What follows belongs to an exercise in optimizing a design on an open flow for small area; a production flow would make more cautious choices. RTL that was checked went through simulation tests only; none was proved equivalent to the original. The series may have gaps, and a smaller design here may also do less where the tests do not look. Function not checked in runs 7, 8 and 12: the RTL went through the layout flow alone. The flow treats the clock pin as an ideal source, which a real chip does not have.

**design/flow/run.sh**
```bash
#!/bin/bash
# synth_recipe.tcl (not shown) runs the flow's synth.tcl, then flattens the netlist and writes it again
# the make line also repeats each setting of config.mk as NAME=value (left out here)
make -C /OpenROAD-flow-scripts/flow DESIGN_CONFIG=/design/flow/config.mk WORK_HOME=/design/flow/orfs CLKGATE_MAP_FILE= SYNTH_SCRIPT=/design/flow/synth_recipe.tcl finish
```
**design/flow/config.mk**
```make
export PLATFORM = sky130hd
export DESIGN_NAME = cordic_dds
export DESIGN_NICKNAME = cordic_dds
export VERILOG_FILES = /design/flow/design.v
export SDC_FILE = /design/flow/constraint.sdc
export NUM_CORES = 4
export LEC_CHECK = 0
export CAP_MARGIN = 20
export CORE_MARGIN = 2
export CORE_UTILIZATION = 40
export SLEW_MARGIN = 20
```
**design/flow/constraint.sdc**
```tcl
create_clock -name core_clock -period 5.0 [get_ports {clk}]
set_input_delay 1.0000 -clock core_clock [delete_from_list [all_inputs] [get_ports {clk}]]
set_output_delay 1.0000 -clock core_clock [all_outputs]
set_load 0.01 [all_outputs]
```
**design/flow/design.v**
```verilog
module cordic_dds (clk, phase_i, sin_o, cos_o, err_o);
   input         clk;
   input  [15:0] phase_i;
   output [16:0] sin_o, cos_o, err_o;
   reg [1:0] q [0:14];
   always @(posedge clk) q[0] <= phase_i[15:14];
   genvar g;
   generate for (g = 1; g < 15; g = g + 1) begin : qp
      always @(posedge clk) q[g] <= q[g-1];
   end endgenerate
   reg [13:0] z0;
   always @(posedge clk) z0 <= phase_i[13:0];
   reg [14:0] z1;
   reg [13:0] z2;
   reg [12:0] z3;
   reg [11:0] z4;
   reg [10:0] z5;
   reg [9:0] z6;
   reg [8:0] z7;
   reg [7:0] z8;
   reg [6:0] z9;
   reg [5:0] z10;
   reg [4:0] z11;
   reg [3:0] z12;
   reg [3:0] z13;
   reg [2:0] z14;
   always @(posedge clk) z1 <= {1'b0, z0} - 15'd8189;
   always @(posedge clk) z2 <= z1[14] ? z1[13:0] + 14'd4834 : z1[13:0] - 14'd4834;
   always @(posedge clk) z3 <= z2[13] ? z2[12:0] + 13'd2554 : z2[12:0] - 13'd2554;
   always @(posedge clk) z4 <= z3[12] ? z3[11:0] + 12'd1296 : z3[11:0] - 12'd1296;
   always @(posedge clk) z5 <= z4[11] ? z4[10:0] + 11'd650 : z4[10:0] - 11'd650;
   always @(posedge clk) z6 <= z5[10] ? z5[9:0] + 10'd325 : z5[9:0] - 10'd325;
   always @(posedge clk) z7 <= z6[9] ? z6[8:0] + 9'd162 : z6[8:0] - 9'd162;
   always @(posedge clk) z8 <= z7[8] ? z7[7:0] + 8'd81 : z7[7:0] - 8'd81;
   always @(posedge clk) z9 <= z8[7] ? z8[6:0] + 7'd40 : z8[6:0] - 7'd40;
   always @(posedge clk) z10 <= z9[6] ? z9[5:0] + 6'd20 : z9[5:0] - 6'd20;
   always @(posedge clk) z11 <= z10[5] ? z10[4:0] + 5'd10 : z10[4:0] - 5'd10;
   always @(posedge clk) z12 <= z11[4] ? z11[3:0] + 4'd5 : z11[3:0] - 4'd5;
   always @(posedge clk) z13 <= z12[3] ? z12[3:0] + 4'd2 : z12[3:0] - 4'd2;
   always @(posedge clk) z14 <= z13[3] ? z13[2:0] + 3'd1 : z13[2:0] - 3'd1;
   assign err_o = {{14{z14[2]}}, z14};
   reg d1_2; always @(posedge clk) d1_2 <= (z1[14] ^ q[1][0]);
   reg d1_3; always @(posedge clk) d1_3 <= d1_2;
   reg d1_4; always @(posedge clk) d1_4 <= d1_3;
   reg d1_5; always @(posedge clk) d1_5 <= d1_4;
   reg d1_6; always @(posedge clk) d1_6 <= d1_5;
   reg d1_7; always @(posedge clk) d1_7 <= d1_6;
   reg d2_3; always @(posedge clk) d2_3 <= (z2[13] ^ q[2][0]);
   reg d2_4; always @(posedge clk) d2_4 <= d2_3;
   reg d2_5; always @(posedge clk) d2_5 <= d2_4;
   reg d2_6; always @(posedge clk) d2_6 <= d2_5;
   reg d2_7; always @(posedge clk) d2_7 <= d2_6;
   reg d3_4; always @(posedge clk) d3_4 <= (z3[12] ^ q[3][0]);
   reg d3_5; always @(posedge clk) d3_5 <= d3_4;
   reg d3_6; always @(posedge clk) d3_6 <= d3_5;
   reg d3_7; always @(posedge clk) d3_7 <= d3_6;
   reg d4_5; always @(posedge clk) d4_5 <= (z4[11] ^ q[4][0]);
   reg d4_6; always @(posedge clk) d4_6 <= d4_5;
   reg d4_7; always @(posedge clk) d4_7 <= d4_6;
   reg d5_6; always @(posedge clk) d5_6 <= (z5[10] ^ q[5][0]);
   reg d5_7; always @(posedge clk) d5_7 <= d5_6;
   reg d6_7; always @(posedge clk) d6_7 <= (z6[9] ^ q[6][0]);
   reg d7_8; always @(posedge clk) d7_8 <= (z7[8] ^ q[7][0]);
   reg d8_9; always @(posedge clk) d8_9 <= (z8[7] ^ q[8][0]);
   reg d9_10; always @(posedge clk) d9_10 <= (z9[6] ^ q[9][0]);
   reg d10_11; always @(posedge clk) d10_11 <= (z10[5] ^ q[10][0]);
   reg d11_12; always @(posedge clk) d11_12 <= (z11[4] ^ q[11][0]);
   reg d12_13; always @(posedge clk) d12_13 <= (z12[3] ^ q[12][0]);
   reg d13_14; always @(posedge clk) d13_14 <= (z13[3] ^ q[13][0]);
   wire [5:0] tsel = {d6_7, d5_7, d4_7, d3_7, d2_7, d1_7};
   wire [15:0] tx, ty;
   wire [63:0] tx_t0 = 64'b1010011111110111101100111011110110100111111101111011001110111101;
   assign tx[0] = tx_t0[tsel];
   wire [63:0] tx_t1 = 64'b0011110011001101011000011001010100101111111000010110011101110011;
   assign tx[1] = tx_t1[tsel];
   wire [63:0] tx_t2 = 64'b0001001111111001000001111111000101111011110110110001110101010011;
   assign tx[2] = tx_t2[tsel];
   wire [63:0] tx_t3 = 64'b0100001010111111011110001010111100000010111100010100100000010101;
   assign tx[3] = tx_t3[tsel];
   wire [63:0] tx_t4 = 64'b0111110010011111011010100001011100100000111011110100010001010101;
   assign tx[4] = tx_t4[tsel];
   wire [63:0] tx_t5 = 64'b0010101110001101000111011101001100000111101100110000001100011011;
   assign tx[5] = tx_t5[tsel];
   wire [63:0] tx_t6 = 64'b1110101110101110100110111000001010010001111001001000101111001100;
   assign tx[6] = tx_t6[tsel];
   wire [63:0] tx_t7 = 64'b1110001110111101100000011101011110100111111100111011111110011101;
   assign tx[7] = tx_t7[tsel];
   wire [63:0] tx_t8 = 64'b1101110110010011100100011111111111111101100101011101101110111111;
   assign tx[8] = tx_t8[tsel];
   wire [63:0] tx_t9 = 64'b1101111110110001111110111011101110111101100100111101001111010001;
   assign tx[9] = tx_t9[tsel];
   wire [63:0] tx_t10 = 64'b1001100110011100111111111011010010101100110010101010100111100000;
   assign tx[10] = tx_t10[tsel];
   wire [63:0] tx_t11 = 64'b1110101010001001100111011111111111001110110010111001110110111111;
   assign tx[11] = tx_t11[tsel];
   wire [63:0] tx_t12 = 64'b1110100011111100111111011000101011101100101111101111110110001010;
   assign tx[12] = tx_t12[tsel];
   wire [63:0] tx_t13 = 64'b1011101010101110101011111010110010111110101011001010111110101100;
   assign tx[13] = tx_t13[tsel];
   wire [63:0] tx_t14 = 64'b1110111011101010111010111110101011101010111010101110101111101010;
   assign tx[14] = tx_t14[tsel];
   wire [63:0] tx_t15 = 64'b0000000000000000000000010000000000000000000000000000000100000000;
   assign tx[15] = tx_t15[tsel];
   wire [63:0] ty_t0 = 64'b1011110111001100111011111110010010111101110011001110111111100100;
   assign ty[0] = ty_t0[tsel];
   wire [63:0] ty_t1 = 64'b0100111011100111000001111111010100101001100001110011001100111101;
   assign ty[1] = ty_t1[tsel];
   wire [63:0] ty_t2 = 64'b1100101010111000110110111101111010001111111000001001111111001000;
   assign ty[2] = ty_t2[tsel];
   wire [63:0] ty_t3 = 64'b0010100000010010000011110100000001110101000111100111110101000010;
   assign ty[3] = ty_t3[tsel];
   wire [63:0] ty_t4 = 64'b0010101000100011011101110000010101101000010101110111100100111111;
   assign ty[4] = ty_t4[tsel];
   wire [63:0] ty_t5 = 64'b1101100011000001110011011110000111001011101110011011000111010101;
   assign ty[5] = ty_t5[tsel];
   wire [63:0] ty_t6 = 64'b1011001111010001101001111000100111000001110110011111010111010111;
   assign ty[6] = ty_t6[tsel];
   wire [63:0] ty_t7 = 64'b1011100111111100110011111110010011101011100000001011110111000110;
   assign ty[7] = ty_t7[tsel];
   wire [63:0] ty_t8 = 64'b1111110111011011101010011011111111111111100010011100100110111011;
   assign ty[8] = ty_t8[tsel];
   wire [63:0] ty_t9 = 64'b1000101111001011110010011011110111011101110111111000110111111011;
   assign ty[9] = ty_t9[tsel];
   wire [63:0] ty_t10 = 64'b1000011110010101110100110011010110101101111111111011100110011001;
   assign ty[10] = ty_t10[tsel];
   wire [63:0] ty_t11 = 64'b0111110110111001010100110111001101111111101110010001000101010111;
   assign ty[11] = ty_t11[tsel];
   wire [63:0] ty_t12 = 64'b0101000110111111011111010011011101010001101111110011111100010111;
   assign ty[12] = ty_t12[tsel];
   wire [63:0] ty_t13 = 64'b0011010111110101001101010111110100110101111101010111010101011101;
   assign ty[13] = ty_t13[tsel];
   wire [63:0] ty_t14 = 64'b0101011111010111010101110101011101010111110101110101011101110111;
   assign ty[14] = ty_t14[tsel];
   wire [63:0] ty_t15 = 64'b0000000010000000000000000000000000000000100000000000000000000000;
   assign ty[15] = ty_t15[tsel];
   reg [15:0] xr8, yr8;
   always @(posedge clk) begin xr8 <= tx; yr8 <= ty; end
   wire [16:0] wy7 = {(yr8[15] & yr8[14]), yr8};
   wire [16:0] wx7 = {(xr8[15] & xr8[14]), xr8};
   wire [15:0] sy7 = {{6{wy7[16]}}, wy7[16:7]};   
   wire [15:0] sx7 = {{6{wx7[16]}}, wx7[16:7]};   
   wire dd7 = d7_8;
   wire nd7 = ~dd7;
   wire [15:0] nx8;
   wire [15:0] u1_b = sy7 ^ {16{nd7}};
   wire [15:0] u1_p = xr8 ^ u1_b, u1_g = xr8 & u1_b;
   wire u1_0_G = u1_g[1] | (u1_p[1] & (u1_g[0] | (u1_p[0] & nd7)));
   wire u1_1_G = u1_g[3] | (u1_p[3] & u1_g[2]);
   wire u1_1_P = u1_p[3] & u1_p[2];
   wire u1_2_G = u1_g[5] | (u1_p[5] & u1_g[4]);
   wire u1_2_P = u1_p[5] & u1_p[4];
   wire u1_3_G = u1_g[7] | (u1_p[7] & u1_g[6]);
   wire u1_3_P = u1_p[7] & u1_p[6];
   wire u1_4_G = u1_g[9] | (u1_p[9] & u1_g[8]);
   wire u1_4_P = u1_p[9] & u1_p[8];
   wire u1_5_G = u1_g[11] | (u1_p[11] & u1_g[10]);
   wire u1_5_P = u1_p[11] & u1_p[10];
   wire u1_6_G = u1_g[13] | (u1_p[13] & u1_g[12]);
   wire u1_6_P = u1_p[13] & u1_p[12];
   wire u1_7_G = u1_g[15] | (u1_p[15] & u1_g[14]);
   wire u1_7_P = u1_p[15] & u1_p[14];
   wire u1_8_G = u1_1_G | (u1_1_P & u1_0_G);
   wire u1_9_G = u1_3_G | (u1_3_P & u1_2_G);
   wire u1_9_P = u1_3_P & u1_2_P;
   wire u1_10_G = u1_5_G | (u1_5_P & u1_4_G);
   wire u1_10_P = u1_5_P & u1_4_P;
   wire u1_11_G = u1_7_G | (u1_7_P & u1_6_G);
   wire u1_11_P = u1_7_P & u1_6_P;
   wire u1_12_G = u1_9_G | (u1_9_P & u1_8_G);
   wire u1_13_G = u1_11_G | (u1_11_P & u1_10_G);
   wire u1_13_P = u1_11_P & u1_10_P;
   wire u1_14_G = u1_13_G | (u1_13_P & u1_12_G);
   wire u1_15_G = u1_10_G | (u1_10_P & u1_12_G);
   wire u1_16_G = u1_2_G | (u1_2_P & u1_8_G);
   wire u1_17_G = u1_4_G | (u1_4_P & u1_12_G);
   wire u1_18_G = u1_6_G | (u1_6_P & u1_15_G);
   wire u1_19_G = u1_g[2] | (u1_p[2] & u1_0_G);
   wire u1_20_G = u1_g[4] | (u1_p[4] & u1_8_G);
   wire u1_21_G = u1_g[6] | (u1_p[6] & u1_16_G);
   wire u1_22_G = u1_g[8] | (u1_p[8] & u1_12_G);
   wire u1_23_G = u1_g[10] | (u1_p[10] & u1_17_G);
   wire u1_24_G = u1_g[12] | (u1_p[12] & u1_15_G);
   wire u1_25_G = u1_g[14] | (u1_p[14] & u1_18_G);
   assign nx8 = u1_p ^ {u1_25_G, u1_18_G, u1_24_G, u1_15_G, u1_23_G, u1_17_G, u1_22_G, u1_12_G, u1_21_G, u1_16_G, u1_20_G, u1_8_G, u1_19_G, u1_0_G, (u1_g[0] | (u1_p[0] & nd7)), nd7};
   wire [15:0] ny8;
   wire [15:0] u2_b = sx7 ^ {16{dd7}};
   wire [15:0] u2_p = yr8 ^ u2_b, u2_g = yr8 & u2_b;
   wire u2_0_G = u2_g[1] | (u2_p[1] & (u2_g[0] | (u2_p[0] & dd7)));
   wire u2_1_G = u2_g[3] | (u2_p[3] & u2_g[2]);
   wire u2_1_P = u2_p[3] & u2_p[2];
   wire u2_2_G = u2_g[5] | (u2_p[5] & u2_g[4]);
   wire u2_2_P = u2_p[5] & u2_p[4];
   wire u2_3_G = u2_g[7] | (u2_p[7] & u2_g[6]);
   wire u2_3_P = u2_p[7] & u2_p[6];
   wire u2_4_G = u2_g[9] | (u2_p[9] & u2_g[8]);
   wire u2_4_P = u2_p[9] & u2_p[8];
   wire u2_5_G = u2_g[11] | (u2_p[11] & u2_g[10]);
   wire u2_5_P = u2_p[11] & u2_p[10];
   wire u2_6_G = u2_g[13] | (u2_p[13] & u2_g[12]);
   wire u2_6_P = u2_p[13] & u2_p[12];
   wire u2_7_G = u2_g[15] | (u2_p[15] & u2_g[14]);
   wire u2_7_P = u2_p[15] & u2_p[14];
   wire u2_8_G = u2_1_G | (u2_1_P & u2_0_G);
   wire u2_9_G = u2_3_G | (u2_3_P & u2_2_G);
   wire u2_9_P = u2_3_P & u2_2_P;
   wire u2_10_G = u2_5_G | (u2_5_P & u2_4_G);
   wire u2_10_P = u2_5_P & u2_4_P;
   wire u2_11_G = u2_7_G | (u2_7_P & u2_6_G);
   wire u2_11_P = u2_7_P & u2_6_P;
   wire u2_12_G = u2_9_G | (u2_9_P & u2_8_G);
   wire u2_13_G = u2_11_G | (u2_11_P & u2_10_G);
   wire u2_13_P = u2_11_P & u2_10_P;
   wire u2_14_G = u2_13_G | (u2_13_P & u2_12_G);
   wire u2_15_G = u2_10_G | (u2_10_P & u2_12_G);
   wire u2_16_G = u2_2_G | (u2_2_P & u2_8_G);
   wire u2_17_G = u2_4_G | (u2_4_P & u2_12_G);
   wire u2_18_G = u2_6_G | (u2_6_P & u2_15_G);
   wire u2_19_G = u2_g[2] | (u2_p[2] & u2_0_G);
   wire u2_20_G = u2_g[4] | (u2_p[4] & u2_8_G);
   wire u2_21_G = u2_g[6] | (u2_p[6] & u2_16_G);
   wire u2_22_G = u2_g[8] | (u2_p[8] & u2_12_G);
   wire u2_23_G = u2_g[10] | (u2_p[10] & u2_17_G);
   wire u2_24_G = u2_g[12] | (u2_p[12] & u2_15_G);
   wire u2_25_G = u2_g[14] | (u2_p[14] & u2_18_G);
   assign ny8 = u2_p ^ {u2_25_G, u2_18_G, u2_24_G, u2_15_G, u2_23_G, u2_17_G, u2_22_G, u2_12_G, u2_21_G, u2_16_G, u2_20_G, u2_8_G, u2_19_G, u2_0_G, (u2_g[0] | (u2_p[0] & dd7)), dd7};
   reg [15:0] xr9, yr9;
   always @(posedge clk) begin xr9 <= nx8; yr9 <= ny8; end
   wire [16:0] wy8 = {1'b0, yr9};
   wire [16:0] wx8 = {1'b0, xr9};
   wire [15:0] sy8 = {{7{wy8[16]}}, wy8[16:8]};   
   wire [15:0] sx8 = {{7{wx8[16]}}, wx8[16:8]};   
   wire dd8 = d8_9;
   wire nd8 = ~dd8;
   wire [15:0] nx9;
   wire [15:0] u3_b = sy8 ^ {16{nd8}};
   wire [15:0] u3_p = xr9 ^ u3_b, u3_g = xr9 & u3_b;
   wire u3_0_G = u3_g[1] | (u3_p[1] & (u3_g[0] | (u3_p[0] & nd8)));
   wire u3_1_G = u3_g[3] | (u3_p[3] & u3_g[2]);
   wire u3_1_P = u3_p[3] & u3_p[2];
   wire u3_2_G = u3_g[5] | (u3_p[5] & u3_g[4]);
   wire u3_2_P = u3_p[5] & u3_p[4];
   wire u3_3_G = u3_g[7] | (u3_p[7] & u3_g[6]);
   wire u3_3_P = u3_p[7] & u3_p[6];
   wire u3_4_G = u3_g[9] | (u3_p[9] & u3_g[8]);
   wire u3_4_P = u3_p[9] & u3_p[8];
   wire u3_5_G = u3_g[11] | (u3_p[11] & u3_g[10]);
   wire u3_5_P = u3_p[11] & u3_p[10];
   wire u3_6_G = u3_g[13] | (u3_p[13] & u3_g[12]);
   wire u3_6_P = u3_p[13] & u3_p[12];
   wire u3_7_G = u3_g[15] | (u3_p[15] & u3_g[14]);
   wire u3_7_P = u3_p[15] & u3_p[14];
   wire u3_8_G = u3_1_G | (u3_1_P & u3_0_G);
   wire u3_9_G = u3_3_G | (u3_3_P & u3_2_G);
   wire u3_9_P = u3_3_P & u3_2_P;
   wire u3_10_G = u3_5_G | (u3_5_P & u3_4_G);
   wire u3_10_P = u3_5_P & u3_4_P;
   wire u3_11_G = u3_7_G | (u3_7_P & u3_6_G);
   wire u3_11_P = u3_7_P & u3_6_P;
   wire u3_12_G = u3_9_G | (u3_9_P & u3_8_G);
   wire u3_13_G = u3_11_G | (u3_11_P & u3_10_G);
   wire u3_13_P = u3_11_P & u3_10_P;
   wire u3_14_G = u3_13_G | (u3_13_P & u3_12_G);
   wire u3_15_G = u3_10_G | (u3_10_P & u3_12_G);
   wire u3_16_G = u3_2_G | (u3_2_P & u3_8_G);
   wire u3_17_G = u3_4_G | (u3_4_P & u3_12_G);
   wire u3_18_G = u3_6_G | (u3_6_P & u3_15_G);
   wire u3_19_G = u3_g[2] | (u3_p[2] & u3_0_G);
   wire u3_20_G = u3_g[4] | (u3_p[4] & u3_8_G);
   wire u3_21_G = u3_g[6] | (u3_p[6] & u3_16_G);
   wire u3_22_G = u3_g[8] | (u3_p[8] & u3_12_G);
   wire u3_23_G = u3_g[10] | (u3_p[10] & u3_17_G);
   wire u3_24_G = u3_g[12] | (u3_p[12] & u3_15_G);
   wire u3_25_G = u3_g[14] | (u3_p[14] & u3_18_G);
   assign nx9 = u3_p ^ {u3_25_G, u3_18_G, u3_24_G, u3_15_G, u3_23_G, u3_17_G, u3_22_G, u3_12_G, u3_21_G, u3_16_G, u3_20_G, u3_8_G, u3_19_G, u3_0_G, (u3_g[0] | (u3_p[0] & nd8)), nd8};
   wire [15:0] ny9;
   wire [15:0] u4_b = sx8 ^ {16{dd8}};
   wire [15:0] u4_p = yr9 ^ u4_b, u4_g = yr9 & u4_b;
   wire u4_0_G = u4_g[1] | (u4_p[1] & (u4_g[0] | (u4_p[0] & dd8)));
   wire u4_1_G = u4_g[3] | (u4_p[3] & u4_g[2]);
   wire u4_1_P = u4_p[3] & u4_p[2];
   wire u4_2_G = u4_g[5] | (u4_p[5] & u4_g[4]);
   wire u4_2_P = u4_p[5] & u4_p[4];
   wire u4_3_G = u4_g[7] | (u4_p[7] & u4_g[6]);
   wire u4_3_P = u4_p[7] & u4_p[6];
   wire u4_4_G = u4_g[9] | (u4_p[9] & u4_g[8]);
   wire u4_4_P = u4_p[9] & u4_p[8];
   wire u4_5_G = u4_g[11] | (u4_p[11] & u4_g[10]);
   wire u4_5_P = u4_p[11] & u4_p[10];
   wire u4_6_G = u4_g[13] | (u4_p[13] & u4_g[12]);
   wire u4_6_P = u4_p[13] & u4_p[12];
   wire u4_7_G = u4_g[15] | (u4_p[15] & u4_g[14]);
   wire u4_7_P = u4_p[15] & u4_p[14];
   wire u4_8_G = u4_1_G | (u4_1_P & u4_0_G);
   wire u4_9_G = u4_3_G | (u4_3_P & u4_2_G);
   wire u4_9_P = u4_3_P & u4_2_P;
   wire u4_10_G = u4_5_G | (u4_5_P & u4_4_G);
   wire u4_10_P = u4_5_P & u4_4_P;
   wire u4_11_G = u4_7_G | (u4_7_P & u4_6_G);
   wire u4_11_P = u4_7_P & u4_6_P;
   wire u4_12_G = u4_9_G | (u4_9_P & u4_8_G);
   wire u4_13_G = u4_11_G | (u4_11_P & u4_10_G);
   wire u4_13_P = u4_11_P & u4_10_P;
   wire u4_14_G = u4_13_G | (u4_13_P & u4_12_G);
   wire u4_15_G = u4_10_G | (u4_10_P & u4_12_G);
   wire u4_16_G = u4_2_G | (u4_2_P & u4_8_G);
   wire u4_17_G = u4_4_G | (u4_4_P & u4_12_G);
   wire u4_18_G = u4_6_G | (u4_6_P & u4_15_G);
   wire u4_19_G = u4_g[2] | (u4_p[2] & u4_0_G);
   wire u4_20_G = u4_g[4] | (u4_p[4] & u4_8_G);
   wire u4_21_G = u4_g[6] | (u4_p[6] & u4_16_G);
   wire u4_22_G = u4_g[8] | (u4_p[8] & u4_12_G);
   wire u4_23_G = u4_g[10] | (u4_p[10] & u4_17_G);
   wire u4_24_G = u4_g[12] | (u4_p[12] & u4_15_G);
   wire u4_25_G = u4_g[14] | (u4_p[14] & u4_18_G);
   assign ny9 = u4_p ^ {u4_25_G, u4_18_G, u4_24_G, u4_15_G, u4_23_G, u4_17_G, u4_22_G, u4_12_G, u4_21_G, u4_16_G, u4_20_G, u4_8_G, u4_19_G, u4_0_G, (u4_g[0] | (u4_p[0] & dd8)), dd8};
   reg [15:0] xr10, yr10;
   always @(posedge clk) begin xr10 <= nx9; yr10 <= ny9; end
   wire [16:0] wy9 = {1'b0, yr10};
   wire [16:0] wx9 = {1'b0, xr10};
   wire [15:0] sy9 = {{8{wy9[16]}}, wy9[16:9]};   
   wire [15:0] sx9 = {{8{wx9[16]}}, wx9[16:9]};   
   wire dd9 = d9_10;
   wire nd9 = ~dd9;
   wire [15:0] nx10;
   wire [15:0] u5_b = sy9 ^ {16{nd9}};
   wire [15:0] u5_p = xr10 ^ u5_b, u5_g = xr10 & u5_b;
   wire u5_0_G = u5_g[1] | (u5_p[1] & (u5_g[0] | (u5_p[0] & nd9)));
   wire u5_1_G = u5_g[3] | (u5_p[3] & u5_g[2]);
   wire u5_1_P = u5_p[3] & u5_p[2];
   wire u5_2_G = u5_g[5] | (u5_p[5] & u5_g[4]);
   wire u5_2_P = u5_p[5] & u5_p[4];
   wire u5_3_G = u5_g[7] | (u5_p[7] & u5_g[6]);
   wire u5_3_P = u5_p[7] & u5_p[6];
   wire u5_4_G = u5_g[9] | (u5_p[9] & u5_g[8]);
   wire u5_4_P = u5_p[9] & u5_p[8];
   wire u5_5_G = u5_g[11] | (u5_p[11] & u5_g[10]);
   wire u5_5_P = u5_p[11] & u5_p[10];
   wire u5_6_G = u5_g[13] | (u5_p[13] & u5_g[12]);
   wire u5_6_P = u5_p[13] & u5_p[12];
   wire u5_7_G = u5_g[15] | (u5_p[15] & u5_g[14]);
   wire u5_7_P = u5_p[15] & u5_p[14];
   wire u5_8_G = u5_1_G | (u5_1_P & u5_0_G);
   wire u5_9_G = u5_3_G | (u5_3_P & u5_2_G);
   wire u5_9_P = u5_3_P & u5_2_P;
   wire u5_10_G = u5_5_G | (u5_5_P & u5_4_G);
   wire u5_10_P = u5_5_P & u5_4_P;
   wire u5_11_G = u5_7_G | (u5_7_P & u5_6_G);
   wire u5_11_P = u5_7_P & u5_6_P;
   wire u5_12_G = u5_9_G | (u5_9_P & u5_8_G);
   wire u5_13_G = u5_11_G | (u5_11_P & u5_10_G);
   wire u5_13_P = u5_11_P & u5_10_P;
   wire u5_14_G = u5_13_G | (u5_13_P & u5_12_G);
   wire u5_15_G = u5_10_G | (u5_10_P & u5_12_G);
   wire u5_16_G = u5_2_G | (u5_2_P & u5_8_G);
   wire u5_17_G = u5_4_G | (u5_4_P & u5_12_G);
   wire u5_18_G = u5_6_G | (u5_6_P & u5_15_G);
   wire u5_19_G = u5_g[2] | (u5_p[2] & u5_0_G);
   wire u5_20_G = u5_g[4] | (u5_p[4] & u5_8_G);
   wire u5_21_G = u5_g[6] | (u5_p[6] & u5_16_G);
   wire u5_22_G = u5_g[8] | (u5_p[8] & u5_12_G);
   wire u5_23_G = u5_g[10] | (u5_p[10] & u5_17_G);
   wire u5_24_G = u5_g[12] | (u5_p[12] & u5_15_G);
   wire u5_25_G = u5_g[14] | (u5_p[14] & u5_18_G);
   assign nx10 = u5_p ^ {u5_25_G, u5_18_G, u5_24_G, u5_15_G, u5_23_G, u5_17_G, u5_22_G, u5_12_G, u5_21_G, u5_16_G, u5_20_G, u5_8_G, u5_19_G, u5_0_G, (u5_g[0] | (u5_p[0] & nd9)), nd9};
   wire [15:0] ny10;
   wire [15:0] u6_b = sx9 ^ {16{dd9}};
   wire [15:0] u6_p = yr10 ^ u6_b, u6_g = yr10 & u6_b;
   wire u6_0_G = u6_g[1] | (u6_p[1] & (u6_g[0] | (u6_p[0] & dd9)));
   wire u6_1_G = u6_g[3] | (u6_p[3] & u6_g[2]);
   wire u6_1_P = u6_p[3] & u6_p[2];
   wire u6_2_G = u6_g[5] | (u6_p[5] & u6_g[4]);
   wire u6_2_P = u6_p[5] & u6_p[4];
   wire u6_3_G = u6_g[7] | (u6_p[7] & u6_g[6]);
   wire u6_3_P = u6_p[7] & u6_p[6];
   wire u6_4_G = u6_g[9] | (u6_p[9] & u6_g[8]);
   wire u6_4_P = u6_p[9] & u6_p[8];
   wire u6_5_G = u6_g[11] | (u6_p[11] & u6_g[10]);
   wire u6_5_P = u6_p[11] & u6_p[10];
   wire u6_6_G = u6_g[13] | (u6_p[13] & u6_g[12]);
   wire u6_6_P = u6_p[13] & u6_p[12];
   wire u6_7_G = u6_g[15] | (u6_p[15] & u6_g[14]);
   wire u6_7_P = u6_p[15] & u6_p[14];
   wire u6_8_G = u6_1_G | (u6_1_P & u6_0_G);
   wire u6_9_G = u6_3_G | (u6_3_P & u6_2_G);
   wire u6_9_P = u6_3_P & u6_2_P;
   wire u6_10_G = u6_5_G | (u6_5_P & u6_4_G);
   wire u6_10_P = u6_5_P & u6_4_P;
   wire u6_11_G = u6_7_G | (u6_7_P & u6_6_G);
   wire u6_11_P = u6_7_P & u6_6_P;
   wire u6_12_G = u6_9_G | (u6_9_P & u6_8_G);
   wire u6_13_G = u6_11_G | (u6_11_P & u6_10_G);
   wire u6_13_P = u6_11_P & u6_10_P;
   wire u6_14_G = u6_13_G | (u6_13_P & u6_12_G);
   wire u6_15_G = u6_10_G | (u6_10_P & u6_12_G);
   wire u6_16_G = u6_2_G | (u6_2_P & u6_8_G);
   wire u6_17_G = u6_4_G | (u6_4_P & u6_12_G);
   wire u6_18_G = u6_6_G | (u6_6_P & u6_15_G);
   wire u6_19_G = u6_g[2] | (u6_p[2] & u6_0_G);
   wire u6_20_G = u6_g[4] | (u6_p[4] & u6_8_G);
   wire u6_21_G = u6_g[6] | (u6_p[6] & u6_16_G);
   wire u6_22_G = u6_g[8] | (u6_p[8] & u6_12_G);
   wire u6_23_G = u6_g[10] | (u6_p[10] & u6_17_G);
   wire u6_24_G = u6_g[12] | (u6_p[12] & u6_15_G);
   wire u6_25_G = u6_g[14] | (u6_p[14] & u6_18_G);
   assign ny10 = u6_p ^ {u6_25_G, u6_18_G, u6_24_G, u6_15_G, u6_23_G, u6_17_G, u6_22_G, u6_12_G, u6_21_G, u6_16_G, u6_20_G, u6_8_G, u6_19_G, u6_0_G, (u6_g[0] | (u6_p[0] & dd9)), dd9};
   reg [15:0] xr11, yr11;
   always @(posedge clk) begin xr11 <= nx10; yr11 <= ny10; end
   wire [16:0] wy10 = {1'b0, yr11};
   wire [16:0] wx10 = {1'b0, xr11};
   wire [15:0] sy10 = {{9{wy10[16]}}, wy10[16:10]};   
   wire [15:0] sx10 = {{9{wx10[16]}}, wx10[16:10]};   
   wire dd10 = d10_11;
   wire nd10 = ~dd10;
   wire [15:0] nx11;
   wire [15:0] u7_b = sy10 ^ {16{nd10}};
   wire [15:0] u7_p = xr11 ^ u7_b, u7_g = xr11 & u7_b;
   wire u7_0_G = u7_g[1] | (u7_p[1] & (u7_g[0] | (u7_p[0] & nd10)));
   wire u7_1_G = u7_g[3] | (u7_p[3] & u7_g[2]);
   wire u7_1_P = u7_p[3] & u7_p[2];
   wire u7_2_G = u7_g[5] | (u7_p[5] & u7_g[4]);
   wire u7_2_P = u7_p[5] & u7_p[4];
   wire u7_3_G = u7_g[7] | (u7_p[7] & u7_g[6]);
   wire u7_3_P = u7_p[7] & u7_p[6];
   wire u7_4_G = u7_g[9] | (u7_p[9] & u7_g[8]);
   wire u7_4_P = u7_p[9] & u7_p[8];
   wire u7_5_G = u7_g[11] | (u7_p[11] & u7_g[10]);
   wire u7_5_P = u7_p[11] & u7_p[10];
   wire u7_6_G = u7_g[13] | (u7_p[13] & u7_g[12]);
   wire u7_6_P = u7_p[13] & u7_p[12];
   wire u7_7_G = u7_g[15] | (u7_p[15] & u7_g[14]);
   wire u7_7_P = u7_p[15] & u7_p[14];
   wire u7_8_G = u7_1_G | (u7_1_P & u7_0_G);
   wire u7_9_G = u7_3_G | (u7_3_P & u7_2_G);
   wire u7_9_P = u7_3_P & u7_2_P;
   wire u7_10_G = u7_5_G | (u7_5_P & u7_4_G);
   wire u7_10_P = u7_5_P & u7_4_P;
   wire u7_11_G = u7_7_G | (u7_7_P & u7_6_G);
   wire u7_11_P = u7_7_P & u7_6_P;
   wire u7_12_G = u7_9_G | (u7_9_P & u7_8_G);
   wire u7_13_G = u7_11_G | (u7_11_P & u7_10_G);
   wire u7_13_P = u7_11_P & u7_10_P;
   wire u7_14_G = u7_13_G | (u7_13_P & u7_12_G);
   wire u7_15_G = u7_10_G | (u7_10_P & u7_12_G);
   wire u7_16_G = u7_2_G | (u7_2_P & u7_8_G);
   wire u7_17_G = u7_4_G | (u7_4_P & u7_12_G);
   wire u7_18_G = u7_6_G | (u7_6_P & u7_15_G);
   wire u7_19_G = u7_g[2] | (u7_p[2] & u7_0_G);
   wire u7_20_G = u7_g[4] | (u7_p[4] & u7_8_G);
   wire u7_21_G = u7_g[6] | (u7_p[6] & u7_16_G);
   wire u7_22_G = u7_g[8] | (u7_p[8] & u7_12_G);
   wire u7_23_G = u7_g[10] | (u7_p[10] & u7_17_G);
   wire u7_24_G = u7_g[12] | (u7_p[12] & u7_15_G);
   wire u7_25_G = u7_g[14] | (u7_p[14] & u7_18_G);
   assign nx11 = u7_p ^ {u7_25_G, u7_18_G, u7_24_G, u7_15_G, u7_23_G, u7_17_G, u7_22_G, u7_12_G, u7_21_G, u7_16_G, u7_20_G, u7_8_G, u7_19_G, u7_0_G, (u7_g[0] | (u7_p[0] & nd10)), nd10};
   wire [15:0] ny11;
   wire [15:0] u8_b = sx10 ^ {16{dd10}};
   wire [15:0] u8_p = yr11 ^ u8_b, u8_g = yr11 & u8_b;
   wire u8_0_G = u8_g[1] | (u8_p[1] & (u8_g[0] | (u8_p[0] & dd10)));
   wire u8_1_G = u8_g[3] | (u8_p[3] & u8_g[2]);
   wire u8_1_P = u8_p[3] & u8_p[2];
   wire u8_2_G = u8_g[5] | (u8_p[5] & u8_g[4]);
   wire u8_2_P = u8_p[5] & u8_p[4];
   wire u8_3_G = u8_g[7] | (u8_p[7] & u8_g[6]);
   wire u8_3_P = u8_p[7] & u8_p[6];
   wire u8_4_G = u8_g[9] | (u8_p[9] & u8_g[8]);
   wire u8_4_P = u8_p[9] & u8_p[8];
   wire u8_5_G = u8_g[11] | (u8_p[11] & u8_g[10]);
   wire u8_5_P = u8_p[11] & u8_p[10];
   wire u8_6_G = u8_g[13] | (u8_p[13] & u8_g[12]);
   wire u8_6_P = u8_p[13] & u8_p[12];
   wire u8_7_G = u8_g[15] | (u8_p[15] & u8_g[14]);
   wire u8_7_P = u8_p[15] & u8_p[14];
   wire u8_8_G = u8_1_G | (u8_1_P & u8_0_G);
   wire u8_9_G = u8_3_G | (u8_3_P & u8_2_G);
   wire u8_9_P = u8_3_P & u8_2_P;
   wire u8_10_G = u8_5_G | (u8_5_P & u8_4_G);
   wire u8_10_P = u8_5_P & u8_4_P;
   wire u8_11_G = u8_7_G | (u8_7_P & u8_6_G);
   wire u8_11_P = u8_7_P & u8_6_P;
   wire u8_12_G = u8_9_G | (u8_9_P & u8_8_G);
   wire u8_13_G = u8_11_G | (u8_11_P & u8_10_G);
   wire u8_13_P = u8_11_P & u8_10_P;
   wire u8_14_G = u8_13_G | (u8_13_P & u8_12_G);
   wire u8_15_G = u8_10_G | (u8_10_P & u8_12_G);
   wire u8_16_G = u8_2_G | (u8_2_P & u8_8_G);
   wire u8_17_G = u8_4_G | (u8_4_P & u8_12_G);
   wire u8_18_G = u8_6_G | (u8_6_P & u8_15_G);
   wire u8_19_G = u8_g[2] | (u8_p[2] & u8_0_G);
   wire u8_20_G = u8_g[4] | (u8_p[4] & u8_8_G);
   wire u8_21_G = u8_g[6] | (u8_p[6] & u8_16_G);
   wire u8_22_G = u8_g[8] | (u8_p[8] & u8_12_G);
   wire u8_23_G = u8_g[10] | (u8_p[10] & u8_17_G);
   wire u8_24_G = u8_g[12] | (u8_p[12] & u8_15_G);
   wire u8_25_G = u8_g[14] | (u8_p[14] & u8_18_G);
   assign ny11 = u8_p ^ {u8_25_G, u8_18_G, u8_24_G, u8_15_G, u8_23_G, u8_17_G, u8_22_G, u8_12_G, u8_21_G, u8_16_G, u8_20_G, u8_8_G, u8_19_G, u8_0_G, (u8_g[0] | (u8_p[0] & dd10)), dd10};
   reg [15:0] xr12, yr12;
   always @(posedge clk) begin xr12 <= nx11; yr12 <= ny11; end
   wire [16:0] wy11 = {1'b0, yr12};
   wire [16:0] wx11 = {1'b0, xr12};
   wire [15:0] sy11 = {{10{wy11[16]}}, wy11[16:11]};   
   wire [15:0] sx11 = {{10{wx11[16]}}, wx11[16:11]};   
   wire dd11 = d11_12;
   wire nd11 = ~dd11;
   wire [15:0] nx12;
   wire [15:0] u9_b = sy11 ^ {16{nd11}};
   wire [15:0] u9_p = xr12 ^ u9_b, u9_g = xr12 & u9_b;
   wire u9_0_G = u9_g[1] | (u9_p[1] & (u9_g[0] | (u9_p[0] & nd11)));
   wire u9_1_G = u9_g[3] | (u9_p[3] & u9_g[2]);
   wire u9_1_P = u9_p[3] & u9_p[2];
   wire u9_2_G = u9_g[5] | (u9_p[5] & u9_g[4]);
   wire u9_2_P = u9_p[5] & u9_p[4];
   wire u9_3_G = u9_g[7] | (u9_p[7] & u9_g[6]);
   wire u9_3_P = u9_p[7] & u9_p[6];
   wire u9_4_G = u9_g[9] | (u9_p[9] & u9_g[8]);
   wire u9_4_P = u9_p[9] & u9_p[8];
   wire u9_5_G = u9_g[11] | (u9_p[11] & u9_g[10]);
   wire u9_5_P = u9_p[11] & u9_p[10];
   wire u9_6_G = u9_g[13] | (u9_p[13] & u9_g[12]);
   wire u9_6_P = u9_p[13] & u9_p[12];
   wire u9_7_G = u9_g[15] | (u9_p[15] & u9_g[14]);
   wire u9_7_P = u9_p[15] & u9_p[14];
   wire u9_8_G = u9_1_G | (u9_1_P & u9_0_G);
   wire u9_9_G = u9_3_G | (u9_3_P & u9_2_G);
   wire u9_9_P = u9_3_P & u9_2_P;
   wire u9_10_G = u9_5_G | (u9_5_P & u9_4_G);
   wire u9_10_P = u9_5_P & u9_4_P;
   wire u9_11_G = u9_7_G | (u9_7_P & u9_6_G);
   wire u9_11_P = u9_7_P & u9_6_P;
   wire u9_12_G = u9_9_G | (u9_9_P & u9_8_G);
   wire u9_13_G = u9_11_G | (u9_11_P & u9_10_G);
   wire u9_13_P = u9_11_P & u9_10_P;
   wire u9_14_G = u9_13_G | (u9_13_P & u9_12_G);
   wire u9_15_G = u9_10_G | (u9_10_P & u9_12_G);
   wire u9_16_G = u9_2_G | (u9_2_P & u9_8_G);
   wire u9_17_G = u9_4_G | (u9_4_P & u9_12_G);
   wire u9_18_G = u9_6_G | (u9_6_P & u9_15_G);
   wire u9_19_G = u9_g[2] | (u9_p[2] & u9_0_G);
   wire u9_20_G = u9_g[4] | (u9_p[4] & u9_8_G);
   wire u9_21_G = u9_g[6] | (u9_p[6] & u9_16_G);
   wire u9_22_G = u9_g[8] | (u9_p[8] & u9_12_G);
   wire u9_23_G = u9_g[10] | (u9_p[10] & u9_17_G);
   wire u9_24_G = u9_g[12] | (u9_p[12] & u9_15_G);
   wire u9_25_G = u9_g[14] | (u9_p[14] & u9_18_G);
   assign nx12 = u9_p ^ {u9_25_G, u9_18_G, u9_24_G, u9_15_G, u9_23_G, u9_17_G, u9_22_G, u9_12_G, u9_21_G, u9_16_G, u9_20_G, u9_8_G, u9_19_G, u9_0_G, (u9_g[0] | (u9_p[0] & nd11)), nd11};
   wire [15:0] ny12;
   wire [15:0] u10_b = sx11 ^ {16{dd11}};
   wire [15:0] u10_p = yr12 ^ u10_b, u10_g = yr12 & u10_b;
   wire u10_0_G = u10_g[1] | (u10_p[1] & (u10_g[0] | (u10_p[0] & dd11)));
   wire u10_1_G = u10_g[3] | (u10_p[3] & u10_g[2]);
   wire u10_1_P = u10_p[3] & u10_p[2];
   wire u10_2_G = u10_g[5] | (u10_p[5] & u10_g[4]);
   wire u10_2_P = u10_p[5] & u10_p[4];
   wire u10_3_G = u10_g[7] | (u10_p[7] & u10_g[6]);
   wire u10_3_P = u10_p[7] & u10_p[6];
   wire u10_4_G = u10_g[9] | (u10_p[9] & u10_g[8]);
   wire u10_4_P = u10_p[9] & u10_p[8];
   wire u10_5_G = u10_g[11] | (u10_p[11] & u10_g[10]);
   wire u10_5_P = u10_p[11] & u10_p[10];
   wire u10_6_G = u10_g[13] | (u10_p[13] & u10_g[12]);
   wire u10_6_P = u10_p[13] & u10_p[12];
   wire u10_7_G = u10_g[15] | (u10_p[15] & u10_g[14]);
   wire u10_7_P = u10_p[15] & u10_p[14];
   wire u10_8_G = u10_1_G | (u10_1_P & u10_0_G);
   wire u10_9_G = u10_3_G | (u10_3_P & u10_2_G);
   wire u10_9_P = u10_3_P & u10_2_P;
   wire u10_10_G = u10_5_G | (u10_5_P & u10_4_G);
   wire u10_10_P = u10_5_P & u10_4_P;
   wire u10_11_G = u10_7_G | (u10_7_P & u10_6_G);
   wire u10_11_P = u10_7_P & u10_6_P;
   wire u10_12_G = u10_9_G | (u10_9_P & u10_8_G);
   wire u10_13_G = u10_11_G | (u10_11_P & u10_10_G);
   wire u10_13_P = u10_11_P & u10_10_P;
   wire u10_14_G = u10_13_G | (u10_13_P & u10_12_G);
   wire u10_15_G = u10_10_G | (u10_10_P & u10_12_G);
   wire u10_16_G = u10_2_G | (u10_2_P & u10_8_G);
   wire u10_17_G = u10_4_G | (u10_4_P & u10_12_G);
   wire u10_18_G = u10_6_G | (u10_6_P & u10_15_G);
   wire u10_19_G = u10_g[2] | (u10_p[2] & u10_0_G);
   wire u10_20_G = u10_g[4] | (u10_p[4] & u10_8_G);
   wire u10_21_G = u10_g[6] | (u10_p[6] & u10_16_G);
   wire u10_22_G = u10_g[8] | (u10_p[8] & u10_12_G);
   wire u10_23_G = u10_g[10] | (u10_p[10] & u10_17_G);
   wire u10_24_G = u10_g[12] | (u10_p[12] & u10_15_G);
   wire u10_25_G = u10_g[14] | (u10_p[14] & u10_18_G);
   assign ny12 = u10_p ^ {u10_25_G, u10_18_G, u10_24_G, u10_15_G, u10_23_G, u10_17_G, u10_22_G, u10_12_G, u10_21_G, u10_16_G, u10_20_G, u10_8_G, u10_19_G, u10_0_G, (u10_g[0] | (u10_p[0] & dd11)), dd11};
   reg [15:0] xr13, yr13;
   always @(posedge clk) begin xr13 <= nx12; yr13 <= ny12; end
   wire [16:0] wy12 = {(yr13[15] & yr13[14]), yr13};
   wire [16:0] wx12 = {(xr13[15] & xr13[14]), xr13};
   wire [15:0] sy12 = {{11{wy12[16]}}, wy12[16:12]};   
   wire [15:0] sx12 = {{11{wx12[16]}}, wx12[16:12]};   
   wire dd12 = d12_13;
   wire nd12 = ~dd12;
   wire [15:0] nx13;
   wire [15:0] u11_b = sy12 ^ {16{nd12}};
   wire [15:0] u11_p = xr13 ^ u11_b, u11_g = xr13 & u11_b;
   wire u11_0_G = u11_g[1] | (u11_p[1] & (u11_g[0] | (u11_p[0] & nd12)));
   wire u11_1_G = u11_g[3] | (u11_p[3] & u11_g[2]);
   wire u11_1_P = u11_p[3] & u11_p[2];
   wire u11_2_G = u11_g[5] | (u11_p[5] & u11_g[4]);
   wire u11_2_P = u11_p[5] & u11_p[4];
   wire u11_3_G = u11_g[7] | (u11_p[7] & u11_g[6]);
   wire u11_3_P = u11_p[7] & u11_p[6];
   wire u11_4_G = u11_g[9] | (u11_p[9] & u11_g[8]);
   wire u11_4_P = u11_p[9] & u11_p[8];
   wire u11_5_G = u11_g[11] | (u11_p[11] & u11_g[10]);
   wire u11_5_P = u11_p[11] & u11_p[10];
   wire u11_6_G = u11_g[13] | (u11_p[13] & u11_g[12]);
   wire u11_6_P = u11_p[13] & u11_p[12];
   wire u11_7_G = u11_g[15] | (u11_p[15] & u11_g[14]);
   wire u11_7_P = u11_p[15] & u11_p[14];
   wire u11_8_G = u11_1_G | (u11_1_P & u11_0_G);
   wire u11_9_G = u11_3_G | (u11_3_P & u11_2_G);
   wire u11_9_P = u11_3_P & u11_2_P;
   wire u11_10_G = u11_5_G | (u11_5_P & u11_4_G);
   wire u11_10_P = u11_5_P & u11_4_P;
   wire u11_11_G = u11_7_G | (u11_7_P & u11_6_G);
   wire u11_11_P = u11_7_P & u11_6_P;
   wire u11_12_G = u11_9_G | (u11_9_P & u11_8_G);
   wire u11_13_G = u11_11_G | (u11_11_P & u11_10_G);
   wire u11_13_P = u11_11_P & u11_10_P;
   wire u11_14_G = u11_13_G | (u11_13_P & u11_12_G);
   wire u11_15_G = u11_10_G | (u11_10_P & u11_12_G);
   wire u11_16_G = u11_2_G | (u11_2_P & u11_8_G);
   wire u11_17_G = u11_4_G | (u11_4_P & u11_12_G);
   wire u11_18_G = u11_6_G | (u11_6_P & u11_15_G);
   wire u11_19_G = u11_g[2] | (u11_p[2] & u11_0_G);
   wire u11_20_G = u11_g[4] | (u11_p[4] & u11_8_G);
   wire u11_21_G = u11_g[6] | (u11_p[6] & u11_16_G);
   wire u11_22_G = u11_g[8] | (u11_p[8] & u11_12_G);
   wire u11_23_G = u11_g[10] | (u11_p[10] & u11_17_G);
   wire u11_24_G = u11_g[12] | (u11_p[12] & u11_15_G);
   wire u11_25_G = u11_g[14] | (u11_p[14] & u11_18_G);
   assign nx13 = u11_p ^ {u11_25_G, u11_18_G, u11_24_G, u11_15_G, u11_23_G, u11_17_G, u11_22_G, u11_12_G, u11_21_G, u11_16_G, u11_20_G, u11_8_G, u11_19_G, u11_0_G, (u11_g[0] | (u11_p[0] & nd12)), nd12};
   wire [15:0] ny13;
   wire [15:0] u12_b = sx12 ^ {16{dd12}};
   wire [15:0] u12_p = yr13 ^ u12_b, u12_g = yr13 & u12_b;
   wire u12_0_G = u12_g[1] | (u12_p[1] & (u12_g[0] | (u12_p[0] & dd12)));
   wire u12_1_G = u12_g[3] | (u12_p[3] & u12_g[2]);
   wire u12_1_P = u12_p[3] & u12_p[2];
   wire u12_2_G = u12_g[5] | (u12_p[5] & u12_g[4]);
   wire u12_2_P = u12_p[5] & u12_p[4];
   wire u12_3_G = u12_g[7] | (u12_p[7] & u12_g[6]);
   wire u12_3_P = u12_p[7] & u12_p[6];
   wire u12_4_G = u12_g[9] | (u12_p[9] & u12_g[8]);
   wire u12_4_P = u12_p[9] & u12_p[8];
   wire u12_5_G = u12_g[11] | (u12_p[11] & u12_g[10]);
   wire u12_5_P = u12_p[11] & u12_p[10];
   wire u12_6_G = u12_g[13] | (u12_p[13] & u12_g[12]);
   wire u12_6_P = u12_p[13] & u12_p[12];
   wire u12_7_G = u12_g[15] | (u12_p[15] & u12_g[14]);
   wire u12_7_P = u12_p[15] & u12_p[14];
   wire u12_8_G = u12_1_G | (u12_1_P & u12_0_G);
   wire u12_9_G = u12_3_G | (u12_3_P & u12_2_G);
   wire u12_9_P = u12_3_P & u12_2_P;
   wire u12_10_G = u12_5_G | (u12_5_P & u12_4_G);
   wire u12_10_P = u12_5_P & u12_4_P;
   wire u12_11_G = u12_7_G | (u12_7_P & u12_6_G);
   wire u12_11_P = u12_7_P & u12_6_P;
   wire u12_12_G = u12_9_G | (u12_9_P & u12_8_G);
   wire u12_13_G = u12_11_G | (u12_11_P & u12_10_G);
   wire u12_13_P = u12_11_P & u12_10_P;
   wire u12_14_G = u12_13_G | (u12_13_P & u12_12_G);
   wire u12_15_G = u12_10_G | (u12_10_P & u12_12_G);
   wire u12_16_G = u12_2_G | (u12_2_P & u12_8_G);
   wire u12_17_G = u12_4_G | (u12_4_P & u12_12_G);
   wire u12_18_G = u12_6_G | (u12_6_P & u12_15_G);
   wire u12_19_G = u12_g[2] | (u12_p[2] & u12_0_G);
   wire u12_20_G = u12_g[4] | (u12_p[4] & u12_8_G);
   wire u12_21_G = u12_g[6] | (u12_p[6] & u12_16_G);
   wire u12_22_G = u12_g[8] | (u12_p[8] & u12_12_G);
   wire u12_23_G = u12_g[10] | (u12_p[10] & u12_17_G);
   wire u12_24_G = u12_g[12] | (u12_p[12] & u12_15_G);
   wire u12_25_G = u12_g[14] | (u12_p[14] & u12_18_G);
   assign ny13 = u12_p ^ {u12_25_G, u12_18_G, u12_24_G, u12_15_G, u12_23_G, u12_17_G, u12_22_G, u12_12_G, u12_21_G, u12_16_G, u12_20_G, u12_8_G, u12_19_G, u12_0_G, (u12_g[0] | (u12_p[0] & dd12)), dd12};
   reg [15:0] xr14, yr14;
   always @(posedge clk) begin xr14 <= nx13; yr14 <= ny13; end
   wire [16:0] X13 = {(xr14[15] & xr14[14]), xr14};
   wire [16:0] Y13 = {(yr14[15] & yr14[14]), yr14};
   wire [3:0] a13 = Y13[16:13];   
   wire [3:0] b13 = X13[16:13];
   wire d13 = d13_14;
   wire cN = q[14][1] ^ q[14][0];
   wire sN = q[14][1];
   wire [4:0] ta = (d13 ? {a13[3], a13} : -{a13[3], a13}) - {4'd0, cN};
   wire [4:0] tb = (d13 ? -{b13[3], b13} : {b13[3], b13}) - {4'd0, sN};
   wire [16:0] tax = {{12{ta[4]}}, ta}, tbx = {{12{tb[4]}}, tb};
   wire [16:0] cs;
   wire [16:0] u13_b = tax ^ {17{1'b0}};
   wire [16:0] u13_p = X13 ^ u13_b, u13_g = X13 & u13_b;
   wire u13_0_G = u13_g[1] | (u13_p[1] & (u13_g[0] | (u13_p[0] & 1'b0)));
   wire u13_1_G = u13_g[3] | (u13_p[3] & u13_g[2]);
   wire u13_1_P = u13_p[3] & u13_p[2];
   wire u13_2_G = u13_g[5] | (u13_p[5] & u13_g[4]);
   wire u13_2_P = u13_p[5] & u13_p[4];
   wire u13_3_G = u13_g[7] | (u13_p[7] & u13_g[6]);
   wire u13_3_P = u13_p[7] & u13_p[6];
   wire u13_4_G = u13_g[9] | (u13_p[9] & u13_g[8]);
   wire u13_4_P = u13_p[9] & u13_p[8];
   wire u13_5_G = u13_g[11] | (u13_p[11] & u13_g[10]);
   wire u13_5_P = u13_p[11] & u13_p[10];
   wire u13_6_G = u13_g[13] | (u13_p[13] & u13_g[12]);
   wire u13_6_P = u13_p[13] & u13_p[12];
   wire u13_7_G = u13_g[15] | (u13_p[15] & u13_g[14]);
   wire u13_7_P = u13_p[15] & u13_p[14];
   wire u13_8_G = u13_1_G | (u13_1_P & u13_0_G);
   wire u13_9_G = u13_3_G | (u13_3_P & u13_2_G);
   wire u13_9_P = u13_3_P & u13_2_P;
   wire u13_10_G = u13_5_G | (u13_5_P & u13_4_G);
   wire u13_10_P = u13_5_P & u13_4_P;
   wire u13_11_G = u13_7_G | (u13_7_P & u13_6_G);
   wire u13_11_P = u13_7_P & u13_6_P;
   wire u13_12_G = u13_9_G | (u13_9_P & u13_8_G);
   wire u13_13_G = u13_11_G | (u13_11_P & u13_10_G);
   wire u13_13_P = u13_11_P & u13_10_P;
   wire u13_14_G = u13_13_G | (u13_13_P & u13_12_G);
   wire u13_15_G = u13_10_G | (u13_10_P & u13_12_G);
   wire u13_16_G = u13_2_G | (u13_2_P & u13_8_G);
   wire u13_17_G = u13_4_G | (u13_4_P & u13_12_G);
   wire u13_18_G = u13_6_G | (u13_6_P & u13_15_G);
   wire u13_19_G = u13_g[2] | (u13_p[2] & u13_0_G);
   wire u13_20_G = u13_g[4] | (u13_p[4] & u13_8_G);
   wire u13_21_G = u13_g[6] | (u13_p[6] & u13_16_G);
   wire u13_22_G = u13_g[8] | (u13_p[8] & u13_12_G);
   wire u13_23_G = u13_g[10] | (u13_p[10] & u13_17_G);
   wire u13_24_G = u13_g[12] | (u13_p[12] & u13_15_G);
   wire u13_25_G = u13_g[14] | (u13_p[14] & u13_18_G);
   wire u13_26_G = u13_g[16] | (u13_p[16] & u13_14_G);
   assign cs = u13_p ^ {u13_14_G, u13_25_G, u13_18_G, u13_24_G, u13_15_G, u13_23_G, u13_17_G, u13_22_G, u13_12_G, u13_21_G, u13_16_G, u13_20_G, u13_8_G, u13_19_G, u13_0_G, (u13_g[0] | (u13_p[0] & 1'b0)), 1'b0};
   wire [16:0] ss;
   wire [16:0] u14_b = tbx ^ {17{1'b0}};
   wire [16:0] u14_p = Y13 ^ u14_b, u14_g = Y13 & u14_b;
   wire u14_0_G = u14_g[1] | (u14_p[1] & (u14_g[0] | (u14_p[0] & 1'b0)));
   wire u14_1_G = u14_g[3] | (u14_p[3] & u14_g[2]);
   wire u14_1_P = u14_p[3] & u14_p[2];
   wire u14_2_G = u14_g[5] | (u14_p[5] & u14_g[4]);
   wire u14_2_P = u14_p[5] & u14_p[4];
   wire u14_3_G = u14_g[7] | (u14_p[7] & u14_g[6]);
   wire u14_3_P = u14_p[7] & u14_p[6];
   wire u14_4_G = u14_g[9] | (u14_p[9] & u14_g[8]);
   wire u14_4_P = u14_p[9] & u14_p[8];
   wire u14_5_G = u14_g[11] | (u14_p[11] & u14_g[10]);
   wire u14_5_P = u14_p[11] & u14_p[10];
   wire u14_6_G = u14_g[13] | (u14_p[13] & u14_g[12]);
   wire u14_6_P = u14_p[13] & u14_p[12];
   wire u14_7_G = u14_g[15] | (u14_p[15] & u14_g[14]);
   wire u14_7_P = u14_p[15] & u14_p[14];
   wire u14_8_G = u14_1_G | (u14_1_P & u14_0_G);
   wire u14_9_G = u14_3_G | (u14_3_P & u14_2_G);
   wire u14_9_P = u14_3_P & u14_2_P;
   wire u14_10_G = u14_5_G | (u14_5_P & u14_4_G);
   wire u14_10_P = u14_5_P & u14_4_P;
   wire u14_11_G = u14_7_G | (u14_7_P & u14_6_G);
   wire u14_11_P = u14_7_P & u14_6_P;
   wire u14_12_G = u14_9_G | (u14_9_P & u14_8_G);
   wire u14_13_G = u14_11_G | (u14_11_P & u14_10_G);
   wire u14_13_P = u14_11_P & u14_10_P;
   wire u14_14_G = u14_13_G | (u14_13_P & u14_12_G);
   wire u14_15_G = u14_10_G | (u14_10_P & u14_12_G);
   wire u14_16_G = u14_2_G | (u14_2_P & u14_8_G);
   wire u14_17_G = u14_4_G | (u14_4_P & u14_12_G);
   wire u14_18_G = u14_6_G | (u14_6_P & u14_15_G);
   wire u14_19_G = u14_g[2] | (u14_p[2] & u14_0_G);
   wire u14_20_G = u14_g[4] | (u14_p[4] & u14_8_G);
   wire u14_21_G = u14_g[6] | (u14_p[6] & u14_16_G);
   wire u14_22_G = u14_g[8] | (u14_p[8] & u14_12_G);
   wire u14_23_G = u14_g[10] | (u14_p[10] & u14_17_G);
   wire u14_24_G = u14_g[12] | (u14_p[12] & u14_15_G);
   wire u14_25_G = u14_g[14] | (u14_p[14] & u14_18_G);
   wire u14_26_G = u14_g[16] | (u14_p[16] & u14_14_G);
   assign ss = u14_p ^ {u14_14_G, u14_25_G, u14_18_G, u14_24_G, u14_15_G, u14_23_G, u14_17_G, u14_22_G, u14_12_G, u14_21_G, u14_16_G, u14_20_G, u14_8_G, u14_19_G, u14_0_G, (u14_g[0] | (u14_p[0] & 1'b0)), 1'b0};
   reg [16:0] cos_r, sin_r;
   always @(posedge clk) begin
      cos_r <= {17{cN}} ^ cs;
      sin_r <= {17{sN}} ^ ss;
   end
   assign cos_o = cos_r;
   assign sin_o = sin_r;
endmodule
```
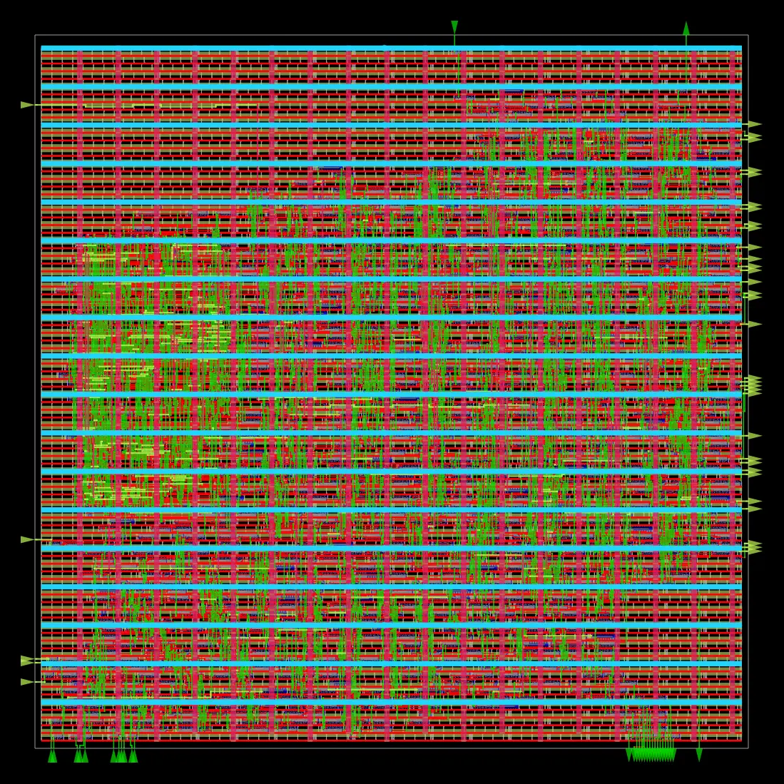
*Finished layout with every layer on, run 1*
floorplan die height: 252.2 um
Util after Layout: 0.4563
Boundary Pins: 68
die boundary width: 252.2 um
non-filler cells in the finished layout: 3384

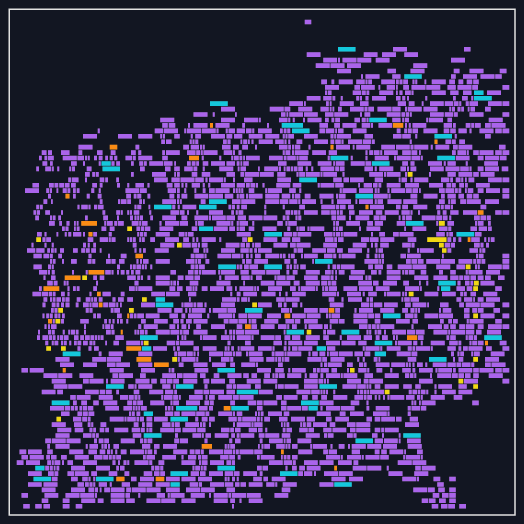
*Cell sizes after repair, run 1*
Drawn at 2 px/um.
legend:
  cyan:
    size: _6 and larger
    cells: 65
    share: 2.5%
  purple:
    size: _0 and _1 cells
    cells: 2470
    share: 95%
  orange:
    size: _2 cells
    cells: 36
    share: 1.4%
  yellow:
    size: _3 and _4 cells
    cells: 31
    share: 1.2%

==> results.yml, run 1 <==
synth:
  synth_fa_ha_area_frac: 0.2361
  synthesis.nets: 2910
  main_combinational_cell_family_by_area_after_synthesis: "adder cells"
  synth_top_cell_by_area: "sky130_fd_sc_hd__dfxtp_1"
  synth-edff-count: 0
  synth.distinct_cells: 73
  synth.cell_area_um2: 24640
  yosys.cell_count.top_type: "sky130_fd_sc_hd__dfxtp_1"
  post_synth.cell_area_avg_um2: 9.844
  ys_top_cells_by_area: "sky130_fd_sc_hd__dfxtp_1 37%, sky130_fd_sc_hd__ha_1 13%, sky130_fd_sc_hd__fa_1 10%"
  synthCells: 2503
  synthArstFlopShare: 0
  synth_largest_type_area_fraction: 0.3664
  post_synth_xor_area_fraction: 0.1063
  yosys_warnings: 2
status:
  run_status: "timing/DRC/antenna clean"
setup_path:
  cp_num_cells: 19
  timing_worst_setup_path_type: "reg -> reg"
  launching_instance_or_port_of_the_critical_path: "yr14[14]$_DFF_P_"
  timing.critical_path.from_type: "register"
  critPathCapture: "cos_r[15]$_DFF_P_"
  maximum_net_fanout_on_the_critical_path: 12
  cp_data_arrival_time_ps: 5050
  cp_slowest_stage_delay_ps: 520
  critical-path-slowest-cell: "sky130_fd_sc_hd__o21ai_1"
  cpLargestDelayFamily: "compound AO/OA/AOI/OAI gates"
  r2r_cells: 19
  crit_buf_inv: 3
  most_frequent_cell_on_the_critical_path: "sky130_fd_sc_hd__ha_1"
  worstPathCellList: "inv_1 > ha_1 > mux2i_1 > ha_1 > nor2b_1 > o22ai_1 > o21ai_1 > clkinvlp_4 > buf_4 > ha_1 > o211ai_1 > a21oi_1 > o21ai_0 > o21a_1 > o21bai_1 > a21oi_1 > fa_1 > xor2_1 > xnor2_1"
  cp_data_required_time_ps: 5460
routing:
  detail_route.first_pass.iterations: 6
  via_per_inst: 4.995
  drt.antenna.violating_nets: 0
  detailroute.wirelength.met3_um: 1930
  wirelength_um: 48550
  wirelength_met1_um: 19210
  routed_wire_length_per_instance_um: 14.35
  highest_layer: "met4"
global_routing:
  gr-total-overflow: 0
  first_global_vias: 17260
  gr-usage-met3: 0.02297
  met2_usage: 0.2993
  grt_antenna_before_repair: 0
  global_route.peak_usage_layer: "met2"
timing:
  fin_hold_ws_ps: 322.8
  final-setup-viol-count: 0
  timing.final.max_slew_violations: 0
  timing.setup.tns_ps: 0
  setup_repair_after_global_routing_missed_its_margin: "no"
  final.period_utilization: 0.9173
  timing.fmax_mhz: 218.0
  tightest_slew_ps: 763.3
  finalClockSkew_ps: 18.42
  timing.final.hold_violations: 0
floorplan:
  fp.dieArea_um2: 63600
  initial_core_util: 0.4067
  tapcell.inserted: 782
min_path:
  hold_path_end: "q[9][1]$_DFF_P_"
  holdCritStartpoint: "q[8][1]$_DFF_P_"
  whs_path_depth: 0
layout:
  num-nonclk-buffers: 94
  nNonClkInverters: 321
  clock_cell_share: 0.05888
  finish.instance_area_um2: 27650
  number_of_multi_input_combinational_cells_in_the_layout: 1645
  seq_share: 0.3267
  drive_gt1_frac: 0.05073
  num-fill-cells: 5638
  seq_cell_count: 451
  clock_buffer_count: 76
  antennaDiodeCount: 0
  bufAreaShareNonClock: 0.03159
  largest-register: "q"
  multi_input_comb_area_um2: 13930
  layout_commonest_cell: "sky130_fd_sc_hd__dfxtp_1"
  final_cell_mix: "448 x sky130_fd_sc_hd__dfxtp_1, 318 x sky130_fd_sc_hd__inv_1, 265 x sky130_fd_sc_hd__ha_1"
clocking:
  cts-hold-fix-buffers: 0
  cts_tree: "yes"
  largest_buffer_count_on_any_clock_path: 3
  worst_skew_pair.late_latency_ps: 590
  post_cts_buffers: 0
  root_buffer_selected_by_cts: "sky130_fd_sc_hd__clkbuf_16"
  cts_h_tree_depth: 2
  numClockSinks: 451
placed_design:
  placement.setup.worst_slack_ps: 339.7
  numPlacedInstances: 3287
  portBuffers: 67
  detailedPlacementHpwl_um: 36930
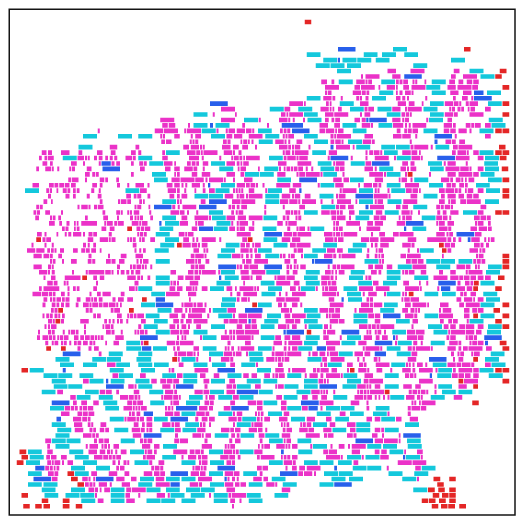
*Placement by cell class, run 1*
Drawn at 2 px/um.
legend:
  blue:
    class: clock drivers and dummy loads
    cells: 91
  cyan:
    class: flops
    cells: 451
  magenta:
    class: combinational and other logic
    cells: 1966
  red:
    class: other buffers and delay cells
    cells: 94
area of the core: 60580 um^2
count of standard-cell rows: 90

### Close-up of the layout, run 1

Window x 111 to 141, y 162 to 192 um. Cells in grey, sequential cells in the stronger grey; small squares are vias.
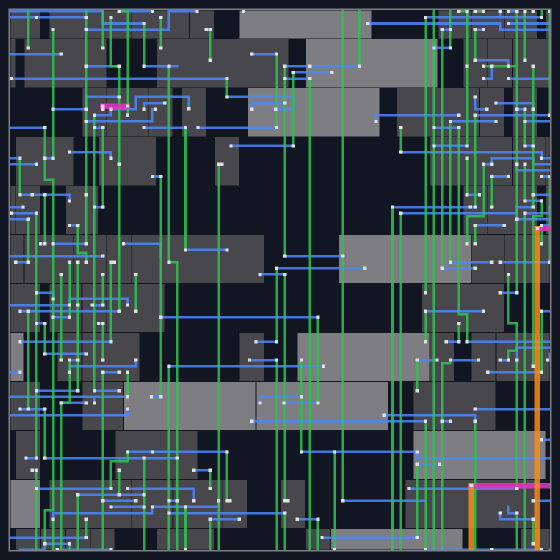

==> run 2: changes to the inputs <==
--- a/design/flow/config.mk
+++ b/design/flow/config.mk
@@ -7,5 +7,8 @@
 export LEC_CHECK = 0
 export CAP_MARGIN = 20
 export CORE_MARGIN = 2
-export CORE_UTILIZATION = 40
+export CORE_UTILIZATION = 60
+export CTS_BUF_LIST = sky130_fd_sc_hd__clkbuf_16
+export CTS_CLUSTER_DIAMETER = 100
+export CTS_CLUSTER_SIZE = 30
 export SLEW_MARGIN = 20
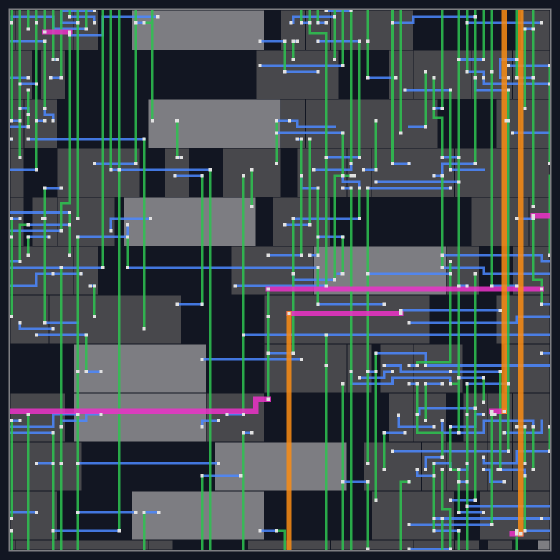
*Close-up of the layout, run 2*
Window x 88 to 118, y 130 to 160 um. Cells in grey, sequential cells in the stronger grey; small squares are vias.
legend:
  blue:
    layer: metal 1
  green:
    layer: metal 2
  magenta:
    layer: metal 3
  orange:
    layer: metal 4
most frequent: inv_1 (12), ha_1 (12), xnor2_1 (9)
netlist names of flops here include: yr10 (5), xr10 (2)
cells with their middle in the window: 64
sequential cells in the window: 8

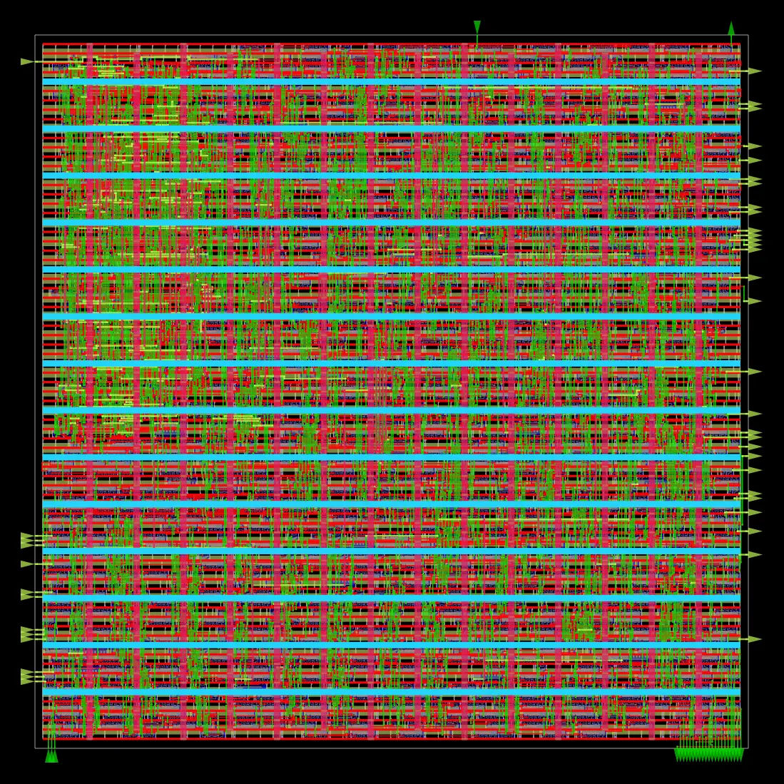
*Finished layout with every layer on, run 2*
non-filler cells in the finished layout: 3062
floorplan die height: 206.6 um
Util after Layout: 0.6445

==> run 2 against run 1 <==
Compared with the run above:
- maximum frequency grew 1.2%
- largest cell class unchanged
==> results.yml, run 2 <==
clocking:
  cts_tree: "yes"
  root_buffer_selected_by_cts: "sky130_fd_sc_hd__clkbuf_16"
  numClockSinks: 451
  cts_h_tree_depth: 1
  post_cts_buffers: 0
  cts-hold-fix-buffers: 0
  largest_buffer_count_on_any_clock_path: 3
setup_path:
  critPathCapture: "sin_r[14]$_DFF_P_"
  cp_data_required_time_ps: 5430
  cp_num_cells: 16
  timing_worst_setup_path_type: "reg -> reg"
  crit_buf_inv: 2
  cpLargestDelayFamily: "compound AO/OA/AOI/OAI gates"
  maximum_net_fanout_on_the_critical_path: 16
  most_frequent_cell_on_the_critical_path: "sky130_fd_sc_hd__ha_1"
  r2r_cells: 16
  cp_data_arrival_time_ps: 4960
  critical-path-slowest-cell: "sky130_fd_sc_hd__dfxtp_1"
  timing.critical_path.from_type: "register"
  launching_instance_or_port_of_the_critical_path: "xr14[14]$_DFF_P_"
  worstPathCellList: "inv_1 > ha_1 > mux2i_1 > ha_1 > a221o_1 > a21oi_2 > inv_1 > ha_1 > a21oi_1 > nand2_1 > o21ai_0 > o21a_1 > o21bai_1 > a21oi_1 > fa_1 > xnor2_1"
  cp_slowest_stage_delay_ps: 490
synth:
  synthesis.nets: 2910
  synth_largest_type_area_fraction: 0.3664
  synth_fa_ha_area_frac: 0.2361
  post_synth.cell_area_avg_um2: 9.844
  synthCells: 2503
  synth-edff-count: 0
  synth_top_cell_by_area: "sky130_fd_sc_hd__dfxtp_1"
  synth.distinct_cells: 73
  ys_top_cells_by_area: "sky130_fd_sc_hd__dfxtp_1 37%, sky130_fd_sc_hd__ha_1 13%, sky130_fd_sc_hd__fa_1 10%"
  synth.cell_area_um2: 24640
  yosys_warnings: 2
  yosys.cell_count.top_type: "sky130_fd_sc_hd__dfxtp_1"
layout:
  largest-register: "q"
  num-fill-cells: 3291
  layout_commonest_cell: "sky130_fd_sc_hd__dfxtp_1"
  antennaDiodeCount: 1
  num-nonclk-buffers: 89
  seq_cell_count: 451
  final_cell_mix: "448 x sky130_fd_sc_hd__dfxtp_1, 320 x sky130_fd_sc_hd__inv_1, 265 x sky130_fd_sc_hd__ha_1"
  nNonClkInverters: 321
  seq_share: 0.3449
  layout.cells.largest_class: "multi-input gates"
  number_of_multi_input_combinational_cells_in_the_layout: 1645
  clock_buffer_count: 19
  bufAreaShareNonClock: 0.03191
  drive_gt1_frac: 0.02887
  largest_registers: "q: 30 flops, cos_r: 17 flops, sin_r: 17 flops"
  clock_cell_share: 0.02011
floorplan:
  fp.dieArea_um2: 42700
  tapcell.inserted: 532
  initial_core_util: 0.6062
  die_width_um: 206.6
  boundary_pins: 68
  core_area_um2: 40650
global_routing:
  grt_antenna_before_repair: 0
  met2_usage: 0.4527
  global_route.peak_usage_layer: "met2"
  gr-total-overflow: 0
  gr-usage-met3: 0.02151
  grt_max_degree: 83
  first_global_vias: 16710
placed_design:
  detailedPlacementHpwl_um: 36510
  placement.setup.worst_slack_ps: 477.0
  numPlacedInstances: 3038
  portBuffers: 67
timing:
  tightest_slew_ps: 775.1
  final.period_utilization: 0.9061
  timing.final.max_slew_violations: 0
  timing.final.hold_violations: 0
  setup_repair_after_global_routing_missed_its_margin: "no"
  fin_hold_ws_ps: 332.4
  final-setup-viol-count: 0
  timing.final.crit_period_ps: 4531
routing:
  drt.antenna.violating_nets: 0
  wirelength_met1_um: 17500
  detailroute.wirelength.met3_um: 1589
  detail_route.first_pass.iterations: 6
  highest_layer: "met4"
  wirelength_um: 46520
  routed_wire_length_per_instance_um: 15.19
min_path:
  whs_path_depth: 0
  holdCritStartpoint: "d4_6$_DFF_P_"
run:
  cap_viol_max_count: 0
status:
  run_status: "timing/DRC/antenna clean"
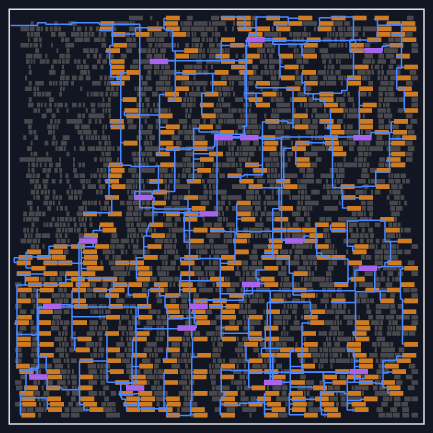
*Clock network drawn from the DEF, run 2*
Drawn at 2 px/um.
legend:
  blue:
    item: clock wires
    length: 4610 um
  purple:
    item: clock drivers
    count: 19
  orange:
    item: flip-flops
    count: 451
routed clock nets: 20
flops lie: spread over the die
worst clock skew: 17.24 ps
clock insertion delay at the later pin of the skew report: 560 ps

### Cell sizes after repair, run 2

Drawn at 3 px/um.
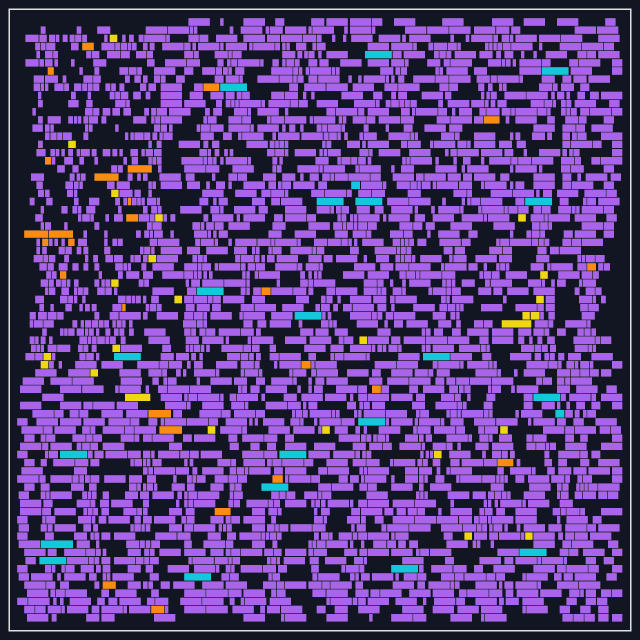

==> run 3: changes to the inputs <==
--- a/design/flow/design.v
+++ b/design/flow/design.v
@@ -68,71 +68,75 @@
    reg d12_13; always @(posedge clk) d12_13 <= (z12[3] ^ q[12][0]);
    reg d13_14; always @(posedge clk) d13_14 <= (z13[3] ^ q[13][0]);
    wire [5:0] tsel = {d6_7, d5_7, d4_7, d3_7, d2_7, d1_7};
-   wire [15:0] tx, ty;
-   wire [63:0] tx_t0 = 64'b1010011111110111101100111011110110100111111101111011001110111101;
-   assign tx[0] = tx_t0[tsel];
-   wire [63:0] tx_t1 = 64'b0011110011001101011000011001010100101111111000010110011101110011;
-   assign tx[1] = tx_t1[tsel];
-   wire [63:0] tx_t2 = 64'b0001001111111001000001111111000101111011110110110001110101010011;
-   assign tx[2] = tx_t2[tsel];
-   wire [63:0] tx_t3 = 64'b0100001010111111011110001010111100000010111100010100100000010101;
-   assign tx[3] = tx_t3[tsel];
-   wire [63:0] tx_t4 = 64'b0111110010011111011010100001011100100000111011110100010001010101;
-   assign tx[4] = tx_t4[tsel];
-   wire [63:0] tx_t5 = 64'b0010101110001101000111011101001100000111101100110000001100011011;
-   assign tx[5] = tx_t5[tsel];
-   wire [63:0] tx_t6 = 64'b1110101110101110100110111000001010010001111001001000101111001100;
-   assign tx[6] = tx_t6[tsel];
-   wire [63:0] tx_t7 = 64'b1110001110111101100000011101011110100111111100111011111110011101;
-   assign tx[7] = tx_t7[tsel];
-   wire [63:0] tx_t8 = 64'b1101110110010011100100011111111111111101100101011101101110111111;
-   assign tx[8] = tx_t8[tsel];
-   wire [63:0] tx_t9 = 64'b1101111110110001111110111011101110111101100100111101001111010001;
-   assign tx[9] = tx_t9[tsel];
-   wire [63:0] tx_t10 = 64'b1001100110011100111111111011010010101100110010101010100111100000;
-   assign tx[10] = tx_t10[tsel];
-   wire [63:0] tx_t11 = 64'b1110101010001001100111011111111111001110110010111001110110111111;
-   assign tx[11] = tx_t11[tsel];
-   wire [63:0] tx_t12 = 64'b1110100011111100111111011000101011101100101111101111110110001010;
-   assign tx[12] = tx_t12[tsel];
-   wire [63:0] tx_t13 = 64'b1011101010101110101011111010110010111110101011001010111110101100;
-   assign tx[13] = tx_t13[tsel];
-   wire [63:0] tx_t14 = 64'b1110111011101010111010111110101011101010111010101110101111101010;
-   assign tx[14] = tx_t14[tsel];
-   wire [63:0] tx_t15 = 64'b0000000000000000000000010000000000000000000000000000000100000000;
-   assign tx[15] = tx_t15[tsel];
-   wire [63:0] ty_t0 = 64'b1011110111001100111011111110010010111101110011001110111111100100;
-   assign ty[0] = ty_t0[tsel];
-   wire [63:0] ty_t1 = 64'b0100111011100111000001111111010100101001100001110011001100111101;
-   assign ty[1] = ty_t1[tsel];
-   wire [63:0] ty_t2 = 64'b1100101010111000110110111101111010001111111000001001111111001000;
-   assign ty[2] = ty_t2[tsel];
-   wire [63:0] ty_t3 = 64'b0010100000010010000011110100000001110101000111100111110101000010;
-   assign ty[3] = ty_t3[tsel];
-   wire [63:0] ty_t4 = 64'b0010101000100011011101110000010101101000010101110111100100111111;
-   assign ty[4] = ty_t4[tsel];
-   wire [63:0] ty_t5 = 64'b1101100011000001110011011110000111001011101110011011000111010101;
-   assign ty[5] = ty_t5[tsel];
-   wire [63:0] ty_t6 = 64'b1011001111010001101001111000100111000001110110011111010111010111;
-   assign ty[6] = ty_t6[tsel];
-   wire [63:0] ty_t7 = 64'b1011100111111100110011111110010011101011100000001011110111000110;
-   assign ty[7] = ty_t7[tsel];
-   wire [63:0] ty_t8 = 64'b1111110111011011101010011011111111111111100010011100100110111011;
-   assign ty[8] = ty_t8[tsel];
-   wire [63:0] ty_t9 = 64'b1000101111001011110010011011110111011101110111111000110111111011;
-   assign ty[9] = ty_t9[tsel];
-   wire [63:0] ty_t10 = 64'b1000011110010101110100110011010110101101111111111011100110011001;
-   assign ty[10] = ty_t10[tsel];
-   wire [63:0] ty_t11 = 64'b0111110110111001010100110111001101111111101110010001000101010111;
-   assign ty[11] = ty_t11[tsel];
-   wire [63:0] ty_t12 = 64'b0101000110111111011111010011011101010001101111110011111100010111;
-   assign ty[12] = ty_t12[tsel];
-   wire [63:0] ty_t13 = 64'b0011010111110101001101010111110100110101111101010111010101011101;
-   assign ty[13] = ty_t13[tsel];
-   wire [63:0] ty_t14 = 64'b0101011111010111010101110101011101010111110101110101011101110111;
-   assign ty[14] = ty_t14[tsel];
-   wire [63:0] ty_t15 = 64'b0000000010000000000000000000000000000000100000000000000000000000;
-   assign ty[15] = ty_t15[tsel];
+   wire hf = tsel[0];
+   wire [4:0] hsel = tsel[5:1] ^ {5{hf}};
+   wire [15:0] hx, hy;
+   wire [31:0] hx_t0 = 32'b00111110010101100011111001010110;
+   assign hx[0] = hx_t0[hsel];
+   wire [31:0] hx_t1 = 32'b01101011100101100011100110101100;
+   assign hx[1] = hx_t1[hsel];
+   wire [31:0] hx_t2 = 32'b01011101001111001101110001101101;
+   assign hx[2] = hx_t2[hsel];
+   wire [31:0] hx_t3 = 32'b10000111110000110000110010010110;
+   assign hx[3] = hx_t3[hsel];
+   wire [31:0] hx_t4 = 32'b11100110100001110000101110101110;
+   assign hx[4] = hx_t4[hsel];
+   wire [31:0] hx_t5 = 32'b00010011011111010011010100010100;
+   assign hx[5] = hx_t5[hsel];
+   wire [31:0] hx_t6 = 32'b10010011010100010101101100011010;
+   assign hx[6] = hx_t6[hsel];
+   wire [31:0] hx_t7 = 32'b10010111000111110011110101110110;
+   assign hx[7] = hx_t7[hsel];
+   wire [31:0] hx_t8 = 32'b11110101010111111111011111010110;
+   assign hx[8] = hx_t8[hsel];
+   wire [31:0] hx_t9 = 32'b11110101110101010111010111011100;
+   assign hx[9] = hx_t9[hsel];
+   wire [31:0] hx_t10 = 32'b01010111111101110010100000001001;
+   assign hx[10] = hx_t10[hsel];
+   wire [31:0] hx_t11 = 32'b10000000011111111010100001110111;
+   assign hx[11] = hx_t11[hsel];
+   wire [31:0] hx_t12 = 32'b10001111111100001010011111110000;
+   assign hx[12] = hx_t12[hsel];
+   wire [31:0] hx_t13 = 32'b01000011001100110110001100110011;
+   assign hx[13] = hx_t13[hsel];
+   wire [31:0] hx_t14 = 32'b10101001100110011000100110011001;
+   assign hx[14] = hx_t14[hsel];
+   wire [31:0] hx_t15 = 32'b00000001000100010000000100010001;
+   assign hx[15] = hx_t15[hsel];
+   wire [31:0] hy_t0 = 32'b01111011101110110111101110111011;
+   assign hy[0] = hy_t0[hsel];
+   wire [31:0] hy_t1 = 32'b10101010001111110001001101000110;
+   assign hy[1] = hy_t1[hsel];
+   wire [31:0] hy_t2 = 32'b10000101110111100011100001111000;
+   assign hy[2] = hy_t2[hsel];
+   wire [31:0] hy_t3 = 32'b00000101001110011111011111111001;
+   assign hy[3] = hy_t3[hsel];
+   wire [31:0] hy_t4 = 32'b00000001111100111000111011000110;
+   assign hy[4] = hy_t4[hsel];
+   wire [31:0] hy_t5 = 32'b11001001101110011001010101011111;
+   assign hy[5] = hy_t5[hsel];
+   wire [31:0] hy_t6 = 32'b01011100001100011001110111111111;
+   assign hy[6] = hy_t6[hsel];
+   wire [31:0] hy_t7 = 32'b01011111101110111001000001111010;
+   assign hy[7] = hy_t7[hsel];
+   wire [31:0] hy_t8 = 32'b11111101000101101111000110010100;
+   assign hy[8] = hy_t8[hsel];
+   wire [31:0] hy_t9 = 32'b00011001100101111111111100111101;
+   assign hy[9] = hy_t9[hsel];
+   wire [31:0] hy_t10 = 32'b00110111110101110011111101010101;
+   assign hy[10] = hy_t10[hsel];
+   wire [31:0] hy_t11 = 32'b11110101110111011111010101011111;
+   assign hy[11] = hy_t11[hsel];
+   wire [31:0] hy_t12 = 32'b11010111111101111101011101110111;
+   assign hy[12] = hy_t12[hsel];
+   wire [31:0] hy_t13 = 32'b01111111011111110111111111111111;
+   assign hy[13] = hy_t13[hsel];
+   wire [31:0] hy_t14 = 32'b11111111111111111111111111111111;
+   assign hy[14] = hy_t14[hsel];
+   wire [31:0] hy_t15 = 32'b00000000000000000000000000000000;
+   assign hy[15] = hy_t15[hsel];
+   wire [15:0] tx = hf ? hy : hx;
+   wire [15:0] ty = hf ? hx : hy;
    reg [15:0] xr8, yr8;
    always @(posedge clk) begin xr8 <= tx; yr8 <= ty; end
    wire [16:0] wy7 = {(yr8[15] & yr8[14]), yr8};
==> design/flow/flow/run.sh (new file) <==
#!/bin/bash
# Own layout flow: the standard flow (standard synthesis unchanged), with
#  - the port buffers made from sky130_fd_sc_hd__buf_1 cells,
#  - clock tree options passed to clock_tree_synthesis,
#  - power recovery (cell down-sizing on paths with slack) after global routing.
# Each make run writes its full output to a log of its own in the work folder;
# ORFS's per-step logs are under orfs/logs/.
set -euo pipefail
cd "$(dirname "$0")/.."
source flow/knobs.sh
bash standard.sh finish \
  "BUFFER_PORTS_ARGS=$PORT_BUF_ARGS" \
  "CTS_ARGS=$CTS_ARGS" \
  "RECOVER_POWER=$RECOVER" > flow_standard.log 2>&1
==> design/flow/flow/knobs.sh (new file) <==
PORT_BUF_ARGS="-buffer_cell sky130_fd_sc_hd__buf_1"
CTS_ARGS="-sink_clustering_enable -repair_clock_nets -dont_use_dummy_load -buf_list sky130_fd_sc_hd__clkbuf_16 -sink_clustering_size 25 -sink_clustering_max_diameter 120"
RECOVER=100
==> design/flow/standard.sh (new file) <==
#!/bin/bash
# synth_recipe.tcl (not shown) runs the flow's synth.tcl, then flattens the netlist and writes it again
# the make line also repeats each setting of config.mk as NAME=value (left out here)
make -C /OpenROAD-flow-scripts/flow DESIGN_CONFIG=/design/flow/config.mk WORK_HOME=/design/flow/orfs CLKGATE_MAP_FILE= SYNTH_SCRIPT=/design/flow/synth_recipe.tcl "${@:-finish}"
==> design/flow/config.mk (replaced) <==
export PLATFORM = sky130hd
export DESIGN_NAME = cordic_dds
export DESIGN_NICKNAME = cordic_dds
export VERILOG_FILES = /design/flow/design.v
export SDC_FILE = /design/flow/constraint.sdc
export NUM_CORES = 4
export LEC_CHECK = 0
export CAP_MARGIN = 20
export CORE_MARGIN = 2
export CORE_UTILIZATION = 40
export SLEW_MARGIN = 20
removed: design/flow/run.sh
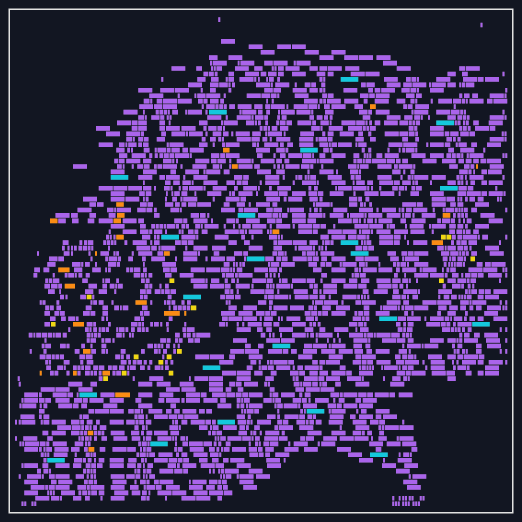
*Cell sizes after repair, run 3*
Drawn at 2 px/um.
legend:
  cyan:
    size: _6 and larger
    cells: 22
    share: 0.90%
  purple:
    size: _0 and _1 cells
    cells: 2392
    share: 97%
  yellow:
    size: _3 and _4 cells
    cells: 15
    share: 0.61%
  orange:
    size: _2 cells
    cells: 27
    share: 1.1%
Non-clock buffers: 91
layout overhead on the synthesized area: 6.483%

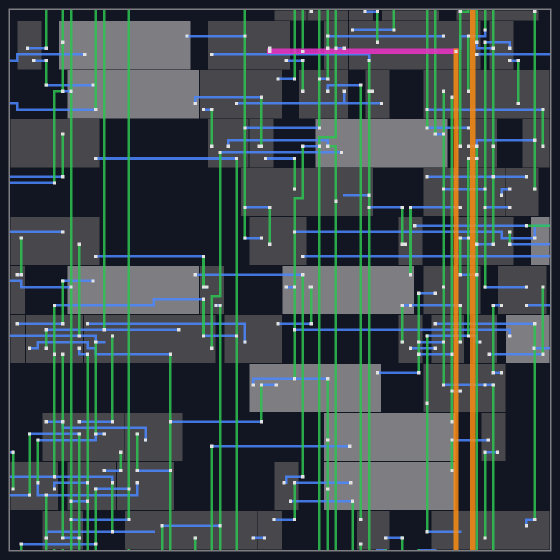
*Close-up of the layout, run 3*
Window x 110 to 140, y 161 to 191 um. Cells in grey, sequential cells in the stronger grey; small squares are vias.

==> run 3 against run 2 <==
Compared with the run above:
- the layout now fails its checks (max-capacitance violations, max-slew violations)
- synthesized cell count shrank 3.7%
- cell count grew 5.7%
- synthesized area is 1.0% lower
- count of clock-buffer cells in the layout rose by 3
- critical path type unchanged
- first-iteration DRC count shrank 31%
- largest cell class unchanged
- register-to-register slack gained 60 ps
- routed wire length grew 0.79%
- non-clock buffer count increased by 2
- global-route usage shrank 7.5 points
- via count fell by 2.2%
- final area fell by 0.85%
- critical endpoint is now cos_r[15]$_DFF_P_
==> results.yml, run 3 <==
setup_path:
  cpLargestDelayFamily: "adder cells"
  timing.critical_path.from_type: "register"
  maximum_net_fanout_on_the_critical_path: 16
floorplan:
  die_width_um: 251.0
  initial_core_util: 0.4041
  boundary_pins: 68
  fp-row-count: 90
global_routing:
  global_route.peak_usage_layer: "met2"
  gr-total-overflow: 0
  grt_antenna_before_repair: 0
layout:
  seq_cell_count: 451
  drive_gt1_frac: 0.02606
  num-fill-cells: 5741
  number_of_multi_input_combinational_cells_in_the_layout: 1597
  instances_no_fill: 3238
  final_cell_mix: "450 x sky130_fd_sc_hd__dfxtp_1, 291 x sky130_fd_sc_hd__inv_1, 262 x sky130_fd_sc_hd__ha_1"
  bufAreaShareNonClock: 0.01517
  layout.cells.largest_class: "multi-input gates"
clocking:
  worst_skew_pair.late_latency_ps: 550
  numClockSinks: 451
synth:
  main_combinational_cell_family_by_area_after_synthesis: "adder cells"
  yosys.cell_count.top_type: "sky130_fd_sc_hd__dfxtp_1"
  synthCells: 2411
  synth_largest_type_area_fraction: 0.3701
  synth.cell_area_um2: 24390
  synthArstFlopShare: 0
placed_design:
  placement.setup.worst_slack_ps: 459.0
  numPlacedInstances: 3216
  portBuffers: 67
  detailedPlacementHpwl_um: 37260
status:
  run_status: "finished with violations"
  so.violations: "max-capacitance violations, max-slew violations"
min_path:
  hold_path_end: "d2_4$_DFF_P_"
  whs_path_depth: 0
timing:
  timing.final.max_slew_violations: 74
  finalClockSkew_ps: 25.85
  final.period_utilization: 0.8940
run:
  cap_viol_max_count: 3
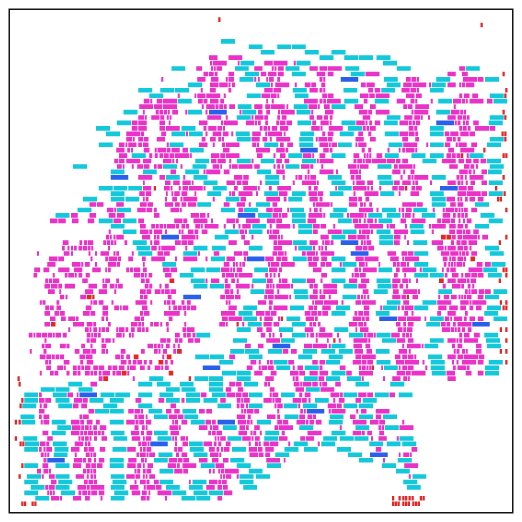
*Placement by cell class, run 3*
Drawn at 2 px/um.
legend:
  blue:
    class: clock drivers
    cells: 22
  magenta:
    class: combinational and other logic
    cells: 1892
  red:
    class: other buffers and delay cells
    cells: 91
  cyan:
    class: flops
    cells: 451
fraction of standard cell area that is sequential: 0.3476
Util after Layout: 0.4303
Design Area, Final: 25970 um^2
area of the core: 60360 um^2

### Clock network drawn from the DEF, run 3

Drawn at 2 px/um.
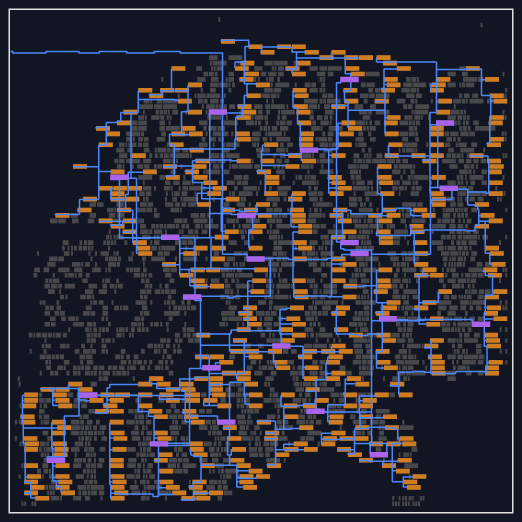

==> run 4: changes to the inputs <==
==> design/flow/flow/knobs.sh (replaced) <==
PORT_BUF_ARGS="-buffer_cell sky130_fd_sc_hd__buf_1"
CTS_ARGS="-sink_clustering_enable -repair_clock_nets -dont_use_dummy_load -buf_list sky130_fd_sc_hd__clkbuf_16 -sink_clustering_size 25 -sink_clustering_max_diameter 120"
RECOVER=0
--- a/design/flow/config.mk
+++ b/design/flow/config.mk
@@ -5,6 +5,8 @@
 export SDC_FILE = /design/flow/constraint.sdc
 export NUM_CORES = 4
 export LEC_CHECK = 0
+export ABC_AREA = 1
+export ABC_CLOCK_PERIOD_IN_PS = 5000
 export CAP_MARGIN = 20
 export CORE_MARGIN = 2
 export CORE_UTILIZATION = 40
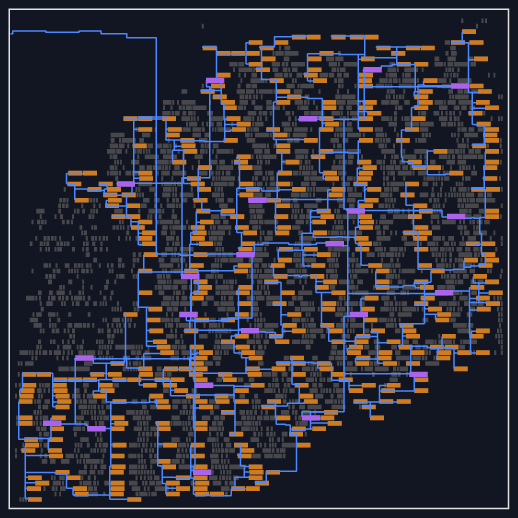
*Clock network drawn from the DEF, run 4*
Drawn at 2 px/um.
legend:
  orange:
    item: flip-flops
    count: 451
  blue:
    item: clock wires
    length: 4840 um
  purple:
    item: clock drivers
    count: 22
routed clock nets: 23
flops lie: spread over the die

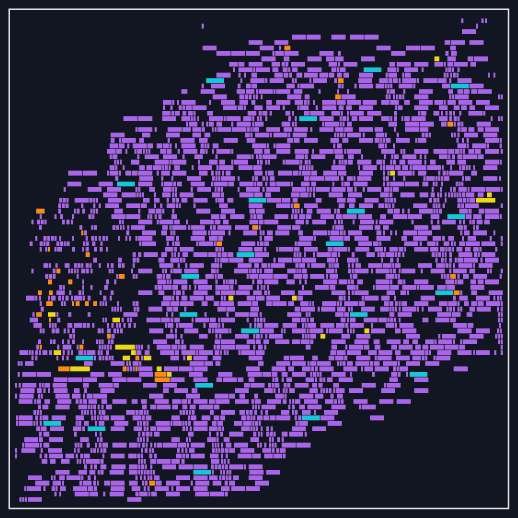
*Cell sizes after repair, run 4*
Drawn at 2 px/um.
legend:
  purple:
    size: _0 and _1 cells
    cells: 2557
    share: 97%
  cyan:
    size: _6 and larger
    cells: 22
    share: 0.84%
  orange:
    size: _2 cells
    cells: 36
    share: 1.4%
  yellow:
    size: _3 and _4 cells
    cells: 19
    share: 0.72%
Design Area, Final: 25540 um^2
post-route setup slack: 944.6 ps
layout overhead on the synthesized area: 6.513%
Non-clock buffers: 78

==> run 4 against run 3 <==
Compared with the run above:
- now clean on timing, DRC and antenna
- cell count increased by 5.3%
- global-route usage down 1.5 points
- critical endpoint is now cos_r[14]$_DFF_P_
- sequential share of layout area up 0.60 points
- flip-flop and latch count did not move
- setup slack better by 410 ps
- hold slack improved by 15 ps
- utilization grew 0.15 points
- clock skew is 17 ps higher
- first-iteration DRC count rose by 6.6%
==> results.yml, run 4 <==
routing:
  routed_wire_length_per_instance_um: 12.13
  highest_layer: "met4"
  wirelength_um: 41340
  drc_errors: 0
  detail_route.first_pass.iterations: 5
  wirelength_met1_um: 18000
  drt.antenna.violating_nets: 0
  via_per_inst: 4.569
  detailroute.wirelength.met3_um: 1154
layout:
  nNonClkInverters: 437
  largest_registers: "q: 30 flops, cos_r: 17 flops, sin_r: 17 flops"
  multi_input_comb_area_um2: 13010
  largest-register: "q"
  final_cell_mix: "450 x sky130_fd_sc_hd__dfxtp_1, 430 x sky130_fd_sc_hd__inv_1, 421 x sky130_fd_sc_hd__nand2_1"
  number_of_multi_input_combinational_cells_in_the_layout: 1646
  bufAreaShareNonClock: 0.01308
  num-fill-cells: 5651
  clock_cell_share: 0.02156
  seq_cell_count: 451
  instances_no_fill: 3408
  drive_gt1_frac: 0.02923
  layout_commonest_cell: "sky130_fd_sc_hd__dfxtp_1"
  layout.cells.largest_class: "multi-input gates"
  antennaDiodeCount: 1
  clock_buffer_count: 22
setup_path:
  cp_num_cells: 16
  maximum_net_fanout_on_the_critical_path: 18
  timing.critical_path.from_type: "register"
  cp_slowest_stage_delay_ps: 560
  worstPathCellList: "buf_4 > xor2_4 > buf_4 > ha_1 > ha_1 > nand3_1 > nand2_1 > ha_1 > a21o_1 > nand2_1 > nand3_1 > nand2_1 > nand3_1 > a21oi_1 > fa_1 > xnor2_1"
  cp_data_required_time_ps: 5450
  r2r_cells: 16
  cp_data_arrival_time_ps: 4510
  cpLargestDelayFamily: "adder cells"
  timing_worst_setup_path_type: "reg -> reg"
  critical-path-slowest-cell: "sky130_fd_sc_hd__nand2_1"
  critPathCapture: "cos_r[14]$_DFF_P_"
  crit_buf_inv: 2
  launching_instance_or_port_of_the_critical_path: "q[14][1]$_DFF_P_"
run:
  cap_viol_max_count: 0
clocking:
  cts_tree: "yes"
  post_cts_buffers: 0
  worst_skew_pair.late_latency_ps: 540
  cts_repair_resize_count: 0
  cts-hold-fix-buffers: 0
  numClockSinks: 451
global_routing:
  first_global_vias: 15930
  gr-usage-met3: 0.01693
  grt_antenna_before_repair: 1
  met2_usage: 0.2619
  gr-total-overflow: 0
  global_route.peak_usage_layer: "met2"
  met1_usage: 0.1534
  grt_max_degree: 41
timing:
  fin_hold_ws_ps: 310.9
  final.period_utilization: 0.8111
  timing.final.max_slew_violations: 0
  final-setup-viol-count: 0
  timing.final.hold_violations: 0
  timing.fmax_mhz: 246.6
  timing.final.crit_period_ps: 4055
  tightest_slew_ps: 1016
  finalClockSkew_ps: 43.19
  setup_repair_after_global_routing_missed_its_margin: "no"
  timing.setup.tns_ps: 0
floorplan:
  die_height_um: 248.8
  boundary_pins: 68
  tapcell.inserted: 773
  fp.dieArea_um2: 61910
  initial_core_util: 0.4054
  die_width_um: 248.8
synth:
  synthesis.nets: 2983
  post_synth_xor_area_fraction: 0.1104
  synth.distinct_cells: 43
  synth_largest_type_area_fraction: 0.3766
  yosys_warnings: 2
  synth-edff-count: 0
  main_combinational_cell_family_by_area_after_synthesis: "adder cells"
  synthArstFlopShare: 0
  register_bit_total_from_synthesis: 451
  post_synth.cell_area_avg_um2: 9.296
  synth_top_cell_by_area: "sky130_fd_sc_hd__dfxtp_1"
  synth_fa_ha_area_frac: 0.2411
  synth.cell_area_um2: 23970
  ys_top_cells_by_area: "sky130_fd_sc_hd__dfxtp_1 38%, sky130_fd_sc_hd__ha_1 14%, sky130_fd_sc_hd__fa_1 10%"
  synthCells: 2579
  yosys.cell_count.top_type: "sky130_fd_sc_hd__dfxtp_1"
min_path:
  whs_path_depth: 0
  holdCritStartpoint: "z3[0]$_DFF_P_"
  hold_path_end: "z4[0]$_DFF_P_"
placed_design:
  numPlacedInstances: 3385
  detailedPlacementHpwl_um: 33010
  portBuffers: 67
  placement.setup.worst_slack_ps: 923.6
status:
  run_status: "timing/DRC/antenna clean"
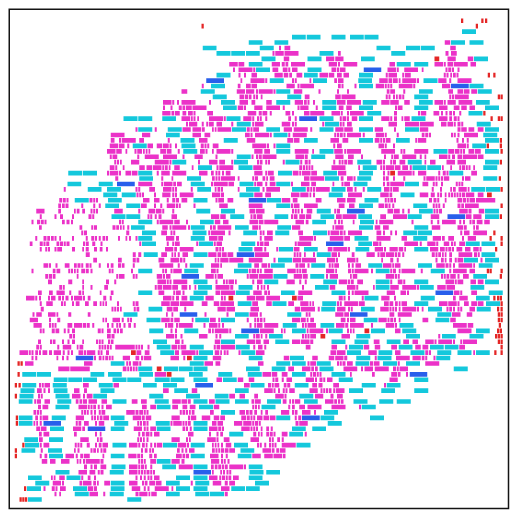
*Placement by cell class, run 4*
Drawn at 2 px/um.
legend:
  cyan:
    class: flops
    cells: 451
  blue:
    class: clock drivers
    cells: 22
  red:
    class: other buffers and delay cells
    cells: 78
  magenta:
    class: combinational and other logic
    cells: 2083
count of standard-cell rows: 89
fraction of standard cell area that is sequential: 0.3536
Util after Layout: 0.4319
area of the core: 59130 um^2

### Close-up of the layout, run 4

Window x 109 to 139, y 159 to 189 um. Cells in grey, sequential cells in the stronger grey; small squares are vias.
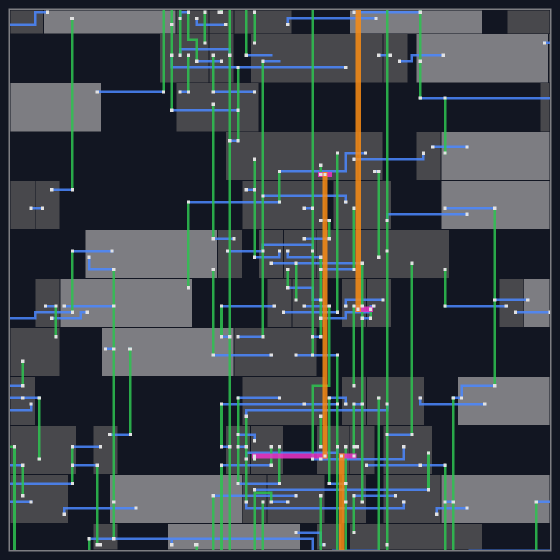

==> run 5: changes to the inputs <==
==> design/flow/run.sh (new file) <==
#!/bin/bash
# synth_recipe.tcl (not shown) runs the flow's synth.tcl, then flattens the netlist and writes it again
# the make line also repeats each setting of config.mk as NAME=value (left out here)
make -C /OpenROAD-flow-scripts/flow DESIGN_CONFIG=/design/flow/config.mk WORK_HOME=/design/flow/orfs CLKGATE_MAP_FILE= SYNTH_SCRIPT=/design/flow/synth_recipe.tcl finish
==> design/flow/config.mk (replaced) <==
export PLATFORM = sky130hd
export DESIGN_NAME = cordic_dds
export DESIGN_NICKNAME = cordic_dds
export VERILOG_FILES = /design/flow/design.v
export SDC_FILE = /design/flow/constraint.sdc
export NUM_CORES = 4
export LEC_CHECK = 0
export CAP_MARGIN = 20
export CORE_MARGIN = 2
export CORE_UTILIZATION = 40
export CTS_BUF_LIST = sky130_fd_sc_hd__clkbuf_16
export CTS_CLUSTER_DIAMETER = 120
export CTS_CLUSTER_SIZE = 25
export SLEW_MARGIN = 20
removed: design/flow/flow/run.sh
removed: design/flow/flow/knobs.sh
removed: design/flow/standard.sh
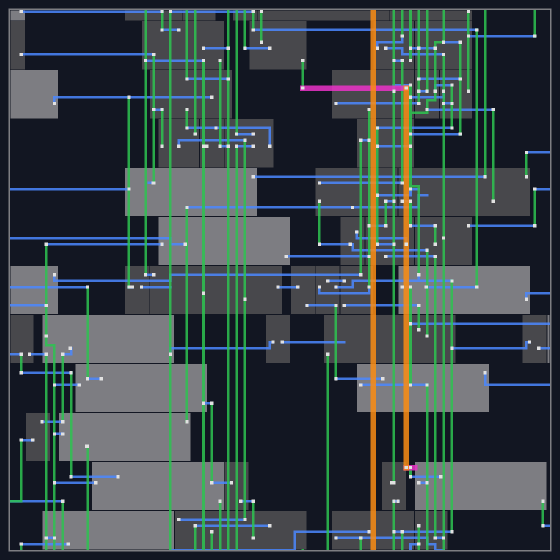
*Close-up of the layout, run 5*
Window x 110 to 140, y 161 to 191 um. Cells in grey, sequential cells in the stronger grey; small squares are vias.
legend:
  green:
    layer: metal 2
  orange:
    layer: metal 4
  magenta:
    layer: metal 3
  blue:
    layer: metal 1
netlist names of flops here include: yr10 (5), xr10 (2), yr11 (2)
cells with their middle in the window: 41
most frequent: dfxtp_1 (10), inv_1 (9), ha_1 (5)
sequential cells in the window: 10

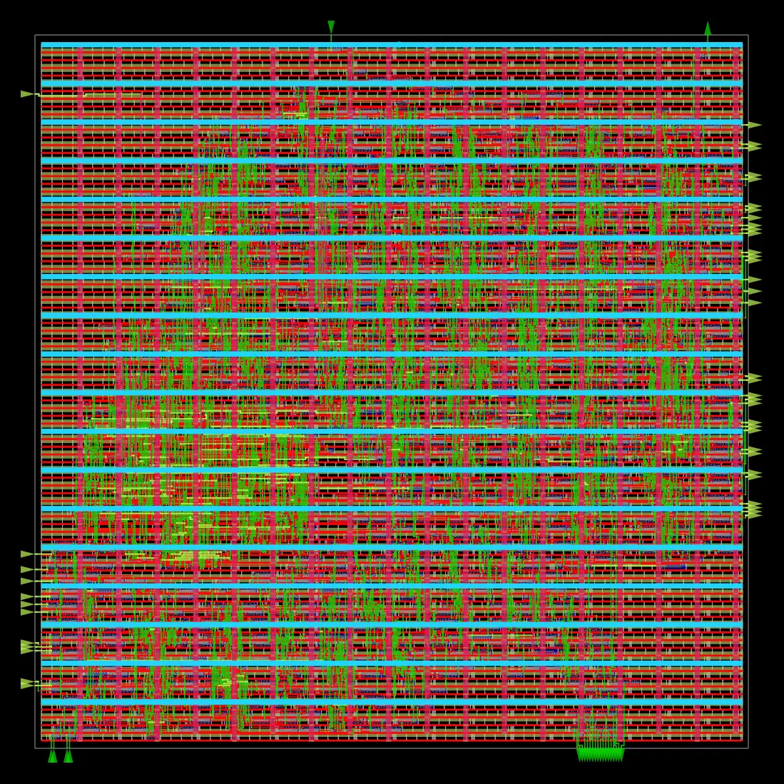
*Finished layout with every layer on, run 5*
Design Area, Final: 26460 um^2
Util after Layout: 0.4384
count of standard-cell rows: 90

==> run 5 against run 4 <==
Compared with the run above:
- still clean
- synthesized area is 1.7% higher
- routed wire length is 13% higher
- first-iteration DRC count is 35% higher
- utilization is 0.66 points higher
- via count is 3.6% higher
- cell count is 4.9% lower
- critical endpoint is now sin_r[14]$_DFF_P_
- largest cell class unchanged
==> results.yml, run 5 <==
status:
  run_status: "timing/DRC/antenna clean"
routing:
  drc_errors: 0
  detailroute.wirelength.met3_um: 1584
  detail_route.first_pass.iterations: 6
  wirelength_um: 46800
  drt.antenna.violating_nets: 0
floorplan:
  core_area_um2: 60360
  die_width_um: 251.0
  fp.dieArea_um2: 62980
  initial_core_util: 0.4041
  boundary_pins: 68
  die_height_um: 251.0
  tapcell.inserted: 782
clocking:
  root_buffer_selected_by_cts: "sky130_fd_sc_hd__clkbuf_16"
  cts-hold-fix-buffers: 0
  cts_tree: "yes"
  cts_h_tree_depth: 1
  largest_buffer_count_on_any_clock_path: 3
  post_cts_buffers: 0
  worst_skew_pair.late_latency_ps: 550
global_routing:
  met1_usage: 0.1690
  met2_usage: 0.2911
  grt_max_degree: 61
  first_global_vias: 16760
  grt_antenna_before_repair: 0
layout:
  number_of_multi_input_combinational_cells_in_the_layout: 1597
  nNonClkInverters: 295
  final_cell_mix: "450 x sky130_fd_sc_hd__dfxtp_1, 291 x sky130_fd_sc_hd__inv_1, 262 x sky130_fd_sc_hd__ha_1"
  multi_input_comb_area_um2: 13910
  layout.cells.largest_class: "multi-input gates"
  largest-register: "q"
  drive_gt1_frac: 0.03092
  layout_commonest_cell: "sky130_fd_sc_hd__dfxtp_1"
  area.growth.synth_to_final_pct: 8.484
  antennaDiodeCount: 0
  num-fill-cells: 5679
  num-nonclk-buffers: 89
  instances_no_fill: 3240
timing:
  final.period_utilization: 0.9116
  timing.final.hold_violations: 0
  fin_ws_ps: 442.1
  fin_hold_ws_ps: 327.2
  tightest_slew_ps: 1021
placed_design:
  portBuffers: 67
  numPlacedInstances: 3214
  detailedPlacementHpwl_um: 37340
setup_path:
  timing.critical_path.from_type: "register"
  maximum_net_fanout_on_the_critical_path: 12
  cpLargestDelayFamily: "adder cells"
  launching_instance_or_port_of_the_critical_path: "xr14[14]$_DFF_P_"
  cp_num_cells: 16
  timing_worst_setup_path_type: "reg -> reg"
  critical-path-slowest-cell: "sky130_fd_sc_hd__a21oi_1"
synth:
  post_synth.cell_area_avg_um2: 10.12
  synth.distinct_cells: 79
  synth.cell_area_um2: 24390
  yosys_warnings: 2
  synth_largest_type_area_fraction: 0.3701
  synth_fa_ha_area_frac: 0.2370
  synth-edff-count: 0
  yosys.cell_count.top_type: "sky130_fd_sc_hd__dfxtp_1"
  synth_top_cell_by_area: "sky130_fd_sc_hd__dfxtp_1"
min_path:
  whs_path_depth: 0
  hold_path_end: "q[11][1]$_DFF_P_"
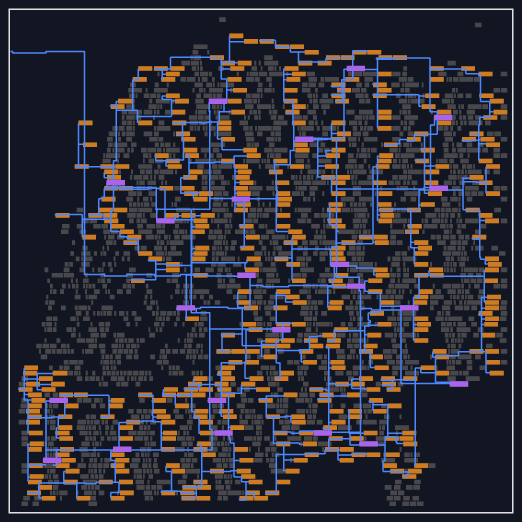
*Clock network drawn from the DEF, run 5*
Drawn at 2 px/um.
legend:
  orange:
    item: flip-flops
    count: 451
  purple:
    item: clock drivers
    count: 22
  blue:
    item: clock wires
    length: 5000 um
routed clock nets: 23

### Placement by cell class, run 5

Drawn at 2 px/um.
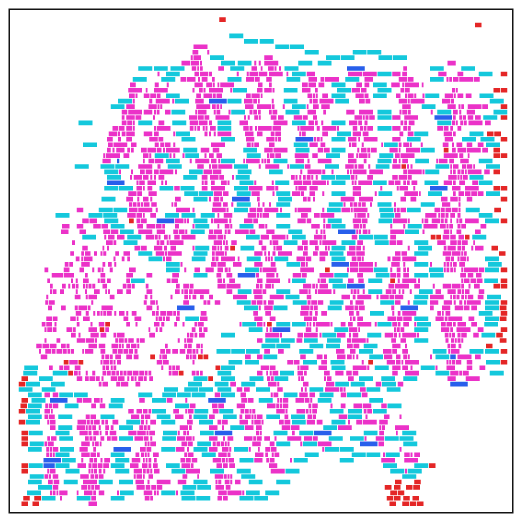

==> run 6: changes to the inputs <==
--- a/design/flow/config.mk
+++ b/design/flow/config.mk
@@ -5,6 +5,8 @@
 export SDC_FILE = /design/flow/constraint.sdc
 export NUM_CORES = 4
 export LEC_CHECK = 0
+export ABC_AREA = 1
+export ABC_CLOCK_PERIOD_IN_PS = 5000
 export CAP_MARGIN = 20
 export CORE_MARGIN = 2
 export CORE_UTILIZATION = 40
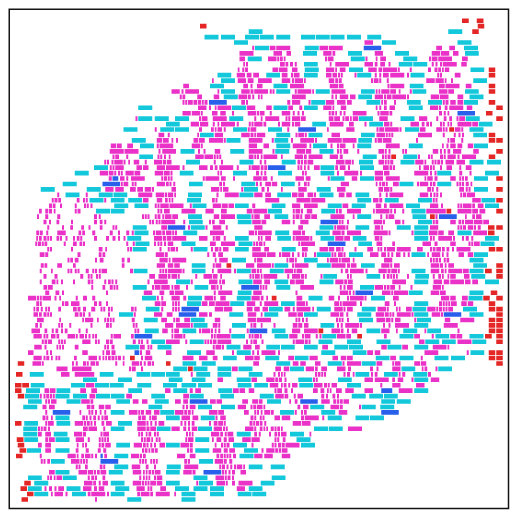
*Placement by cell class, run 6*
Drawn at 2 px/um.
Design Area, Final: 26010 um^2
fraction of standard cell area that is sequential: 0.3471
count of standard-cell rows: 89
Util after Layout: 0.4399

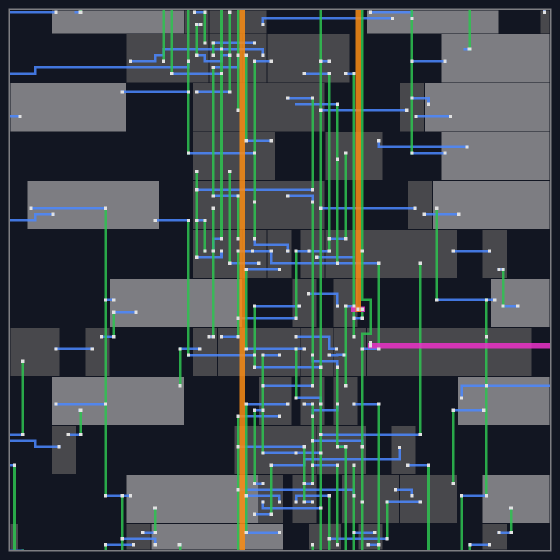
*Close-up of the layout, run 6*
Window x 109 to 139, y 159 to 189 um. Cells in grey, sequential cells in the stronger grey; small squares are vias.
legend:
  green:
    layer: metal 2
  blue:
    layer: metal 1
  magenta:
    layer: metal 3
  orange:
    layer: metal 4
sequential cells in the window: 12
most frequent: inv_1 (13), dfxtp_1 (12)
netlist names of flops here include: xr10 (4), xr11 (3), yr11 (3)
cells with their middle in the window: 51

==> run 6 against run 5 <==
Compared with the run above:
- still clean on timing, DRC and antenna
- register-to-register slack gained 690 ps
- non-clock buffer count is 11 lower
- die area decreased by 1.7%
- critical path type unchanged
- critical endpoint is now cos_r[14]$_DFF_P_
==> results.yml, run 6 <==
routing:
  wirelength_met1_um: 17950
  detailroute.wirelength.met3_um: 1164
  wirelength_um: 41760
  detail_route.first_pass.iterations: 6
  routed_wire_length_per_instance_um: 12.24
  highest_layer: "met4"
  drc_errors: 0
setup_path:
  cp_data_arrival_time_ps: 4320
  worstPathCellList: "xor2_4 > buf_4 > ha_1 > ha_1 > nand3_1 > nand2_1 > ha_1 > a21o_1 > nand2_1 > nand3_1 > nand2_1 > nand3_1 > a21oi_1 > fa_1 > xnor2_1"
  r2r_cells: 15
  timing.critical_path.from_type: "register"
  cpLargestDelayFamily: "adder cells"
  launching_instance_or_port_of_the_critical_path: "q[14][1]$_DFF_P_"
clocking:
  numClockSinks: 451
  worst_skew_pair.late_latency_ps: 560
  cts-hold-fix-buffers: 0
  largest_buffer_count_on_any_clock_path: 3
  cts_tree: "yes"
placed_design:
  portBuffers: 67
  placement.setup.worst_slack_ps: 1137
  numPlacedInstances: 3385
  detailedPlacementHpwl_um: 33260
global_routing:
  global_route.peak_usage_layer: "met2"
  gr-usage-met3: 0.01609
  met2_usage: 0.2686
  gr-total-overflow: 0
  grt_antenna_before_repair: 1
layout:
  bufAreaShareNonClock: 0.02895
  layout.cells.largest_class: "multi-input gates"
  largest_registers: "q: 30 flops, cos_r: 17 flops, sin_r: 17 flops"
  clock_cell_share: 0.02352
  final_cell_mix: "450 x sky130_fd_sc_hd__dfxtp_1, 431 x sky130_fd_sc_hd__inv_1, 421 x sky130_fd_sc_hd__nand2_1"
  layout_commonest_cell: "sky130_fd_sc_hd__dfxtp_1"
  num-nonclk-buffers: 78
  clock_buffer_count: 23
  nNonClkInverters: 437
  number_of_multi_input_combinational_cells_in_the_layout: 1646
  instances_no_fill: 3412
  seq_cell_count: 451
synth:
  yosys.cell_count.top_type: "sky130_fd_sc_hd__dfxtp_1"
  synth_fa_ha_area_frac: 0.2411
  synth_top_cell_by_area: "sky130_fd_sc_hd__dfxtp_1"
  post_synth.cell_area_avg_um2: 9.296
  ys_top_cells_by_area: "sky130_fd_sc_hd__dfxtp_1 38%, sky130_fd_sc_hd__ha_1 14%, sky130_fd_sc_hd__fa_1 10%"
  synthesis.nets: 2983
  post_synth_xor_area_fraction: 0.1104
  synth.cell_area_um2: 23970
  yosys_warnings: 2
  synthCells: 2579
  synth_largest_type_area_fraction: 0.3766
timing:
  timing.final.crit_period_ps: 3866
  timing.fmax_mhz: 258.7
  setup_repair_after_global_routing_missed_its_margin: "no"
  fin_hold_ws_ps: 320.9
  timing.final.max_slew_violations: 0
  tightest_slew_ps: 1013
  final-setup-viol-count: 0
  timing.final.hold_violations: 0
  final.period_utilization: 0.7732
min_path:
  hold_path_end: "q[4][1]$_DFF_P_"
  holdCritStartpoint: "q[3][1]$_DFF_P_"
floorplan:
  tapcell.inserted: 773
  core_area_um2: 59130
  die_width_um: 248.8
  die_height_um: 248.8
status:
  run_status: "timing/DRC/antenna clean"
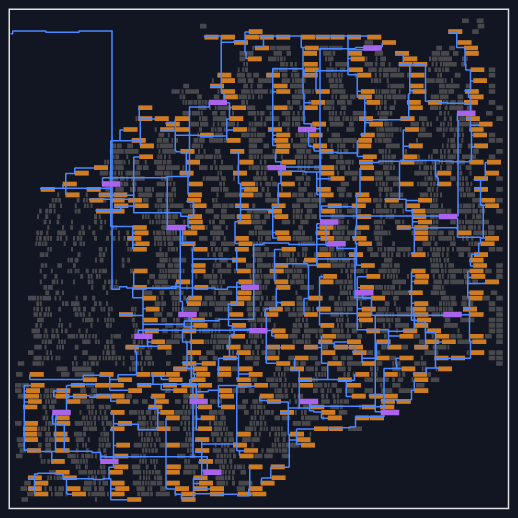
*Clock network drawn from the DEF, run 6*
Drawn at 2 px/um.
legend:
  purple:
    item: clock drivers
    count: 22
  orange:
    item: flip-flops
    count: 451
  blue:
    item: clock wires
    length: 5050 um
routed clock nets: 23
worst clock skew: 13.49 ps

### Cell sizes after repair, run 6

Drawn at 2 px/um.
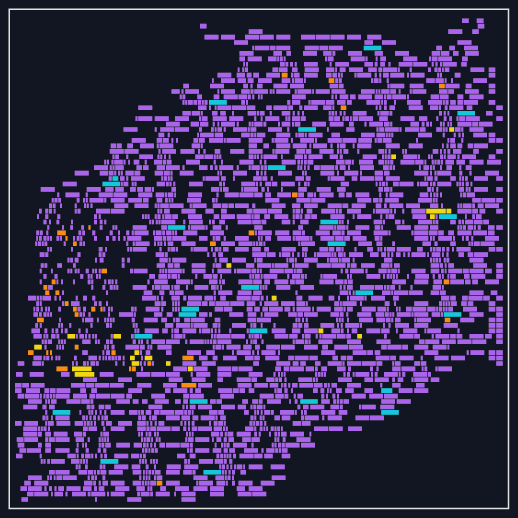

## Run 7: files that changed since run 6, shown whole
removed: design/flow/run.sh
==> design/flow/design.v <==
module cordic_dds (clk, phase_i, sin_o, cos_o, err_o);
   input         clk;
   input  [15:0] phase_i;
   output [16:0] sin_o, cos_o, err_o;
   reg [1:0] q [0:14];
   always @(posedge clk) q[0] <= phase_i[15:14];
   genvar g;
   generate for (g = 1; g < 15; g = g + 1) begin : qp
      always @(posedge clk) q[g] <= q[g-1];
   end endgenerate
   reg [13:0] z0;
   always @(posedge clk) z0 <= phase_i[13:0];
   reg [14:0] z1;
   reg [13:0] z2;
   reg [12:0] z3;
   reg [11:0] z4;
   reg [10:0] z5;
   reg [9:0] z6;
   reg [8:0] z7;
   reg [7:0] z8;
   reg [6:0] z9;
   reg [5:0] z10;
   reg [4:0] z11;
   reg [3:0] z12;
   reg [3:0] z13;
   reg [2:0] z14;
   always @(posedge clk) z1 <= {1'b0, z0} - 15'd8189;
   always @(posedge clk) z2 <= z1[14] ? z1[13:0] + 14'd4834 : z1[13:0] - 14'd4834;
   always @(posedge clk) z3 <= z2[13] ? z2[12:0] + 13'd2554 : z2[12:0] - 13'd2554;
   always @(posedge clk) z4 <= z3[12] ? z3[11:0] + 12'd1296 : z3[11:0] - 12'd1296;
   always @(posedge clk) z5 <= z4[11] ? z4[10:0] + 11'd650 : z4[10:0] - 11'd650;
   always @(posedge clk) z6 <= z5[10] ? z5[9:0] + 10'd325 : z5[9:0] - 10'd325;
   always @(posedge clk) z7 <= z6[9] ? z6[8:0] + 9'd162 : z6[8:0] - 9'd162;
   always @(posedge clk) z8 <= z7[8] ? z7[7:0] + 8'd81 : z7[7:0] - 8'd81;
   always @(posedge clk) z9 <= z8[7] ? z8[6:0] + 7'd40 : z8[6:0] - 7'd40;
   always @(posedge clk) z10 <= z9[6] ? z9[5:0] + 6'd20 : z9[5:0] - 6'd20;
   always @(posedge clk) z11 <= z10[5] ? z10[4:0] + 5'd10 : z10[4:0] - 5'd10;
   always @(posedge clk) z12 <= z11[4] ? z11[3:0] + 4'd5 : z11[3:0] - 4'd5;
   always @(posedge clk) z13 <= z12[3] ? z12[3:0] + 4'd2 : z12[3:0] - 4'd2;
   always @(posedge clk) z14 <= z13[3] ? z13[2:0] + 3'd1 : z13[2:0] - 3'd1;
   assign err_o = {{14{z14[2]}}, z14};
   reg d1_2; always @(posedge clk) d1_2 <= (z1[14] ^ q[1][0]);
   reg d1_3; always @(posedge clk) d1_3 <= d1_2;
   reg d1_4; always @(posedge clk) d1_4 <= d1_3;
   reg d1_5; always @(posedge clk) d1_5 <= d1_4;
   reg d1_6; always @(posedge clk) d1_6 <= d1_5;
   reg d1_7; always @(posedge clk) d1_7 <= d1_6;
   reg d1_8; always @(posedge clk) d1_8 <= d1_7;
   reg d2_3; always @(posedge clk) d2_3 <= (z2[13] ^ q[2][0]);
   reg d2_4; always @(posedge clk) d2_4 <= d2_3;
   reg d2_5; always @(posedge clk) d2_5 <= d2_4;
   reg d2_6; always @(posedge clk) d2_6 <= d2_5;
   reg d2_7; always @(posedge clk) d2_7 <= d2_6;
   reg d2_8; always @(posedge clk) d2_8 <= d2_7;
   reg d3_4; always @(posedge clk) d3_4 <= (z3[12] ^ q[3][0]);
   reg d3_5; always @(posedge clk) d3_5 <= d3_4;
   reg d3_6; always @(posedge clk) d3_6 <= d3_5;
   reg d3_7; always @(posedge clk) d3_7 <= d3_6;
   reg d3_8; always @(posedge clk) d3_8 <= d3_7;
   reg d4_5; always @(posedge clk) d4_5 <= (z4[11] ^ q[4][0]);
   reg d4_6; always @(posedge clk) d4_6 <= d4_5;
   reg d4_7; always @(posedge clk) d4_7 <= d4_6;
   reg d4_8; always @(posedge clk) d4_8 <= d4_7;
   reg d5_6; always @(posedge clk) d5_6 <= (z5[10] ^ q[5][0]);
   reg d5_7; always @(posedge clk) d5_7 <= d5_6;
   reg d5_8; always @(posedge clk) d5_8 <= d5_7;
   reg d6_7; always @(posedge clk) d6_7 <= (z6[9] ^ q[6][0]);
   reg d6_8; always @(posedge clk) d6_8 <= d6_7;
   reg d7_8; always @(posedge clk) d7_8 <= (z7[8] ^ q[7][0]);
   reg d8_9; always @(posedge clk) d8_9 <= (z8[7] ^ q[8][0]);
   reg d9_10; always @(posedge clk) d9_10 <= (z9[6] ^ q[9][0]);
   reg d10_11; always @(posedge clk) d10_11 <= (z10[5] ^ q[10][0]);
   reg d11_12; always @(posedge clk) d11_12 <= (z11[4] ^ q[11][0]);
   reg d12_13; always @(posedge clk) d12_13 <= (z12[3] ^ q[12][0]);
   reg d13_14; always @(posedge clk) d13_14 <= (z13[3] ^ q[13][0]);
   wire [6:0] tsel = {d7_8, d6_8, d5_8, d4_8, d3_8, d2_8, d1_8};
   wire hf = tsel[0];
   wire [5:0] hsel = tsel[6:1] ^ {6{hf}};
   wire [15:0] hx, hy;
   wire [63:0] hx_t0 = 64'b0110000111101101101011100010110001100001111011011010111000101100;
   assign hx[0] = hx_t0[hsel];
   wire [63:0] hx_t1 = 64'b1000100010010010110110000110101011010111001010010100100000010000;
   assign hx[1] = hx_t1[hsel];
   wire [63:0] hx_t2 = 64'b0011101110111101000100101100010010010001100000101110001101000000;
   assign hx[2] = hx_t2[hsel];
   wire [63:0] hx_t3 = 64'b1110110100000010110011101111111000100001100101111101000011010011;
   assign hx[3] = hx_t3[hsel];
   wire [63:0] hx_t4 = 64'b0000010010001101110000111110010000100010110011010000110110100000;
   assign hx[4] = hx_t4[hsel];
   wire [63:0] hx_t5 = 64'b0011001101011101110111110111110011110101010101110001011100110010;
   assign hx[5] = hx_t5[hsel];
   wire [63:0] hx_t6 = 64'b0011101111011001000100011111001000011001111110011111001110010110;
   assign hx[6] = hx_t6[hsel];
   wire [63:0] hx_t7 = 64'b1011111110010111101111011001011000010101000111110011010101111110;
   assign hx[7] = hx_t7[hsel];
   wire [63:0] hx_t8 = 64'b0010001000100000100010001010100110001000101000000000000000101001;
   assign hx[8] = hx_t8[hsel];
   wire [63:0] hx_t9 = 64'b0010000010001010000000101000101011111101011101010111010111110101;
   assign hx[9] = hx_t9[hsel];
   wire [63:0] hx_t10 = 64'b1000001010100010010111010101110101011111110101110010100000101000;
   assign hx[10] = hx_t10[hsel];
   wire [63:0] hx_t11 = 64'b1101010100101010100010000111011110001000011111111010100001010111;
   assign hx[11] = hx_t11[hsel];
   wire [63:0] hx_t12 = 64'b1000111110100101100001111111000010000111111100001010011111110000;
   assign hx[12] = hx_t12[hsel];
   wire [63:0] hx_t13 = 64'b0100001101100011010000110011001101000011001100110110001100110011;
   assign hx[13] = hx_t13[hsel];
   wire [63:0] hx_t14 = 64'b1010100110001001101010011001100110101001100110011000100110011001;
   assign hx[14] = hx_t14[hsel];
   wire [63:0] hx_t15 = 64'b0000000100000001000000010001000100000001000100010000000100010001;
   assign hx[15] = hx_t15[hsel];
   wire [63:0] hy_t0 = 64'b1110110010100100010001101100110111101100101001000100011011001101;
   assign hy[0] = hy_t0[hsel];
   wire [63:0] hy_t1 = 64'b1101101101100100111000001101010001001100011110111101110110100010;
   assign hy[1] = hy_t1[hsel];
   wire [63:0] hy_t2 = 64'b1010010101001111101010010111000011000011000101000111111011110010;
   assign hy[2] = hy_t2[hsel];
   wire [63:0] hy_t3 = 64'b1010011110001011001110100010010011100111000100011110111010101100;
   assign hy[3] = hy_t3[hsel];
   wire [63:0] hy_t4 = 64'b0111011001001011000011101011010110010100011100110001011111101000;
   assign hy[4] = hy_t4[hsel];
   wire [63:0] hy_t5 = 64'b1011000000000110000110101001101001000111101101101001101011111000;
   assign hy[5] = hy_t5[hsel];
   wire [63:0] hy_t6 = 64'b1010100101000100110101000111110010010110111110110101101110011011;
   assign hy[6] = hy_t6[hsel];
   wire [63:0] hy_t7 = 64'b0101010101100100011110111101001110111111000100111011110010010100;
   assign hy[7] = hy_t7[hsel];
   wire [63:0] hy_t8 = 64'b0101110101000011100110110001010010110101101111100111000111111110;
   assign hy[8] = hy_t8[hsel];
   wire [63:0] hy_t9 = 64'b0001100111000111111101010011110101010001100101110111111100111101;
   assign hy[9] = hy_t9[hsel];
   wire [63:0] hy_t10 = 64'b0011011110000111001111110101010100111111110101111011111101010101;
   assign hy[10] = hy_t10[hsel];
   wire [63:0] hy_t11 = 64'b1111010111001101111101010101111111110101110111011111010101011111;
   assign hy[11] = hy_t11[hsel];
   wire [63:0] hy_t12 = 64'b1101011111100111110101110111011111010111111101111101011101110111;
   assign hy[12] = hy_t12[hsel];
   wire [63:0] hy_t13 = 64'b0111111101101111011111111111111101111111011111110111111111111111;
   assign hy[13] = hy_t13[hsel];
   wire [63:0] hy_t14 = 64'b1111111111101111111111111111111111111111111111111111111111111111;
   assign hy[14] = hy_t14[hsel];
   wire [63:0] hy_t15 = 64'b0000000000010000000000000000000000000000000000000000000000000000;
   assign hy[15] = hy_t15[hsel];
   wire [15:0] tx = hf ? hy : hx;
   wire [15:0] ty = hf ? hx : hy;
   reg [15:0] xr9, yr9;
   always @(posedge clk) begin xr9 <= tx; yr9 <= ty; end
   wire [16:0] wy8 = {1'b0, yr9};
   wire [16:0] wx8 = {1'b0, xr9};
   wire [15:0] sy8 = {{7{wy8[16]}}, wy8[16:8]};   
   wire [15:0] sx8 = {{7{wx8[16]}}, wx8[16:8]};   
   wire dd8 = d8_9;
   wire nd8 = ~dd8;
   wire [15:0] nx9;
   wire [15:0] u1_b = sy8 ^ {16{nd8}};
   wire [15:0] u1_p = xr9 ^ u1_b, u1_g = xr9 & u1_b;
   wire u1_0_G = u1_g[1] | (u1_p[1] & (u1_g[0] | (u1_p[0] & nd8)));
   wire u1_1_G = u1_g[3] | (u1_p[3] & u1_g[2]);
   wire u1_1_P = u1_p[3] & u1_p[2];
   wire u1_2_G = u1_g[5] | (u1_p[5] & u1_g[4]);
   wire u1_2_P = u1_p[5] & u1_p[4];
   wire u1_3_G = u1_g[7] | (u1_p[7] & u1_g[6]);
   wire u1_3_P = u1_p[7] & u1_p[6];
   wire u1_4_G = u1_g[9] | (u1_p[9] & u1_g[8]);
   wire u1_4_P = u1_p[9] & u1_p[8];
   wire u1_5_G = u1_g[11] | (u1_p[11] & u1_g[10]);
   wire u1_5_P = u1_p[11] & u1_p[10];
   wire u1_6_G = u1_g[13] | (u1_p[13] & u1_g[12]);
   wire u1_6_P = u1_p[13] & u1_p[12];
   wire u1_7_G = u1_g[15] | (u1_p[15] & u1_g[14]);
   wire u1_7_P = u1_p[15] & u1_p[14];
   wire u1_8_G = u1_1_G | (u1_1_P & u1_0_G);
   wire u1_9_G = u1_3_G | (u1_3_P & u1_2_G);
   wire u1_9_P = u1_3_P & u1_2_P;
   wire u1_10_G = u1_5_G | (u1_5_P & u1_4_G);
   wire u1_10_P = u1_5_P & u1_4_P;
   wire u1_11_G = u1_7_G | (u1_7_P & u1_6_G);
   wire u1_11_P = u1_7_P & u1_6_P;
   wire u1_12_G = u1_9_G | (u1_9_P & u1_8_G);
   wire u1_13_G = u1_11_G | (u1_11_P & u1_10_G);
   wire u1_13_P = u1_11_P & u1_10_P;
   wire u1_14_G = u1_13_G | (u1_13_P & u1_12_G);
   wire u1_15_G = u1_10_G | (u1_10_P & u1_12_G);
   wire u1_16_G = u1_2_G | (u1_2_P & u1_8_G);
   wire u1_17_G = u1_4_G | (u1_4_P & u1_12_G);
   wire u1_18_G = u1_6_G | (u1_6_P & u1_15_G);
   wire u1_19_G = u1_g[2] | (u1_p[2] & u1_0_G);
   wire u1_20_G = u1_g[4] | (u1_p[4] & u1_8_G);
   wire u1_21_G = u1_g[6] | (u1_p[6] & u1_16_G);
   wire u1_22_G = u1_g[8] | (u1_p[8] & u1_12_G);
   wire u1_23_G = u1_g[10] | (u1_p[10] & u1_17_G);
   wire u1_24_G = u1_g[12] | (u1_p[12] & u1_15_G);
   wire u1_25_G = u1_g[14] | (u1_p[14] & u1_18_G);
   assign nx9 = u1_p ^ {u1_25_G, u1_18_G, u1_24_G, u1_15_G, u1_23_G, u1_17_G, u1_22_G, u1_12_G, u1_21_G, u1_16_G, u1_20_G, u1_8_G, u1_19_G, u1_0_G, (u1_g[0] | (u1_p[0] & nd8)), nd8};
   wire [15:0] ny9;
   wire [15:0] u2_b = sx8 ^ {16{dd8}};
   wire [15:0] u2_p = yr9 ^ u2_b, u2_g = yr9 & u2_b;
   wire u2_0_G = u2_g[1] | (u2_p[1] & (u2_g[0] | (u2_p[0] & dd8)));
   wire u2_1_G = u2_g[3] | (u2_p[3] & u2_g[2]);
   wire u2_1_P = u2_p[3] & u2_p[2];
   wire u2_2_G = u2_g[5] | (u2_p[5] & u2_g[4]);
   wire u2_2_P = u2_p[5] & u2_p[4];
   wire u2_3_G = u2_g[7] | (u2_p[7] & u2_g[6]);
   wire u2_3_P = u2_p[7] & u2_p[6];
   wire u2_4_G = u2_g[9] | (u2_p[9] & u2_g[8]);
   wire u2_4_P = u2_p[9] & u2_p[8];
   wire u2_5_G = u2_g[11] | (u2_p[11] & u2_g[10]);
   wire u2_5_P = u2_p[11] & u2_p[10];
   wire u2_6_G = u2_g[13] | (u2_p[13] & u2_g[12]);
   wire u2_6_P = u2_p[13] & u2_p[12];
   wire u2_7_G = u2_g[15] | (u2_p[15] & u2_g[14]);
   wire u2_7_P = u2_p[15] & u2_p[14];
   wire u2_8_G = u2_1_G | (u2_1_P & u2_0_G);
   wire u2_9_G = u2_3_G | (u2_3_P & u2_2_G);
   wire u2_9_P = u2_3_P & u2_2_P;
   wire u2_10_G = u2_5_G | (u2_5_P & u2_4_G);
   wire u2_10_P = u2_5_P & u2_4_P;
   wire u2_11_G = u2_7_G | (u2_7_P & u2_6_G);
   wire u2_11_P = u2_7_P & u2_6_P;
   wire u2_12_G = u2_9_G | (u2_9_P & u2_8_G);
   wire u2_13_G = u2_11_G | (u2_11_P & u2_10_G);
   wire u2_13_P = u2_11_P & u2_10_P;
   wire u2_14_G = u2_13_G | (u2_13_P & u2_12_G);
   wire u2_15_G = u2_10_G | (u2_10_P & u2_12_G);
   wire u2_16_G = u2_2_G | (u2_2_P & u2_8_G);
   wire u2_17_G = u2_4_G | (u2_4_P & u2_12_G);
   wire u2_18_G = u2_6_G | (u2_6_P & u2_15_G);
   wire u2_19_G = u2_g[2] | (u2_p[2] & u2_0_G);
   wire u2_20_G = u2_g[4] | (u2_p[4] & u2_8_G);
   wire u2_21_G = u2_g[6] | (u2_p[6] & u2_16_G);
   wire u2_22_G = u2_g[8] | (u2_p[8] & u2_12_G);
   wire u2_23_G = u2_g[10] | (u2_p[10] & u2_17_G);
   wire u2_24_G = u2_g[12] | (u2_p[12] & u2_15_G);
   wire u2_25_G = u2_g[14] | (u2_p[14] & u2_18_G);
   assign ny9 = u2_p ^ {u2_25_G, u2_18_G, u2_24_G, u2_15_G, u2_23_G, u2_17_G, u2_22_G, u2_12_G, u2_21_G, u2_16_G, u2_20_G, u2_8_G, u2_19_G, u2_0_G, (u2_g[0] | (u2_p[0] & dd8)), dd8};
   reg [15:0] xr10, yr10;
   always @(posedge clk) begin xr10 <= nx9; yr10 <= ny9; end
   wire [16:0] wy9 = {1'b0, yr10};
   wire [16:0] wx9 = {1'b0, xr10};
   wire [15:0] sy9 = {{8{wy9[16]}}, wy9[16:9]};   
   wire [15:0] sx9 = {{8{wx9[16]}}, wx9[16:9]};   
   wire dd9 = d9_10;
   wire nd9 = ~dd9;
   wire [15:0] nx10;
   wire [15:0] u3_b = sy9 ^ {16{nd9}};
   wire [15:0] u3_p = xr10 ^ u3_b, u3_g = xr10 & u3_b;
   wire u3_0_G = u3_g[1] | (u3_p[1] & (u3_g[0] | (u3_p[0] & nd9)));
   wire u3_1_G = u3_g[3] | (u3_p[3] & u3_g[2]);
   wire u3_1_P = u3_p[3] & u3_p[2];
   wire u3_2_G = u3_g[5] | (u3_p[5] & u3_g[4]);
   wire u3_2_P = u3_p[5] & u3_p[4];
   wire u3_3_G = u3_g[7] | (u3_p[7] & u3_g[6]);
   wire u3_3_P = u3_p[7] & u3_p[6];
   wire u3_4_G = u3_g[9] | (u3_p[9] & u3_g[8]);
   wire u3_4_P = u3_p[9] & u3_p[8];
   wire u3_5_G = u3_g[11] | (u3_p[11] & u3_g[10]);
   wire u3_5_P = u3_p[11] & u3_p[10];
   wire u3_6_G = u3_g[13] | (u3_p[13] & u3_g[12]);
   wire u3_6_P = u3_p[13] & u3_p[12];
   wire u3_7_G = u3_g[15] | (u3_p[15] & u3_g[14]);
   wire u3_7_P = u3_p[15] & u3_p[14];
   wire u3_8_G = u3_1_G | (u3_1_P & u3_0_G);
   wire u3_9_G = u3_3_G | (u3_3_P & u3_2_G);
   wire u3_9_P = u3_3_P & u3_2_P;
   wire u3_10_G = u3_5_G | (u3_5_P & u3_4_G);
   wire u3_10_P = u3_5_P & u3_4_P;
   wire u3_11_G = u3_7_G | (u3_7_P & u3_6_G);
   wire u3_11_P = u3_7_P & u3_6_P;
   wire u3_12_G = u3_9_G | (u3_9_P & u3_8_G);
   wire u3_13_G = u3_11_G | (u3_11_P & u3_10_G);
   wire u3_13_P = u3_11_P & u3_10_P;
   wire u3_14_G = u3_13_G | (u3_13_P & u3_12_G);
   wire u3_15_G = u3_10_G | (u3_10_P & u3_12_G);
   wire u3_16_G = u3_2_G | (u3_2_P & u3_8_G);
   wire u3_17_G = u3_4_G | (u3_4_P & u3_12_G);
   wire u3_18_G = u3_6_G | (u3_6_P & u3_15_G);
   wire u3_19_G = u3_g[2] | (u3_p[2] & u3_0_G);
   wire u3_20_G = u3_g[4] | (u3_p[4] & u3_8_G);
   wire u3_21_G = u3_g[6] | (u3_p[6] & u3_16_G);
   wire u3_22_G = u3_g[8] | (u3_p[8] & u3_12_G);
   wire u3_23_G = u3_g[10] | (u3_p[10] & u3_17_G);
   wire u3_24_G = u3_g[12] | (u3_p[12] & u3_15_G);
   wire u3_25_G = u3_g[14] | (u3_p[14] & u3_18_G);
   assign nx10 = u3_p ^ {u3_25_G, u3_18_G, u3_24_G, u3_15_G, u3_23_G, u3_17_G, u3_22_G, u3_12_G, u3_21_G, u3_16_G, u3_20_G, u3_8_G, u3_19_G, u3_0_G, (u3_g[0] | (u3_p[0] & nd9)), nd9};
   wire [15:0] ny10;
   wire [15:0] u4_b = sx9 ^ {16{dd9}};
   wire [15:0] u4_p = yr10 ^ u4_b, u4_g = yr10 & u4_b;
   wire u4_0_G = u4_g[1] | (u4_p[1] & (u4_g[0] | (u4_p[0] & dd9)));
   wire u4_1_G = u4_g[3] | (u4_p[3] & u4_g[2]);
   wire u4_1_P = u4_p[3] & u4_p[2];
   wire u4_2_G = u4_g[5] | (u4_p[5] & u4_g[4]);
   wire u4_2_P = u4_p[5] & u4_p[4];
   wire u4_3_G = u4_g[7] | (u4_p[7] & u4_g[6]);
   wire u4_3_P = u4_p[7] & u4_p[6];
   wire u4_4_G = u4_g[9] | (u4_p[9] & u4_g[8]);
   wire u4_4_P = u4_p[9] & u4_p[8];
   wire u4_5_G = u4_g[11] | (u4_p[11] & u4_g[10]);
   wire u4_5_P = u4_p[11] & u4_p[10];
   wire u4_6_G = u4_g[13] | (u4_p[13] & u4_g[12]);
   wire u4_6_P = u4_p[13] & u4_p[12];
   wire u4_7_G = u4_g[15] | (u4_p[15] & u4_g[14]);
   wire u4_7_P = u4_p[15] & u4_p[14];
   wire u4_8_G = u4_1_G | (u4_1_P & u4_0_G);
   wire u4_9_G = u4_3_G | (u4_3_P & u4_2_G);
   wire u4_9_P = u4_3_P & u4_2_P;
   wire u4_10_G = u4_5_G | (u4_5_P & u4_4_G);
   wire u4_10_P = u4_5_P & u4_4_P;
   wire u4_11_G = u4_7_G | (u4_7_P & u4_6_G);
   wire u4_11_P = u4_7_P & u4_6_P;
   wire u4_12_G = u4_9_G | (u4_9_P & u4_8_G);
   wire u4_13_G = u4_11_G | (u4_11_P & u4_10_G);
   wire u4_13_P = u4_11_P & u4_10_P;
   wire u4_14_G = u4_13_G | (u4_13_P & u4_12_G);
   wire u4_15_G = u4_10_G | (u4_10_P & u4_12_G);
   wire u4_16_G = u4_2_G | (u4_2_P & u4_8_G);
   wire u4_17_G = u4_4_G | (u4_4_P & u4_12_G);
   wire u4_18_G = u4_6_G | (u4_6_P & u4_15_G);
   wire u4_19_G = u4_g[2] | (u4_p[2] & u4_0_G);
   wire u4_20_G = u4_g[4] | (u4_p[4] & u4_8_G);
   wire u4_21_G = u4_g[6] | (u4_p[6] & u4_16_G);
   wire u4_22_G = u4_g[8] | (u4_p[8] & u4_12_G);
   wire u4_23_G = u4_g[10] | (u4_p[10] & u4_17_G);
   wire u4_24_G = u4_g[12] | (u4_p[12] & u4_15_G);
   wire u4_25_G = u4_g[14] | (u4_p[14] & u4_18_G);
   assign ny10 = u4_p ^ {u4_25_G, u4_18_G, u4_24_G, u4_15_G, u4_23_G, u4_17_G, u4_22_G, u4_12_G, u4_21_G, u4_16_G, u4_20_G, u4_8_G, u4_19_G, u4_0_G, (u4_g[0] | (u4_p[0] & dd9)), dd9};
   reg [15:0] xr11, yr11;
   always @(posedge clk) begin xr11 <= nx10; yr11 <= ny10; end
   wire [16:0] wy10 = {1'b0, yr11};
   wire [16:0] wx10 = {1'b0, xr11};
   wire [15:0] sy10 = {{9{wy10[16]}}, wy10[16:10]};   
   wire [15:0] sx10 = {{9{wx10[16]}}, wx10[16:10]};   
   wire dd10 = d10_11;
   wire nd10 = ~dd10;
   wire [15:0] nx11;
   wire [15:0] u5_b = sy10 ^ {16{nd10}};
   wire [15:0] u5_p = xr11 ^ u5_b, u5_g = xr11 & u5_b;
   wire u5_0_G = u5_g[1] | (u5_p[1] & (u5_g[0] | (u5_p[0] & nd10)));
   wire u5_1_G = u5_g[3] | (u5_p[3] & u5_g[2]);
   wire u5_1_P = u5_p[3] & u5_p[2];
   wire u5_2_G = u5_g[5] | (u5_p[5] & u5_g[4]);
   wire u5_2_P = u5_p[5] & u5_p[4];
   wire u5_3_G = u5_g[7] | (u5_p[7] & u5_g[6]);
   wire u5_3_P = u5_p[7] & u5_p[6];
   wire u5_4_G = u5_g[9] | (u5_p[9] & u5_g[8]);
   wire u5_4_P = u5_p[9] & u5_p[8];
   wire u5_5_G = u5_g[11] | (u5_p[11] & u5_g[10]);
   wire u5_5_P = u5_p[11] & u5_p[10];
   wire u5_6_G = u5_g[13] | (u5_p[13] & u5_g[12]);
   wire u5_6_P = u5_p[13] & u5_p[12];
   wire u5_7_G = u5_g[15] | (u5_p[15] & u5_g[14]);
   wire u5_7_P = u5_p[15] & u5_p[14];
   wire u5_8_G = u5_1_G | (u5_1_P & u5_0_G);
   wire u5_9_G = u5_3_G | (u5_3_P & u5_2_G);
   wire u5_9_P = u5_3_P & u5_2_P;
   wire u5_10_G = u5_5_G | (u5_5_P & u5_4_G);
   wire u5_10_P = u5_5_P & u5_4_P;
   wire u5_11_G = u5_7_G | (u5_7_P & u5_6_G);
   wire u5_11_P = u5_7_P & u5_6_P;
   wire u5_12_G = u5_9_G | (u5_9_P & u5_8_G);
   wire u5_13_G = u5_11_G | (u5_11_P & u5_10_G);
   wire u5_13_P = u5_11_P & u5_10_P;
   wire u5_14_G = u5_13_G | (u5_13_P & u5_12_G);
   wire u5_15_G = u5_10_G | (u5_10_P & u5_12_G);
   wire u5_16_G = u5_2_G | (u5_2_P & u5_8_G);
   wire u5_17_G = u5_4_G | (u5_4_P & u5_12_G);
   wire u5_18_G = u5_6_G | (u5_6_P & u5_15_G);
   wire u5_19_G = u5_g[2] | (u5_p[2] & u5_0_G);
   wire u5_20_G = u5_g[4] | (u5_p[4] & u5_8_G);
   wire u5_21_G = u5_g[6] | (u5_p[6] & u5_16_G);
   wire u5_22_G = u5_g[8] | (u5_p[8] & u5_12_G);
   wire u5_23_G = u5_g[10] | (u5_p[10] & u5_17_G);
   wire u5_24_G = u5_g[12] | (u5_p[12] & u5_15_G);
   wire u5_25_G = u5_g[14] | (u5_p[14] & u5_18_G);
   assign nx11 = u5_p ^ {u5_25_G, u5_18_G, u5_24_G, u5_15_G, u5_23_G, u5_17_G, u5_22_G, u5_12_G, u5_21_G, u5_16_G, u5_20_G, u5_8_G, u5_19_G, u5_0_G, (u5_g[0] | (u5_p[0] & nd10)), nd10};
   wire [15:0] ny11;
   wire [15:0] u6_b = sx10 ^ {16{dd10}};
   wire [15:0] u6_p = yr11 ^ u6_b, u6_g = yr11 & u6_b;
   wire u6_0_G = u6_g[1] | (u6_p[1] & (u6_g[0] | (u6_p[0] & dd10)));
   wire u6_1_G = u6_g[3] | (u6_p[3] & u6_g[2]);
   wire u6_1_P = u6_p[3] & u6_p[2];
   wire u6_2_G = u6_g[5] | (u6_p[5] & u6_g[4]);
   wire u6_2_P = u6_p[5] & u6_p[4];
   wire u6_3_G = u6_g[7] | (u6_p[7] & u6_g[6]);
   wire u6_3_P = u6_p[7] & u6_p[6];
   wire u6_4_G = u6_g[9] | (u6_p[9] & u6_g[8]);
   wire u6_4_P = u6_p[9] & u6_p[8];
   wire u6_5_G = u6_g[11] | (u6_p[11] & u6_g[10]);
   wire u6_5_P = u6_p[11] & u6_p[10];
   wire u6_6_G = u6_g[13] | (u6_p[13] & u6_g[12]);
   wire u6_6_P = u6_p[13] & u6_p[12];
   wire u6_7_G = u6_g[15] | (u6_p[15] & u6_g[14]);
   wire u6_7_P = u6_p[15] & u6_p[14];
   wire u6_8_G = u6_1_G | (u6_1_P & u6_0_G);
   wire u6_9_G = u6_3_G | (u6_3_P & u6_2_G);
   wire u6_9_P = u6_3_P & u6_2_P;
   wire u6_10_G = u6_5_G | (u6_5_P & u6_4_G);
   wire u6_10_P = u6_5_P & u6_4_P;
   wire u6_11_G = u6_7_G | (u6_7_P & u6_6_G);
   wire u6_11_P = u6_7_P & u6_6_P;
   wire u6_12_G = u6_9_G | (u6_9_P & u6_8_G);
   wire u6_13_G = u6_11_G | (u6_11_P & u6_10_G);
   wire u6_13_P = u6_11_P & u6_10_P;
   wire u6_14_G = u6_13_G | (u6_13_P & u6_12_G);
   wire u6_15_G = u6_10_G | (u6_10_P & u6_12_G);
   wire u6_16_G = u6_2_G | (u6_2_P & u6_8_G);
   wire u6_17_G = u6_4_G | (u6_4_P & u6_12_G);
   wire u6_18_G = u6_6_G | (u6_6_P & u6_15_G);
   wire u6_19_G = u6_g[2] | (u6_p[2] & u6_0_G);
   wire u6_20_G = u6_g[4] | (u6_p[4] & u6_8_G);
   wire u6_21_G = u6_g[6] | (u6_p[6] & u6_16_G);
   wire u6_22_G = u6_g[8] | (u6_p[8] & u6_12_G);
   wire u6_23_G = u6_g[10] | (u6_p[10] & u6_17_G);
   wire u6_24_G = u6_g[12] | (u6_p[12] & u6_15_G);
   wire u6_25_G = u6_g[14] | (u6_p[14] & u6_18_G);
   assign ny11 = u6_p ^ {u6_25_G, u6_18_G, u6_24_G, u6_15_G, u6_23_G, u6_17_G, u6_22_G, u6_12_G, u6_21_G, u6_16_G, u6_20_G, u6_8_G, u6_19_G, u6_0_G, (u6_g[0] | (u6_p[0] & dd10)), dd10};
   reg [15:0] xr12, yr12;
   always @(posedge clk) begin xr12 <= nx11; yr12 <= ny11; end
   wire [16:0] wy11 = {1'b0, yr12};
   wire [16:0] wx11 = {1'b0, xr12};
   wire [15:0] sy11 = {{10{wy11[16]}}, wy11[16:11]};   
   wire [15:0] sx11 = {{10{wx11[16]}}, wx11[16:11]};   
   wire dd11 = d11_12;
   wire nd11 = ~dd11;
   wire [15:0] nx12;
   wire [15:0] u7_b = sy11 ^ {16{nd11}};
   wire [15:0] u7_p = xr12 ^ u7_b, u7_g = xr12 & u7_b;
   wire u7_0_G = u7_g[1] | (u7_p[1] & (u7_g[0] | (u7_p[0] & nd11)));
   wire u7_1_G = u7_g[3] | (u7_p[3] & u7_g[2]);
   wire u7_1_P = u7_p[3] & u7_p[2];
   wire u7_2_G = u7_g[5] | (u7_p[5] & u7_g[4]);
   wire u7_2_P = u7_p[5] & u7_p[4];
   wire u7_3_G = u7_g[7] | (u7_p[7] & u7_g[6]);
   wire u7_3_P = u7_p[7] & u7_p[6];
   wire u7_4_G = u7_g[9] | (u7_p[9] & u7_g[8]);
   wire u7_4_P = u7_p[9] & u7_p[8];
   wire u7_5_G = u7_g[11] | (u7_p[11] & u7_g[10]);
   wire u7_5_P = u7_p[11] & u7_p[10];
   wire u7_6_G = u7_g[13] | (u7_p[13] & u7_g[12]);
   wire u7_6_P = u7_p[13] & u7_p[12];
   wire u7_7_G = u7_g[15] | (u7_p[15] & u7_g[14]);
   wire u7_7_P = u7_p[15] & u7_p[14];
   wire u7_8_G = u7_1_G | (u7_1_P & u7_0_G);
   wire u7_9_G = u7_3_G | (u7_3_P & u7_2_G);
   wire u7_9_P = u7_3_P & u7_2_P;
   wire u7_10_G = u7_5_G | (u7_5_P & u7_4_G);
   wire u7_10_P = u7_5_P & u7_4_P;
   wire u7_11_G = u7_7_G | (u7_7_P & u7_6_G);
   wire u7_11_P = u7_7_P & u7_6_P;
   wire u7_12_G = u7_9_G | (u7_9_P & u7_8_G);
   wire u7_13_G = u7_11_G | (u7_11_P & u7_10_G);
   wire u7_13_P = u7_11_P & u7_10_P;
   wire u7_14_G = u7_13_G | (u7_13_P & u7_12_G);
   wire u7_15_G = u7_10_G | (u7_10_P & u7_12_G);
   wire u7_16_G = u7_2_G | (u7_2_P & u7_8_G);
   wire u7_17_G = u7_4_G | (u7_4_P & u7_12_G);
   wire u7_18_G = u7_6_G | (u7_6_P & u7_15_G);
   wire u7_19_G = u7_g[2] | (u7_p[2] & u7_0_G);
   wire u7_20_G = u7_g[4] | (u7_p[4] & u7_8_G);
   wire u7_21_G = u7_g[6] | (u7_p[6] & u7_16_G);
   wire u7_22_G = u7_g[8] | (u7_p[8] & u7_12_G);
   wire u7_23_G = u7_g[10] | (u7_p[10] & u7_17_G);
   wire u7_24_G = u7_g[12] | (u7_p[12] & u7_15_G);
   wire u7_25_G = u7_g[14] | (u7_p[14] & u7_18_G);
   assign nx12 = u7_p ^ {u7_25_G, u7_18_G, u7_24_G, u7_15_G, u7_23_G, u7_17_G, u7_22_G, u7_12_G, u7_21_G, u7_16_G, u7_20_G, u7_8_G, u7_19_G, u7_0_G, (u7_g[0] | (u7_p[0] & nd11)), nd11};
   wire [15:0] ny12;
   wire [15:0] u8_b = sx11 ^ {16{dd11}};
   wire [15:0] u8_p = yr12 ^ u8_b, u8_g = yr12 & u8_b;
   wire u8_0_G = u8_g[1] | (u8_p[1] & (u8_g[0] | (u8_p[0] & dd11)));
   wire u8_1_G = u8_g[3] | (u8_p[3] & u8_g[2]);
   wire u8_1_P = u8_p[3] & u8_p[2];
   wire u8_2_G = u8_g[5] | (u8_p[5] & u8_g[4]);
   wire u8_2_P = u8_p[5] & u8_p[4];
   wire u8_3_G = u8_g[7] | (u8_p[7] & u8_g[6]);
   wire u8_3_P = u8_p[7] & u8_p[6];
   wire u8_4_G = u8_g[9] | (u8_p[9] & u8_g[8]);
   wire u8_4_P = u8_p[9] & u8_p[8];
   wire u8_5_G = u8_g[11] | (u8_p[11] & u8_g[10]);
   wire u8_5_P = u8_p[11] & u8_p[10];
   wire u8_6_G = u8_g[13] | (u8_p[13] & u8_g[12]);
   wire u8_6_P = u8_p[13] & u8_p[12];
   wire u8_7_G = u8_g[15] | (u8_p[15] & u8_g[14]);
   wire u8_7_P = u8_p[15] & u8_p[14];
   wire u8_8_G = u8_1_G | (u8_1_P & u8_0_G);
   wire u8_9_G = u8_3_G | (u8_3_P & u8_2_G);
   wire u8_9_P = u8_3_P & u8_2_P;
   wire u8_10_G = u8_5_G | (u8_5_P & u8_4_G);
   wire u8_10_P = u8_5_P & u8_4_P;
   wire u8_11_G = u8_7_G | (u8_7_P & u8_6_G);
   wire u8_11_P = u8_7_P & u8_6_P;
   wire u8_12_G = u8_9_G | (u8_9_P & u8_8_G);
   wire u8_13_G = u8_11_G | (u8_11_P & u8_10_G);
   wire u8_13_P = u8_11_P & u8_10_P;
   wire u8_14_G = u8_13_G | (u8_13_P & u8_12_G);
   wire u8_15_G = u8_10_G | (u8_10_P & u8_12_G);
   wire u8_16_G = u8_2_G | (u8_2_P & u8_8_G);
   wire u8_17_G = u8_4_G | (u8_4_P & u8_12_G);
   wire u8_18_G = u8_6_G | (u8_6_P & u8_15_G);
   wire u8_19_G = u8_g[2] | (u8_p[2] & u8_0_G);
   wire u8_20_G = u8_g[4] | (u8_p[4] & u8_8_G);
   wire u8_21_G = u8_g[6] | (u8_p[6] & u8_16_G);
   wire u8_22_G = u8_g[8] | (u8_p[8] & u8_12_G);
   wire u8_23_G = u8_g[10] | (u8_p[10] & u8_17_G);
   wire u8_24_G = u8_g[12] | (u8_p[12] & u8_15_G);
   wire u8_25_G = u8_g[14] | (u8_p[14] & u8_18_G);
   assign ny12 = u8_p ^ {u8_25_G, u8_18_G, u8_24_G, u8_15_G, u8_23_G, u8_17_G, u8_22_G, u8_12_G, u8_21_G, u8_16_G, u8_20_G, u8_8_G, u8_19_G, u8_0_G, (u8_g[0] | (u8_p[0] & dd11)), dd11};
   reg [15:0] xr13, yr13;
   always @(posedge clk) begin xr13 <= nx12; yr13 <= ny12; end
   wire [16:0] wy12 = {(yr13[15] & yr13[14]), yr13};
   wire [16:0] wx12 = {(xr13[15] & xr13[14]), xr13};
   wire [15:0] sy12 = {{11{wy12[16]}}, wy12[16:12]};   
   wire [15:0] sx12 = {{11{wx12[16]}}, wx12[16:12]};   
   wire dd12 = d12_13;
   wire nd12 = ~dd12;
   wire [15:0] nx13;
   wire [15:0] u9_b = sy12 ^ {16{nd12}};
   wire [15:0] u9_p = xr13 ^ u9_b, u9_g = xr13 & u9_b;
   wire u9_0_G = u9_g[1] | (u9_p[1] & (u9_g[0] | (u9_p[0] & nd12)));
   wire u9_1_G = u9_g[3] | (u9_p[3] & u9_g[2]);
   wire u9_1_P = u9_p[3] & u9_p[2];
   wire u9_2_G = u9_g[5] | (u9_p[5] & u9_g[4]);
   wire u9_2_P = u9_p[5] & u9_p[4];
   wire u9_3_G = u9_g[7] | (u9_p[7] & u9_g[6]);
   wire u9_3_P = u9_p[7] & u9_p[6];
   wire u9_4_G = u9_g[9] | (u9_p[9] & u9_g[8]);
   wire u9_4_P = u9_p[9] & u9_p[8];
   wire u9_5_G = u9_g[11] | (u9_p[11] & u9_g[10]);
   wire u9_5_P = u9_p[11] & u9_p[10];
   wire u9_6_G = u9_g[13] | (u9_p[13] & u9_g[12]);
   wire u9_6_P = u9_p[13] & u9_p[12];
   wire u9_7_G = u9_g[15] | (u9_p[15] & u9_g[14]);
   wire u9_7_P = u9_p[15] & u9_p[14];
   wire u9_8_G = u9_1_G | (u9_1_P & u9_0_G);
   wire u9_9_G = u9_3_G | (u9_3_P & u9_2_G);
   wire u9_9_P = u9_3_P & u9_2_P;
   wire u9_10_G = u9_5_G | (u9_5_P & u9_4_G);
   wire u9_10_P = u9_5_P & u9_4_P;
   wire u9_11_G = u9_7_G | (u9_7_P & u9_6_G);
   wire u9_11_P = u9_7_P & u9_6_P;
   wire u9_12_G = u9_9_G | (u9_9_P & u9_8_G);
   wire u9_13_G = u9_11_G | (u9_11_P & u9_10_G);
   wire u9_13_P = u9_11_P & u9_10_P;
   wire u9_14_G = u9_13_G | (u9_13_P & u9_12_G);
   wire u9_15_G = u9_10_G | (u9_10_P & u9_12_G);
   wire u9_16_G = u9_2_G | (u9_2_P & u9_8_G);
   wire u9_17_G = u9_4_G | (u9_4_P & u9_12_G);
   wire u9_18_G = u9_6_G | (u9_6_P & u9_15_G);
   wire u9_19_G = u9_g[2] | (u9_p[2] & u9_0_G);
   wire u9_20_G = u9_g[4] | (u9_p[4] & u9_8_G);
   wire u9_21_G = u9_g[6] | (u9_p[6] & u9_16_G);
   wire u9_22_G = u9_g[8] | (u9_p[8] & u9_12_G);
   wire u9_23_G = u9_g[10] | (u9_p[10] & u9_17_G);
   wire u9_24_G = u9_g[12] | (u9_p[12] & u9_15_G);
   wire u9_25_G = u9_g[14] | (u9_p[14] & u9_18_G);
   assign nx13 = u9_p ^ {u9_25_G, u9_18_G, u9_24_G, u9_15_G, u9_23_G, u9_17_G, u9_22_G, u9_12_G, u9_21_G, u9_16_G, u9_20_G, u9_8_G, u9_19_G, u9_0_G, (u9_g[0] | (u9_p[0] & nd12)), nd12};
   wire [15:0] ny13;
   wire [15:0] u10_b = sx12 ^ {16{dd12}};
   wire [15:0] u10_p = yr13 ^ u10_b, u10_g = yr13 & u10_b;
   wire u10_0_G = u10_g[1] | (u10_p[1] & (u10_g[0] | (u10_p[0] & dd12)));
   wire u10_1_G = u10_g[3] | (u10_p[3] & u10_g[2]);
   wire u10_1_P = u10_p[3] & u10_p[2];
   wire u10_2_G = u10_g[5] | (u10_p[5] & u10_g[4]);
   wire u10_2_P = u10_p[5] & u10_p[4];
   wire u10_3_G = u10_g[7] | (u10_p[7] & u10_g[6]);
   wire u10_3_P = u10_p[7] & u10_p[6];
   wire u10_4_G = u10_g[9] | (u10_p[9] & u10_g[8]);
   wire u10_4_P = u10_p[9] & u10_p[8];
   wire u10_5_G = u10_g[11] | (u10_p[11] & u10_g[10]);
   wire u10_5_P = u10_p[11] & u10_p[10];
   wire u10_6_G = u10_g[13] | (u10_p[13] & u10_g[12]);
   wire u10_6_P = u10_p[13] & u10_p[12];
   wire u10_7_G = u10_g[15] | (u10_p[15] & u10_g[14]);
   wire u10_7_P = u10_p[15] & u10_p[14];
   wire u10_8_G = u10_1_G | (u10_1_P & u10_0_G);
   wire u10_9_G = u10_3_G | (u10_3_P & u10_2_G);
   wire u10_9_P = u10_3_P & u10_2_P;
   wire u10_10_G = u10_5_G | (u10_5_P & u10_4_G);
   wire u10_10_P = u10_5_P & u10_4_P;
   wire u10_11_G = u10_7_G | (u10_7_P & u10_6_G);
   wire u10_11_P = u10_7_P & u10_6_P;
   wire u10_12_G = u10_9_G | (u10_9_P & u10_8_G);
   wire u10_13_G = u10_11_G | (u10_11_P & u10_10_G);
   wire u10_13_P = u10_11_P & u10_10_P;
   wire u10_14_G = u10_13_G | (u10_13_P & u10_12_G);
   wire u10_15_G = u10_10_G | (u10_10_P & u10_12_G);
   wire u10_16_G = u10_2_G | (u10_2_P & u10_8_G);
   wire u10_17_G = u10_4_G | (u10_4_P & u10_12_G);
   wire u10_18_G = u10_6_G | (u10_6_P & u10_15_G);
   wire u10_19_G = u10_g[2] | (u10_p[2] & u10_0_G);
   wire u10_20_G = u10_g[4] | (u10_p[4] & u10_8_G);
   wire u10_21_G = u10_g[6] | (u10_p[6] & u10_16_G);
   wire u10_22_G = u10_g[8] | (u10_p[8] & u10_12_G);
   wire u10_23_G = u10_g[10] | (u10_p[10] & u10_17_G);
   wire u10_24_G = u10_g[12] | (u10_p[12] & u10_15_G);
   wire u10_25_G = u10_g[14] | (u10_p[14] & u10_18_G);
   assign ny13 = u10_p ^ {u10_25_G, u10_18_G, u10_24_G, u10_15_G, u10_23_G, u10_17_G, u10_22_G, u10_12_G, u10_21_G, u10_16_G, u10_20_G, u10_8_G, u10_19_G, u10_0_G, (u10_g[0] | (u10_p[0] & dd12)), dd12};
   reg [15:0] xr14, yr14;
   always @(posedge clk) begin xr14 <= nx13; yr14 <= ny13; end
   wire [16:0] X13 = {(xr14[15] & xr14[14]), xr14};
   wire [16:0] Y13 = {(yr14[15] & yr14[14]), yr14};
   wire [3:0] a13 = Y13[16:13];   
   wire [3:0] b13 = X13[16:13];
   wire d13 = d13_14;
   wire cN = q[14][1] ^ q[14][0];
   wire sN = q[14][1];
   wire [4:0] ta = (d13 ? {a13[3], a13} : -{a13[3], a13}) - {4'd0, cN};
   wire [4:0] tb = (d13 ? -{b13[3], b13} : {b13[3], b13}) - {4'd0, sN};
   wire [16:0] tax = {{12{ta[4]}}, ta}, tbx = {{12{tb[4]}}, tb};
   wire [16:0] cs;
   wire [16:0] u11_b = tax ^ {17{1'b0}};
   wire [16:0] u11_p = X13 ^ u11_b, u11_g = X13 & u11_b;
   wire u11_0_G = u11_g[1] | (u11_p[1] & (u11_g[0] | (u11_p[0] & 1'b0)));
   wire u11_1_G = u11_g[3] | (u11_p[3] & u11_g[2]);
   wire u11_1_P = u11_p[3] & u11_p[2];
   wire u11_2_G = u11_g[5] | (u11_p[5] & u11_g[4]);
   wire u11_2_P = u11_p[5] & u11_p[4];
   wire u11_3_G = u11_g[7] | (u11_p[7] & u11_g[6]);
   wire u11_3_P = u11_p[7] & u11_p[6];
   wire u11_4_G = u11_g[9] | (u11_p[9] & u11_g[8]);
   wire u11_4_P = u11_p[9] & u11_p[8];
   wire u11_5_G = u11_g[11] | (u11_p[11] & u11_g[10]);
   wire u11_5_P = u11_p[11] & u11_p[10];
   wire u11_6_G = u11_g[13] | (u11_p[13] & u11_g[12]);
   wire u11_6_P = u11_p[13] & u11_p[12];
   wire u11_7_G = u11_g[15] | (u11_p[15] & u11_g[14]);
   wire u11_7_P = u11_p[15] & u11_p[14];
   wire u11_8_G = u11_1_G | (u11_1_P & u11_0_G);
   wire u11_9_G = u11_3_G | (u11_3_P & u11_2_G);
   wire u11_9_P = u11_3_P & u11_2_P;
   wire u11_10_G = u11_5_G | (u11_5_P & u11_4_G);
   wire u11_10_P = u11_5_P & u11_4_P;
   wire u11_11_G = u11_7_G | (u11_7_P & u11_6_G);
   wire u11_11_P = u11_7_P & u11_6_P;
   wire u11_12_G = u11_9_G | (u11_9_P & u11_8_G);
   wire u11_13_G = u11_11_G | (u11_11_P & u11_10_G);
   wire u11_13_P = u11_11_P & u11_10_P;
   wire u11_14_G = u11_13_G | (u11_13_P & u11_12_G);
   wire u11_15_G = u11_10_G | (u11_10_P & u11_12_G);
   wire u11_16_G = u11_2_G | (u11_2_P & u11_8_G);
   wire u11_17_G = u11_4_G | (u11_4_P & u11_12_G);
   wire u11_18_G = u11_6_G | (u11_6_P & u11_15_G);
   wire u11_19_G = u11_g[2] | (u11_p[2] & u11_0_G);
   wire u11_20_G = u11_g[4] | (u11_p[4] & u11_8_G);
   wire u11_21_G = u11_g[6] | (u11_p[6] & u11_16_G);
   wire u11_22_G = u11_g[8] | (u11_p[8] & u11_12_G);
   wire u11_23_G = u11_g[10] | (u11_p[10] & u11_17_G);
   wire u11_24_G = u11_g[12] | (u11_p[12] & u11_15_G);
   wire u11_25_G = u11_g[14] | (u11_p[14] & u11_18_G);
   wire u11_26_G = u11_g[16] | (u11_p[16] & u11_14_G);
   assign cs = u11_p ^ {u11_14_G, u11_25_G, u11_18_G, u11_24_G, u11_15_G, u11_23_G, u11_17_G, u11_22_G, u11_12_G, u11_21_G, u11_16_G, u11_20_G, u11_8_G, u11_19_G, u11_0_G, (u11_g[0] | (u11_p[0] & 1'b0)), 1'b0};
   wire [16:0] ss;
   wire [16:0] u12_b = tbx ^ {17{1'b0}};
   wire [16:0] u12_p = Y13 ^ u12_b, u12_g = Y13 & u12_b;
   wire u12_0_G = u12_g[1] | (u12_p[1] & (u12_g[0] | (u12_p[0] & 1'b0)));
   wire u12_1_G = u12_g[3] | (u12_p[3] & u12_g[2]);
   wire u12_1_P = u12_p[3] & u12_p[2];
   wire u12_2_G = u12_g[5] | (u12_p[5] & u12_g[4]);
   wire u12_2_P = u12_p[5] & u12_p[4];
   wire u12_3_G = u12_g[7] | (u12_p[7] & u12_g[6]);
   wire u12_3_P = u12_p[7] & u12_p[6];
   wire u12_4_G = u12_g[9] | (u12_p[9] & u12_g[8]);
   wire u12_4_P = u12_p[9] & u12_p[8];
   wire u12_5_G = u12_g[11] | (u12_p[11] & u12_g[10]);
   wire u12_5_P = u12_p[11] & u12_p[10];
   wire u12_6_G = u12_g[13] | (u12_p[13] & u12_g[12]);
   wire u12_6_P = u12_p[13] & u12_p[12];
   wire u12_7_G = u12_g[15] | (u12_p[15] & u12_g[14]);
   wire u12_7_P = u12_p[15] & u12_p[14];
   wire u12_8_G = u12_1_G | (u12_1_P & u12_0_G);
   wire u12_9_G = u12_3_G | (u12_3_P & u12_2_G);
   wire u12_9_P = u12_3_P & u12_2_P;
   wire u12_10_G = u12_5_G | (u12_5_P & u12_4_G);
   wire u12_10_P = u12_5_P & u12_4_P;
   wire u12_11_G = u12_7_G | (u12_7_P & u12_6_G);
   wire u12_11_P = u12_7_P & u12_6_P;
   wire u12_12_G = u12_9_G | (u12_9_P & u12_8_G);
   wire u12_13_G = u12_11_G | (u12_11_P & u12_10_G);
   wire u12_13_P = u12_11_P & u12_10_P;
   wire u12_14_G = u12_13_G | (u12_13_P & u12_12_G);
   wire u12_15_G = u12_10_G | (u12_10_P & u12_12_G);
   wire u12_16_G = u12_2_G | (u12_2_P & u12_8_G);
   wire u12_17_G = u12_4_G | (u12_4_P & u12_12_G);
   wire u12_18_G = u12_6_G | (u12_6_P & u12_15_G);
   wire u12_19_G = u12_g[2] | (u12_p[2] & u12_0_G);
   wire u12_20_G = u12_g[4] | (u12_p[4] & u12_8_G);
   wire u12_21_G = u12_g[6] | (u12_p[6] & u12_16_G);
   wire u12_22_G = u12_g[8] | (u12_p[8] & u12_12_G);
   wire u12_23_G = u12_g[10] | (u12_p[10] & u12_17_G);
   wire u12_24_G = u12_g[12] | (u12_p[12] & u12_15_G);
   wire u12_25_G = u12_g[14] | (u12_p[14] & u12_18_G);
   wire u12_26_G = u12_g[16] | (u12_p[16] & u12_14_G);
   assign ss = u12_p ^ {u12_14_G, u12_25_G, u12_18_G, u12_24_G, u12_15_G, u12_23_G, u12_17_G, u12_22_G, u12_12_G, u12_21_G, u12_16_G, u12_20_G, u12_8_G, u12_19_G, u12_0_G, (u12_g[0] | (u12_p[0] & 1'b0)), 1'b0};
   reg [16:0] cos_r, sin_r;
   always @(posedge clk) begin
      cos_r <= {17{cN}} ^ cs;
      sin_r <= {17{sN}} ^ ss;
   end
   assign cos_o = cos_r;
   assign sin_o = sin_r;
endmodule
==> design/flow/flow/run.sh <==
#!/bin/bash
# Own layout flow: the standard flow (standard synthesis unchanged), with
#  - the port buffers made from sky130_fd_sc_hd__buf_1 cells,
#  - clock tree options passed to clock_tree_synthesis,
#  - power recovery (cell down-sizing on paths with slack) after global routing.
# Each make run writes its full output to a log of its own in the work folder;
# ORFS's per-step logs are under orfs/logs/.
set -euo pipefail
cd "$(dirname "$0")/.."
source flow/knobs.sh
bash standard.sh finish \
  "BUFFER_PORTS_ARGS=$PORT_BUF_ARGS" \
  "CTS_ARGS=$CTS_ARGS" \
  "RECOVER_POWER=$RECOVER" > flow_standard.log 2>&1
==> design/flow/flow/knobs.sh <==
PORT_BUF_ARGS="-buffer_cell sky130_fd_sc_hd__buf_1"
CTS_ARGS="-sink_clustering_enable -repair_clock_nets -dont_use_dummy_load -buf_list sky130_fd_sc_hd__clkbuf_16 -sink_clustering_size 25 -sink_clustering_max_diameter 120"
RECOVER=0
==> design/flow/standard.sh <==
#!/bin/bash
# synth_recipe.tcl (not shown) runs the flow's synth.tcl, then flattens the netlist and writes it again
# the make line also repeats each setting of config.mk as NAME=value (left out here)
make -C /OpenROAD-flow-scripts/flow DESIGN_CONFIG=/design/flow/config.mk WORK_HOME=/design/flow/orfs CLKGATE_MAP_FILE= SYNTH_SCRIPT=/design/flow/synth_recipe.tcl "${@:-finish}"
==> design/flow/config.mk <==
export PLATFORM = sky130hd
export DESIGN_NAME = cordic_dds
export DESIGN_NICKNAME = cordic_dds
export VERILOG_FILES = /design/flow/design.v
export SDC_FILE = /design/flow/constraint.sdc
export NUM_CORES = 4
export LEC_CHECK = 0
export ABC_AREA = 1
export ABC_CLOCK_PERIOD_IN_PS = 5000
export CAP_MARGIN = 20
export CORE_MARGIN = 2
export CORE_UTILIZATION = 40
export SLEW_MARGIN = 20
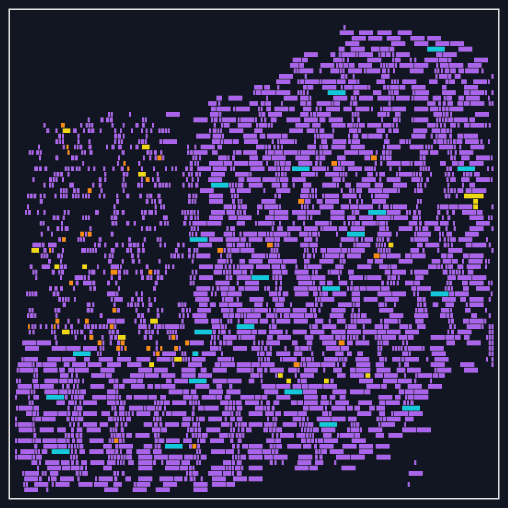
*Cell sizes after repair, run 7*
Drawn at 2 px/um.
post-route setup slack: 1017 ps
Design Area, Final: 24470 um^2
Non-clock buffers: 77
layout overhead on the synthesized area: 6.231%

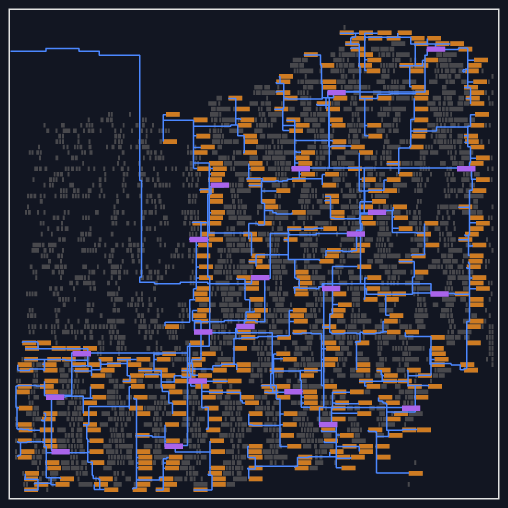
*Clock network drawn from the DEF, run 7*
Drawn at 2 px/um.
legend:
  blue:
    item: clock wires
    length: 4590 um
  orange:
    item: flip-flops
    count: 425
  purple:
    item: clock drivers
    count: 21
routed clock nets: 22
worst clock skew: 43.16 ps

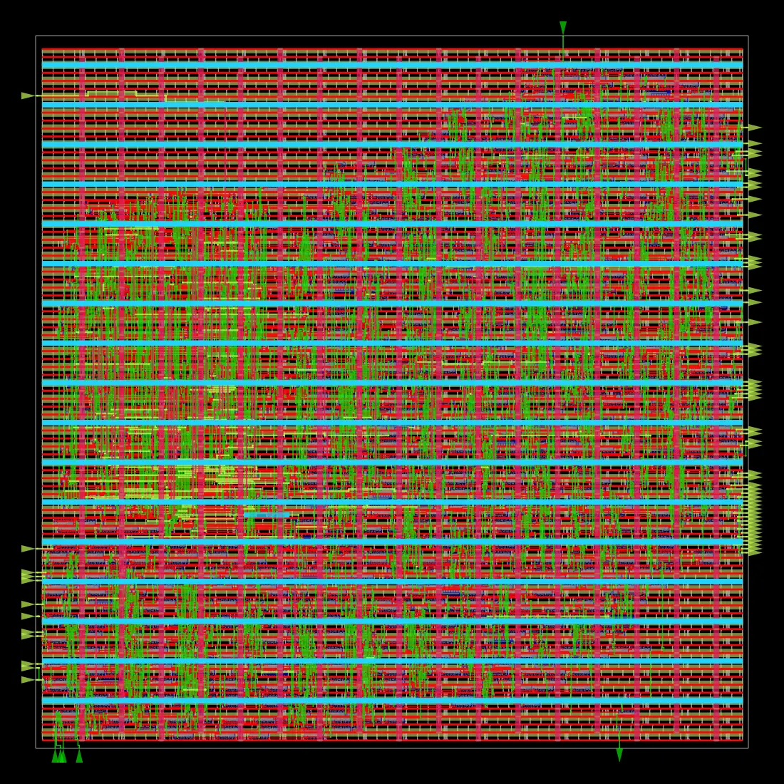
*Finished layout with every layer on, run 7*
count of standard-cell rows: 87
die boundary width: 244.0 um
floorplan die height: 244.0 um

==> run 7 against run 6 <==
Compared with the run above:
- still clean
- routed wire length is 18% higher
- global-route usage grew 3.1 points
- setup slack lost 120 ps
- cell count increased by 0.12%
- critical path type unchanged
==> results.yml, run 7 <==
status:
  run_status: "timing/DRC/antenna clean"
setup_path:
  launching_instance_or_port_of_the_critical_path: "q[14][1]$_DFF_P_"
  cp_num_cells: 16
  critPathCapture: "cos_r[14]$_DFF_P_"
  timing.critical_path.from_type: "register"
  cp_data_required_time_ps: 5440
  r2r_cells: 16
  cp_data_arrival_time_ps: 4420
  cp_slowest_stage_delay_ps: 560
  crit_buf_inv: 2
floorplan:
  tapcell.inserted: 756
  fp.dieArea_um2: 59520
routing:
  via_per_inst: 4.754
  routed_wire_length_per_instance_um: 14.41
  drt.antenna.violating_nets: 0
  detailroute.wirelength.met3_um: 1842
timing:
  timing.final.crit_period_ps: 3983
  setup_repair_after_global_routing_missed_its_margin: "no"
  fin_hold_ws_ps: 330.7
  timing.final.max_slew_violations: 0
  timing.setup.tns_ps: 0
  final-setup-viol-count: 0
layout:
  clock_buffer_count: 21
  clock_cell_share: 0.02148
  bufAreaShareNonClock: 0.01335
  seq_share: 0.3477
  instances_no_fill: 3416
  number_of_multi_input_combinational_cells_in_the_layout: 1763
  nNonClkInverters: 374
  largest-register: "q"
  multi_input_comb_area_um2: 12750
  antennaDiodeCount: 0
  seq_cell_count: 425
  util_after_layout: 0.4314
synth:
  synth_fa_ha_area_frac: 0.2240
  yosys_warnings: 2
  synth-edff-count: 0
  synth.distinct_cells: 43
  synthArstFlopShare: 0
  post_synth.cell_area_avg_um2: 8.798
  yosys.cell_count.top_type: "sky130_fd_sc_hd__nand2_1"
  synth_largest_type_area_fraction: 0.3694
global_routing:
  gr-usage-met3: 0.02074
  gr-total-overflow: 0
  met1_usage: 0.1833
clocking:
  worst_skew_pair.late_latency_ps: 550
  post_cts_buffers: 0
placed_design:
  numPlacedInstances: 3395
  placement.setup.worst_slack_ps: 1028
  portBuffers: 67
run:
  cap_viol_max_count: 0
min_path:
  whs_path_depth: 0
### Close-up of the layout, run 7

Window x 107 to 137, y 156 to 186 um. Cells in grey, sequential cells in the stronger grey; small squares are vias.
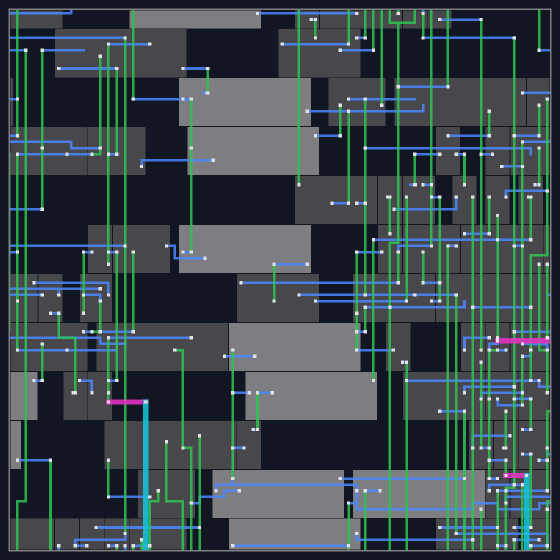

==> run 8: a larger rewrite; changed files in full <==
==> design/flow/design.v <==
module cordic_dds (clk, phase_i, sin_o, cos_o, err_o);
   input         clk;
   input  [15:0] phase_i;
   output [16:0] sin_o, cos_o, err_o;
   reg [1:0] q [0:14];
   always @(posedge clk) q[0] <= phase_i[15:14];
   genvar g;
   generate for (g = 1; g < 15; g = g + 1) begin : qp
      always @(posedge clk) q[g] <= q[g-1];
   end endgenerate
   reg [13:0] z0;
   always @(posedge clk) z0 <= phase_i[13:0];
   reg [14:0] z1;
   reg [13:0] z2;
   reg [12:0] z3;
   reg [11:0] z4;
   reg [10:0] z5;
   reg [9:0] z6;
   reg [8:0] z7;
   reg [7:0] z8;
   reg [6:0] z9;
   reg [5:0] z10;
   reg [4:0] z11;
   reg [3:0] z12;
   reg [3:0] z13;
   reg [2:0] z14;
   always @(posedge clk) z1 <= {1'b0, z0} - 15'd8189;
   always @(posedge clk) z2 <= z1[14] ? z1[13:0] + 14'd4834 : z1[13:0] - 14'd4834;
   always @(posedge clk) z3 <= z2[13] ? z2[12:0] + 13'd2554 : z2[12:0] - 13'd2554;
   always @(posedge clk) z4 <= z3[12] ? z3[11:0] + 12'd1296 : z3[11:0] - 12'd1296;
   always @(posedge clk) z5 <= z4[11] ? z4[10:0] + 11'd650 : z4[10:0] - 11'd650;
   always @(posedge clk) z6 <= z5[10] ? z5[9:0] + 10'd325 : z5[9:0] - 10'd325;
   always @(posedge clk) z7 <= z6[9] ? z6[8:0] + 9'd162 : z6[8:0] - 9'd162;
   always @(posedge clk) z8 <= z7[8] ? z7[7:0] + 8'd81 : z7[7:0] - 8'd81;
   always @(posedge clk) z9 <= z8[7] ? z8[6:0] + 7'd40 : z8[6:0] - 7'd40;
   always @(posedge clk) z10 <= z9[6] ? z9[5:0] + 6'd20 : z9[5:0] - 6'd20;
   always @(posedge clk) z11 <= z10[5] ? z10[4:0] + 5'd10 : z10[4:0] - 5'd10;
   always @(posedge clk) z12 <= z11[4] ? z11[3:0] + 4'd5 : z11[3:0] - 4'd5;
   always @(posedge clk) z13 <= z12[3] ? z12[3:0] + 4'd2 : z12[3:0] - 4'd2;
   always @(posedge clk) z14 <= z13[3] ? z13[2:0] + 3'd1 : z13[2:0] - 3'd1;
   assign err_o = {{14{z14[2]}}, z14};
   reg d1_2; always @(posedge clk) d1_2 <= (z1[14] ^ q[1][0]);
   reg d1_3; always @(posedge clk) d1_3 <= d1_2;
   reg d1_4; always @(posedge clk) d1_4 <= d1_3;
   reg d1_5; always @(posedge clk) d1_5 <= d1_4;
   reg d1_6; always @(posedge clk) d1_6 <= d1_5;
   reg d1_7; always @(posedge clk) d1_7 <= d1_6;
   reg d1_8; always @(posedge clk) d1_8 <= d1_7;
   reg d1_9; always @(posedge clk) d1_9 <= d1_8;
   reg d2_3; always @(posedge clk) d2_3 <= (z2[13] ^ q[2][0]);
   reg d2_4; always @(posedge clk) d2_4 <= d2_3;
   reg d2_5; always @(posedge clk) d2_5 <= d2_4;
   reg d2_6; always @(posedge clk) d2_6 <= d2_5;
   reg d2_7; always @(posedge clk) d2_7 <= d2_6;
   reg d2_8; always @(posedge clk) d2_8 <= d2_7;
   reg d2_9; always @(posedge clk) d2_9 <= d2_8;
   reg d3_4; always @(posedge clk) d3_4 <= (z3[12] ^ q[3][0]);
   reg d3_5; always @(posedge clk) d3_5 <= d3_4;
   reg d3_6; always @(posedge clk) d3_6 <= d3_5;
   reg d3_7; always @(posedge clk) d3_7 <= d3_6;
   reg d3_8; always @(posedge clk) d3_8 <= d3_7;
   reg d3_9; always @(posedge clk) d3_9 <= d3_8;
   reg d4_5; always @(posedge clk) d4_5 <= (z4[11] ^ q[4][0]);
   reg d4_6; always @(posedge clk) d4_6 <= d4_5;
   reg d4_7; always @(posedge clk) d4_7 <= d4_6;
   reg d4_8; always @(posedge clk) d4_8 <= d4_7;
   reg d4_9; always @(posedge clk) d4_9 <= d4_8;
   reg d5_6; always @(posedge clk) d5_6 <= (z5[10] ^ q[5][0]);
   reg d5_7; always @(posedge clk) d5_7 <= d5_6;
   reg d5_8; always @(posedge clk) d5_8 <= d5_7;
   reg d5_9; always @(posedge clk) d5_9 <= d5_8;
   reg d6_7; always @(posedge clk) d6_7 <= (z6[9] ^ q[6][0]);
   reg d6_8; always @(posedge clk) d6_8 <= d6_7;
   reg d6_9; always @(posedge clk) d6_9 <= d6_8;
   reg d7_8; always @(posedge clk) d7_8 <= (z7[8] ^ q[7][0]);
   reg d7_9; always @(posedge clk) d7_9 <= d7_8;
   reg d8_9; always @(posedge clk) d8_9 <= (z8[7] ^ q[8][0]);
   reg d9_10; always @(posedge clk) d9_10 <= (z9[6] ^ q[9][0]);
   reg d10_11; always @(posedge clk) d10_11 <= (z10[5] ^ q[10][0]);
   reg d11_12; always @(posedge clk) d11_12 <= (z11[4] ^ q[11][0]);
   reg d12_13; always @(posedge clk) d12_13 <= (z12[3] ^ q[12][0]);
   reg d13_14; always @(posedge clk) d13_14 <= (z13[3] ^ q[13][0]);
   wire [7:0] tsel = {d8_9, d7_9, d6_9, d5_9, d4_9, d3_9, d2_9, d1_9};
   wire hf = tsel[0];
   wire [6:0] hsel = tsel[7:1] ^ {7{hf}};
   wire [15:0] hx, hy;
   wire [127:0] hx_t0 = 128'b00111100101011100011010100111000110101000101001111011111110100100011110010101110001101010011100011010100010100111101111111010010;
   assign hx[0] = hx_t0[hsel];
   wire [127:0] hx_t1 = 128'b11010000000101001010011101010011101001110001001000010111000000011000110101010111001111000100011100010010101011000110011011111111;
   assign hx[1] = hx_t1[hsel];
   wire [127:0] hx_t2 = 128'b00000101111110011111010110111101111111111111100000110100001010010001000101111101000110001000010010111110110000110010101111101010;
   assign hx[2] = hx_t2[hsel];
   wire [127:0] hx_t3 = 128'b00100011010010000010000111100101110001011100110111001110110110000000110110001000000001101011010011101010100111010001101001110011;
   assign hx[3] = hx_t3[hsel];
   wire [127:0] hx_t4 = 128'b00101110111011011100101011001101110001001010110100101011100000001100011010100111001000011000011000001011111001111110010110101000;
   assign hx[4] = hx_t4[hsel];
   wire [127:0] hx_t5 = 128'b10011001101101010111011111110101101110011111111110111101101110101001101111010101100101011001010001010101110111111001111110110010;
   assign hx[5] = hx_t5[hsel];
   wire [127:0] hx_t6 = 128'b10110011011110010011000101110011100100010101000101011011000111100001101111010001110110111001101010111001111110011111001110010110;
   assign hx[6] = hx_t6[hsel];
   wire [127:0] hx_t7 = 128'b11000000010010000110001001101000011010101110000011000010100010010110000001100000010000100000100111101010111000001100101010000001;
   assign hx[7] = hx_t7[hsel];
   wire [127:0] hx_t8 = 128'b00011101101101110001010100111111100111011011111100110101010111110110001001000000110010101010000001100010010000001100101010101000;
   assign hx[8] = hx_t8[hsel];
   wire [127:0] hx_t9 = 128'b00000010100010101000101000001010111111010111010101110101110101010110000011001010010000001000101010011111001101011011111101110101;
   assign hx[9] = hx_t9[hsel];
   wire [127:0] hx_t10 = 128'b10100010101000100101110111011101010111111101011100101000000010001100001011100010000111010101110101011101110101111010001000101000;
   assign hx[10] = hx_t10[hsel];
   wire [127:0] hx_t11 = 128'b11010101001010101000100001110111100010000111111110101000011101111001010101101010100010000111011110001000011111110010101001010111;
   assign hx[11] = hx_t11[hsel];
   wire [127:0] hx_t12 = 128'b10001111101001011000011111110000100001111111000010100111111100001000111111100101100001111111000010000111111100001010010111110000;
   assign hx[12] = hx_t12[hsel];
   wire [127:0] hx_t13 = 128'b01000011011000110100001100110011010000110011001101100011001100110100001100100011010000110011001101000011001100110110001100110011;
   assign hx[13] = hx_t13[hsel];
   wire [127:0] hx_t14 = 128'b10101001100010011010100110011001101010011001100110001001100110011010100110001001101010011001100110101001100110011000100110011001;
   assign hx[14] = hx_t14[hsel];
   wire [127:0] hx_t15 = 128'b00000001000000010000000100010001000000010001000100000001000100010000000100000001000000010001000100000001000100010000000100010001;
   assign hx[15] = hx_t15[hsel];
   wire [127:0] hy_t0 = 128'b11001110100001001100111001100100011001000000010001000110111001001100111010000100110011100110010001100100000001000100011011100100;
   assign hy[0] = hy_t0[hsel];
   wire [127:0] hy_t1 = 128'b11111001111011100110101001111110101100010000111010101000011101111101101111001110111000101101011100111001101011101010100001011110;
   assign hy[1] = hy_t1[hsel];
   wire [127:0] hy_t2 = 128'b00000111011001111111111000000111001011011100011101110110101011110000011111001101111101001010010101010000101100100000001101111011;
   assign hy[2] = hy_t2[hsel];
   wire [127:0] hy_t3 = 128'b01110000000000111110110001011100010100101010100101100110110101101101001010000011101110110000101110100000001110110011101001011011;
   assign hy[3] = hy_t3[hsel];
   wire [127:0] hy_t4 = 128'b10101001110011000100010100011010000010110110110010010000010011110101110011000100100000010011000111011100110101100101110010111100;
   assign hy[4] = hy_t4[hsel];
   wire [127:0] hy_t5 = 128'b01111010110000011001110011110011000011110110100101011001100111000101010001001110010101110101110110000011111101000101111000101011;
   assign hy[5] = hy_t5[hsel];
   wire [127:0] hy_t6 = 128'b01001011001011001011100010010110001101000000101110110011000101011010001111101110011101110101011101111000010100010111000111110010;
   assign hy[6] = hy_t6[hsel];
   wire [127:0] hy_t7 = 128'b00011111110011001101001101010001100101110000101100011100100100001111110101100100111100100111101000111001101110010011011000011100;
   assign hy[7] = hy_t7[hsel];
   wire [127:0] hy_t8 = 128'b01010111110010110001101100010100101101011010011001110001111111100101110101000011100100111001010000110011101111001111100101111110;
   assign hy[8] = hy_t8[hsel];
   wire [127:0] hy_t9 = 128'b00011011010011111111010100111101010100011000011101111111001111010001100111000111111111010011110111010101100101010111111110111101;
   assign hy[9] = hy_t9[hsel];
   wire [127:0] hy_t10 = 128'b00110101100011110011111101010101001111111100011110111111010101010011011110000111001111110101010100111111110101011011111101010101;
   assign hy[10] = hy_t10[hsel];
   wire [127:0] hy_t11 = 128'b11110101110001011111010101011111111101011100110111110101010111111111010111001101111101010101111111110101110111111111010101011111;
   assign hy[11] = hy_t11[hsel];
   wire [127:0] hy_t12 = 128'b11010111111001111101011101110111110101111110011111010111011101111101011111100111110101110111011111010111111101111101011101110111;
   assign hy[12] = hy_t12[hsel];
   wire [127:0] hy_t13 = 128'b01111111011011110111111111111111011111110110111101111111111111110111111101101111011111111111111101111111011111110111111111111111;
   assign hy[13] = hy_t13[hsel];
   wire [127:0] hy_t14 = 128'b11111111111011111111111111111111111111111110111111111111111111111111111111101111111111111111111111111111111111111111111111111111;
   assign hy[14] = hy_t14[hsel];
   wire [127:0] hy_t15 = 128'b00000000000100000000000000000000000000000001000000000000000000000000000000010000000000000000000000000000000000000000000000000000;
   assign hy[15] = hy_t15[hsel];
   wire [15:0] tx = hf ? hy : hx;
   wire [15:0] ty = hf ? hx : hy;
   reg [15:0] xr10, yr10;
   always @(posedge clk) begin xr10 <= tx; yr10 <= ty; end
   wire [16:0] wy9 = {1'b0, yr10};
   wire [16:0] wx9 = {1'b0, xr10};
   wire [15:0] sy9 = {{8{wy9[16]}}, wy9[16:9]};   
   wire [15:0] sx9 = {{8{wx9[16]}}, wx9[16:9]};   
   wire dd9 = d9_10;
   wire nd9 = ~dd9;
   wire [15:0] nx10;
   wire [15:0] u1_b = sy9 ^ {16{nd9}};
   wire [15:0] u1_p = xr10 ^ u1_b, u1_g = xr10 & u1_b;
   wire u1_0_G = u1_g[1] | (u1_p[1] & (u1_g[0] | (u1_p[0] & nd9)));
   wire u1_1_G = u1_g[3] | (u1_p[3] & u1_g[2]);
   wire u1_1_P = u1_p[3] & u1_p[2];
   wire u1_2_G = u1_g[5] | (u1_p[5] & u1_g[4]);
   wire u1_2_P = u1_p[5] & u1_p[4];
   wire u1_3_G = u1_g[7] | (u1_p[7] & u1_g[6]);
   wire u1_3_P = u1_p[7] & u1_p[6];
   wire u1_4_G = u1_g[9] | (u1_p[9] & u1_g[8]);
   wire u1_4_P = u1_p[9] & u1_p[8];
   wire u1_5_G = u1_g[11] | (u1_p[11] & u1_g[10]);
   wire u1_5_P = u1_p[11] & u1_p[10];
   wire u1_6_G = u1_g[13] | (u1_p[13] & u1_g[12]);
   wire u1_6_P = u1_p[13] & u1_p[12];
   wire u1_7_G = u1_g[15] | (u1_p[15] & u1_g[14]);
   wire u1_7_P = u1_p[15] & u1_p[14];
   wire u1_8_G = u1_1_G | (u1_1_P & u1_0_G);
   wire u1_9_G = u1_3_G | (u1_3_P & u1_2_G);
   wire u1_9_P = u1_3_P & u1_2_P;
   wire u1_10_G = u1_5_G | (u1_5_P & u1_4_G);
   wire u1_10_P = u1_5_P & u1_4_P;
   wire u1_11_G = u1_7_G | (u1_7_P & u1_6_G);
   wire u1_11_P = u1_7_P & u1_6_P;
   wire u1_12_G = u1_9_G | (u1_9_P & u1_8_G);
   wire u1_13_G = u1_11_G | (u1_11_P & u1_10_G);
   wire u1_13_P = u1_11_P & u1_10_P;
   wire u1_14_G = u1_13_G | (u1_13_P & u1_12_G);
   wire u1_15_G = u1_10_G | (u1_10_P & u1_12_G);
   wire u1_16_G = u1_2_G | (u1_2_P & u1_8_G);
   wire u1_17_G = u1_4_G | (u1_4_P & u1_12_G);
   wire u1_18_G = u1_6_G | (u1_6_P & u1_15_G);
   wire u1_19_G = u1_g[2] | (u1_p[2] & u1_0_G);
   wire u1_20_G = u1_g[4] | (u1_p[4] & u1_8_G);
   wire u1_21_G = u1_g[6] | (u1_p[6] & u1_16_G);
   wire u1_22_G = u1_g[8] | (u1_p[8] & u1_12_G);
   wire u1_23_G = u1_g[10] | (u1_p[10] & u1_17_G);
   wire u1_24_G = u1_g[12] | (u1_p[12] & u1_15_G);
   wire u1_25_G = u1_g[14] | (u1_p[14] & u1_18_G);
   assign nx10 = u1_p ^ {u1_25_G, u1_18_G, u1_24_G, u1_15_G, u1_23_G, u1_17_G, u1_22_G, u1_12_G, u1_21_G, u1_16_G, u1_20_G, u1_8_G, u1_19_G, u1_0_G, (u1_g[0] | (u1_p[0] & nd9)), nd9};
   wire [15:0] ny10;
   wire [15:0] u2_b = sx9 ^ {16{dd9}};
   wire [15:0] u2_p = yr10 ^ u2_b, u2_g = yr10 & u2_b;
   wire u2_0_G = u2_g[1] | (u2_p[1] & (u2_g[0] | (u2_p[0] & dd9)));
   wire u2_1_G = u2_g[3] | (u2_p[3] & u2_g[2]);
   wire u2_1_P = u2_p[3] & u2_p[2];
   wire u2_2_G = u2_g[5] | (u2_p[5] & u2_g[4]);
   wire u2_2_P = u2_p[5] & u2_p[4];
   wire u2_3_G = u2_g[7] | (u2_p[7] & u2_g[6]);
   wire u2_3_P = u2_p[7] & u2_p[6];
   wire u2_4_G = u2_g[9] | (u2_p[9] & u2_g[8]);
   wire u2_4_P = u2_p[9] & u2_p[8];
   wire u2_5_G = u2_g[11] | (u2_p[11] & u2_g[10]);
   wire u2_5_P = u2_p[11] & u2_p[10];
   wire u2_6_G = u2_g[13] | (u2_p[13] & u2_g[12]);
   wire u2_6_P = u2_p[13] & u2_p[12];
   wire u2_7_G = u2_g[15] | (u2_p[15] & u2_g[14]);
   wire u2_7_P = u2_p[15] & u2_p[14];
   wire u2_8_G = u2_1_G | (u2_1_P & u2_0_G);
   wire u2_9_G = u2_3_G | (u2_3_P & u2_2_G);
   wire u2_9_P = u2_3_P & u2_2_P;
   wire u2_10_G = u2_5_G | (u2_5_P & u2_4_G);
   wire u2_10_P = u2_5_P & u2_4_P;
   wire u2_11_G = u2_7_G | (u2_7_P & u2_6_G);
   wire u2_11_P = u2_7_P & u2_6_P;
   wire u2_12_G = u2_9_G | (u2_9_P & u2_8_G);
   wire u2_13_G = u2_11_G | (u2_11_P & u2_10_G);
   wire u2_13_P = u2_11_P & u2_10_P;
   wire u2_14_G = u2_13_G | (u2_13_P & u2_12_G);
   wire u2_15_G = u2_10_G | (u2_10_P & u2_12_G);
   wire u2_16_G = u2_2_G | (u2_2_P & u2_8_G);
   wire u2_17_G = u2_4_G | (u2_4_P & u2_12_G);
   wire u2_18_G = u2_6_G | (u2_6_P & u2_15_G);
   wire u2_19_G = u2_g[2] | (u2_p[2] & u2_0_G);
   wire u2_20_G = u2_g[4] | (u2_p[4] & u2_8_G);
   wire u2_21_G = u2_g[6] | (u2_p[6] & u2_16_G);
   wire u2_22_G = u2_g[8] | (u2_p[8] & u2_12_G);
   wire u2_23_G = u2_g[10] | (u2_p[10] & u2_17_G);
   wire u2_24_G = u2_g[12] | (u2_p[12] & u2_15_G);
   wire u2_25_G = u2_g[14] | (u2_p[14] & u2_18_G);
   assign ny10 = u2_p ^ {u2_25_G, u2_18_G, u2_24_G, u2_15_G, u2_23_G, u2_17_G, u2_22_G, u2_12_G, u2_21_G, u2_16_G, u2_20_G, u2_8_G, u2_19_G, u2_0_G, (u2_g[0] | (u2_p[0] & dd9)), dd9};
   reg [15:0] xr11, yr11;
   always @(posedge clk) begin xr11 <= nx10; yr11 <= ny10; end
   wire [16:0] wy10 = {1'b0, yr11};
   wire [16:0] wx10 = {1'b0, xr11};
   wire [15:0] sy10 = {{9{wy10[16]}}, wy10[16:10]};   
   wire [15:0] sx10 = {{9{wx10[16]}}, wx10[16:10]};   
   wire dd10 = d10_11;
   wire nd10 = ~dd10;
   wire [15:0] nx11;
   wire [15:0] u3_b = sy10 ^ {16{nd10}};
   wire [15:0] u3_p = xr11 ^ u3_b, u3_g = xr11 & u3_b;
   wire u3_0_G = u3_g[1] | (u3_p[1] & (u3_g[0] | (u3_p[0] & nd10)));
   wire u3_1_G = u3_g[3] | (u3_p[3] & u3_g[2]);
   wire u3_1_P = u3_p[3] & u3_p[2];
   wire u3_2_G = u3_g[5] | (u3_p[5] & u3_g[4]);
   wire u3_2_P = u3_p[5] & u3_p[4];
   wire u3_3_G = u3_g[7] | (u3_p[7] & u3_g[6]);
   wire u3_3_P = u3_p[7] & u3_p[6];
   wire u3_4_G = u3_g[9] | (u3_p[9] & u3_g[8]);
   wire u3_4_P = u3_p[9] & u3_p[8];
   wire u3_5_G = u3_g[11] | (u3_p[11] & u3_g[10]);
   wire u3_5_P = u3_p[11] & u3_p[10];
   wire u3_6_G = u3_g[13] | (u3_p[13] & u3_g[12]);
   wire u3_6_P = u3_p[13] & u3_p[12];
   wire u3_7_G = u3_g[15] | (u3_p[15] & u3_g[14]);
   wire u3_7_P = u3_p[15] & u3_p[14];
   wire u3_8_G = u3_1_G | (u3_1_P & u3_0_G);
   wire u3_9_G = u3_3_G | (u3_3_P & u3_2_G);
   wire u3_9_P = u3_3_P & u3_2_P;
   wire u3_10_G = u3_5_G | (u3_5_P & u3_4_G);
   wire u3_10_P = u3_5_P & u3_4_P;
   wire u3_11_G = u3_7_G | (u3_7_P & u3_6_G);
   wire u3_11_P = u3_7_P & u3_6_P;
   wire u3_12_G = u3_9_G | (u3_9_P & u3_8_G);
   wire u3_13_G = u3_11_G | (u3_11_P & u3_10_G);
   wire u3_13_P = u3_11_P & u3_10_P;
   wire u3_14_G = u3_13_G | (u3_13_P & u3_12_G);
   wire u3_15_G = u3_10_G | (u3_10_P & u3_12_G);
   wire u3_16_G = u3_2_G | (u3_2_P & u3_8_G);
   wire u3_17_G = u3_4_G | (u3_4_P & u3_12_G);
   wire u3_18_G = u3_6_G | (u3_6_P & u3_15_G);
   wire u3_19_G = u3_g[2] | (u3_p[2] & u3_0_G);
   wire u3_20_G = u3_g[4] | (u3_p[4] & u3_8_G);
   wire u3_21_G = u3_g[6] | (u3_p[6] & u3_16_G);
   wire u3_22_G = u3_g[8] | (u3_p[8] & u3_12_G);
   wire u3_23_G = u3_g[10] | (u3_p[10] & u3_17_G);
   wire u3_24_G = u3_g[12] | (u3_p[12] & u3_15_G);
   wire u3_25_G = u3_g[14] | (u3_p[14] & u3_18_G);
   assign nx11 = u3_p ^ {u3_25_G, u3_18_G, u3_24_G, u3_15_G, u3_23_G, u3_17_G, u3_22_G, u3_12_G, u3_21_G, u3_16_G, u3_20_G, u3_8_G, u3_19_G, u3_0_G, (u3_g[0] | (u3_p[0] & nd10)), nd10};
   wire [15:0] ny11;
   wire [15:0] u4_b = sx10 ^ {16{dd10}};
   wire [15:0] u4_p = yr11 ^ u4_b, u4_g = yr11 & u4_b;
   wire u4_0_G = u4_g[1] | (u4_p[1] & (u4_g[0] | (u4_p[0] & dd10)));
   wire u4_1_G = u4_g[3] | (u4_p[3] & u4_g[2]);
   wire u4_1_P = u4_p[3] & u4_p[2];
   wire u4_2_G = u4_g[5] | (u4_p[5] & u4_g[4]);
   wire u4_2_P = u4_p[5] & u4_p[4];
   wire u4_3_G = u4_g[7] | (u4_p[7] & u4_g[6]);
   wire u4_3_P = u4_p[7] & u4_p[6];
   wire u4_4_G = u4_g[9] | (u4_p[9] & u4_g[8]);
   wire u4_4_P = u4_p[9] & u4_p[8];
   wire u4_5_G = u4_g[11] | (u4_p[11] & u4_g[10]);
   wire u4_5_P = u4_p[11] & u4_p[10];
   wire u4_6_G = u4_g[13] | (u4_p[13] & u4_g[12]);
   wire u4_6_P = u4_p[13] & u4_p[12];
   wire u4_7_G = u4_g[15] | (u4_p[15] & u4_g[14]);
   wire u4_7_P = u4_p[15] & u4_p[14];
   wire u4_8_G = u4_1_G | (u4_1_P & u4_0_G);
   wire u4_9_G = u4_3_G | (u4_3_P & u4_2_G);
   wire u4_9_P = u4_3_P & u4_2_P;
   wire u4_10_G = u4_5_G | (u4_5_P & u4_4_G);
   wire u4_10_P = u4_5_P & u4_4_P;
   wire u4_11_G = u4_7_G | (u4_7_P & u4_6_G);
   wire u4_11_P = u4_7_P & u4_6_P;
   wire u4_12_G = u4_9_G | (u4_9_P & u4_8_G);
   wire u4_13_G = u4_11_G | (u4_11_P & u4_10_G);
   wire u4_13_P = u4_11_P & u4_10_P;
   wire u4_14_G = u4_13_G | (u4_13_P & u4_12_G);
   wire u4_15_G = u4_10_G | (u4_10_P & u4_12_G);
   wire u4_16_G = u4_2_G | (u4_2_P & u4_8_G);
   wire u4_17_G = u4_4_G | (u4_4_P & u4_12_G);
   wire u4_18_G = u4_6_G | (u4_6_P & u4_15_G);
   wire u4_19_G = u4_g[2] | (u4_p[2] & u4_0_G);
   wire u4_20_G = u4_g[4] | (u4_p[4] & u4_8_G);
   wire u4_21_G = u4_g[6] | (u4_p[6] & u4_16_G);
   wire u4_22_G = u4_g[8] | (u4_p[8] & u4_12_G);
   wire u4_23_G = u4_g[10] | (u4_p[10] & u4_17_G);
   wire u4_24_G = u4_g[12] | (u4_p[12] & u4_15_G);
   wire u4_25_G = u4_g[14] | (u4_p[14] & u4_18_G);
   assign ny11 = u4_p ^ {u4_25_G, u4_18_G, u4_24_G, u4_15_G, u4_23_G, u4_17_G, u4_22_G, u4_12_G, u4_21_G, u4_16_G, u4_20_G, u4_8_G, u4_19_G, u4_0_G, (u4_g[0] | (u4_p[0] & dd10)), dd10};
   reg [15:0] xr12, yr12;
   always @(posedge clk) begin xr12 <= nx11; yr12 <= ny11; end
   wire [16:0] wy11 = {1'b0, yr12};
   wire [16:0] wx11 = {1'b0, xr12};
   wire [15:0] sy11 = {{10{wy11[16]}}, wy11[16:11]};   
   wire [15:0] sx11 = {{10{wx11[16]}}, wx11[16:11]};   
   wire dd11 = d11_12;
   wire nd11 = ~dd11;
   wire [15:0] nx12;
   wire [15:0] u5_b = sy11 ^ {16{nd11}};
   wire [15:0] u5_p = xr12 ^ u5_b, u5_g = xr12 & u5_b;
   wire u5_0_G = u5_g[1] | (u5_p[1] & (u5_g[0] | (u5_p[0] & nd11)));
   wire u5_1_G = u5_g[3] | (u5_p[3] & u5_g[2]);
   wire u5_1_P = u5_p[3] & u5_p[2];
   wire u5_2_G = u5_g[5] | (u5_p[5] & u5_g[4]);
   wire u5_2_P = u5_p[5] & u5_p[4];
   wire u5_3_G = u5_g[7] | (u5_p[7] & u5_g[6]);
   wire u5_3_P = u5_p[7] & u5_p[6];
   wire u5_4_G = u5_g[9] | (u5_p[9] & u5_g[8]);
   wire u5_4_P = u5_p[9] & u5_p[8];
   wire u5_5_G = u5_g[11] | (u5_p[11] & u5_g[10]);
   wire u5_5_P = u5_p[11] & u5_p[10];
   wire u5_6_G = u5_g[13] | (u5_p[13] & u5_g[12]);
   wire u5_6_P = u5_p[13] & u5_p[12];
   wire u5_7_G = u5_g[15] | (u5_p[15] & u5_g[14]);
   wire u5_7_P = u5_p[15] & u5_p[14];
   wire u5_8_G = u5_1_G | (u5_1_P & u5_0_G);
   wire u5_9_G = u5_3_G | (u5_3_P & u5_2_G);
   wire u5_9_P = u5_3_P & u5_2_P;
   wire u5_10_G = u5_5_G | (u5_5_P & u5_4_G);
   wire u5_10_P = u5_5_P & u5_4_P;
   wire u5_11_G = u5_7_G | (u5_7_P & u5_6_G);
   wire u5_11_P = u5_7_P & u5_6_P;
   wire u5_12_G = u5_9_G | (u5_9_P & u5_8_G);
   wire u5_13_G = u5_11_G | (u5_11_P & u5_10_G);
   wire u5_13_P = u5_11_P & u5_10_P;
   wire u5_14_G = u5_13_G | (u5_13_P & u5_12_G);
   wire u5_15_G = u5_10_G | (u5_10_P & u5_12_G);
   wire u5_16_G = u5_2_G | (u5_2_P & u5_8_G);
   wire u5_17_G = u5_4_G | (u5_4_P & u5_12_G);
   wire u5_18_G = u5_6_G | (u5_6_P & u5_15_G);
   wire u5_19_G = u5_g[2] | (u5_p[2] & u5_0_G);
   wire u5_20_G = u5_g[4] | (u5_p[4] & u5_8_G);
   wire u5_21_G = u5_g[6] | (u5_p[6] & u5_16_G);
   wire u5_22_G = u5_g[8] | (u5_p[8] & u5_12_G);
   wire u5_23_G = u5_g[10] | (u5_p[10] & u5_17_G);
   wire u5_24_G = u5_g[12] | (u5_p[12] & u5_15_G);
   wire u5_25_G = u5_g[14] | (u5_p[14] & u5_18_G);
   assign nx12 = u5_p ^ {u5_25_G, u5_18_G, u5_24_G, u5_15_G, u5_23_G, u5_17_G, u5_22_G, u5_12_G, u5_21_G, u5_16_G, u5_20_G, u5_8_G, u5_19_G, u5_0_G, (u5_g[0] | (u5_p[0] & nd11)), nd11};
   wire [15:0] ny12;
   wire [15:0] u6_b = sx11 ^ {16{dd11}};
   wire [15:0] u6_p = yr12 ^ u6_b, u6_g = yr12 & u6_b;
   wire u6_0_G = u6_g[1] | (u6_p[1] & (u6_g[0] | (u6_p[0] & dd11)));
   wire u6_1_G = u6_g[3] | (u6_p[3] & u6_g[2]);
   wire u6_1_P = u6_p[3] & u6_p[2];
   wire u6_2_G = u6_g[5] | (u6_p[5] & u6_g[4]);
   wire u6_2_P = u6_p[5] & u6_p[4];
   wire u6_3_G = u6_g[7] | (u6_p[7] & u6_g[6]);
   wire u6_3_P = u6_p[7] & u6_p[6];
   wire u6_4_G = u6_g[9] | (u6_p[9] & u6_g[8]);
   wire u6_4_P = u6_p[9] & u6_p[8];
   wire u6_5_G = u6_g[11] | (u6_p[11] & u6_g[10]);
   wire u6_5_P = u6_p[11] & u6_p[10];
   wire u6_6_G = u6_g[13] | (u6_p[13] & u6_g[12]);
   wire u6_6_P = u6_p[13] & u6_p[12];
   wire u6_7_G = u6_g[15] | (u6_p[15] & u6_g[14]);
   wire u6_7_P = u6_p[15] & u6_p[14];
   wire u6_8_G = u6_1_G | (u6_1_P & u6_0_G);
   wire u6_9_G = u6_3_G | (u6_3_P & u6_2_G);
   wire u6_9_P = u6_3_P & u6_2_P;
   wire u6_10_G = u6_5_G | (u6_5_P & u6_4_G);
   wire u6_10_P = u6_5_P & u6_4_P;
   wire u6_11_G = u6_7_G | (u6_7_P & u6_6_G);
   wire u6_11_P = u6_7_P & u6_6_P;
   wire u6_12_G = u6_9_G | (u6_9_P & u6_8_G);
   wire u6_13_G = u6_11_G | (u6_11_P & u6_10_G);
   wire u6_13_P = u6_11_P & u6_10_P;
   wire u6_14_G = u6_13_G | (u6_13_P & u6_12_G);
   wire u6_15_G = u6_10_G | (u6_10_P & u6_12_G);
   wire u6_16_G = u6_2_G | (u6_2_P & u6_8_G);
   wire u6_17_G = u6_4_G | (u6_4_P & u6_12_G);
   wire u6_18_G = u6_6_G | (u6_6_P & u6_15_G);
   wire u6_19_G = u6_g[2] | (u6_p[2] & u6_0_G);
   wire u6_20_G = u6_g[4] | (u6_p[4] & u6_8_G);
   wire u6_21_G = u6_g[6] | (u6_p[6] & u6_16_G);
   wire u6_22_G = u6_g[8] | (u6_p[8] & u6_12_G);
   wire u6_23_G = u6_g[10] | (u6_p[10] & u6_17_G);
   wire u6_24_G = u6_g[12] | (u6_p[12] & u6_15_G);
   wire u6_25_G = u6_g[14] | (u6_p[14] & u6_18_G);
   assign ny12 = u6_p ^ {u6_25_G, u6_18_G, u6_24_G, u6_15_G, u6_23_G, u6_17_G, u6_22_G, u6_12_G, u6_21_G, u6_16_G, u6_20_G, u6_8_G, u6_19_G, u6_0_G, (u6_g[0] | (u6_p[0] & dd11)), dd11};
   reg [15:0] xr13, yr13;
   always @(posedge clk) begin xr13 <= nx12; yr13 <= ny12; end
   wire [16:0] wy12 = {(yr13[15] & yr13[14]), yr13};
   wire [16:0] wx12 = {(xr13[15] & xr13[14]), xr13};
   wire [15:0] sy12 = {{11{wy12[16]}}, wy12[16:12]};   
   wire [15:0] sx12 = {{11{wx12[16]}}, wx12[16:12]};   
   wire dd12 = d12_13;
   wire nd12 = ~dd12;
   wire [15:0] nx13;
   wire [15:0] u7_b = sy12 ^ {16{nd12}};
   wire [15:0] u7_p = xr13 ^ u7_b, u7_g = xr13 & u7_b;
   wire u7_0_G = u7_g[1] | (u7_p[1] & (u7_g[0] | (u7_p[0] & nd12)));
   wire u7_1_G = u7_g[3] | (u7_p[3] & u7_g[2]);
   wire u7_1_P = u7_p[3] & u7_p[2];
   wire u7_2_G = u7_g[5] | (u7_p[5] & u7_g[4]);
   wire u7_2_P = u7_p[5] & u7_p[4];
   wire u7_3_G = u7_g[7] | (u7_p[7] & u7_g[6]);
   wire u7_3_P = u7_p[7] & u7_p[6];
   wire u7_4_G = u7_g[9] | (u7_p[9] & u7_g[8]);
   wire u7_4_P = u7_p[9] & u7_p[8];
   wire u7_5_G = u7_g[11] | (u7_p[11] & u7_g[10]);
   wire u7_5_P = u7_p[11] & u7_p[10];
   wire u7_6_G = u7_g[13] | (u7_p[13] & u7_g[12]);
   wire u7_6_P = u7_p[13] & u7_p[12];
   wire u7_7_G = u7_g[15] | (u7_p[15] & u7_g[14]);
   wire u7_7_P = u7_p[15] & u7_p[14];
   wire u7_8_G = u7_1_G | (u7_1_P & u7_0_G);
   wire u7_9_G = u7_3_G | (u7_3_P & u7_2_G);
   wire u7_9_P = u7_3_P & u7_2_P;
   wire u7_10_G = u7_5_G | (u7_5_P & u7_4_G);
   wire u7_10_P = u7_5_P & u7_4_P;
   wire u7_11_G = u7_7_G | (u7_7_P & u7_6_G);
   wire u7_11_P = u7_7_P & u7_6_P;
   wire u7_12_G = u7_9_G | (u7_9_P & u7_8_G);
   wire u7_13_G = u7_11_G | (u7_11_P & u7_10_G);
   wire u7_13_P = u7_11_P & u7_10_P;
   wire u7_14_G = u7_13_G | (u7_13_P & u7_12_G);
   wire u7_15_G = u7_10_G | (u7_10_P & u7_12_G);
   wire u7_16_G = u7_2_G | (u7_2_P & u7_8_G);
   wire u7_17_G = u7_4_G | (u7_4_P & u7_12_G);
   wire u7_18_G = u7_6_G | (u7_6_P & u7_15_G);
   wire u7_19_G = u7_g[2] | (u7_p[2] & u7_0_G);
   wire u7_20_G = u7_g[4] | (u7_p[4] & u7_8_G);
   wire u7_21_G = u7_g[6] | (u7_p[6] & u7_16_G);
   wire u7_22_G = u7_g[8] | (u7_p[8] & u7_12_G);
   wire u7_23_G = u7_g[10] | (u7_p[10] & u7_17_G);
   wire u7_24_G = u7_g[12] | (u7_p[12] & u7_15_G);
   wire u7_25_G = u7_g[14] | (u7_p[14] & u7_18_G);
   assign nx13 = u7_p ^ {u7_25_G, u7_18_G, u7_24_G, u7_15_G, u7_23_G, u7_17_G, u7_22_G, u7_12_G, u7_21_G, u7_16_G, u7_20_G, u7_8_G, u7_19_G, u7_0_G, (u7_g[0] | (u7_p[0] & nd12)), nd12};
   wire [15:0] ny13;
   wire [15:0] u8_b = sx12 ^ {16{dd12}};
   wire [15:0] u8_p = yr13 ^ u8_b, u8_g = yr13 & u8_b;
   wire u8_0_G = u8_g[1] | (u8_p[1] & (u8_g[0] | (u8_p[0] & dd12)));
   wire u8_1_G = u8_g[3] | (u8_p[3] & u8_g[2]);
   wire u8_1_P = u8_p[3] & u8_p[2];
   wire u8_2_G = u8_g[5] | (u8_p[5] & u8_g[4]);
   wire u8_2_P = u8_p[5] & u8_p[4];
   wire u8_3_G = u8_g[7] | (u8_p[7] & u8_g[6]);
   wire u8_3_P = u8_p[7] & u8_p[6];
   wire u8_4_G = u8_g[9] | (u8_p[9] & u8_g[8]);
   wire u8_4_P = u8_p[9] & u8_p[8];
   wire u8_5_G = u8_g[11] | (u8_p[11] & u8_g[10]);
   wire u8_5_P = u8_p[11] & u8_p[10];
   wire u8_6_G = u8_g[13] | (u8_p[13] & u8_g[12]);
   wire u8_6_P = u8_p[13] & u8_p[12];
   wire u8_7_G = u8_g[15] | (u8_p[15] & u8_g[14]);
   wire u8_7_P = u8_p[15] & u8_p[14];
   wire u8_8_G = u8_1_G | (u8_1_P & u8_0_G);
   wire u8_9_G = u8_3_G | (u8_3_P & u8_2_G);
   wire u8_9_P = u8_3_P & u8_2_P;
   wire u8_10_G = u8_5_G | (u8_5_P & u8_4_G);
   wire u8_10_P = u8_5_P & u8_4_P;
   wire u8_11_G = u8_7_G | (u8_7_P & u8_6_G);
   wire u8_11_P = u8_7_P & u8_6_P;
   wire u8_12_G = u8_9_G | (u8_9_P & u8_8_G);
   wire u8_13_G = u8_11_G | (u8_11_P & u8_10_G);
   wire u8_13_P = u8_11_P & u8_10_P;
   wire u8_14_G = u8_13_G | (u8_13_P & u8_12_G);
   wire u8_15_G = u8_10_G | (u8_10_P & u8_12_G);
   wire u8_16_G = u8_2_G | (u8_2_P & u8_8_G);
   wire u8_17_G = u8_4_G | (u8_4_P & u8_12_G);
   wire u8_18_G = u8_6_G | (u8_6_P & u8_15_G);
   wire u8_19_G = u8_g[2] | (u8_p[2] & u8_0_G);
   wire u8_20_G = u8_g[4] | (u8_p[4] & u8_8_G);
   wire u8_21_G = u8_g[6] | (u8_p[6] & u8_16_G);
   wire u8_22_G = u8_g[8] | (u8_p[8] & u8_12_G);
   wire u8_23_G = u8_g[10] | (u8_p[10] & u8_17_G);
   wire u8_24_G = u8_g[12] | (u8_p[12] & u8_15_G);
   wire u8_25_G = u8_g[14] | (u8_p[14] & u8_18_G);
   assign ny13 = u8_p ^ {u8_25_G, u8_18_G, u8_24_G, u8_15_G, u8_23_G, u8_17_G, u8_22_G, u8_12_G, u8_21_G, u8_16_G, u8_20_G, u8_8_G, u8_19_G, u8_0_G, (u8_g[0] | (u8_p[0] & dd12)), dd12};
   reg [15:0] xr14, yr14;
   always @(posedge clk) begin xr14 <= nx13; yr14 <= ny13; end
   wire [16:0] X13 = {(xr14[15] & xr14[14]), xr14};
   wire [16:0] Y13 = {(yr14[15] & yr14[14]), yr14};
   wire [3:0] a13 = Y13[16:13];   
   wire [3:0] b13 = X13[16:13];
   wire d13 = d13_14;
   wire cN = q[14][1] ^ q[14][0];
   wire sN = q[14][1];
   wire [4:0] ta = (d13 ? {a13[3], a13} : -{a13[3], a13}) - {4'd0, cN};
   wire [4:0] tb = (d13 ? -{b13[3], b13} : {b13[3], b13}) - {4'd0, sN};
   wire [16:0] tax = {{12{ta[4]}}, ta}, tbx = {{12{tb[4]}}, tb};
   wire [16:0] cs;
   wire [16:0] u9_b = tax ^ {17{1'b0}};
   wire [16:0] u9_p = X13 ^ u9_b, u9_g = X13 & u9_b;
   wire u9_0_G = u9_g[1] | (u9_p[1] & (u9_g[0] | (u9_p[0] & 1'b0)));
   wire u9_1_G = u9_g[3] | (u9_p[3] & u9_g[2]);
   wire u9_1_P = u9_p[3] & u9_p[2];
   wire u9_2_G = u9_g[5] | (u9_p[5] & u9_g[4]);
   wire u9_2_P = u9_p[5] & u9_p[4];
   wire u9_3_G = u9_g[7] | (u9_p[7] & u9_g[6]);
   wire u9_3_P = u9_p[7] & u9_p[6];
   wire u9_4_G = u9_g[9] | (u9_p[9] & u9_g[8]);
   wire u9_4_P = u9_p[9] & u9_p[8];
   wire u9_5_G = u9_g[11] | (u9_p[11] & u9_g[10]);
   wire u9_5_P = u9_p[11] & u9_p[10];
   wire u9_6_G = u9_g[13] | (u9_p[13] & u9_g[12]);
   wire u9_6_P = u9_p[13] & u9_p[12];
   wire u9_7_G = u9_g[15] | (u9_p[15] & u9_g[14]);
   wire u9_7_P = u9_p[15] & u9_p[14];
   wire u9_8_G = u9_1_G | (u9_1_P & u9_0_G);
   wire u9_9_G = u9_3_G | (u9_3_P & u9_2_G);
   wire u9_9_P = u9_3_P & u9_2_P;
   wire u9_10_G = u9_5_G | (u9_5_P & u9_4_G);
   wire u9_10_P = u9_5_P & u9_4_P;
   wire u9_11_G = u9_7_G | (u9_7_P & u9_6_G);
   wire u9_11_P = u9_7_P & u9_6_P;
   wire u9_12_G = u9_9_G | (u9_9_P & u9_8_G);
   wire u9_13_G = u9_11_G | (u9_11_P & u9_10_G);
   wire u9_13_P = u9_11_P & u9_10_P;
   wire u9_14_G = u9_13_G | (u9_13_P & u9_12_G);
   wire u9_15_G = u9_10_G | (u9_10_P & u9_12_G);
   wire u9_16_G = u9_2_G | (u9_2_P & u9_8_G);
   wire u9_17_G = u9_4_G | (u9_4_P & u9_12_G);
   wire u9_18_G = u9_6_G | (u9_6_P & u9_15_G);
   wire u9_19_G = u9_g[2] | (u9_p[2] & u9_0_G);
   wire u9_20_G = u9_g[4] | (u9_p[4] & u9_8_G);
   wire u9_21_G = u9_g[6] | (u9_p[6] & u9_16_G);
   wire u9_22_G = u9_g[8] | (u9_p[8] & u9_12_G);
   wire u9_23_G = u9_g[10] | (u9_p[10] & u9_17_G);
   wire u9_24_G = u9_g[12] | (u9_p[12] & u9_15_G);
   wire u9_25_G = u9_g[14] | (u9_p[14] & u9_18_G);
   wire u9_26_G = u9_g[16] | (u9_p[16] & u9_14_G);
   assign cs = u9_p ^ {u9_14_G, u9_25_G, u9_18_G, u9_24_G, u9_15_G, u9_23_G, u9_17_G, u9_22_G, u9_12_G, u9_21_G, u9_16_G, u9_20_G, u9_8_G, u9_19_G, u9_0_G, (u9_g[0] | (u9_p[0] & 1'b0)), 1'b0};
   wire [16:0] ss;
   wire [16:0] u10_b = tbx ^ {17{1'b0}};
   wire [16:0] u10_p = Y13 ^ u10_b, u10_g = Y13 & u10_b;
   wire u10_0_G = u10_g[1] | (u10_p[1] & (u10_g[0] | (u10_p[0] & 1'b0)));
   wire u10_1_G = u10_g[3] | (u10_p[3] & u10_g[2]);
   wire u10_1_P = u10_p[3] & u10_p[2];
   wire u10_2_G = u10_g[5] | (u10_p[5] & u10_g[4]);
   wire u10_2_P = u10_p[5] & u10_p[4];
   wire u10_3_G = u10_g[7] | (u10_p[7] & u10_g[6]);
   wire u10_3_P = u10_p[7] & u10_p[6];
   wire u10_4_G = u10_g[9] | (u10_p[9] & u10_g[8]);
   wire u10_4_P = u10_p[9] & u10_p[8];
   wire u10_5_G = u10_g[11] | (u10_p[11] & u10_g[10]);
   wire u10_5_P = u10_p[11] & u10_p[10];
   wire u10_6_G = u10_g[13] | (u10_p[13] & u10_g[12]);
   wire u10_6_P = u10_p[13] & u10_p[12];
   wire u10_7_G = u10_g[15] | (u10_p[15] & u10_g[14]);
   wire u10_7_P = u10_p[15] & u10_p[14];
   wire u10_8_G = u10_1_G | (u10_1_P & u10_0_G);
   wire u10_9_G = u10_3_G | (u10_3_P & u10_2_G);
   wire u10_9_P = u10_3_P & u10_2_P;
   wire u10_10_G = u10_5_G | (u10_5_P & u10_4_G);
   wire u10_10_P = u10_5_P & u10_4_P;
   wire u10_11_G = u10_7_G | (u10_7_P & u10_6_G);
   wire u10_11_P = u10_7_P & u10_6_P;
   wire u10_12_G = u10_9_G | (u10_9_P & u10_8_G);
   wire u10_13_G = u10_11_G | (u10_11_P & u10_10_G);
   wire u10_13_P = u10_11_P & u10_10_P;
   wire u10_14_G = u10_13_G | (u10_13_P & u10_12_G);
   wire u10_15_G = u10_10_G | (u10_10_P & u10_12_G);
   wire u10_16_G = u10_2_G | (u10_2_P & u10_8_G);
   wire u10_17_G = u10_4_G | (u10_4_P & u10_12_G);
   wire u10_18_G = u10_6_G | (u10_6_P & u10_15_G);
   wire u10_19_G = u10_g[2] | (u10_p[2] & u10_0_G);
   wire u10_20_G = u10_g[4] | (u10_p[4] & u10_8_G);
   wire u10_21_G = u10_g[6] | (u10_p[6] & u10_16_G);
   wire u10_22_G = u10_g[8] | (u10_p[8] & u10_12_G);
   wire u10_23_G = u10_g[10] | (u10_p[10] & u10_17_G);
   wire u10_24_G = u10_g[12] | (u10_p[12] & u10_15_G);
   wire u10_25_G = u10_g[14] | (u10_p[14] & u10_18_G);
   wire u10_26_G = u10_g[16] | (u10_p[16] & u10_14_G);
   assign ss = u10_p ^ {u10_14_G, u10_25_G, u10_18_G, u10_24_G, u10_15_G, u10_23_G, u10_17_G, u10_22_G, u10_12_G, u10_21_G, u10_16_G, u10_20_G, u10_8_G, u10_19_G, u10_0_G, (u10_g[0] | (u10_p[0] & 1'b0)), 1'b0};
   reg [16:0] cos_r, sin_r;
   always @(posedge clk) begin
      cos_r <= {17{cN}} ^ cs;
      sin_r <= {17{sN}} ^ ss;
   end
   assign cos_o = cos_r;
   assign sin_o = sin_r;
endmodule
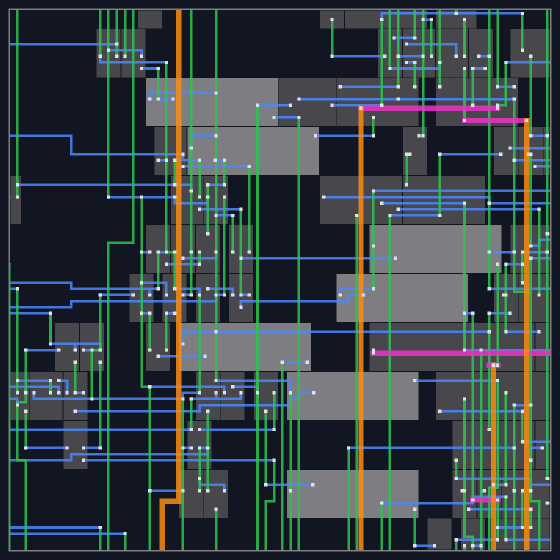
*Close-up of the layout, run 8*
Window x 107 to 137, y 156 to 186 um. Cells in grey, sequential cells in the stronger grey; small squares are vias.
legend:
  blue:
    layer: metal 1
  orange:
    layer: metal 4
  magenta:
    layer: metal 3
  green:
    layer: metal 2
most frequent: nand2_1 (23), inv_1 (10), dfxtp_1 (7)
cells with their middle in the window: 59
sequential cells in the window: 7
netlist names of flops here include: xr10 (4), yr10 (3)

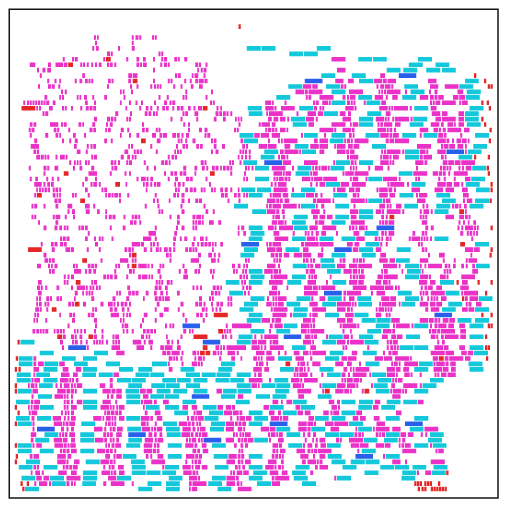
*Placement by cell class, run 8*
Drawn at 2 px/um.
legend:
  magenta:
    class: combinational and other logic
    cells: 2277
  red:
    class: other buffers and delay cells
    cells: 100
  cyan:
    class: flops
    cells: 400
  blue:
    class: clock drivers
    cells: 20
fraction of standard cell area that is sequential: 0.3284
Design Area, Final: 24390 um^2
area of the core: 56600 um^2
Util after Layout: 0.4309

==> run 8 against run 7 <==
Compared with the run above:
- via count increased by 11%
- global-route usage increased by 4.4 points
- critical endpoint is now cos_r[15]$_DFF_P_
- critical path depth increased by 3
- routed wire length increased by 29%
- register-to-register slack got worse by 110 ps
- still clean
- critical path type unchanged
==> results.yml, run 8 <==
layout:
  clock_cell_share: 0.02052
  num-fill-cells: 5718
  layout.cells.largest_class: "multi-input gates"
  bufAreaShareNonClock: 0.02252
  number_of_multi_input_combinational_cells_in_the_layout: 1950
  layout_commonest_cell: "sky130_fd_sc_hd__nand2_1"
  antennaDiodeCount: 0
  area.growth.synth_to_final_pct: 6.223
timing:
  final-setup-viol-count: 0
  fin_ws_ps: 904.3
  setup_repair_after_global_routing_missed_its_margin: "no"
  timing.fmax_mhz: 244.2
  fin_hold_ws_ps: 265.8
floorplan:
  die_width_um: 243.6
  die_height_um: 243.6
  initial_core_util: 0.4057
  boundary_pins: 68
synth:
  main_combinational_cell_family_by_area_after_synthesis: "simple AND/OR/NAND/NOR gates"
  synthCells: 2766
  synth-edff-count: 0
  yosys_warnings: 2
  post_synth.cell_area_avg_um2: 8.302
clocking:
  worst_skew_pair.late_latency_ps: 550
  cts-hold-fix-buffers: 0
  cts_tree: "yes"
routing:
  drc_errors: 0
  wirelength_um: 63370
  via_per_inst: 5.095
  detail_route.first_pass.iterations: 6
  routed_wire_length_per_instance_um: 17.84
  drt.antenna.violating_nets: 0
  highest_layer: "met4"
  detailroute.wirelength.met3_um: 3160
  wirelength_met1_um: 25360
setup_path:
  cp_data_required_time_ps: 5440
  timing_worst_setup_path_type: "reg -> reg"
  cpLargestDelayFamily: "adder cells"
  worstPathCellList: "buf_4 > nand2_1 > nand2_1 > buf_4 > inv_1 > ha_1 > ha_1 > nand3_1 > nand2_1 > buf_4 > ha_1 > nand4_1 > nand3_1 > nand3_1 > o21bai_1 > a21boi_0 > fa_1 > xnor2_1 > xnor2_1"
  cp_data_arrival_time_ps: 4530
  launching_instance_or_port_of_the_critical_path: "q[14][1]$_DFF_P_"
min_path:
  holdCritStartpoint: "d1_8$_DFF_P_"
run:
  cap_viol_max_count: 0
global_routing:
  gr-usage-met3: 0.02423
  global_route.peak_usage_layer: "met2"
  met2_usage: 0.3929
placed_design:
  numPlacedInstances: 3533
  portBuffers: 67
  placement.setup.worst_slack_ps: 888.0
  detailedPlacementHpwl_um: 48630
status:
  run_status: "timing/DRC/antenna clean"
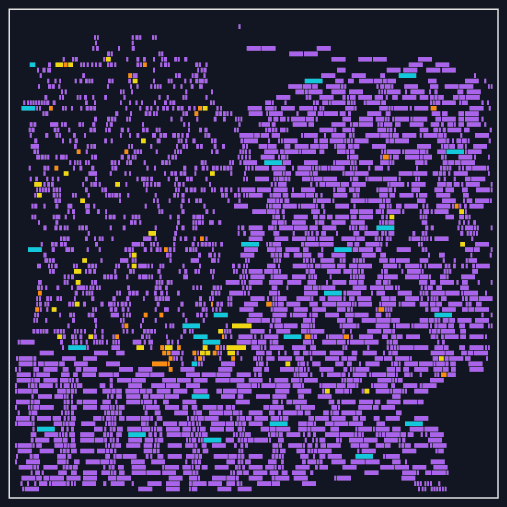
*Cell sizes after repair, run 8*
Drawn at 2 px/um.
legend:
  orange:
    size: _2 cells
    cells: 40
    share: 1.4%
  cyan:
    size: _6 and larger
    cells: 26
    share: 0.93%
  purple:
    size: _0 and _1 cells
    cells: 2693
    share: 96%
  yellow:
    size: _3 and _4 cells
    cells: 38
    share: 1.4%

### Clock network drawn from the DEF, run 8

Drawn at 2 px/um.
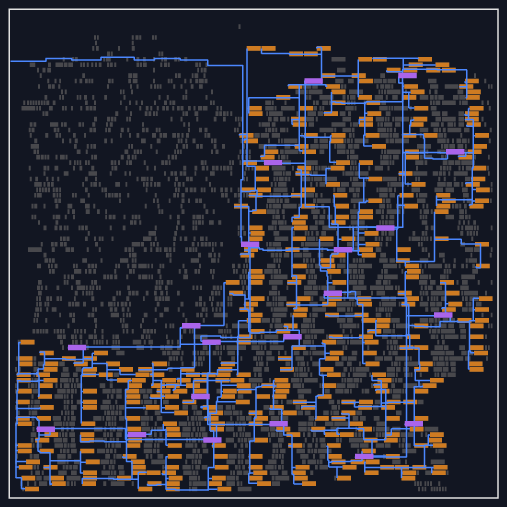

--- run 9: outline of the changes from run 8 ---
design/flow/design.v: 616 -> 560 lines; modules unchanged: 0
  cordic_dds: edited, 616 -> 560 lines
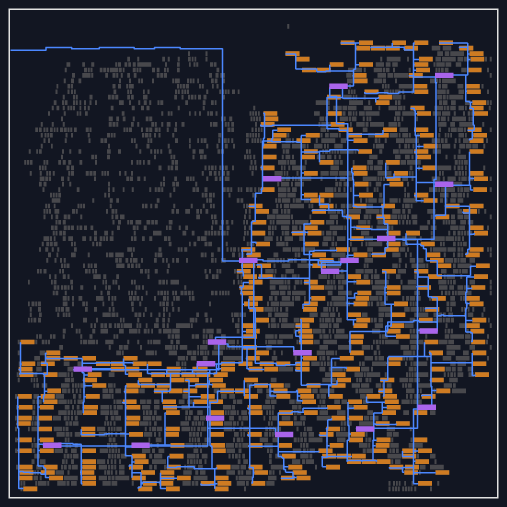
*Clock network drawn from the DEF, run 9*
Drawn at 2 px/um.
legend:
  blue:
    item: clock wires
    length: 4160 um
  purple:
    item: clock drivers
    count: 19
  orange:
    item: flip-flops
    count: 400
flops lie: spread over the die
routed clock nets: 20

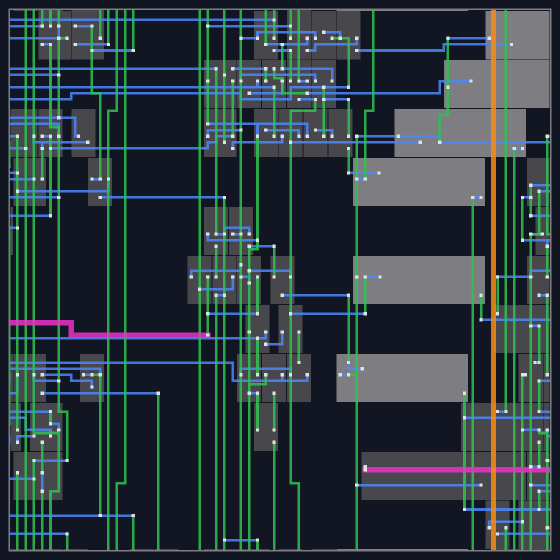
*Close-up of the layout, run 9*
Window x 107 to 137, y 155 to 185 um. Cells in grey, sequential cells in the stronger grey; small squares are vias.
legend:
  green:
    layer: metal 2
  orange:
    layer: metal 4
  magenta:
    layer: metal 3
  blue:
    layer: metal 1
sequential cells in the window: 5
cells with their middle in the window: 50
netlist names of flops here include: xr10 (3), yr10 (2)
most frequent: nand2_1 (28), nand3_1 (5), dfxtp_1 (5)

==> run 9 against run 8 <==
Compared with the run above:
- sequential share of layout area about the same
- first-iteration DRC count increased by 23%
- clock skew decreased by 37 ps
- via count decreased by 0.45%
- non-clock buffer count decreased by 3
- routed wire length decreased by 2.4%
- setup slack got worse by 150 ps
- register-to-register slack got worse by 150 ps
- synthesized cell count increased by 0.61%
- critical path type unchanged
==> results.yml, run 9 <==
layout:
  drive_gt1_frac: 0.03486
  number_of_multi_input_combinational_cells_in_the_layout: 1965
  seq_cell_count: 400
  nNonClkInverters: 330
  util_after_layout: 0.4312
  largest_registers: "q: 30 flops, cos_r: 17 flops, sin_r: 17 flops"
  clock_cell_share: 0.01952
  antennaDiodeCount: 0
  layout.cells.largest_class: "multi-input gates"
  num-fill-cells: 5593
  multi_input_comb_area_um2: 13190
  seq_share: 0.3287
  largest-register: "q"
  bufAreaShareNonClock: 0.02059
  layout_commonest_cell: "sky130_fd_sc_hd__nand2_1"
  final_cell_mix: "624 x sky130_fd_sc_hd__nand2_1, 399 x sky130_fd_sc_hd__dfxtp_1, 323 x sky130_fd_sc_hd__inv_1"
setup_path:
  cp_data_arrival_time_ps: 4670
  cp_slowest_stage_delay_ps: 490
  cpLargestDelayFamily: "adder cells"
  worstPathCellList: "buf_4 > nand2_1 > nand2_1 > inv_1 > ha_1 > ha_1 > a21oi_1 > inv_1 > ha_1 > a21o_1 > nand2_1 > nand3_1 > nand3_1 > o21bai_1 > a21boi_0 > fa_1 > xor2_1"
  cp_num_cells: 17
  launching_instance_or_port_of_the_critical_path: "q[14][1]$_DFF_P_"
  crit_buf_inv: 3
  r2r_cells: 17
timing:
  final-setup-viol-count: 0
  fin_ws_ps: 758.6
  timing.final.crit_period_ps: 4241
  timing.setup.tns_ps: 0
  finalClockSkew_ps: 45.92
  timing.fmax_mhz: 235.8
  final.period_utilization: 0.8483
  fin_hold_ws_ps: 301.9
  timing.final.hold_violations: 0
  setup_repair_after_global_routing_missed_its_margin: "no"
global_routing:
  met1_usage: 0.2356
  grt_max_degree: 61
  global_route.peak_usage_layer: "met2"
  met2_usage: 0.3776
  gr-total-overflow: 0
synth:
  yosys.cell_count.top_type: "sky130_fd_sc_hd__nand2_1"
  synthCells: 2783
  synth-edff-count: 0
  synth_fa_ha_area_frac: 0.1984
  ys_top_cells_by_area: "sky130_fd_sc_hd__dfxtp_1 35%, sky130_fd_sc_hd__ha_1 12%, sky130_fd_sc_hd__nand2_1 10%"
  yosys_warnings: 2
  synth_largest_type_area_fraction: 0.3490
  synth.distinct_cells: 46
  synthArstFlopShare: 0
  register_bit_total_from_synthesis: 400
clocking:
  cts_tree: "yes"
  cts_repair_resize_count: 0
  post_cts_buffers: 0
  cts-hold-fix-buffers: 0
  worst_skew_pair.late_latency_ps: 540
  numClockSinks: 400
placed_design:
  numPlacedInstances: 3548
  detailedPlacementHpwl_um: 47580
  portBuffers: 67
  placement.setup.worst_slack_ps: 742.7
min_path:
  whs_path_depth: 0
  holdCritStartpoint: "z8[2]$_DFF_P_"
  hold_path_end: "z9[2]$_DFF_P_"
routing:
  via_per_inst: 5.052
  detail_route.first_pass.iterations: 6
  drc_errors: 0
  routed_wire_length_per_instance_um: 17.34
  detailroute.wirelength.met3_um: 3589
  highest_layer: "met4"
  wirelength_um: 61870
floorplan:
  core_area_um2: 56500
  initial_core_util: 0.4061
  tapcell.inserted: 756
  die_height_um: 243.5
status:
  run_status: "timing/DRC/antenna clean"
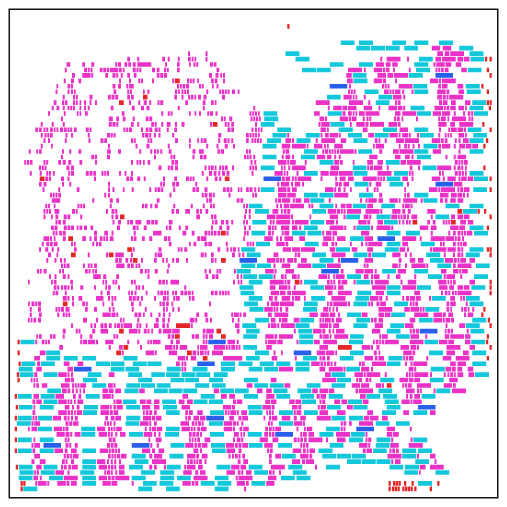
*Placement by cell class, run 9*
Drawn at 2 px/um.
legend:
  blue:
    class: clock drivers
    cells: 19
  magenta:
    class: combinational and other logic
    cells: 2295
  red:
    class: other buffers and delay cells
    cells: 97
  cyan:
    class: flops
    cells: 400

### Finished layout with every layer on, run 9

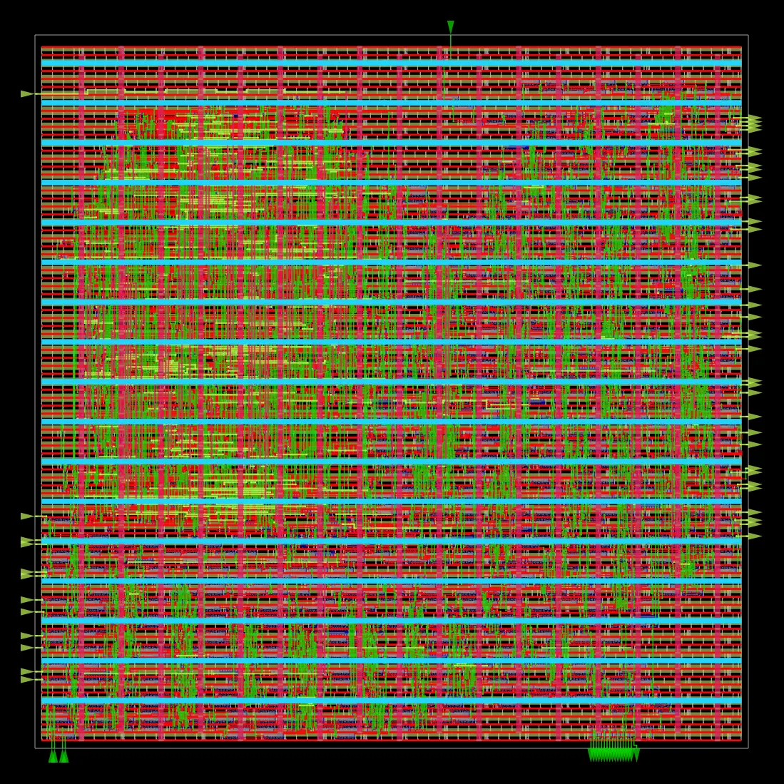

==> run 10: too many edits to list; what changed since run 9 <==
design/flow/design.v: 560 -> 430 lines; modules unchanged: 0
  cordic_dds: edited, 560 -> 430 lines
==> design/flow/flow/knobs.sh (replaced) <==
PORT_BUF_ARGS="-buffer_cell sky130_fd_sc_hd__buf_1"
CTS_ARGS="-sink_clustering_enable -repair_clock_nets -dont_use_dummy_load -buf_list sky130_fd_sc_hd__clkbuf_8 -root_buf sky130_fd_sc_hd__clkbuf_16 -sink_clustering_size 20 -sink_clustering_max_diameter 100"
RECOVER=0
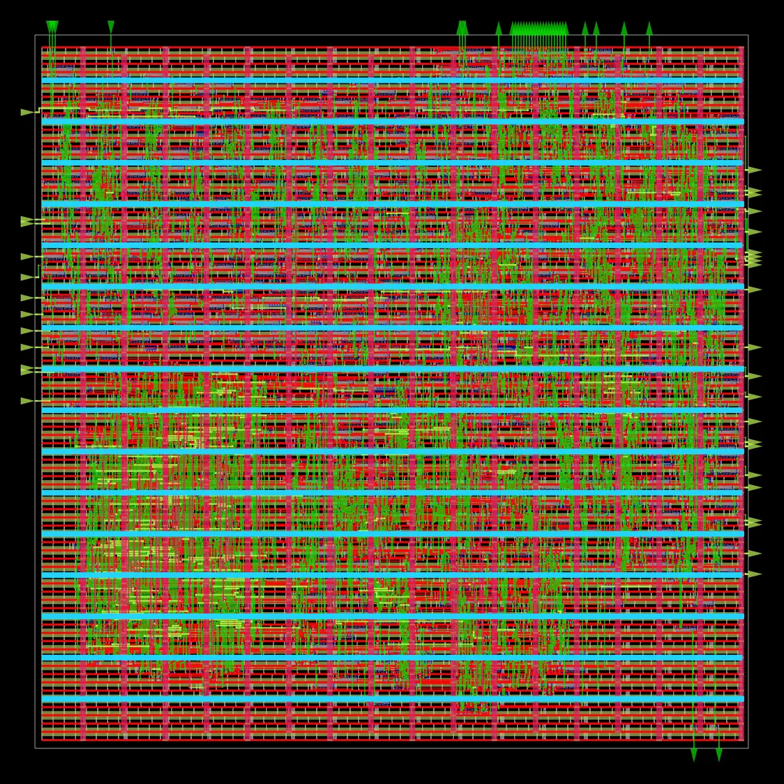
*Finished layout with every layer on, run 10*
Util after Layout: 0.4337
floorplan die height: 235.3 um

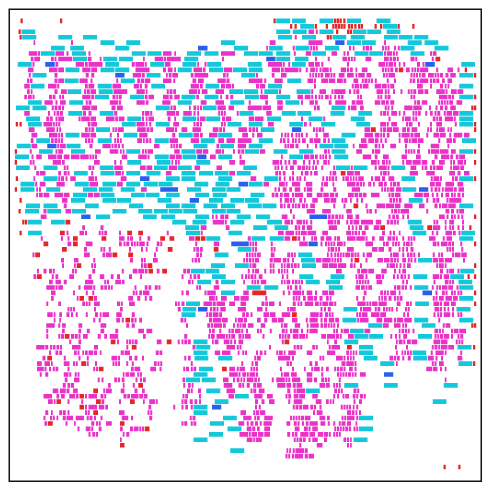
*Placement by cell class, run 10*
Drawn at 2 px/um.
Design Area, Final: 22880 um^2
count of standard-cell rows: 84
fraction of standard cell area that is sequential: 0.3141
area of the core: 52760 um^2

==> run 10 against run 9 <==
Compared with the run above:
- routed wire length decreased by 12%
- critical path depth grew 8
- non-clock buffer count increased by 29
- utilization grew 0.25 points
- maximum frequency down 6.2%
- highest routed layer unchanged
==> results.yml, run 10 <==
status:
  run_status: "timing/DRC/antenna clean"
min_path:
  whs_path_depth: 0
  holdCritStartpoint: "d10_12$_DFF_P_"
  hold_path_end: "d10_13$_DFF_P_"
layout:
  largest_registers: "q: 30 flops, cos_r: 17 flops, sin_r: 17 flops"
  multi_input_comb_area_um2: 12390
  layout_commonest_cell: "sky130_fd_sc_hd__nand2_1"
  seq_cell_count: 359
  final_cell_mix: "619 x sky130_fd_sc_hd__nand2_1, 358 x sky130_fd_sc_hd__dfxtp_1, 352 x sky130_fd_sc_hd__inv_1"
  nNonClkInverters: 373
  bufAreaShareNonClock: 0.03089
  instances_no_fill: 3573
  largest-register: "q"
  number_of_multi_input_combinational_cells_in_the_layout: 2005
  layout.cells.largest_class: "multi-input gates"
  antennaDiodeCount: 0
routing:
  detailroute.wirelength.met3_um: 2001
  routed_wire_length_per_instance_um: 15.29
  via_per_inst: 5.086
  highest_layer: "met4"
  drc_errors: 0
  drt.antenna.violating_nets: 0
  wirelength_um: 54630
setup_path:
  crit_buf_inv: 2
  r2r_cells: 25
  cp_slowest_stage_delay_ps: 380
  most_frequent_cell_on_the_critical_path: "sky130_fd_sc_hd__nand2_1"
  timing.critical_path.from_type: "register"
  cp_num_cells: 25
  timing_worst_setup_path_type: "reg -> reg"
  maximum_net_fanout_on_the_critical_path: 28
timing:
  timing.fmax_mhz: 221.1
  fin_hold_ws_ps: 326.2
  setup_repair_after_global_routing_missed_its_margin: "no"
  tightest_slew_ps: 1047
  final.period_utilization: 0.9046
  timing.final.max_slew_violations: 0
global_routing:
  gr-usage-met3: 0.01782
  gr-total-overflow: 0
  global_route.peak_usage_layer: "met2"
  first_global_vias: 17800
  grt_antenna_before_repair: 0
synth:
  synthArstFlopShare: 0
  synth.cell_area_um2: 21400
  post_synth_xor_area_fraction: 0.1253
  synthCells: 2815
  synthesis.nets: 3003
  register_bit_total_from_synthesis: 359
  post_synth.cell_area_avg_um2: 7.601
floorplan:
  die_width_um: 235.3
  tapcell.inserted: 688
  initial_core_util: 0.4055
run:
  cap_viol_max_count: 0
clocking:
  cts-hold-fix-buffers: 0
placed_design:
  detailedPlacementHpwl_um: 43580
  placement.setup.worst_slack_ps: 420.2
  portBuffers: 67
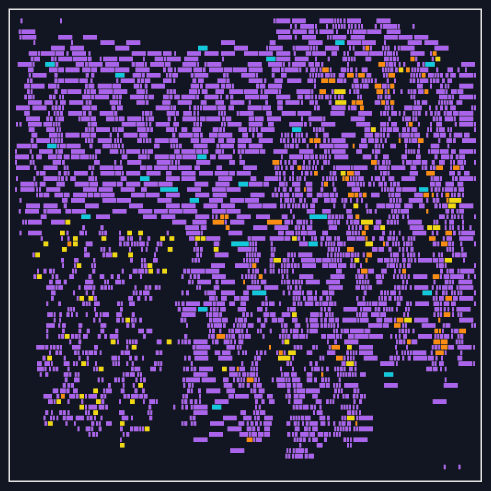
*Cell sizes after repair, run 10*
Drawn at 2 px/um.
post-route setup slack: 477.2 ps
layout overhead on the synthesized area: 6.953%
Non-clock buffers: 126

### Close-up of the layout, run 10

Window x 103 to 133, y 150 to 180 um. Cells in grey, sequential cells in the stronger grey; small squares are vias.
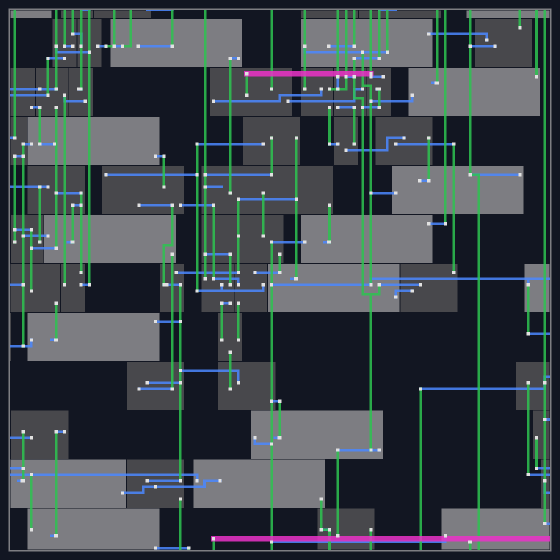

==> run 11: changes to the inputs <==
==> design/flow/flow/knobs.sh (replaced) <==
PORT_BUF_ARGS="-buffer_cell sky130_fd_sc_hd__buf_1"
CTS_ARGS="-sink_clustering_enable -repair_clock_nets -dont_use_dummy_load -buf_list sky130_fd_sc_hd__clkbuf_16 -sink_clustering_size 25 -sink_clustering_max_diameter 120"
RECOVER=0
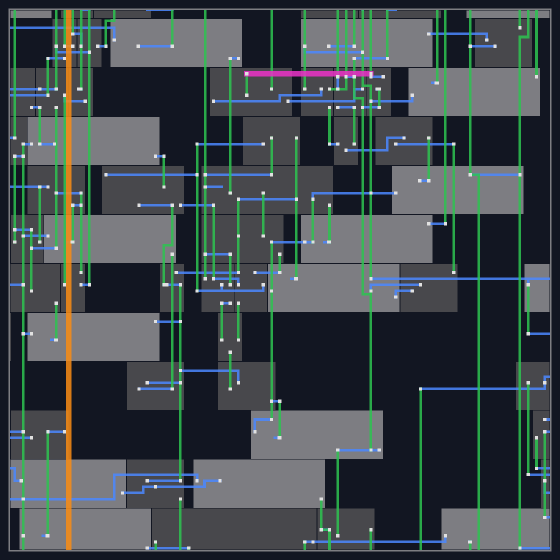
*Close-up of the layout, run 11*
Window x 103 to 133, y 150 to 180 um. Cells in grey, sequential cells in the stronger grey; small squares are vias.

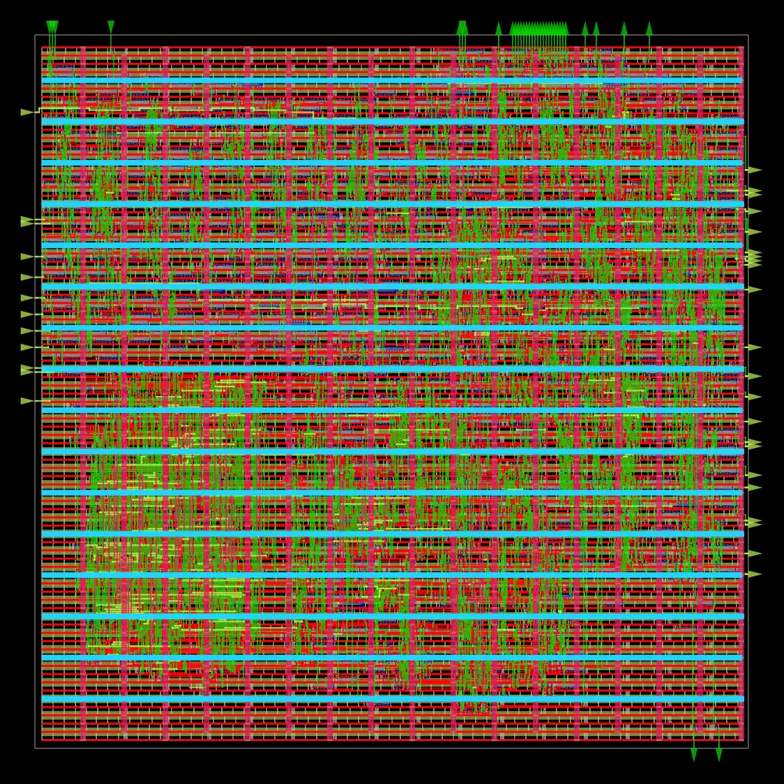
*Finished layout with every layer on, run 11*
Util after Layout: 0.4364
die footprint: 55360 um^2

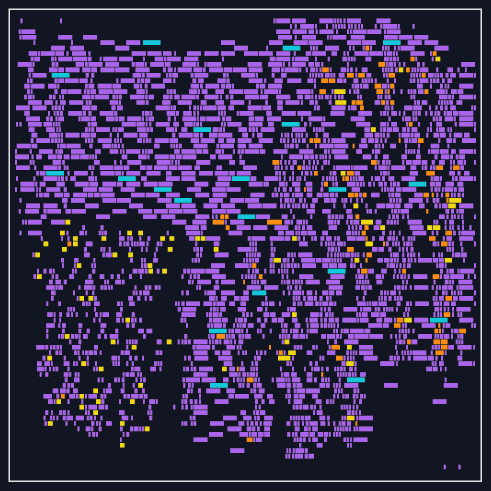
*Cell sizes after repair, run 11*
Drawn at 2 px/um.
legend:
  purple:
    size: _0 and _1 cells
    cells: 2694
    share: 93%
  yellow:
    size: _3 and _4 cells
    cells: 72
    share: 2.5%
  orange:
    size: _2 cells
    cells: 96
    share: 3.3%
  cyan:
    size: _6 and larger
    cells: 20
    share: 0.69%
Design Area, Final: 23020 um^2
post-route setup slack: 482.2 ps
layout overhead on the synthesized area: 7.602%

==> run 11 against run 10 <==
Compared with the run above:
- still clean
- register-to-register slack about the same
- synthesized cell count unchanged
- clock skew rose by 20 ps
- count of clock-buffer cells in the layout down 3
- cell count hardly changed
- first-iteration DRC count decreased by 7.6%
- sequential share of layout area shrank 0.19 points
- critical path type unchanged
- largest cell class unchanged
==> results.yml, run 11 <==
synth:
  synth_fa_ha_area_frac: 0.1046
  ys_top_cells_by_area: "sky130_fd_sc_hd__dfxtp_1 34%, sky130_fd_sc_hd__nand2_1 11%, sky130_fd_sc_hd__ha_1 9.2%"
  post_synth_xor_area_fraction: 0.1253
  post_synth.cell_area_avg_um2: 7.601
  synth.distinct_cells: 61
  synth_top_cell_by_area: "sky130_fd_sc_hd__dfxtp_1"
  yosys.cell_count.top_type: "sky130_fd_sc_hd__nand2_1"
layout:
  largest_registers: "q: 30 flops, cos_r: 17 flops, sin_r: 17 flops"
  clock_cell_share: 0.02065
  final_cell_mix: "619 x sky130_fd_sc_hd__nand2_1, 358 x sky130_fd_sc_hd__dfxtp_1, 352 x sky130_fd_sc_hd__inv_1"
  bufAreaShareNonClock: 0.03070
  layout.cells.largest_class: "multi-input gates"
  largest-register: "q"
  layout_commonest_cell: "sky130_fd_sc_hd__nand2_1"
routing:
  detailroute.wirelength.met3_um: 2031
  wirelength_um: 54720
  detail_route.first_pass.iterations: 6
  drc_errors: 0
timing:
  timing.final.crit_period_ps: 4518
  final-setup-viol-count: 0
  setup_repair_after_global_routing_missed_its_margin: "no"
  fin_hold_ws_ps: 320.8
global_routing:
  gr-usage-met3: 0.02029
  met2_usage: 0.3625
setup_path:
  timing.critical_path.from_type: "register"
  crit_buf_inv: 4
  cpLargestDelayFamily: "compound AO/OA/AOI/OAI gates"
  launching_instance_or_port_of_the_critical_path: "d8_12$_DFF_P_"
  cp_data_arrival_time_ps: 4910
  r2r_cells: 25
placed_design:
  detailedPlacementHpwl_um: 43580
  portBuffers: 67
status:
  run_status: "timing/DRC/antenna clean"
min_path:
  whs_path_depth: 0
  hold_path_end: "d8_11$_DFF_P_"
floorplan:
  tapcell.inserted: 688
clocking:
  cts_repair_resize_count: 0
### Clock network drawn from the DEF, run 11

Drawn at 2 px/um.
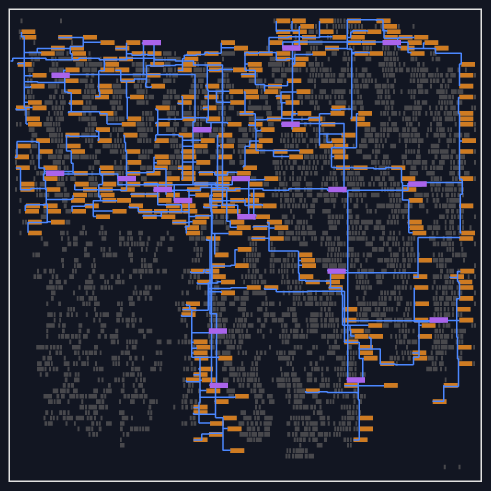

--- run 12: outline of the changes from run 11 ---
design/flow/design.v: 430 -> 685 lines; modules unchanged: 0
  cordic_dds: edited, 430 -> 685 lines
--- a/design/flow/config.mk
+++ b/design/flow/config.mk
@@ -10,4 +10,4 @@
 export CAP_MARGIN = 20
 export CORE_MARGIN = 2
-export CORE_UTILIZATION = 40
+export CORE_UTILIZATION = 65
 export SLEW_MARGIN = 20
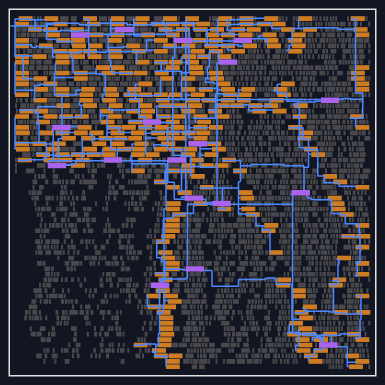
*Clock network drawn from the DEF, run 12*
Drawn at 2 px/um.
legend:
  blue:
    item: clock wires
    length: 3610 um
  purple:
    item: clock drivers
    count: 18
  orange:
    item: flip-flops
    count: 359
routed clock nets: 19

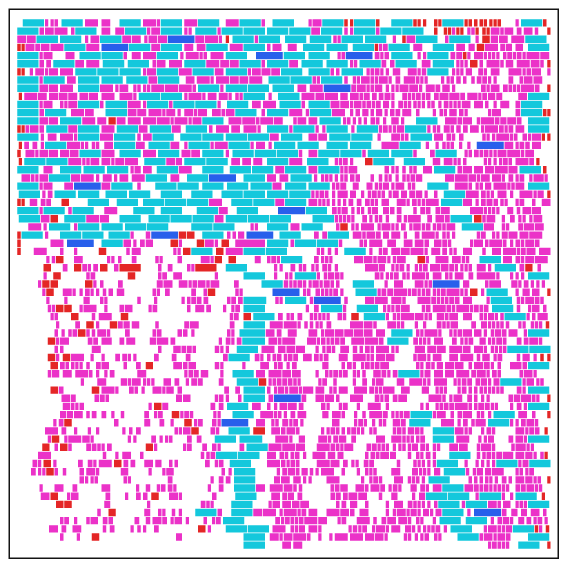
*Placement by cell class, run 12*
Drawn at 3 px/um.
legend:
  magenta:
    class: combinational and other logic
    cells: 2280
  cyan:
    class: flops
    cells: 359
  blue:
    class: clock drivers
    cells: 18
  red:
    class: other buffers and delay cells
    cells: 139
count of standard-cell rows: 65
fraction of standard cell area that is sequential: 0.3259
Design Area, Final: 22070 um^2
Util after Layout: 0.7013
area of the core: 31470 um^2

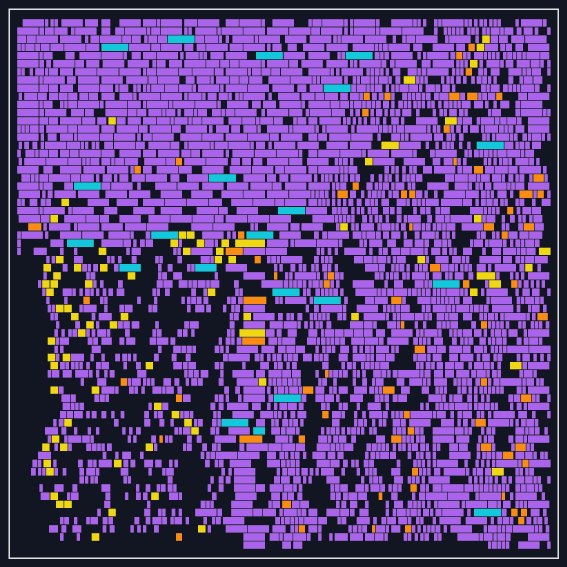
*Cell sizes after repair, run 12*
Drawn at 3 px/um.
legend:
  cyan:
    size: _6 and larger
    cells: 21
    share: 0.75%
  orange:
    size: _2 cells
    cells: 75
    share: 2.7%
  purple:
    size: _0 and _1 cells
    cells: 2621
    share: 94%
  yellow:
    size: _3 and _4 cells
    cells: 79
    share: 2.8%
layout overhead on the synthesized area: 6.618%
Non-clock buffers: 139
post-route setup slack: 499.5 ps

==> run 12 against run 11 <==
Compared with the run above:
- routed wire length down 3.2%
- global-route usage up 12 points
- still clean
- highest routed layer unchanged
- count of clock-buffer cells in the layout down 1
- non-clock buffer count up 13
- clock skew down 7.0 ps
- sequential share of layout area up 1.4 points
- die area down 40%
- utilization up 26 points
==> results.yml, run 12 <==
global_routing:
  global_route.peak_usage_layer: "met2"
  first_global_vias: 17750
  grt_max_degree: 34
  grt_antenna_before_repair: 0
  gr-total-overflow: 0
  gr-usage-met3: 0.03652
routing:
  wirelength_um: 52980
  highest_layer: "met4"
  wirelength_met1_um: 20240
  routed_wire_length_per_instance_um: 16.57
  via_per_inst: 5.619
  drt.antenna.violating_nets: 0
  detail_route.first_pass.iterations: 8
  detailroute.wirelength.met3_um: 2677
timing:
  setup_repair_after_global_routing_missed_its_margin: "no"
  final.period_utilization: 0.9001
  timing.final.max_slew_violations: 0
  fin_hold_ws_ps: 306.0
  timing.fmax_mhz: 222.2
  tightest_slew_ps: 984.5
  timing.setup.tns_ps: 0
  finalClockSkew_ps: 40.05
  timing.final.hold_violations: 0
floorplan:
  tapcell.inserted: 402
  boundary_pins: 68
  fp.dieArea_um2: 33290
  die_width_um: 182.5
min_path:
  whs_path_depth: 0
  hold_path_end: "d12_14$_DFF_P_"
  holdCritStartpoint: "d12_13$_DFF_P_"
layout:
  bufAreaShareNonClock: 0.03719
  number_of_multi_input_combinational_cells_in_the_layout: 1890
  final_cell_mix: "595 x sky130_fd_sc_hd__nand2_1, 374 x sky130_fd_sc_hd__inv_1, 355 x sky130_fd_sc_hd__dfxtp_1"
  layout.cells.largest_class: "multi-input gates"
  clock_cell_share: 0.02041
  multi_input_comb_area_um2: 11640
  antennaDiodeCount: 0
  instances_no_fill: 3198
  layout_commonest_cell: "sky130_fd_sc_hd__nand2_1"
  seq_cell_count: 359
  nNonClkInverters: 390
synth:
  synth_largest_type_area_fraction: 0.3472
  synth.cell_area_um2: 20700
  synth_top_cell_by_area: "sky130_fd_sc_hd__dfxtp_1"
  synthesis.nets: 2893
  synth-edff-count: 0
  yosys_warnings: 2
  synthArstFlopShare: 0
  synth_sequential_area_ratio: 0.3472
  ys_top_cells_by_area: "sky130_fd_sc_hd__dfxtp_1 35%, sky130_fd_sc_hd__nand2_1 11%, sky130_fd_sc_hd__ha_1 9.5%"
  synth.distinct_cells: 58
  post_synth_xor_area_fraction: 0.1435
  register_bit_total_from_synthesis: 359
  synth_fa_ha_area_frac: 0.09489
  main_combinational_cell_family_by_area_after_synthesis: "simple AND/OR/NAND/NOR gates"
  synthCells: 2719
placed_design:
  numPlacedInstances: 3180
  portBuffers: 67
  placement.setup.worst_slack_ps: 175.0
  detailedPlacementHpwl_um: 41420
clocking:
  cts_repair_resize_count: 0
  cts_tree: "yes"
  numClockSinks: 359
  cts-hold-fix-buffers: 0
  worst_skew_pair.late_latency_ps: 530
status:
  run_status: "timing/DRC/antenna clean"
setup_path:
  maximum_net_fanout_on_the_critical_path: 13
  cp_slowest_stage_delay_ps: 420
  cp_num_cells: 30
  crit_buf_inv: 4
  critical-path-slowest-cell: "sky130_fd_sc_hd__dfxtp_4"
  cp_data_required_time_ps: 5420
  timing.critical_path.from_type: "register"
  critPathCapture: "yr13[15]$_DFF_P_"
  cpLargestDelayFamily: "simple AND/OR/NAND/NOR gates"
  timing_worst_setup_path_type: "reg -> reg"
  r2r_cells: 30
run:
  cap_viol_max_count: 0

==> gallery <==
Finished layout with every layer on.
shot_01.png
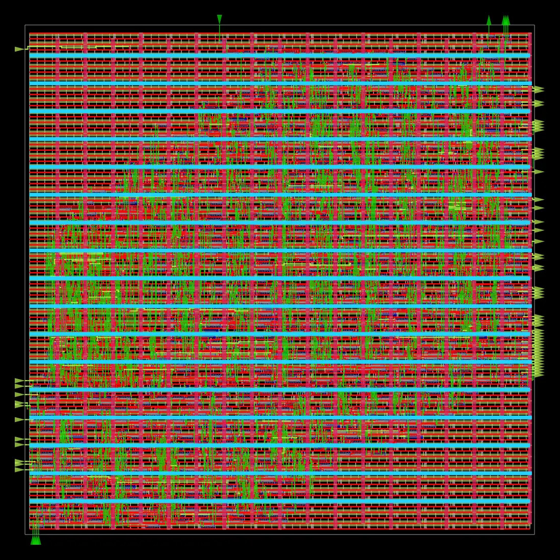
shot_02.png
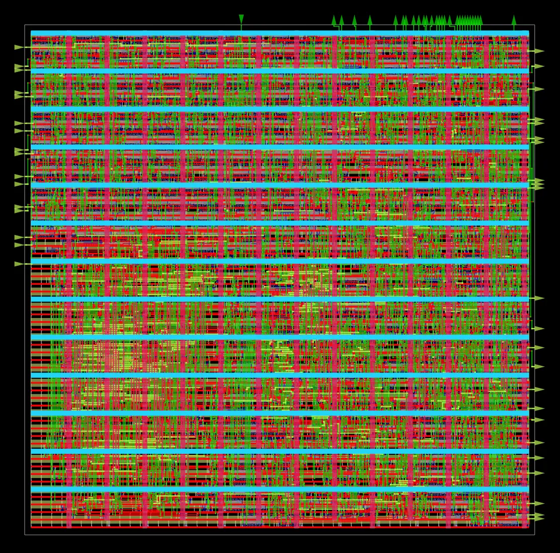
- shot_01.png = run 6
- shot_02.png = run 12
Of these, highest utilization: shot_02.png
Of these, largest die: shot_01.png


==> layout pictures side by side <==
Placement by cell class.
(a)
Drawn at 3 px/um.
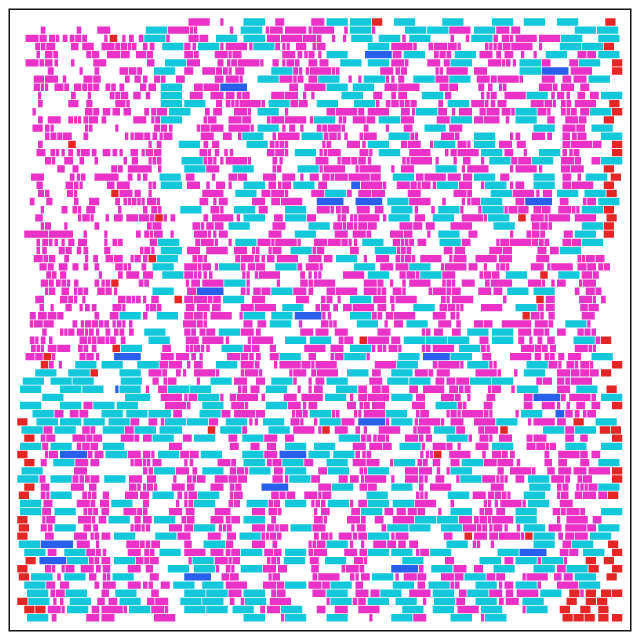
(b)
Drawn at 2 px/um.
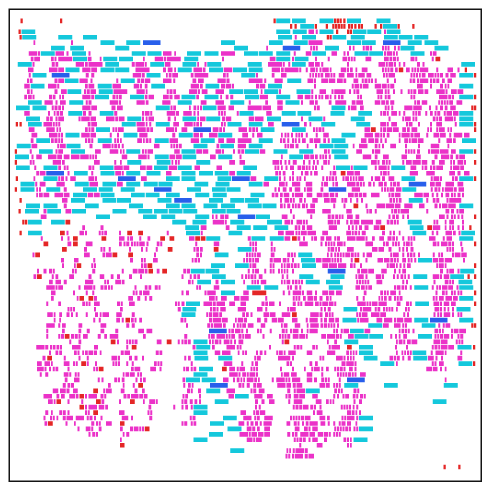
(c)
Drawn at 2 px/um.
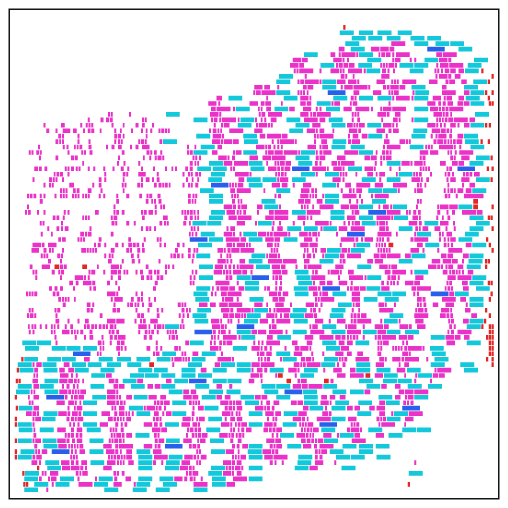
(c) is run 7.
(b) is run 11.
(a) is run 2.
The one with the smallest die is (a).

## static timing again, ports no longer ideal
How much do the figures lean on ideal ports? The routed layouts below were timed once more, with nothing changed but the port constraints. Step 1 assumes that a clkbuf_16 drives the clock port and a buf_2 every other input. Step 2, shift: input delay + t, output delay - t, t = (earliest + latest rising clock arrival at the registers) / 2. This alone moves slack from input paths to output paths. a / b / c = no drivers / after step 1 / after step 2; a / b = the first two.
run | shift t [ns] | setup slack, ns | cell pins on the clock port's net
run 1 | 0.639 | 0.414 / 0.414 / 0.414 | 1
run 2 | 0.601 | 0.469 / 0.469 / 0.469 | 1
run 3 | 0.595 | 0.530 / 0.530 / 0.530 | 1
run 4 | 0.589 | 0.945 / 0.945 / 0.945 | 1
run 5 | 0.606 | 0.442 / 0.442 / 0.442 | 1
run 6 | 0.613 | 1.134 / 1.134 / 1.134 | 1
run 7 | 0.589 | 1.017 / 1.017 / 1.017 | 1
run 8 | 0.571 | 0.904 / 0.904 / 0.904 | 1
run 9 | 0.577 | 0.759 / 0.759 / 0.759 | 1
run 10 | 0.567 | 0.477 / 0.477 / 0.477 | 1
run 11 | 0.571 | 0.482 / 0.482 / 0.482 | 1
run 12 | 0.559 | 0.499 / 0.499 / 0.499 | 1
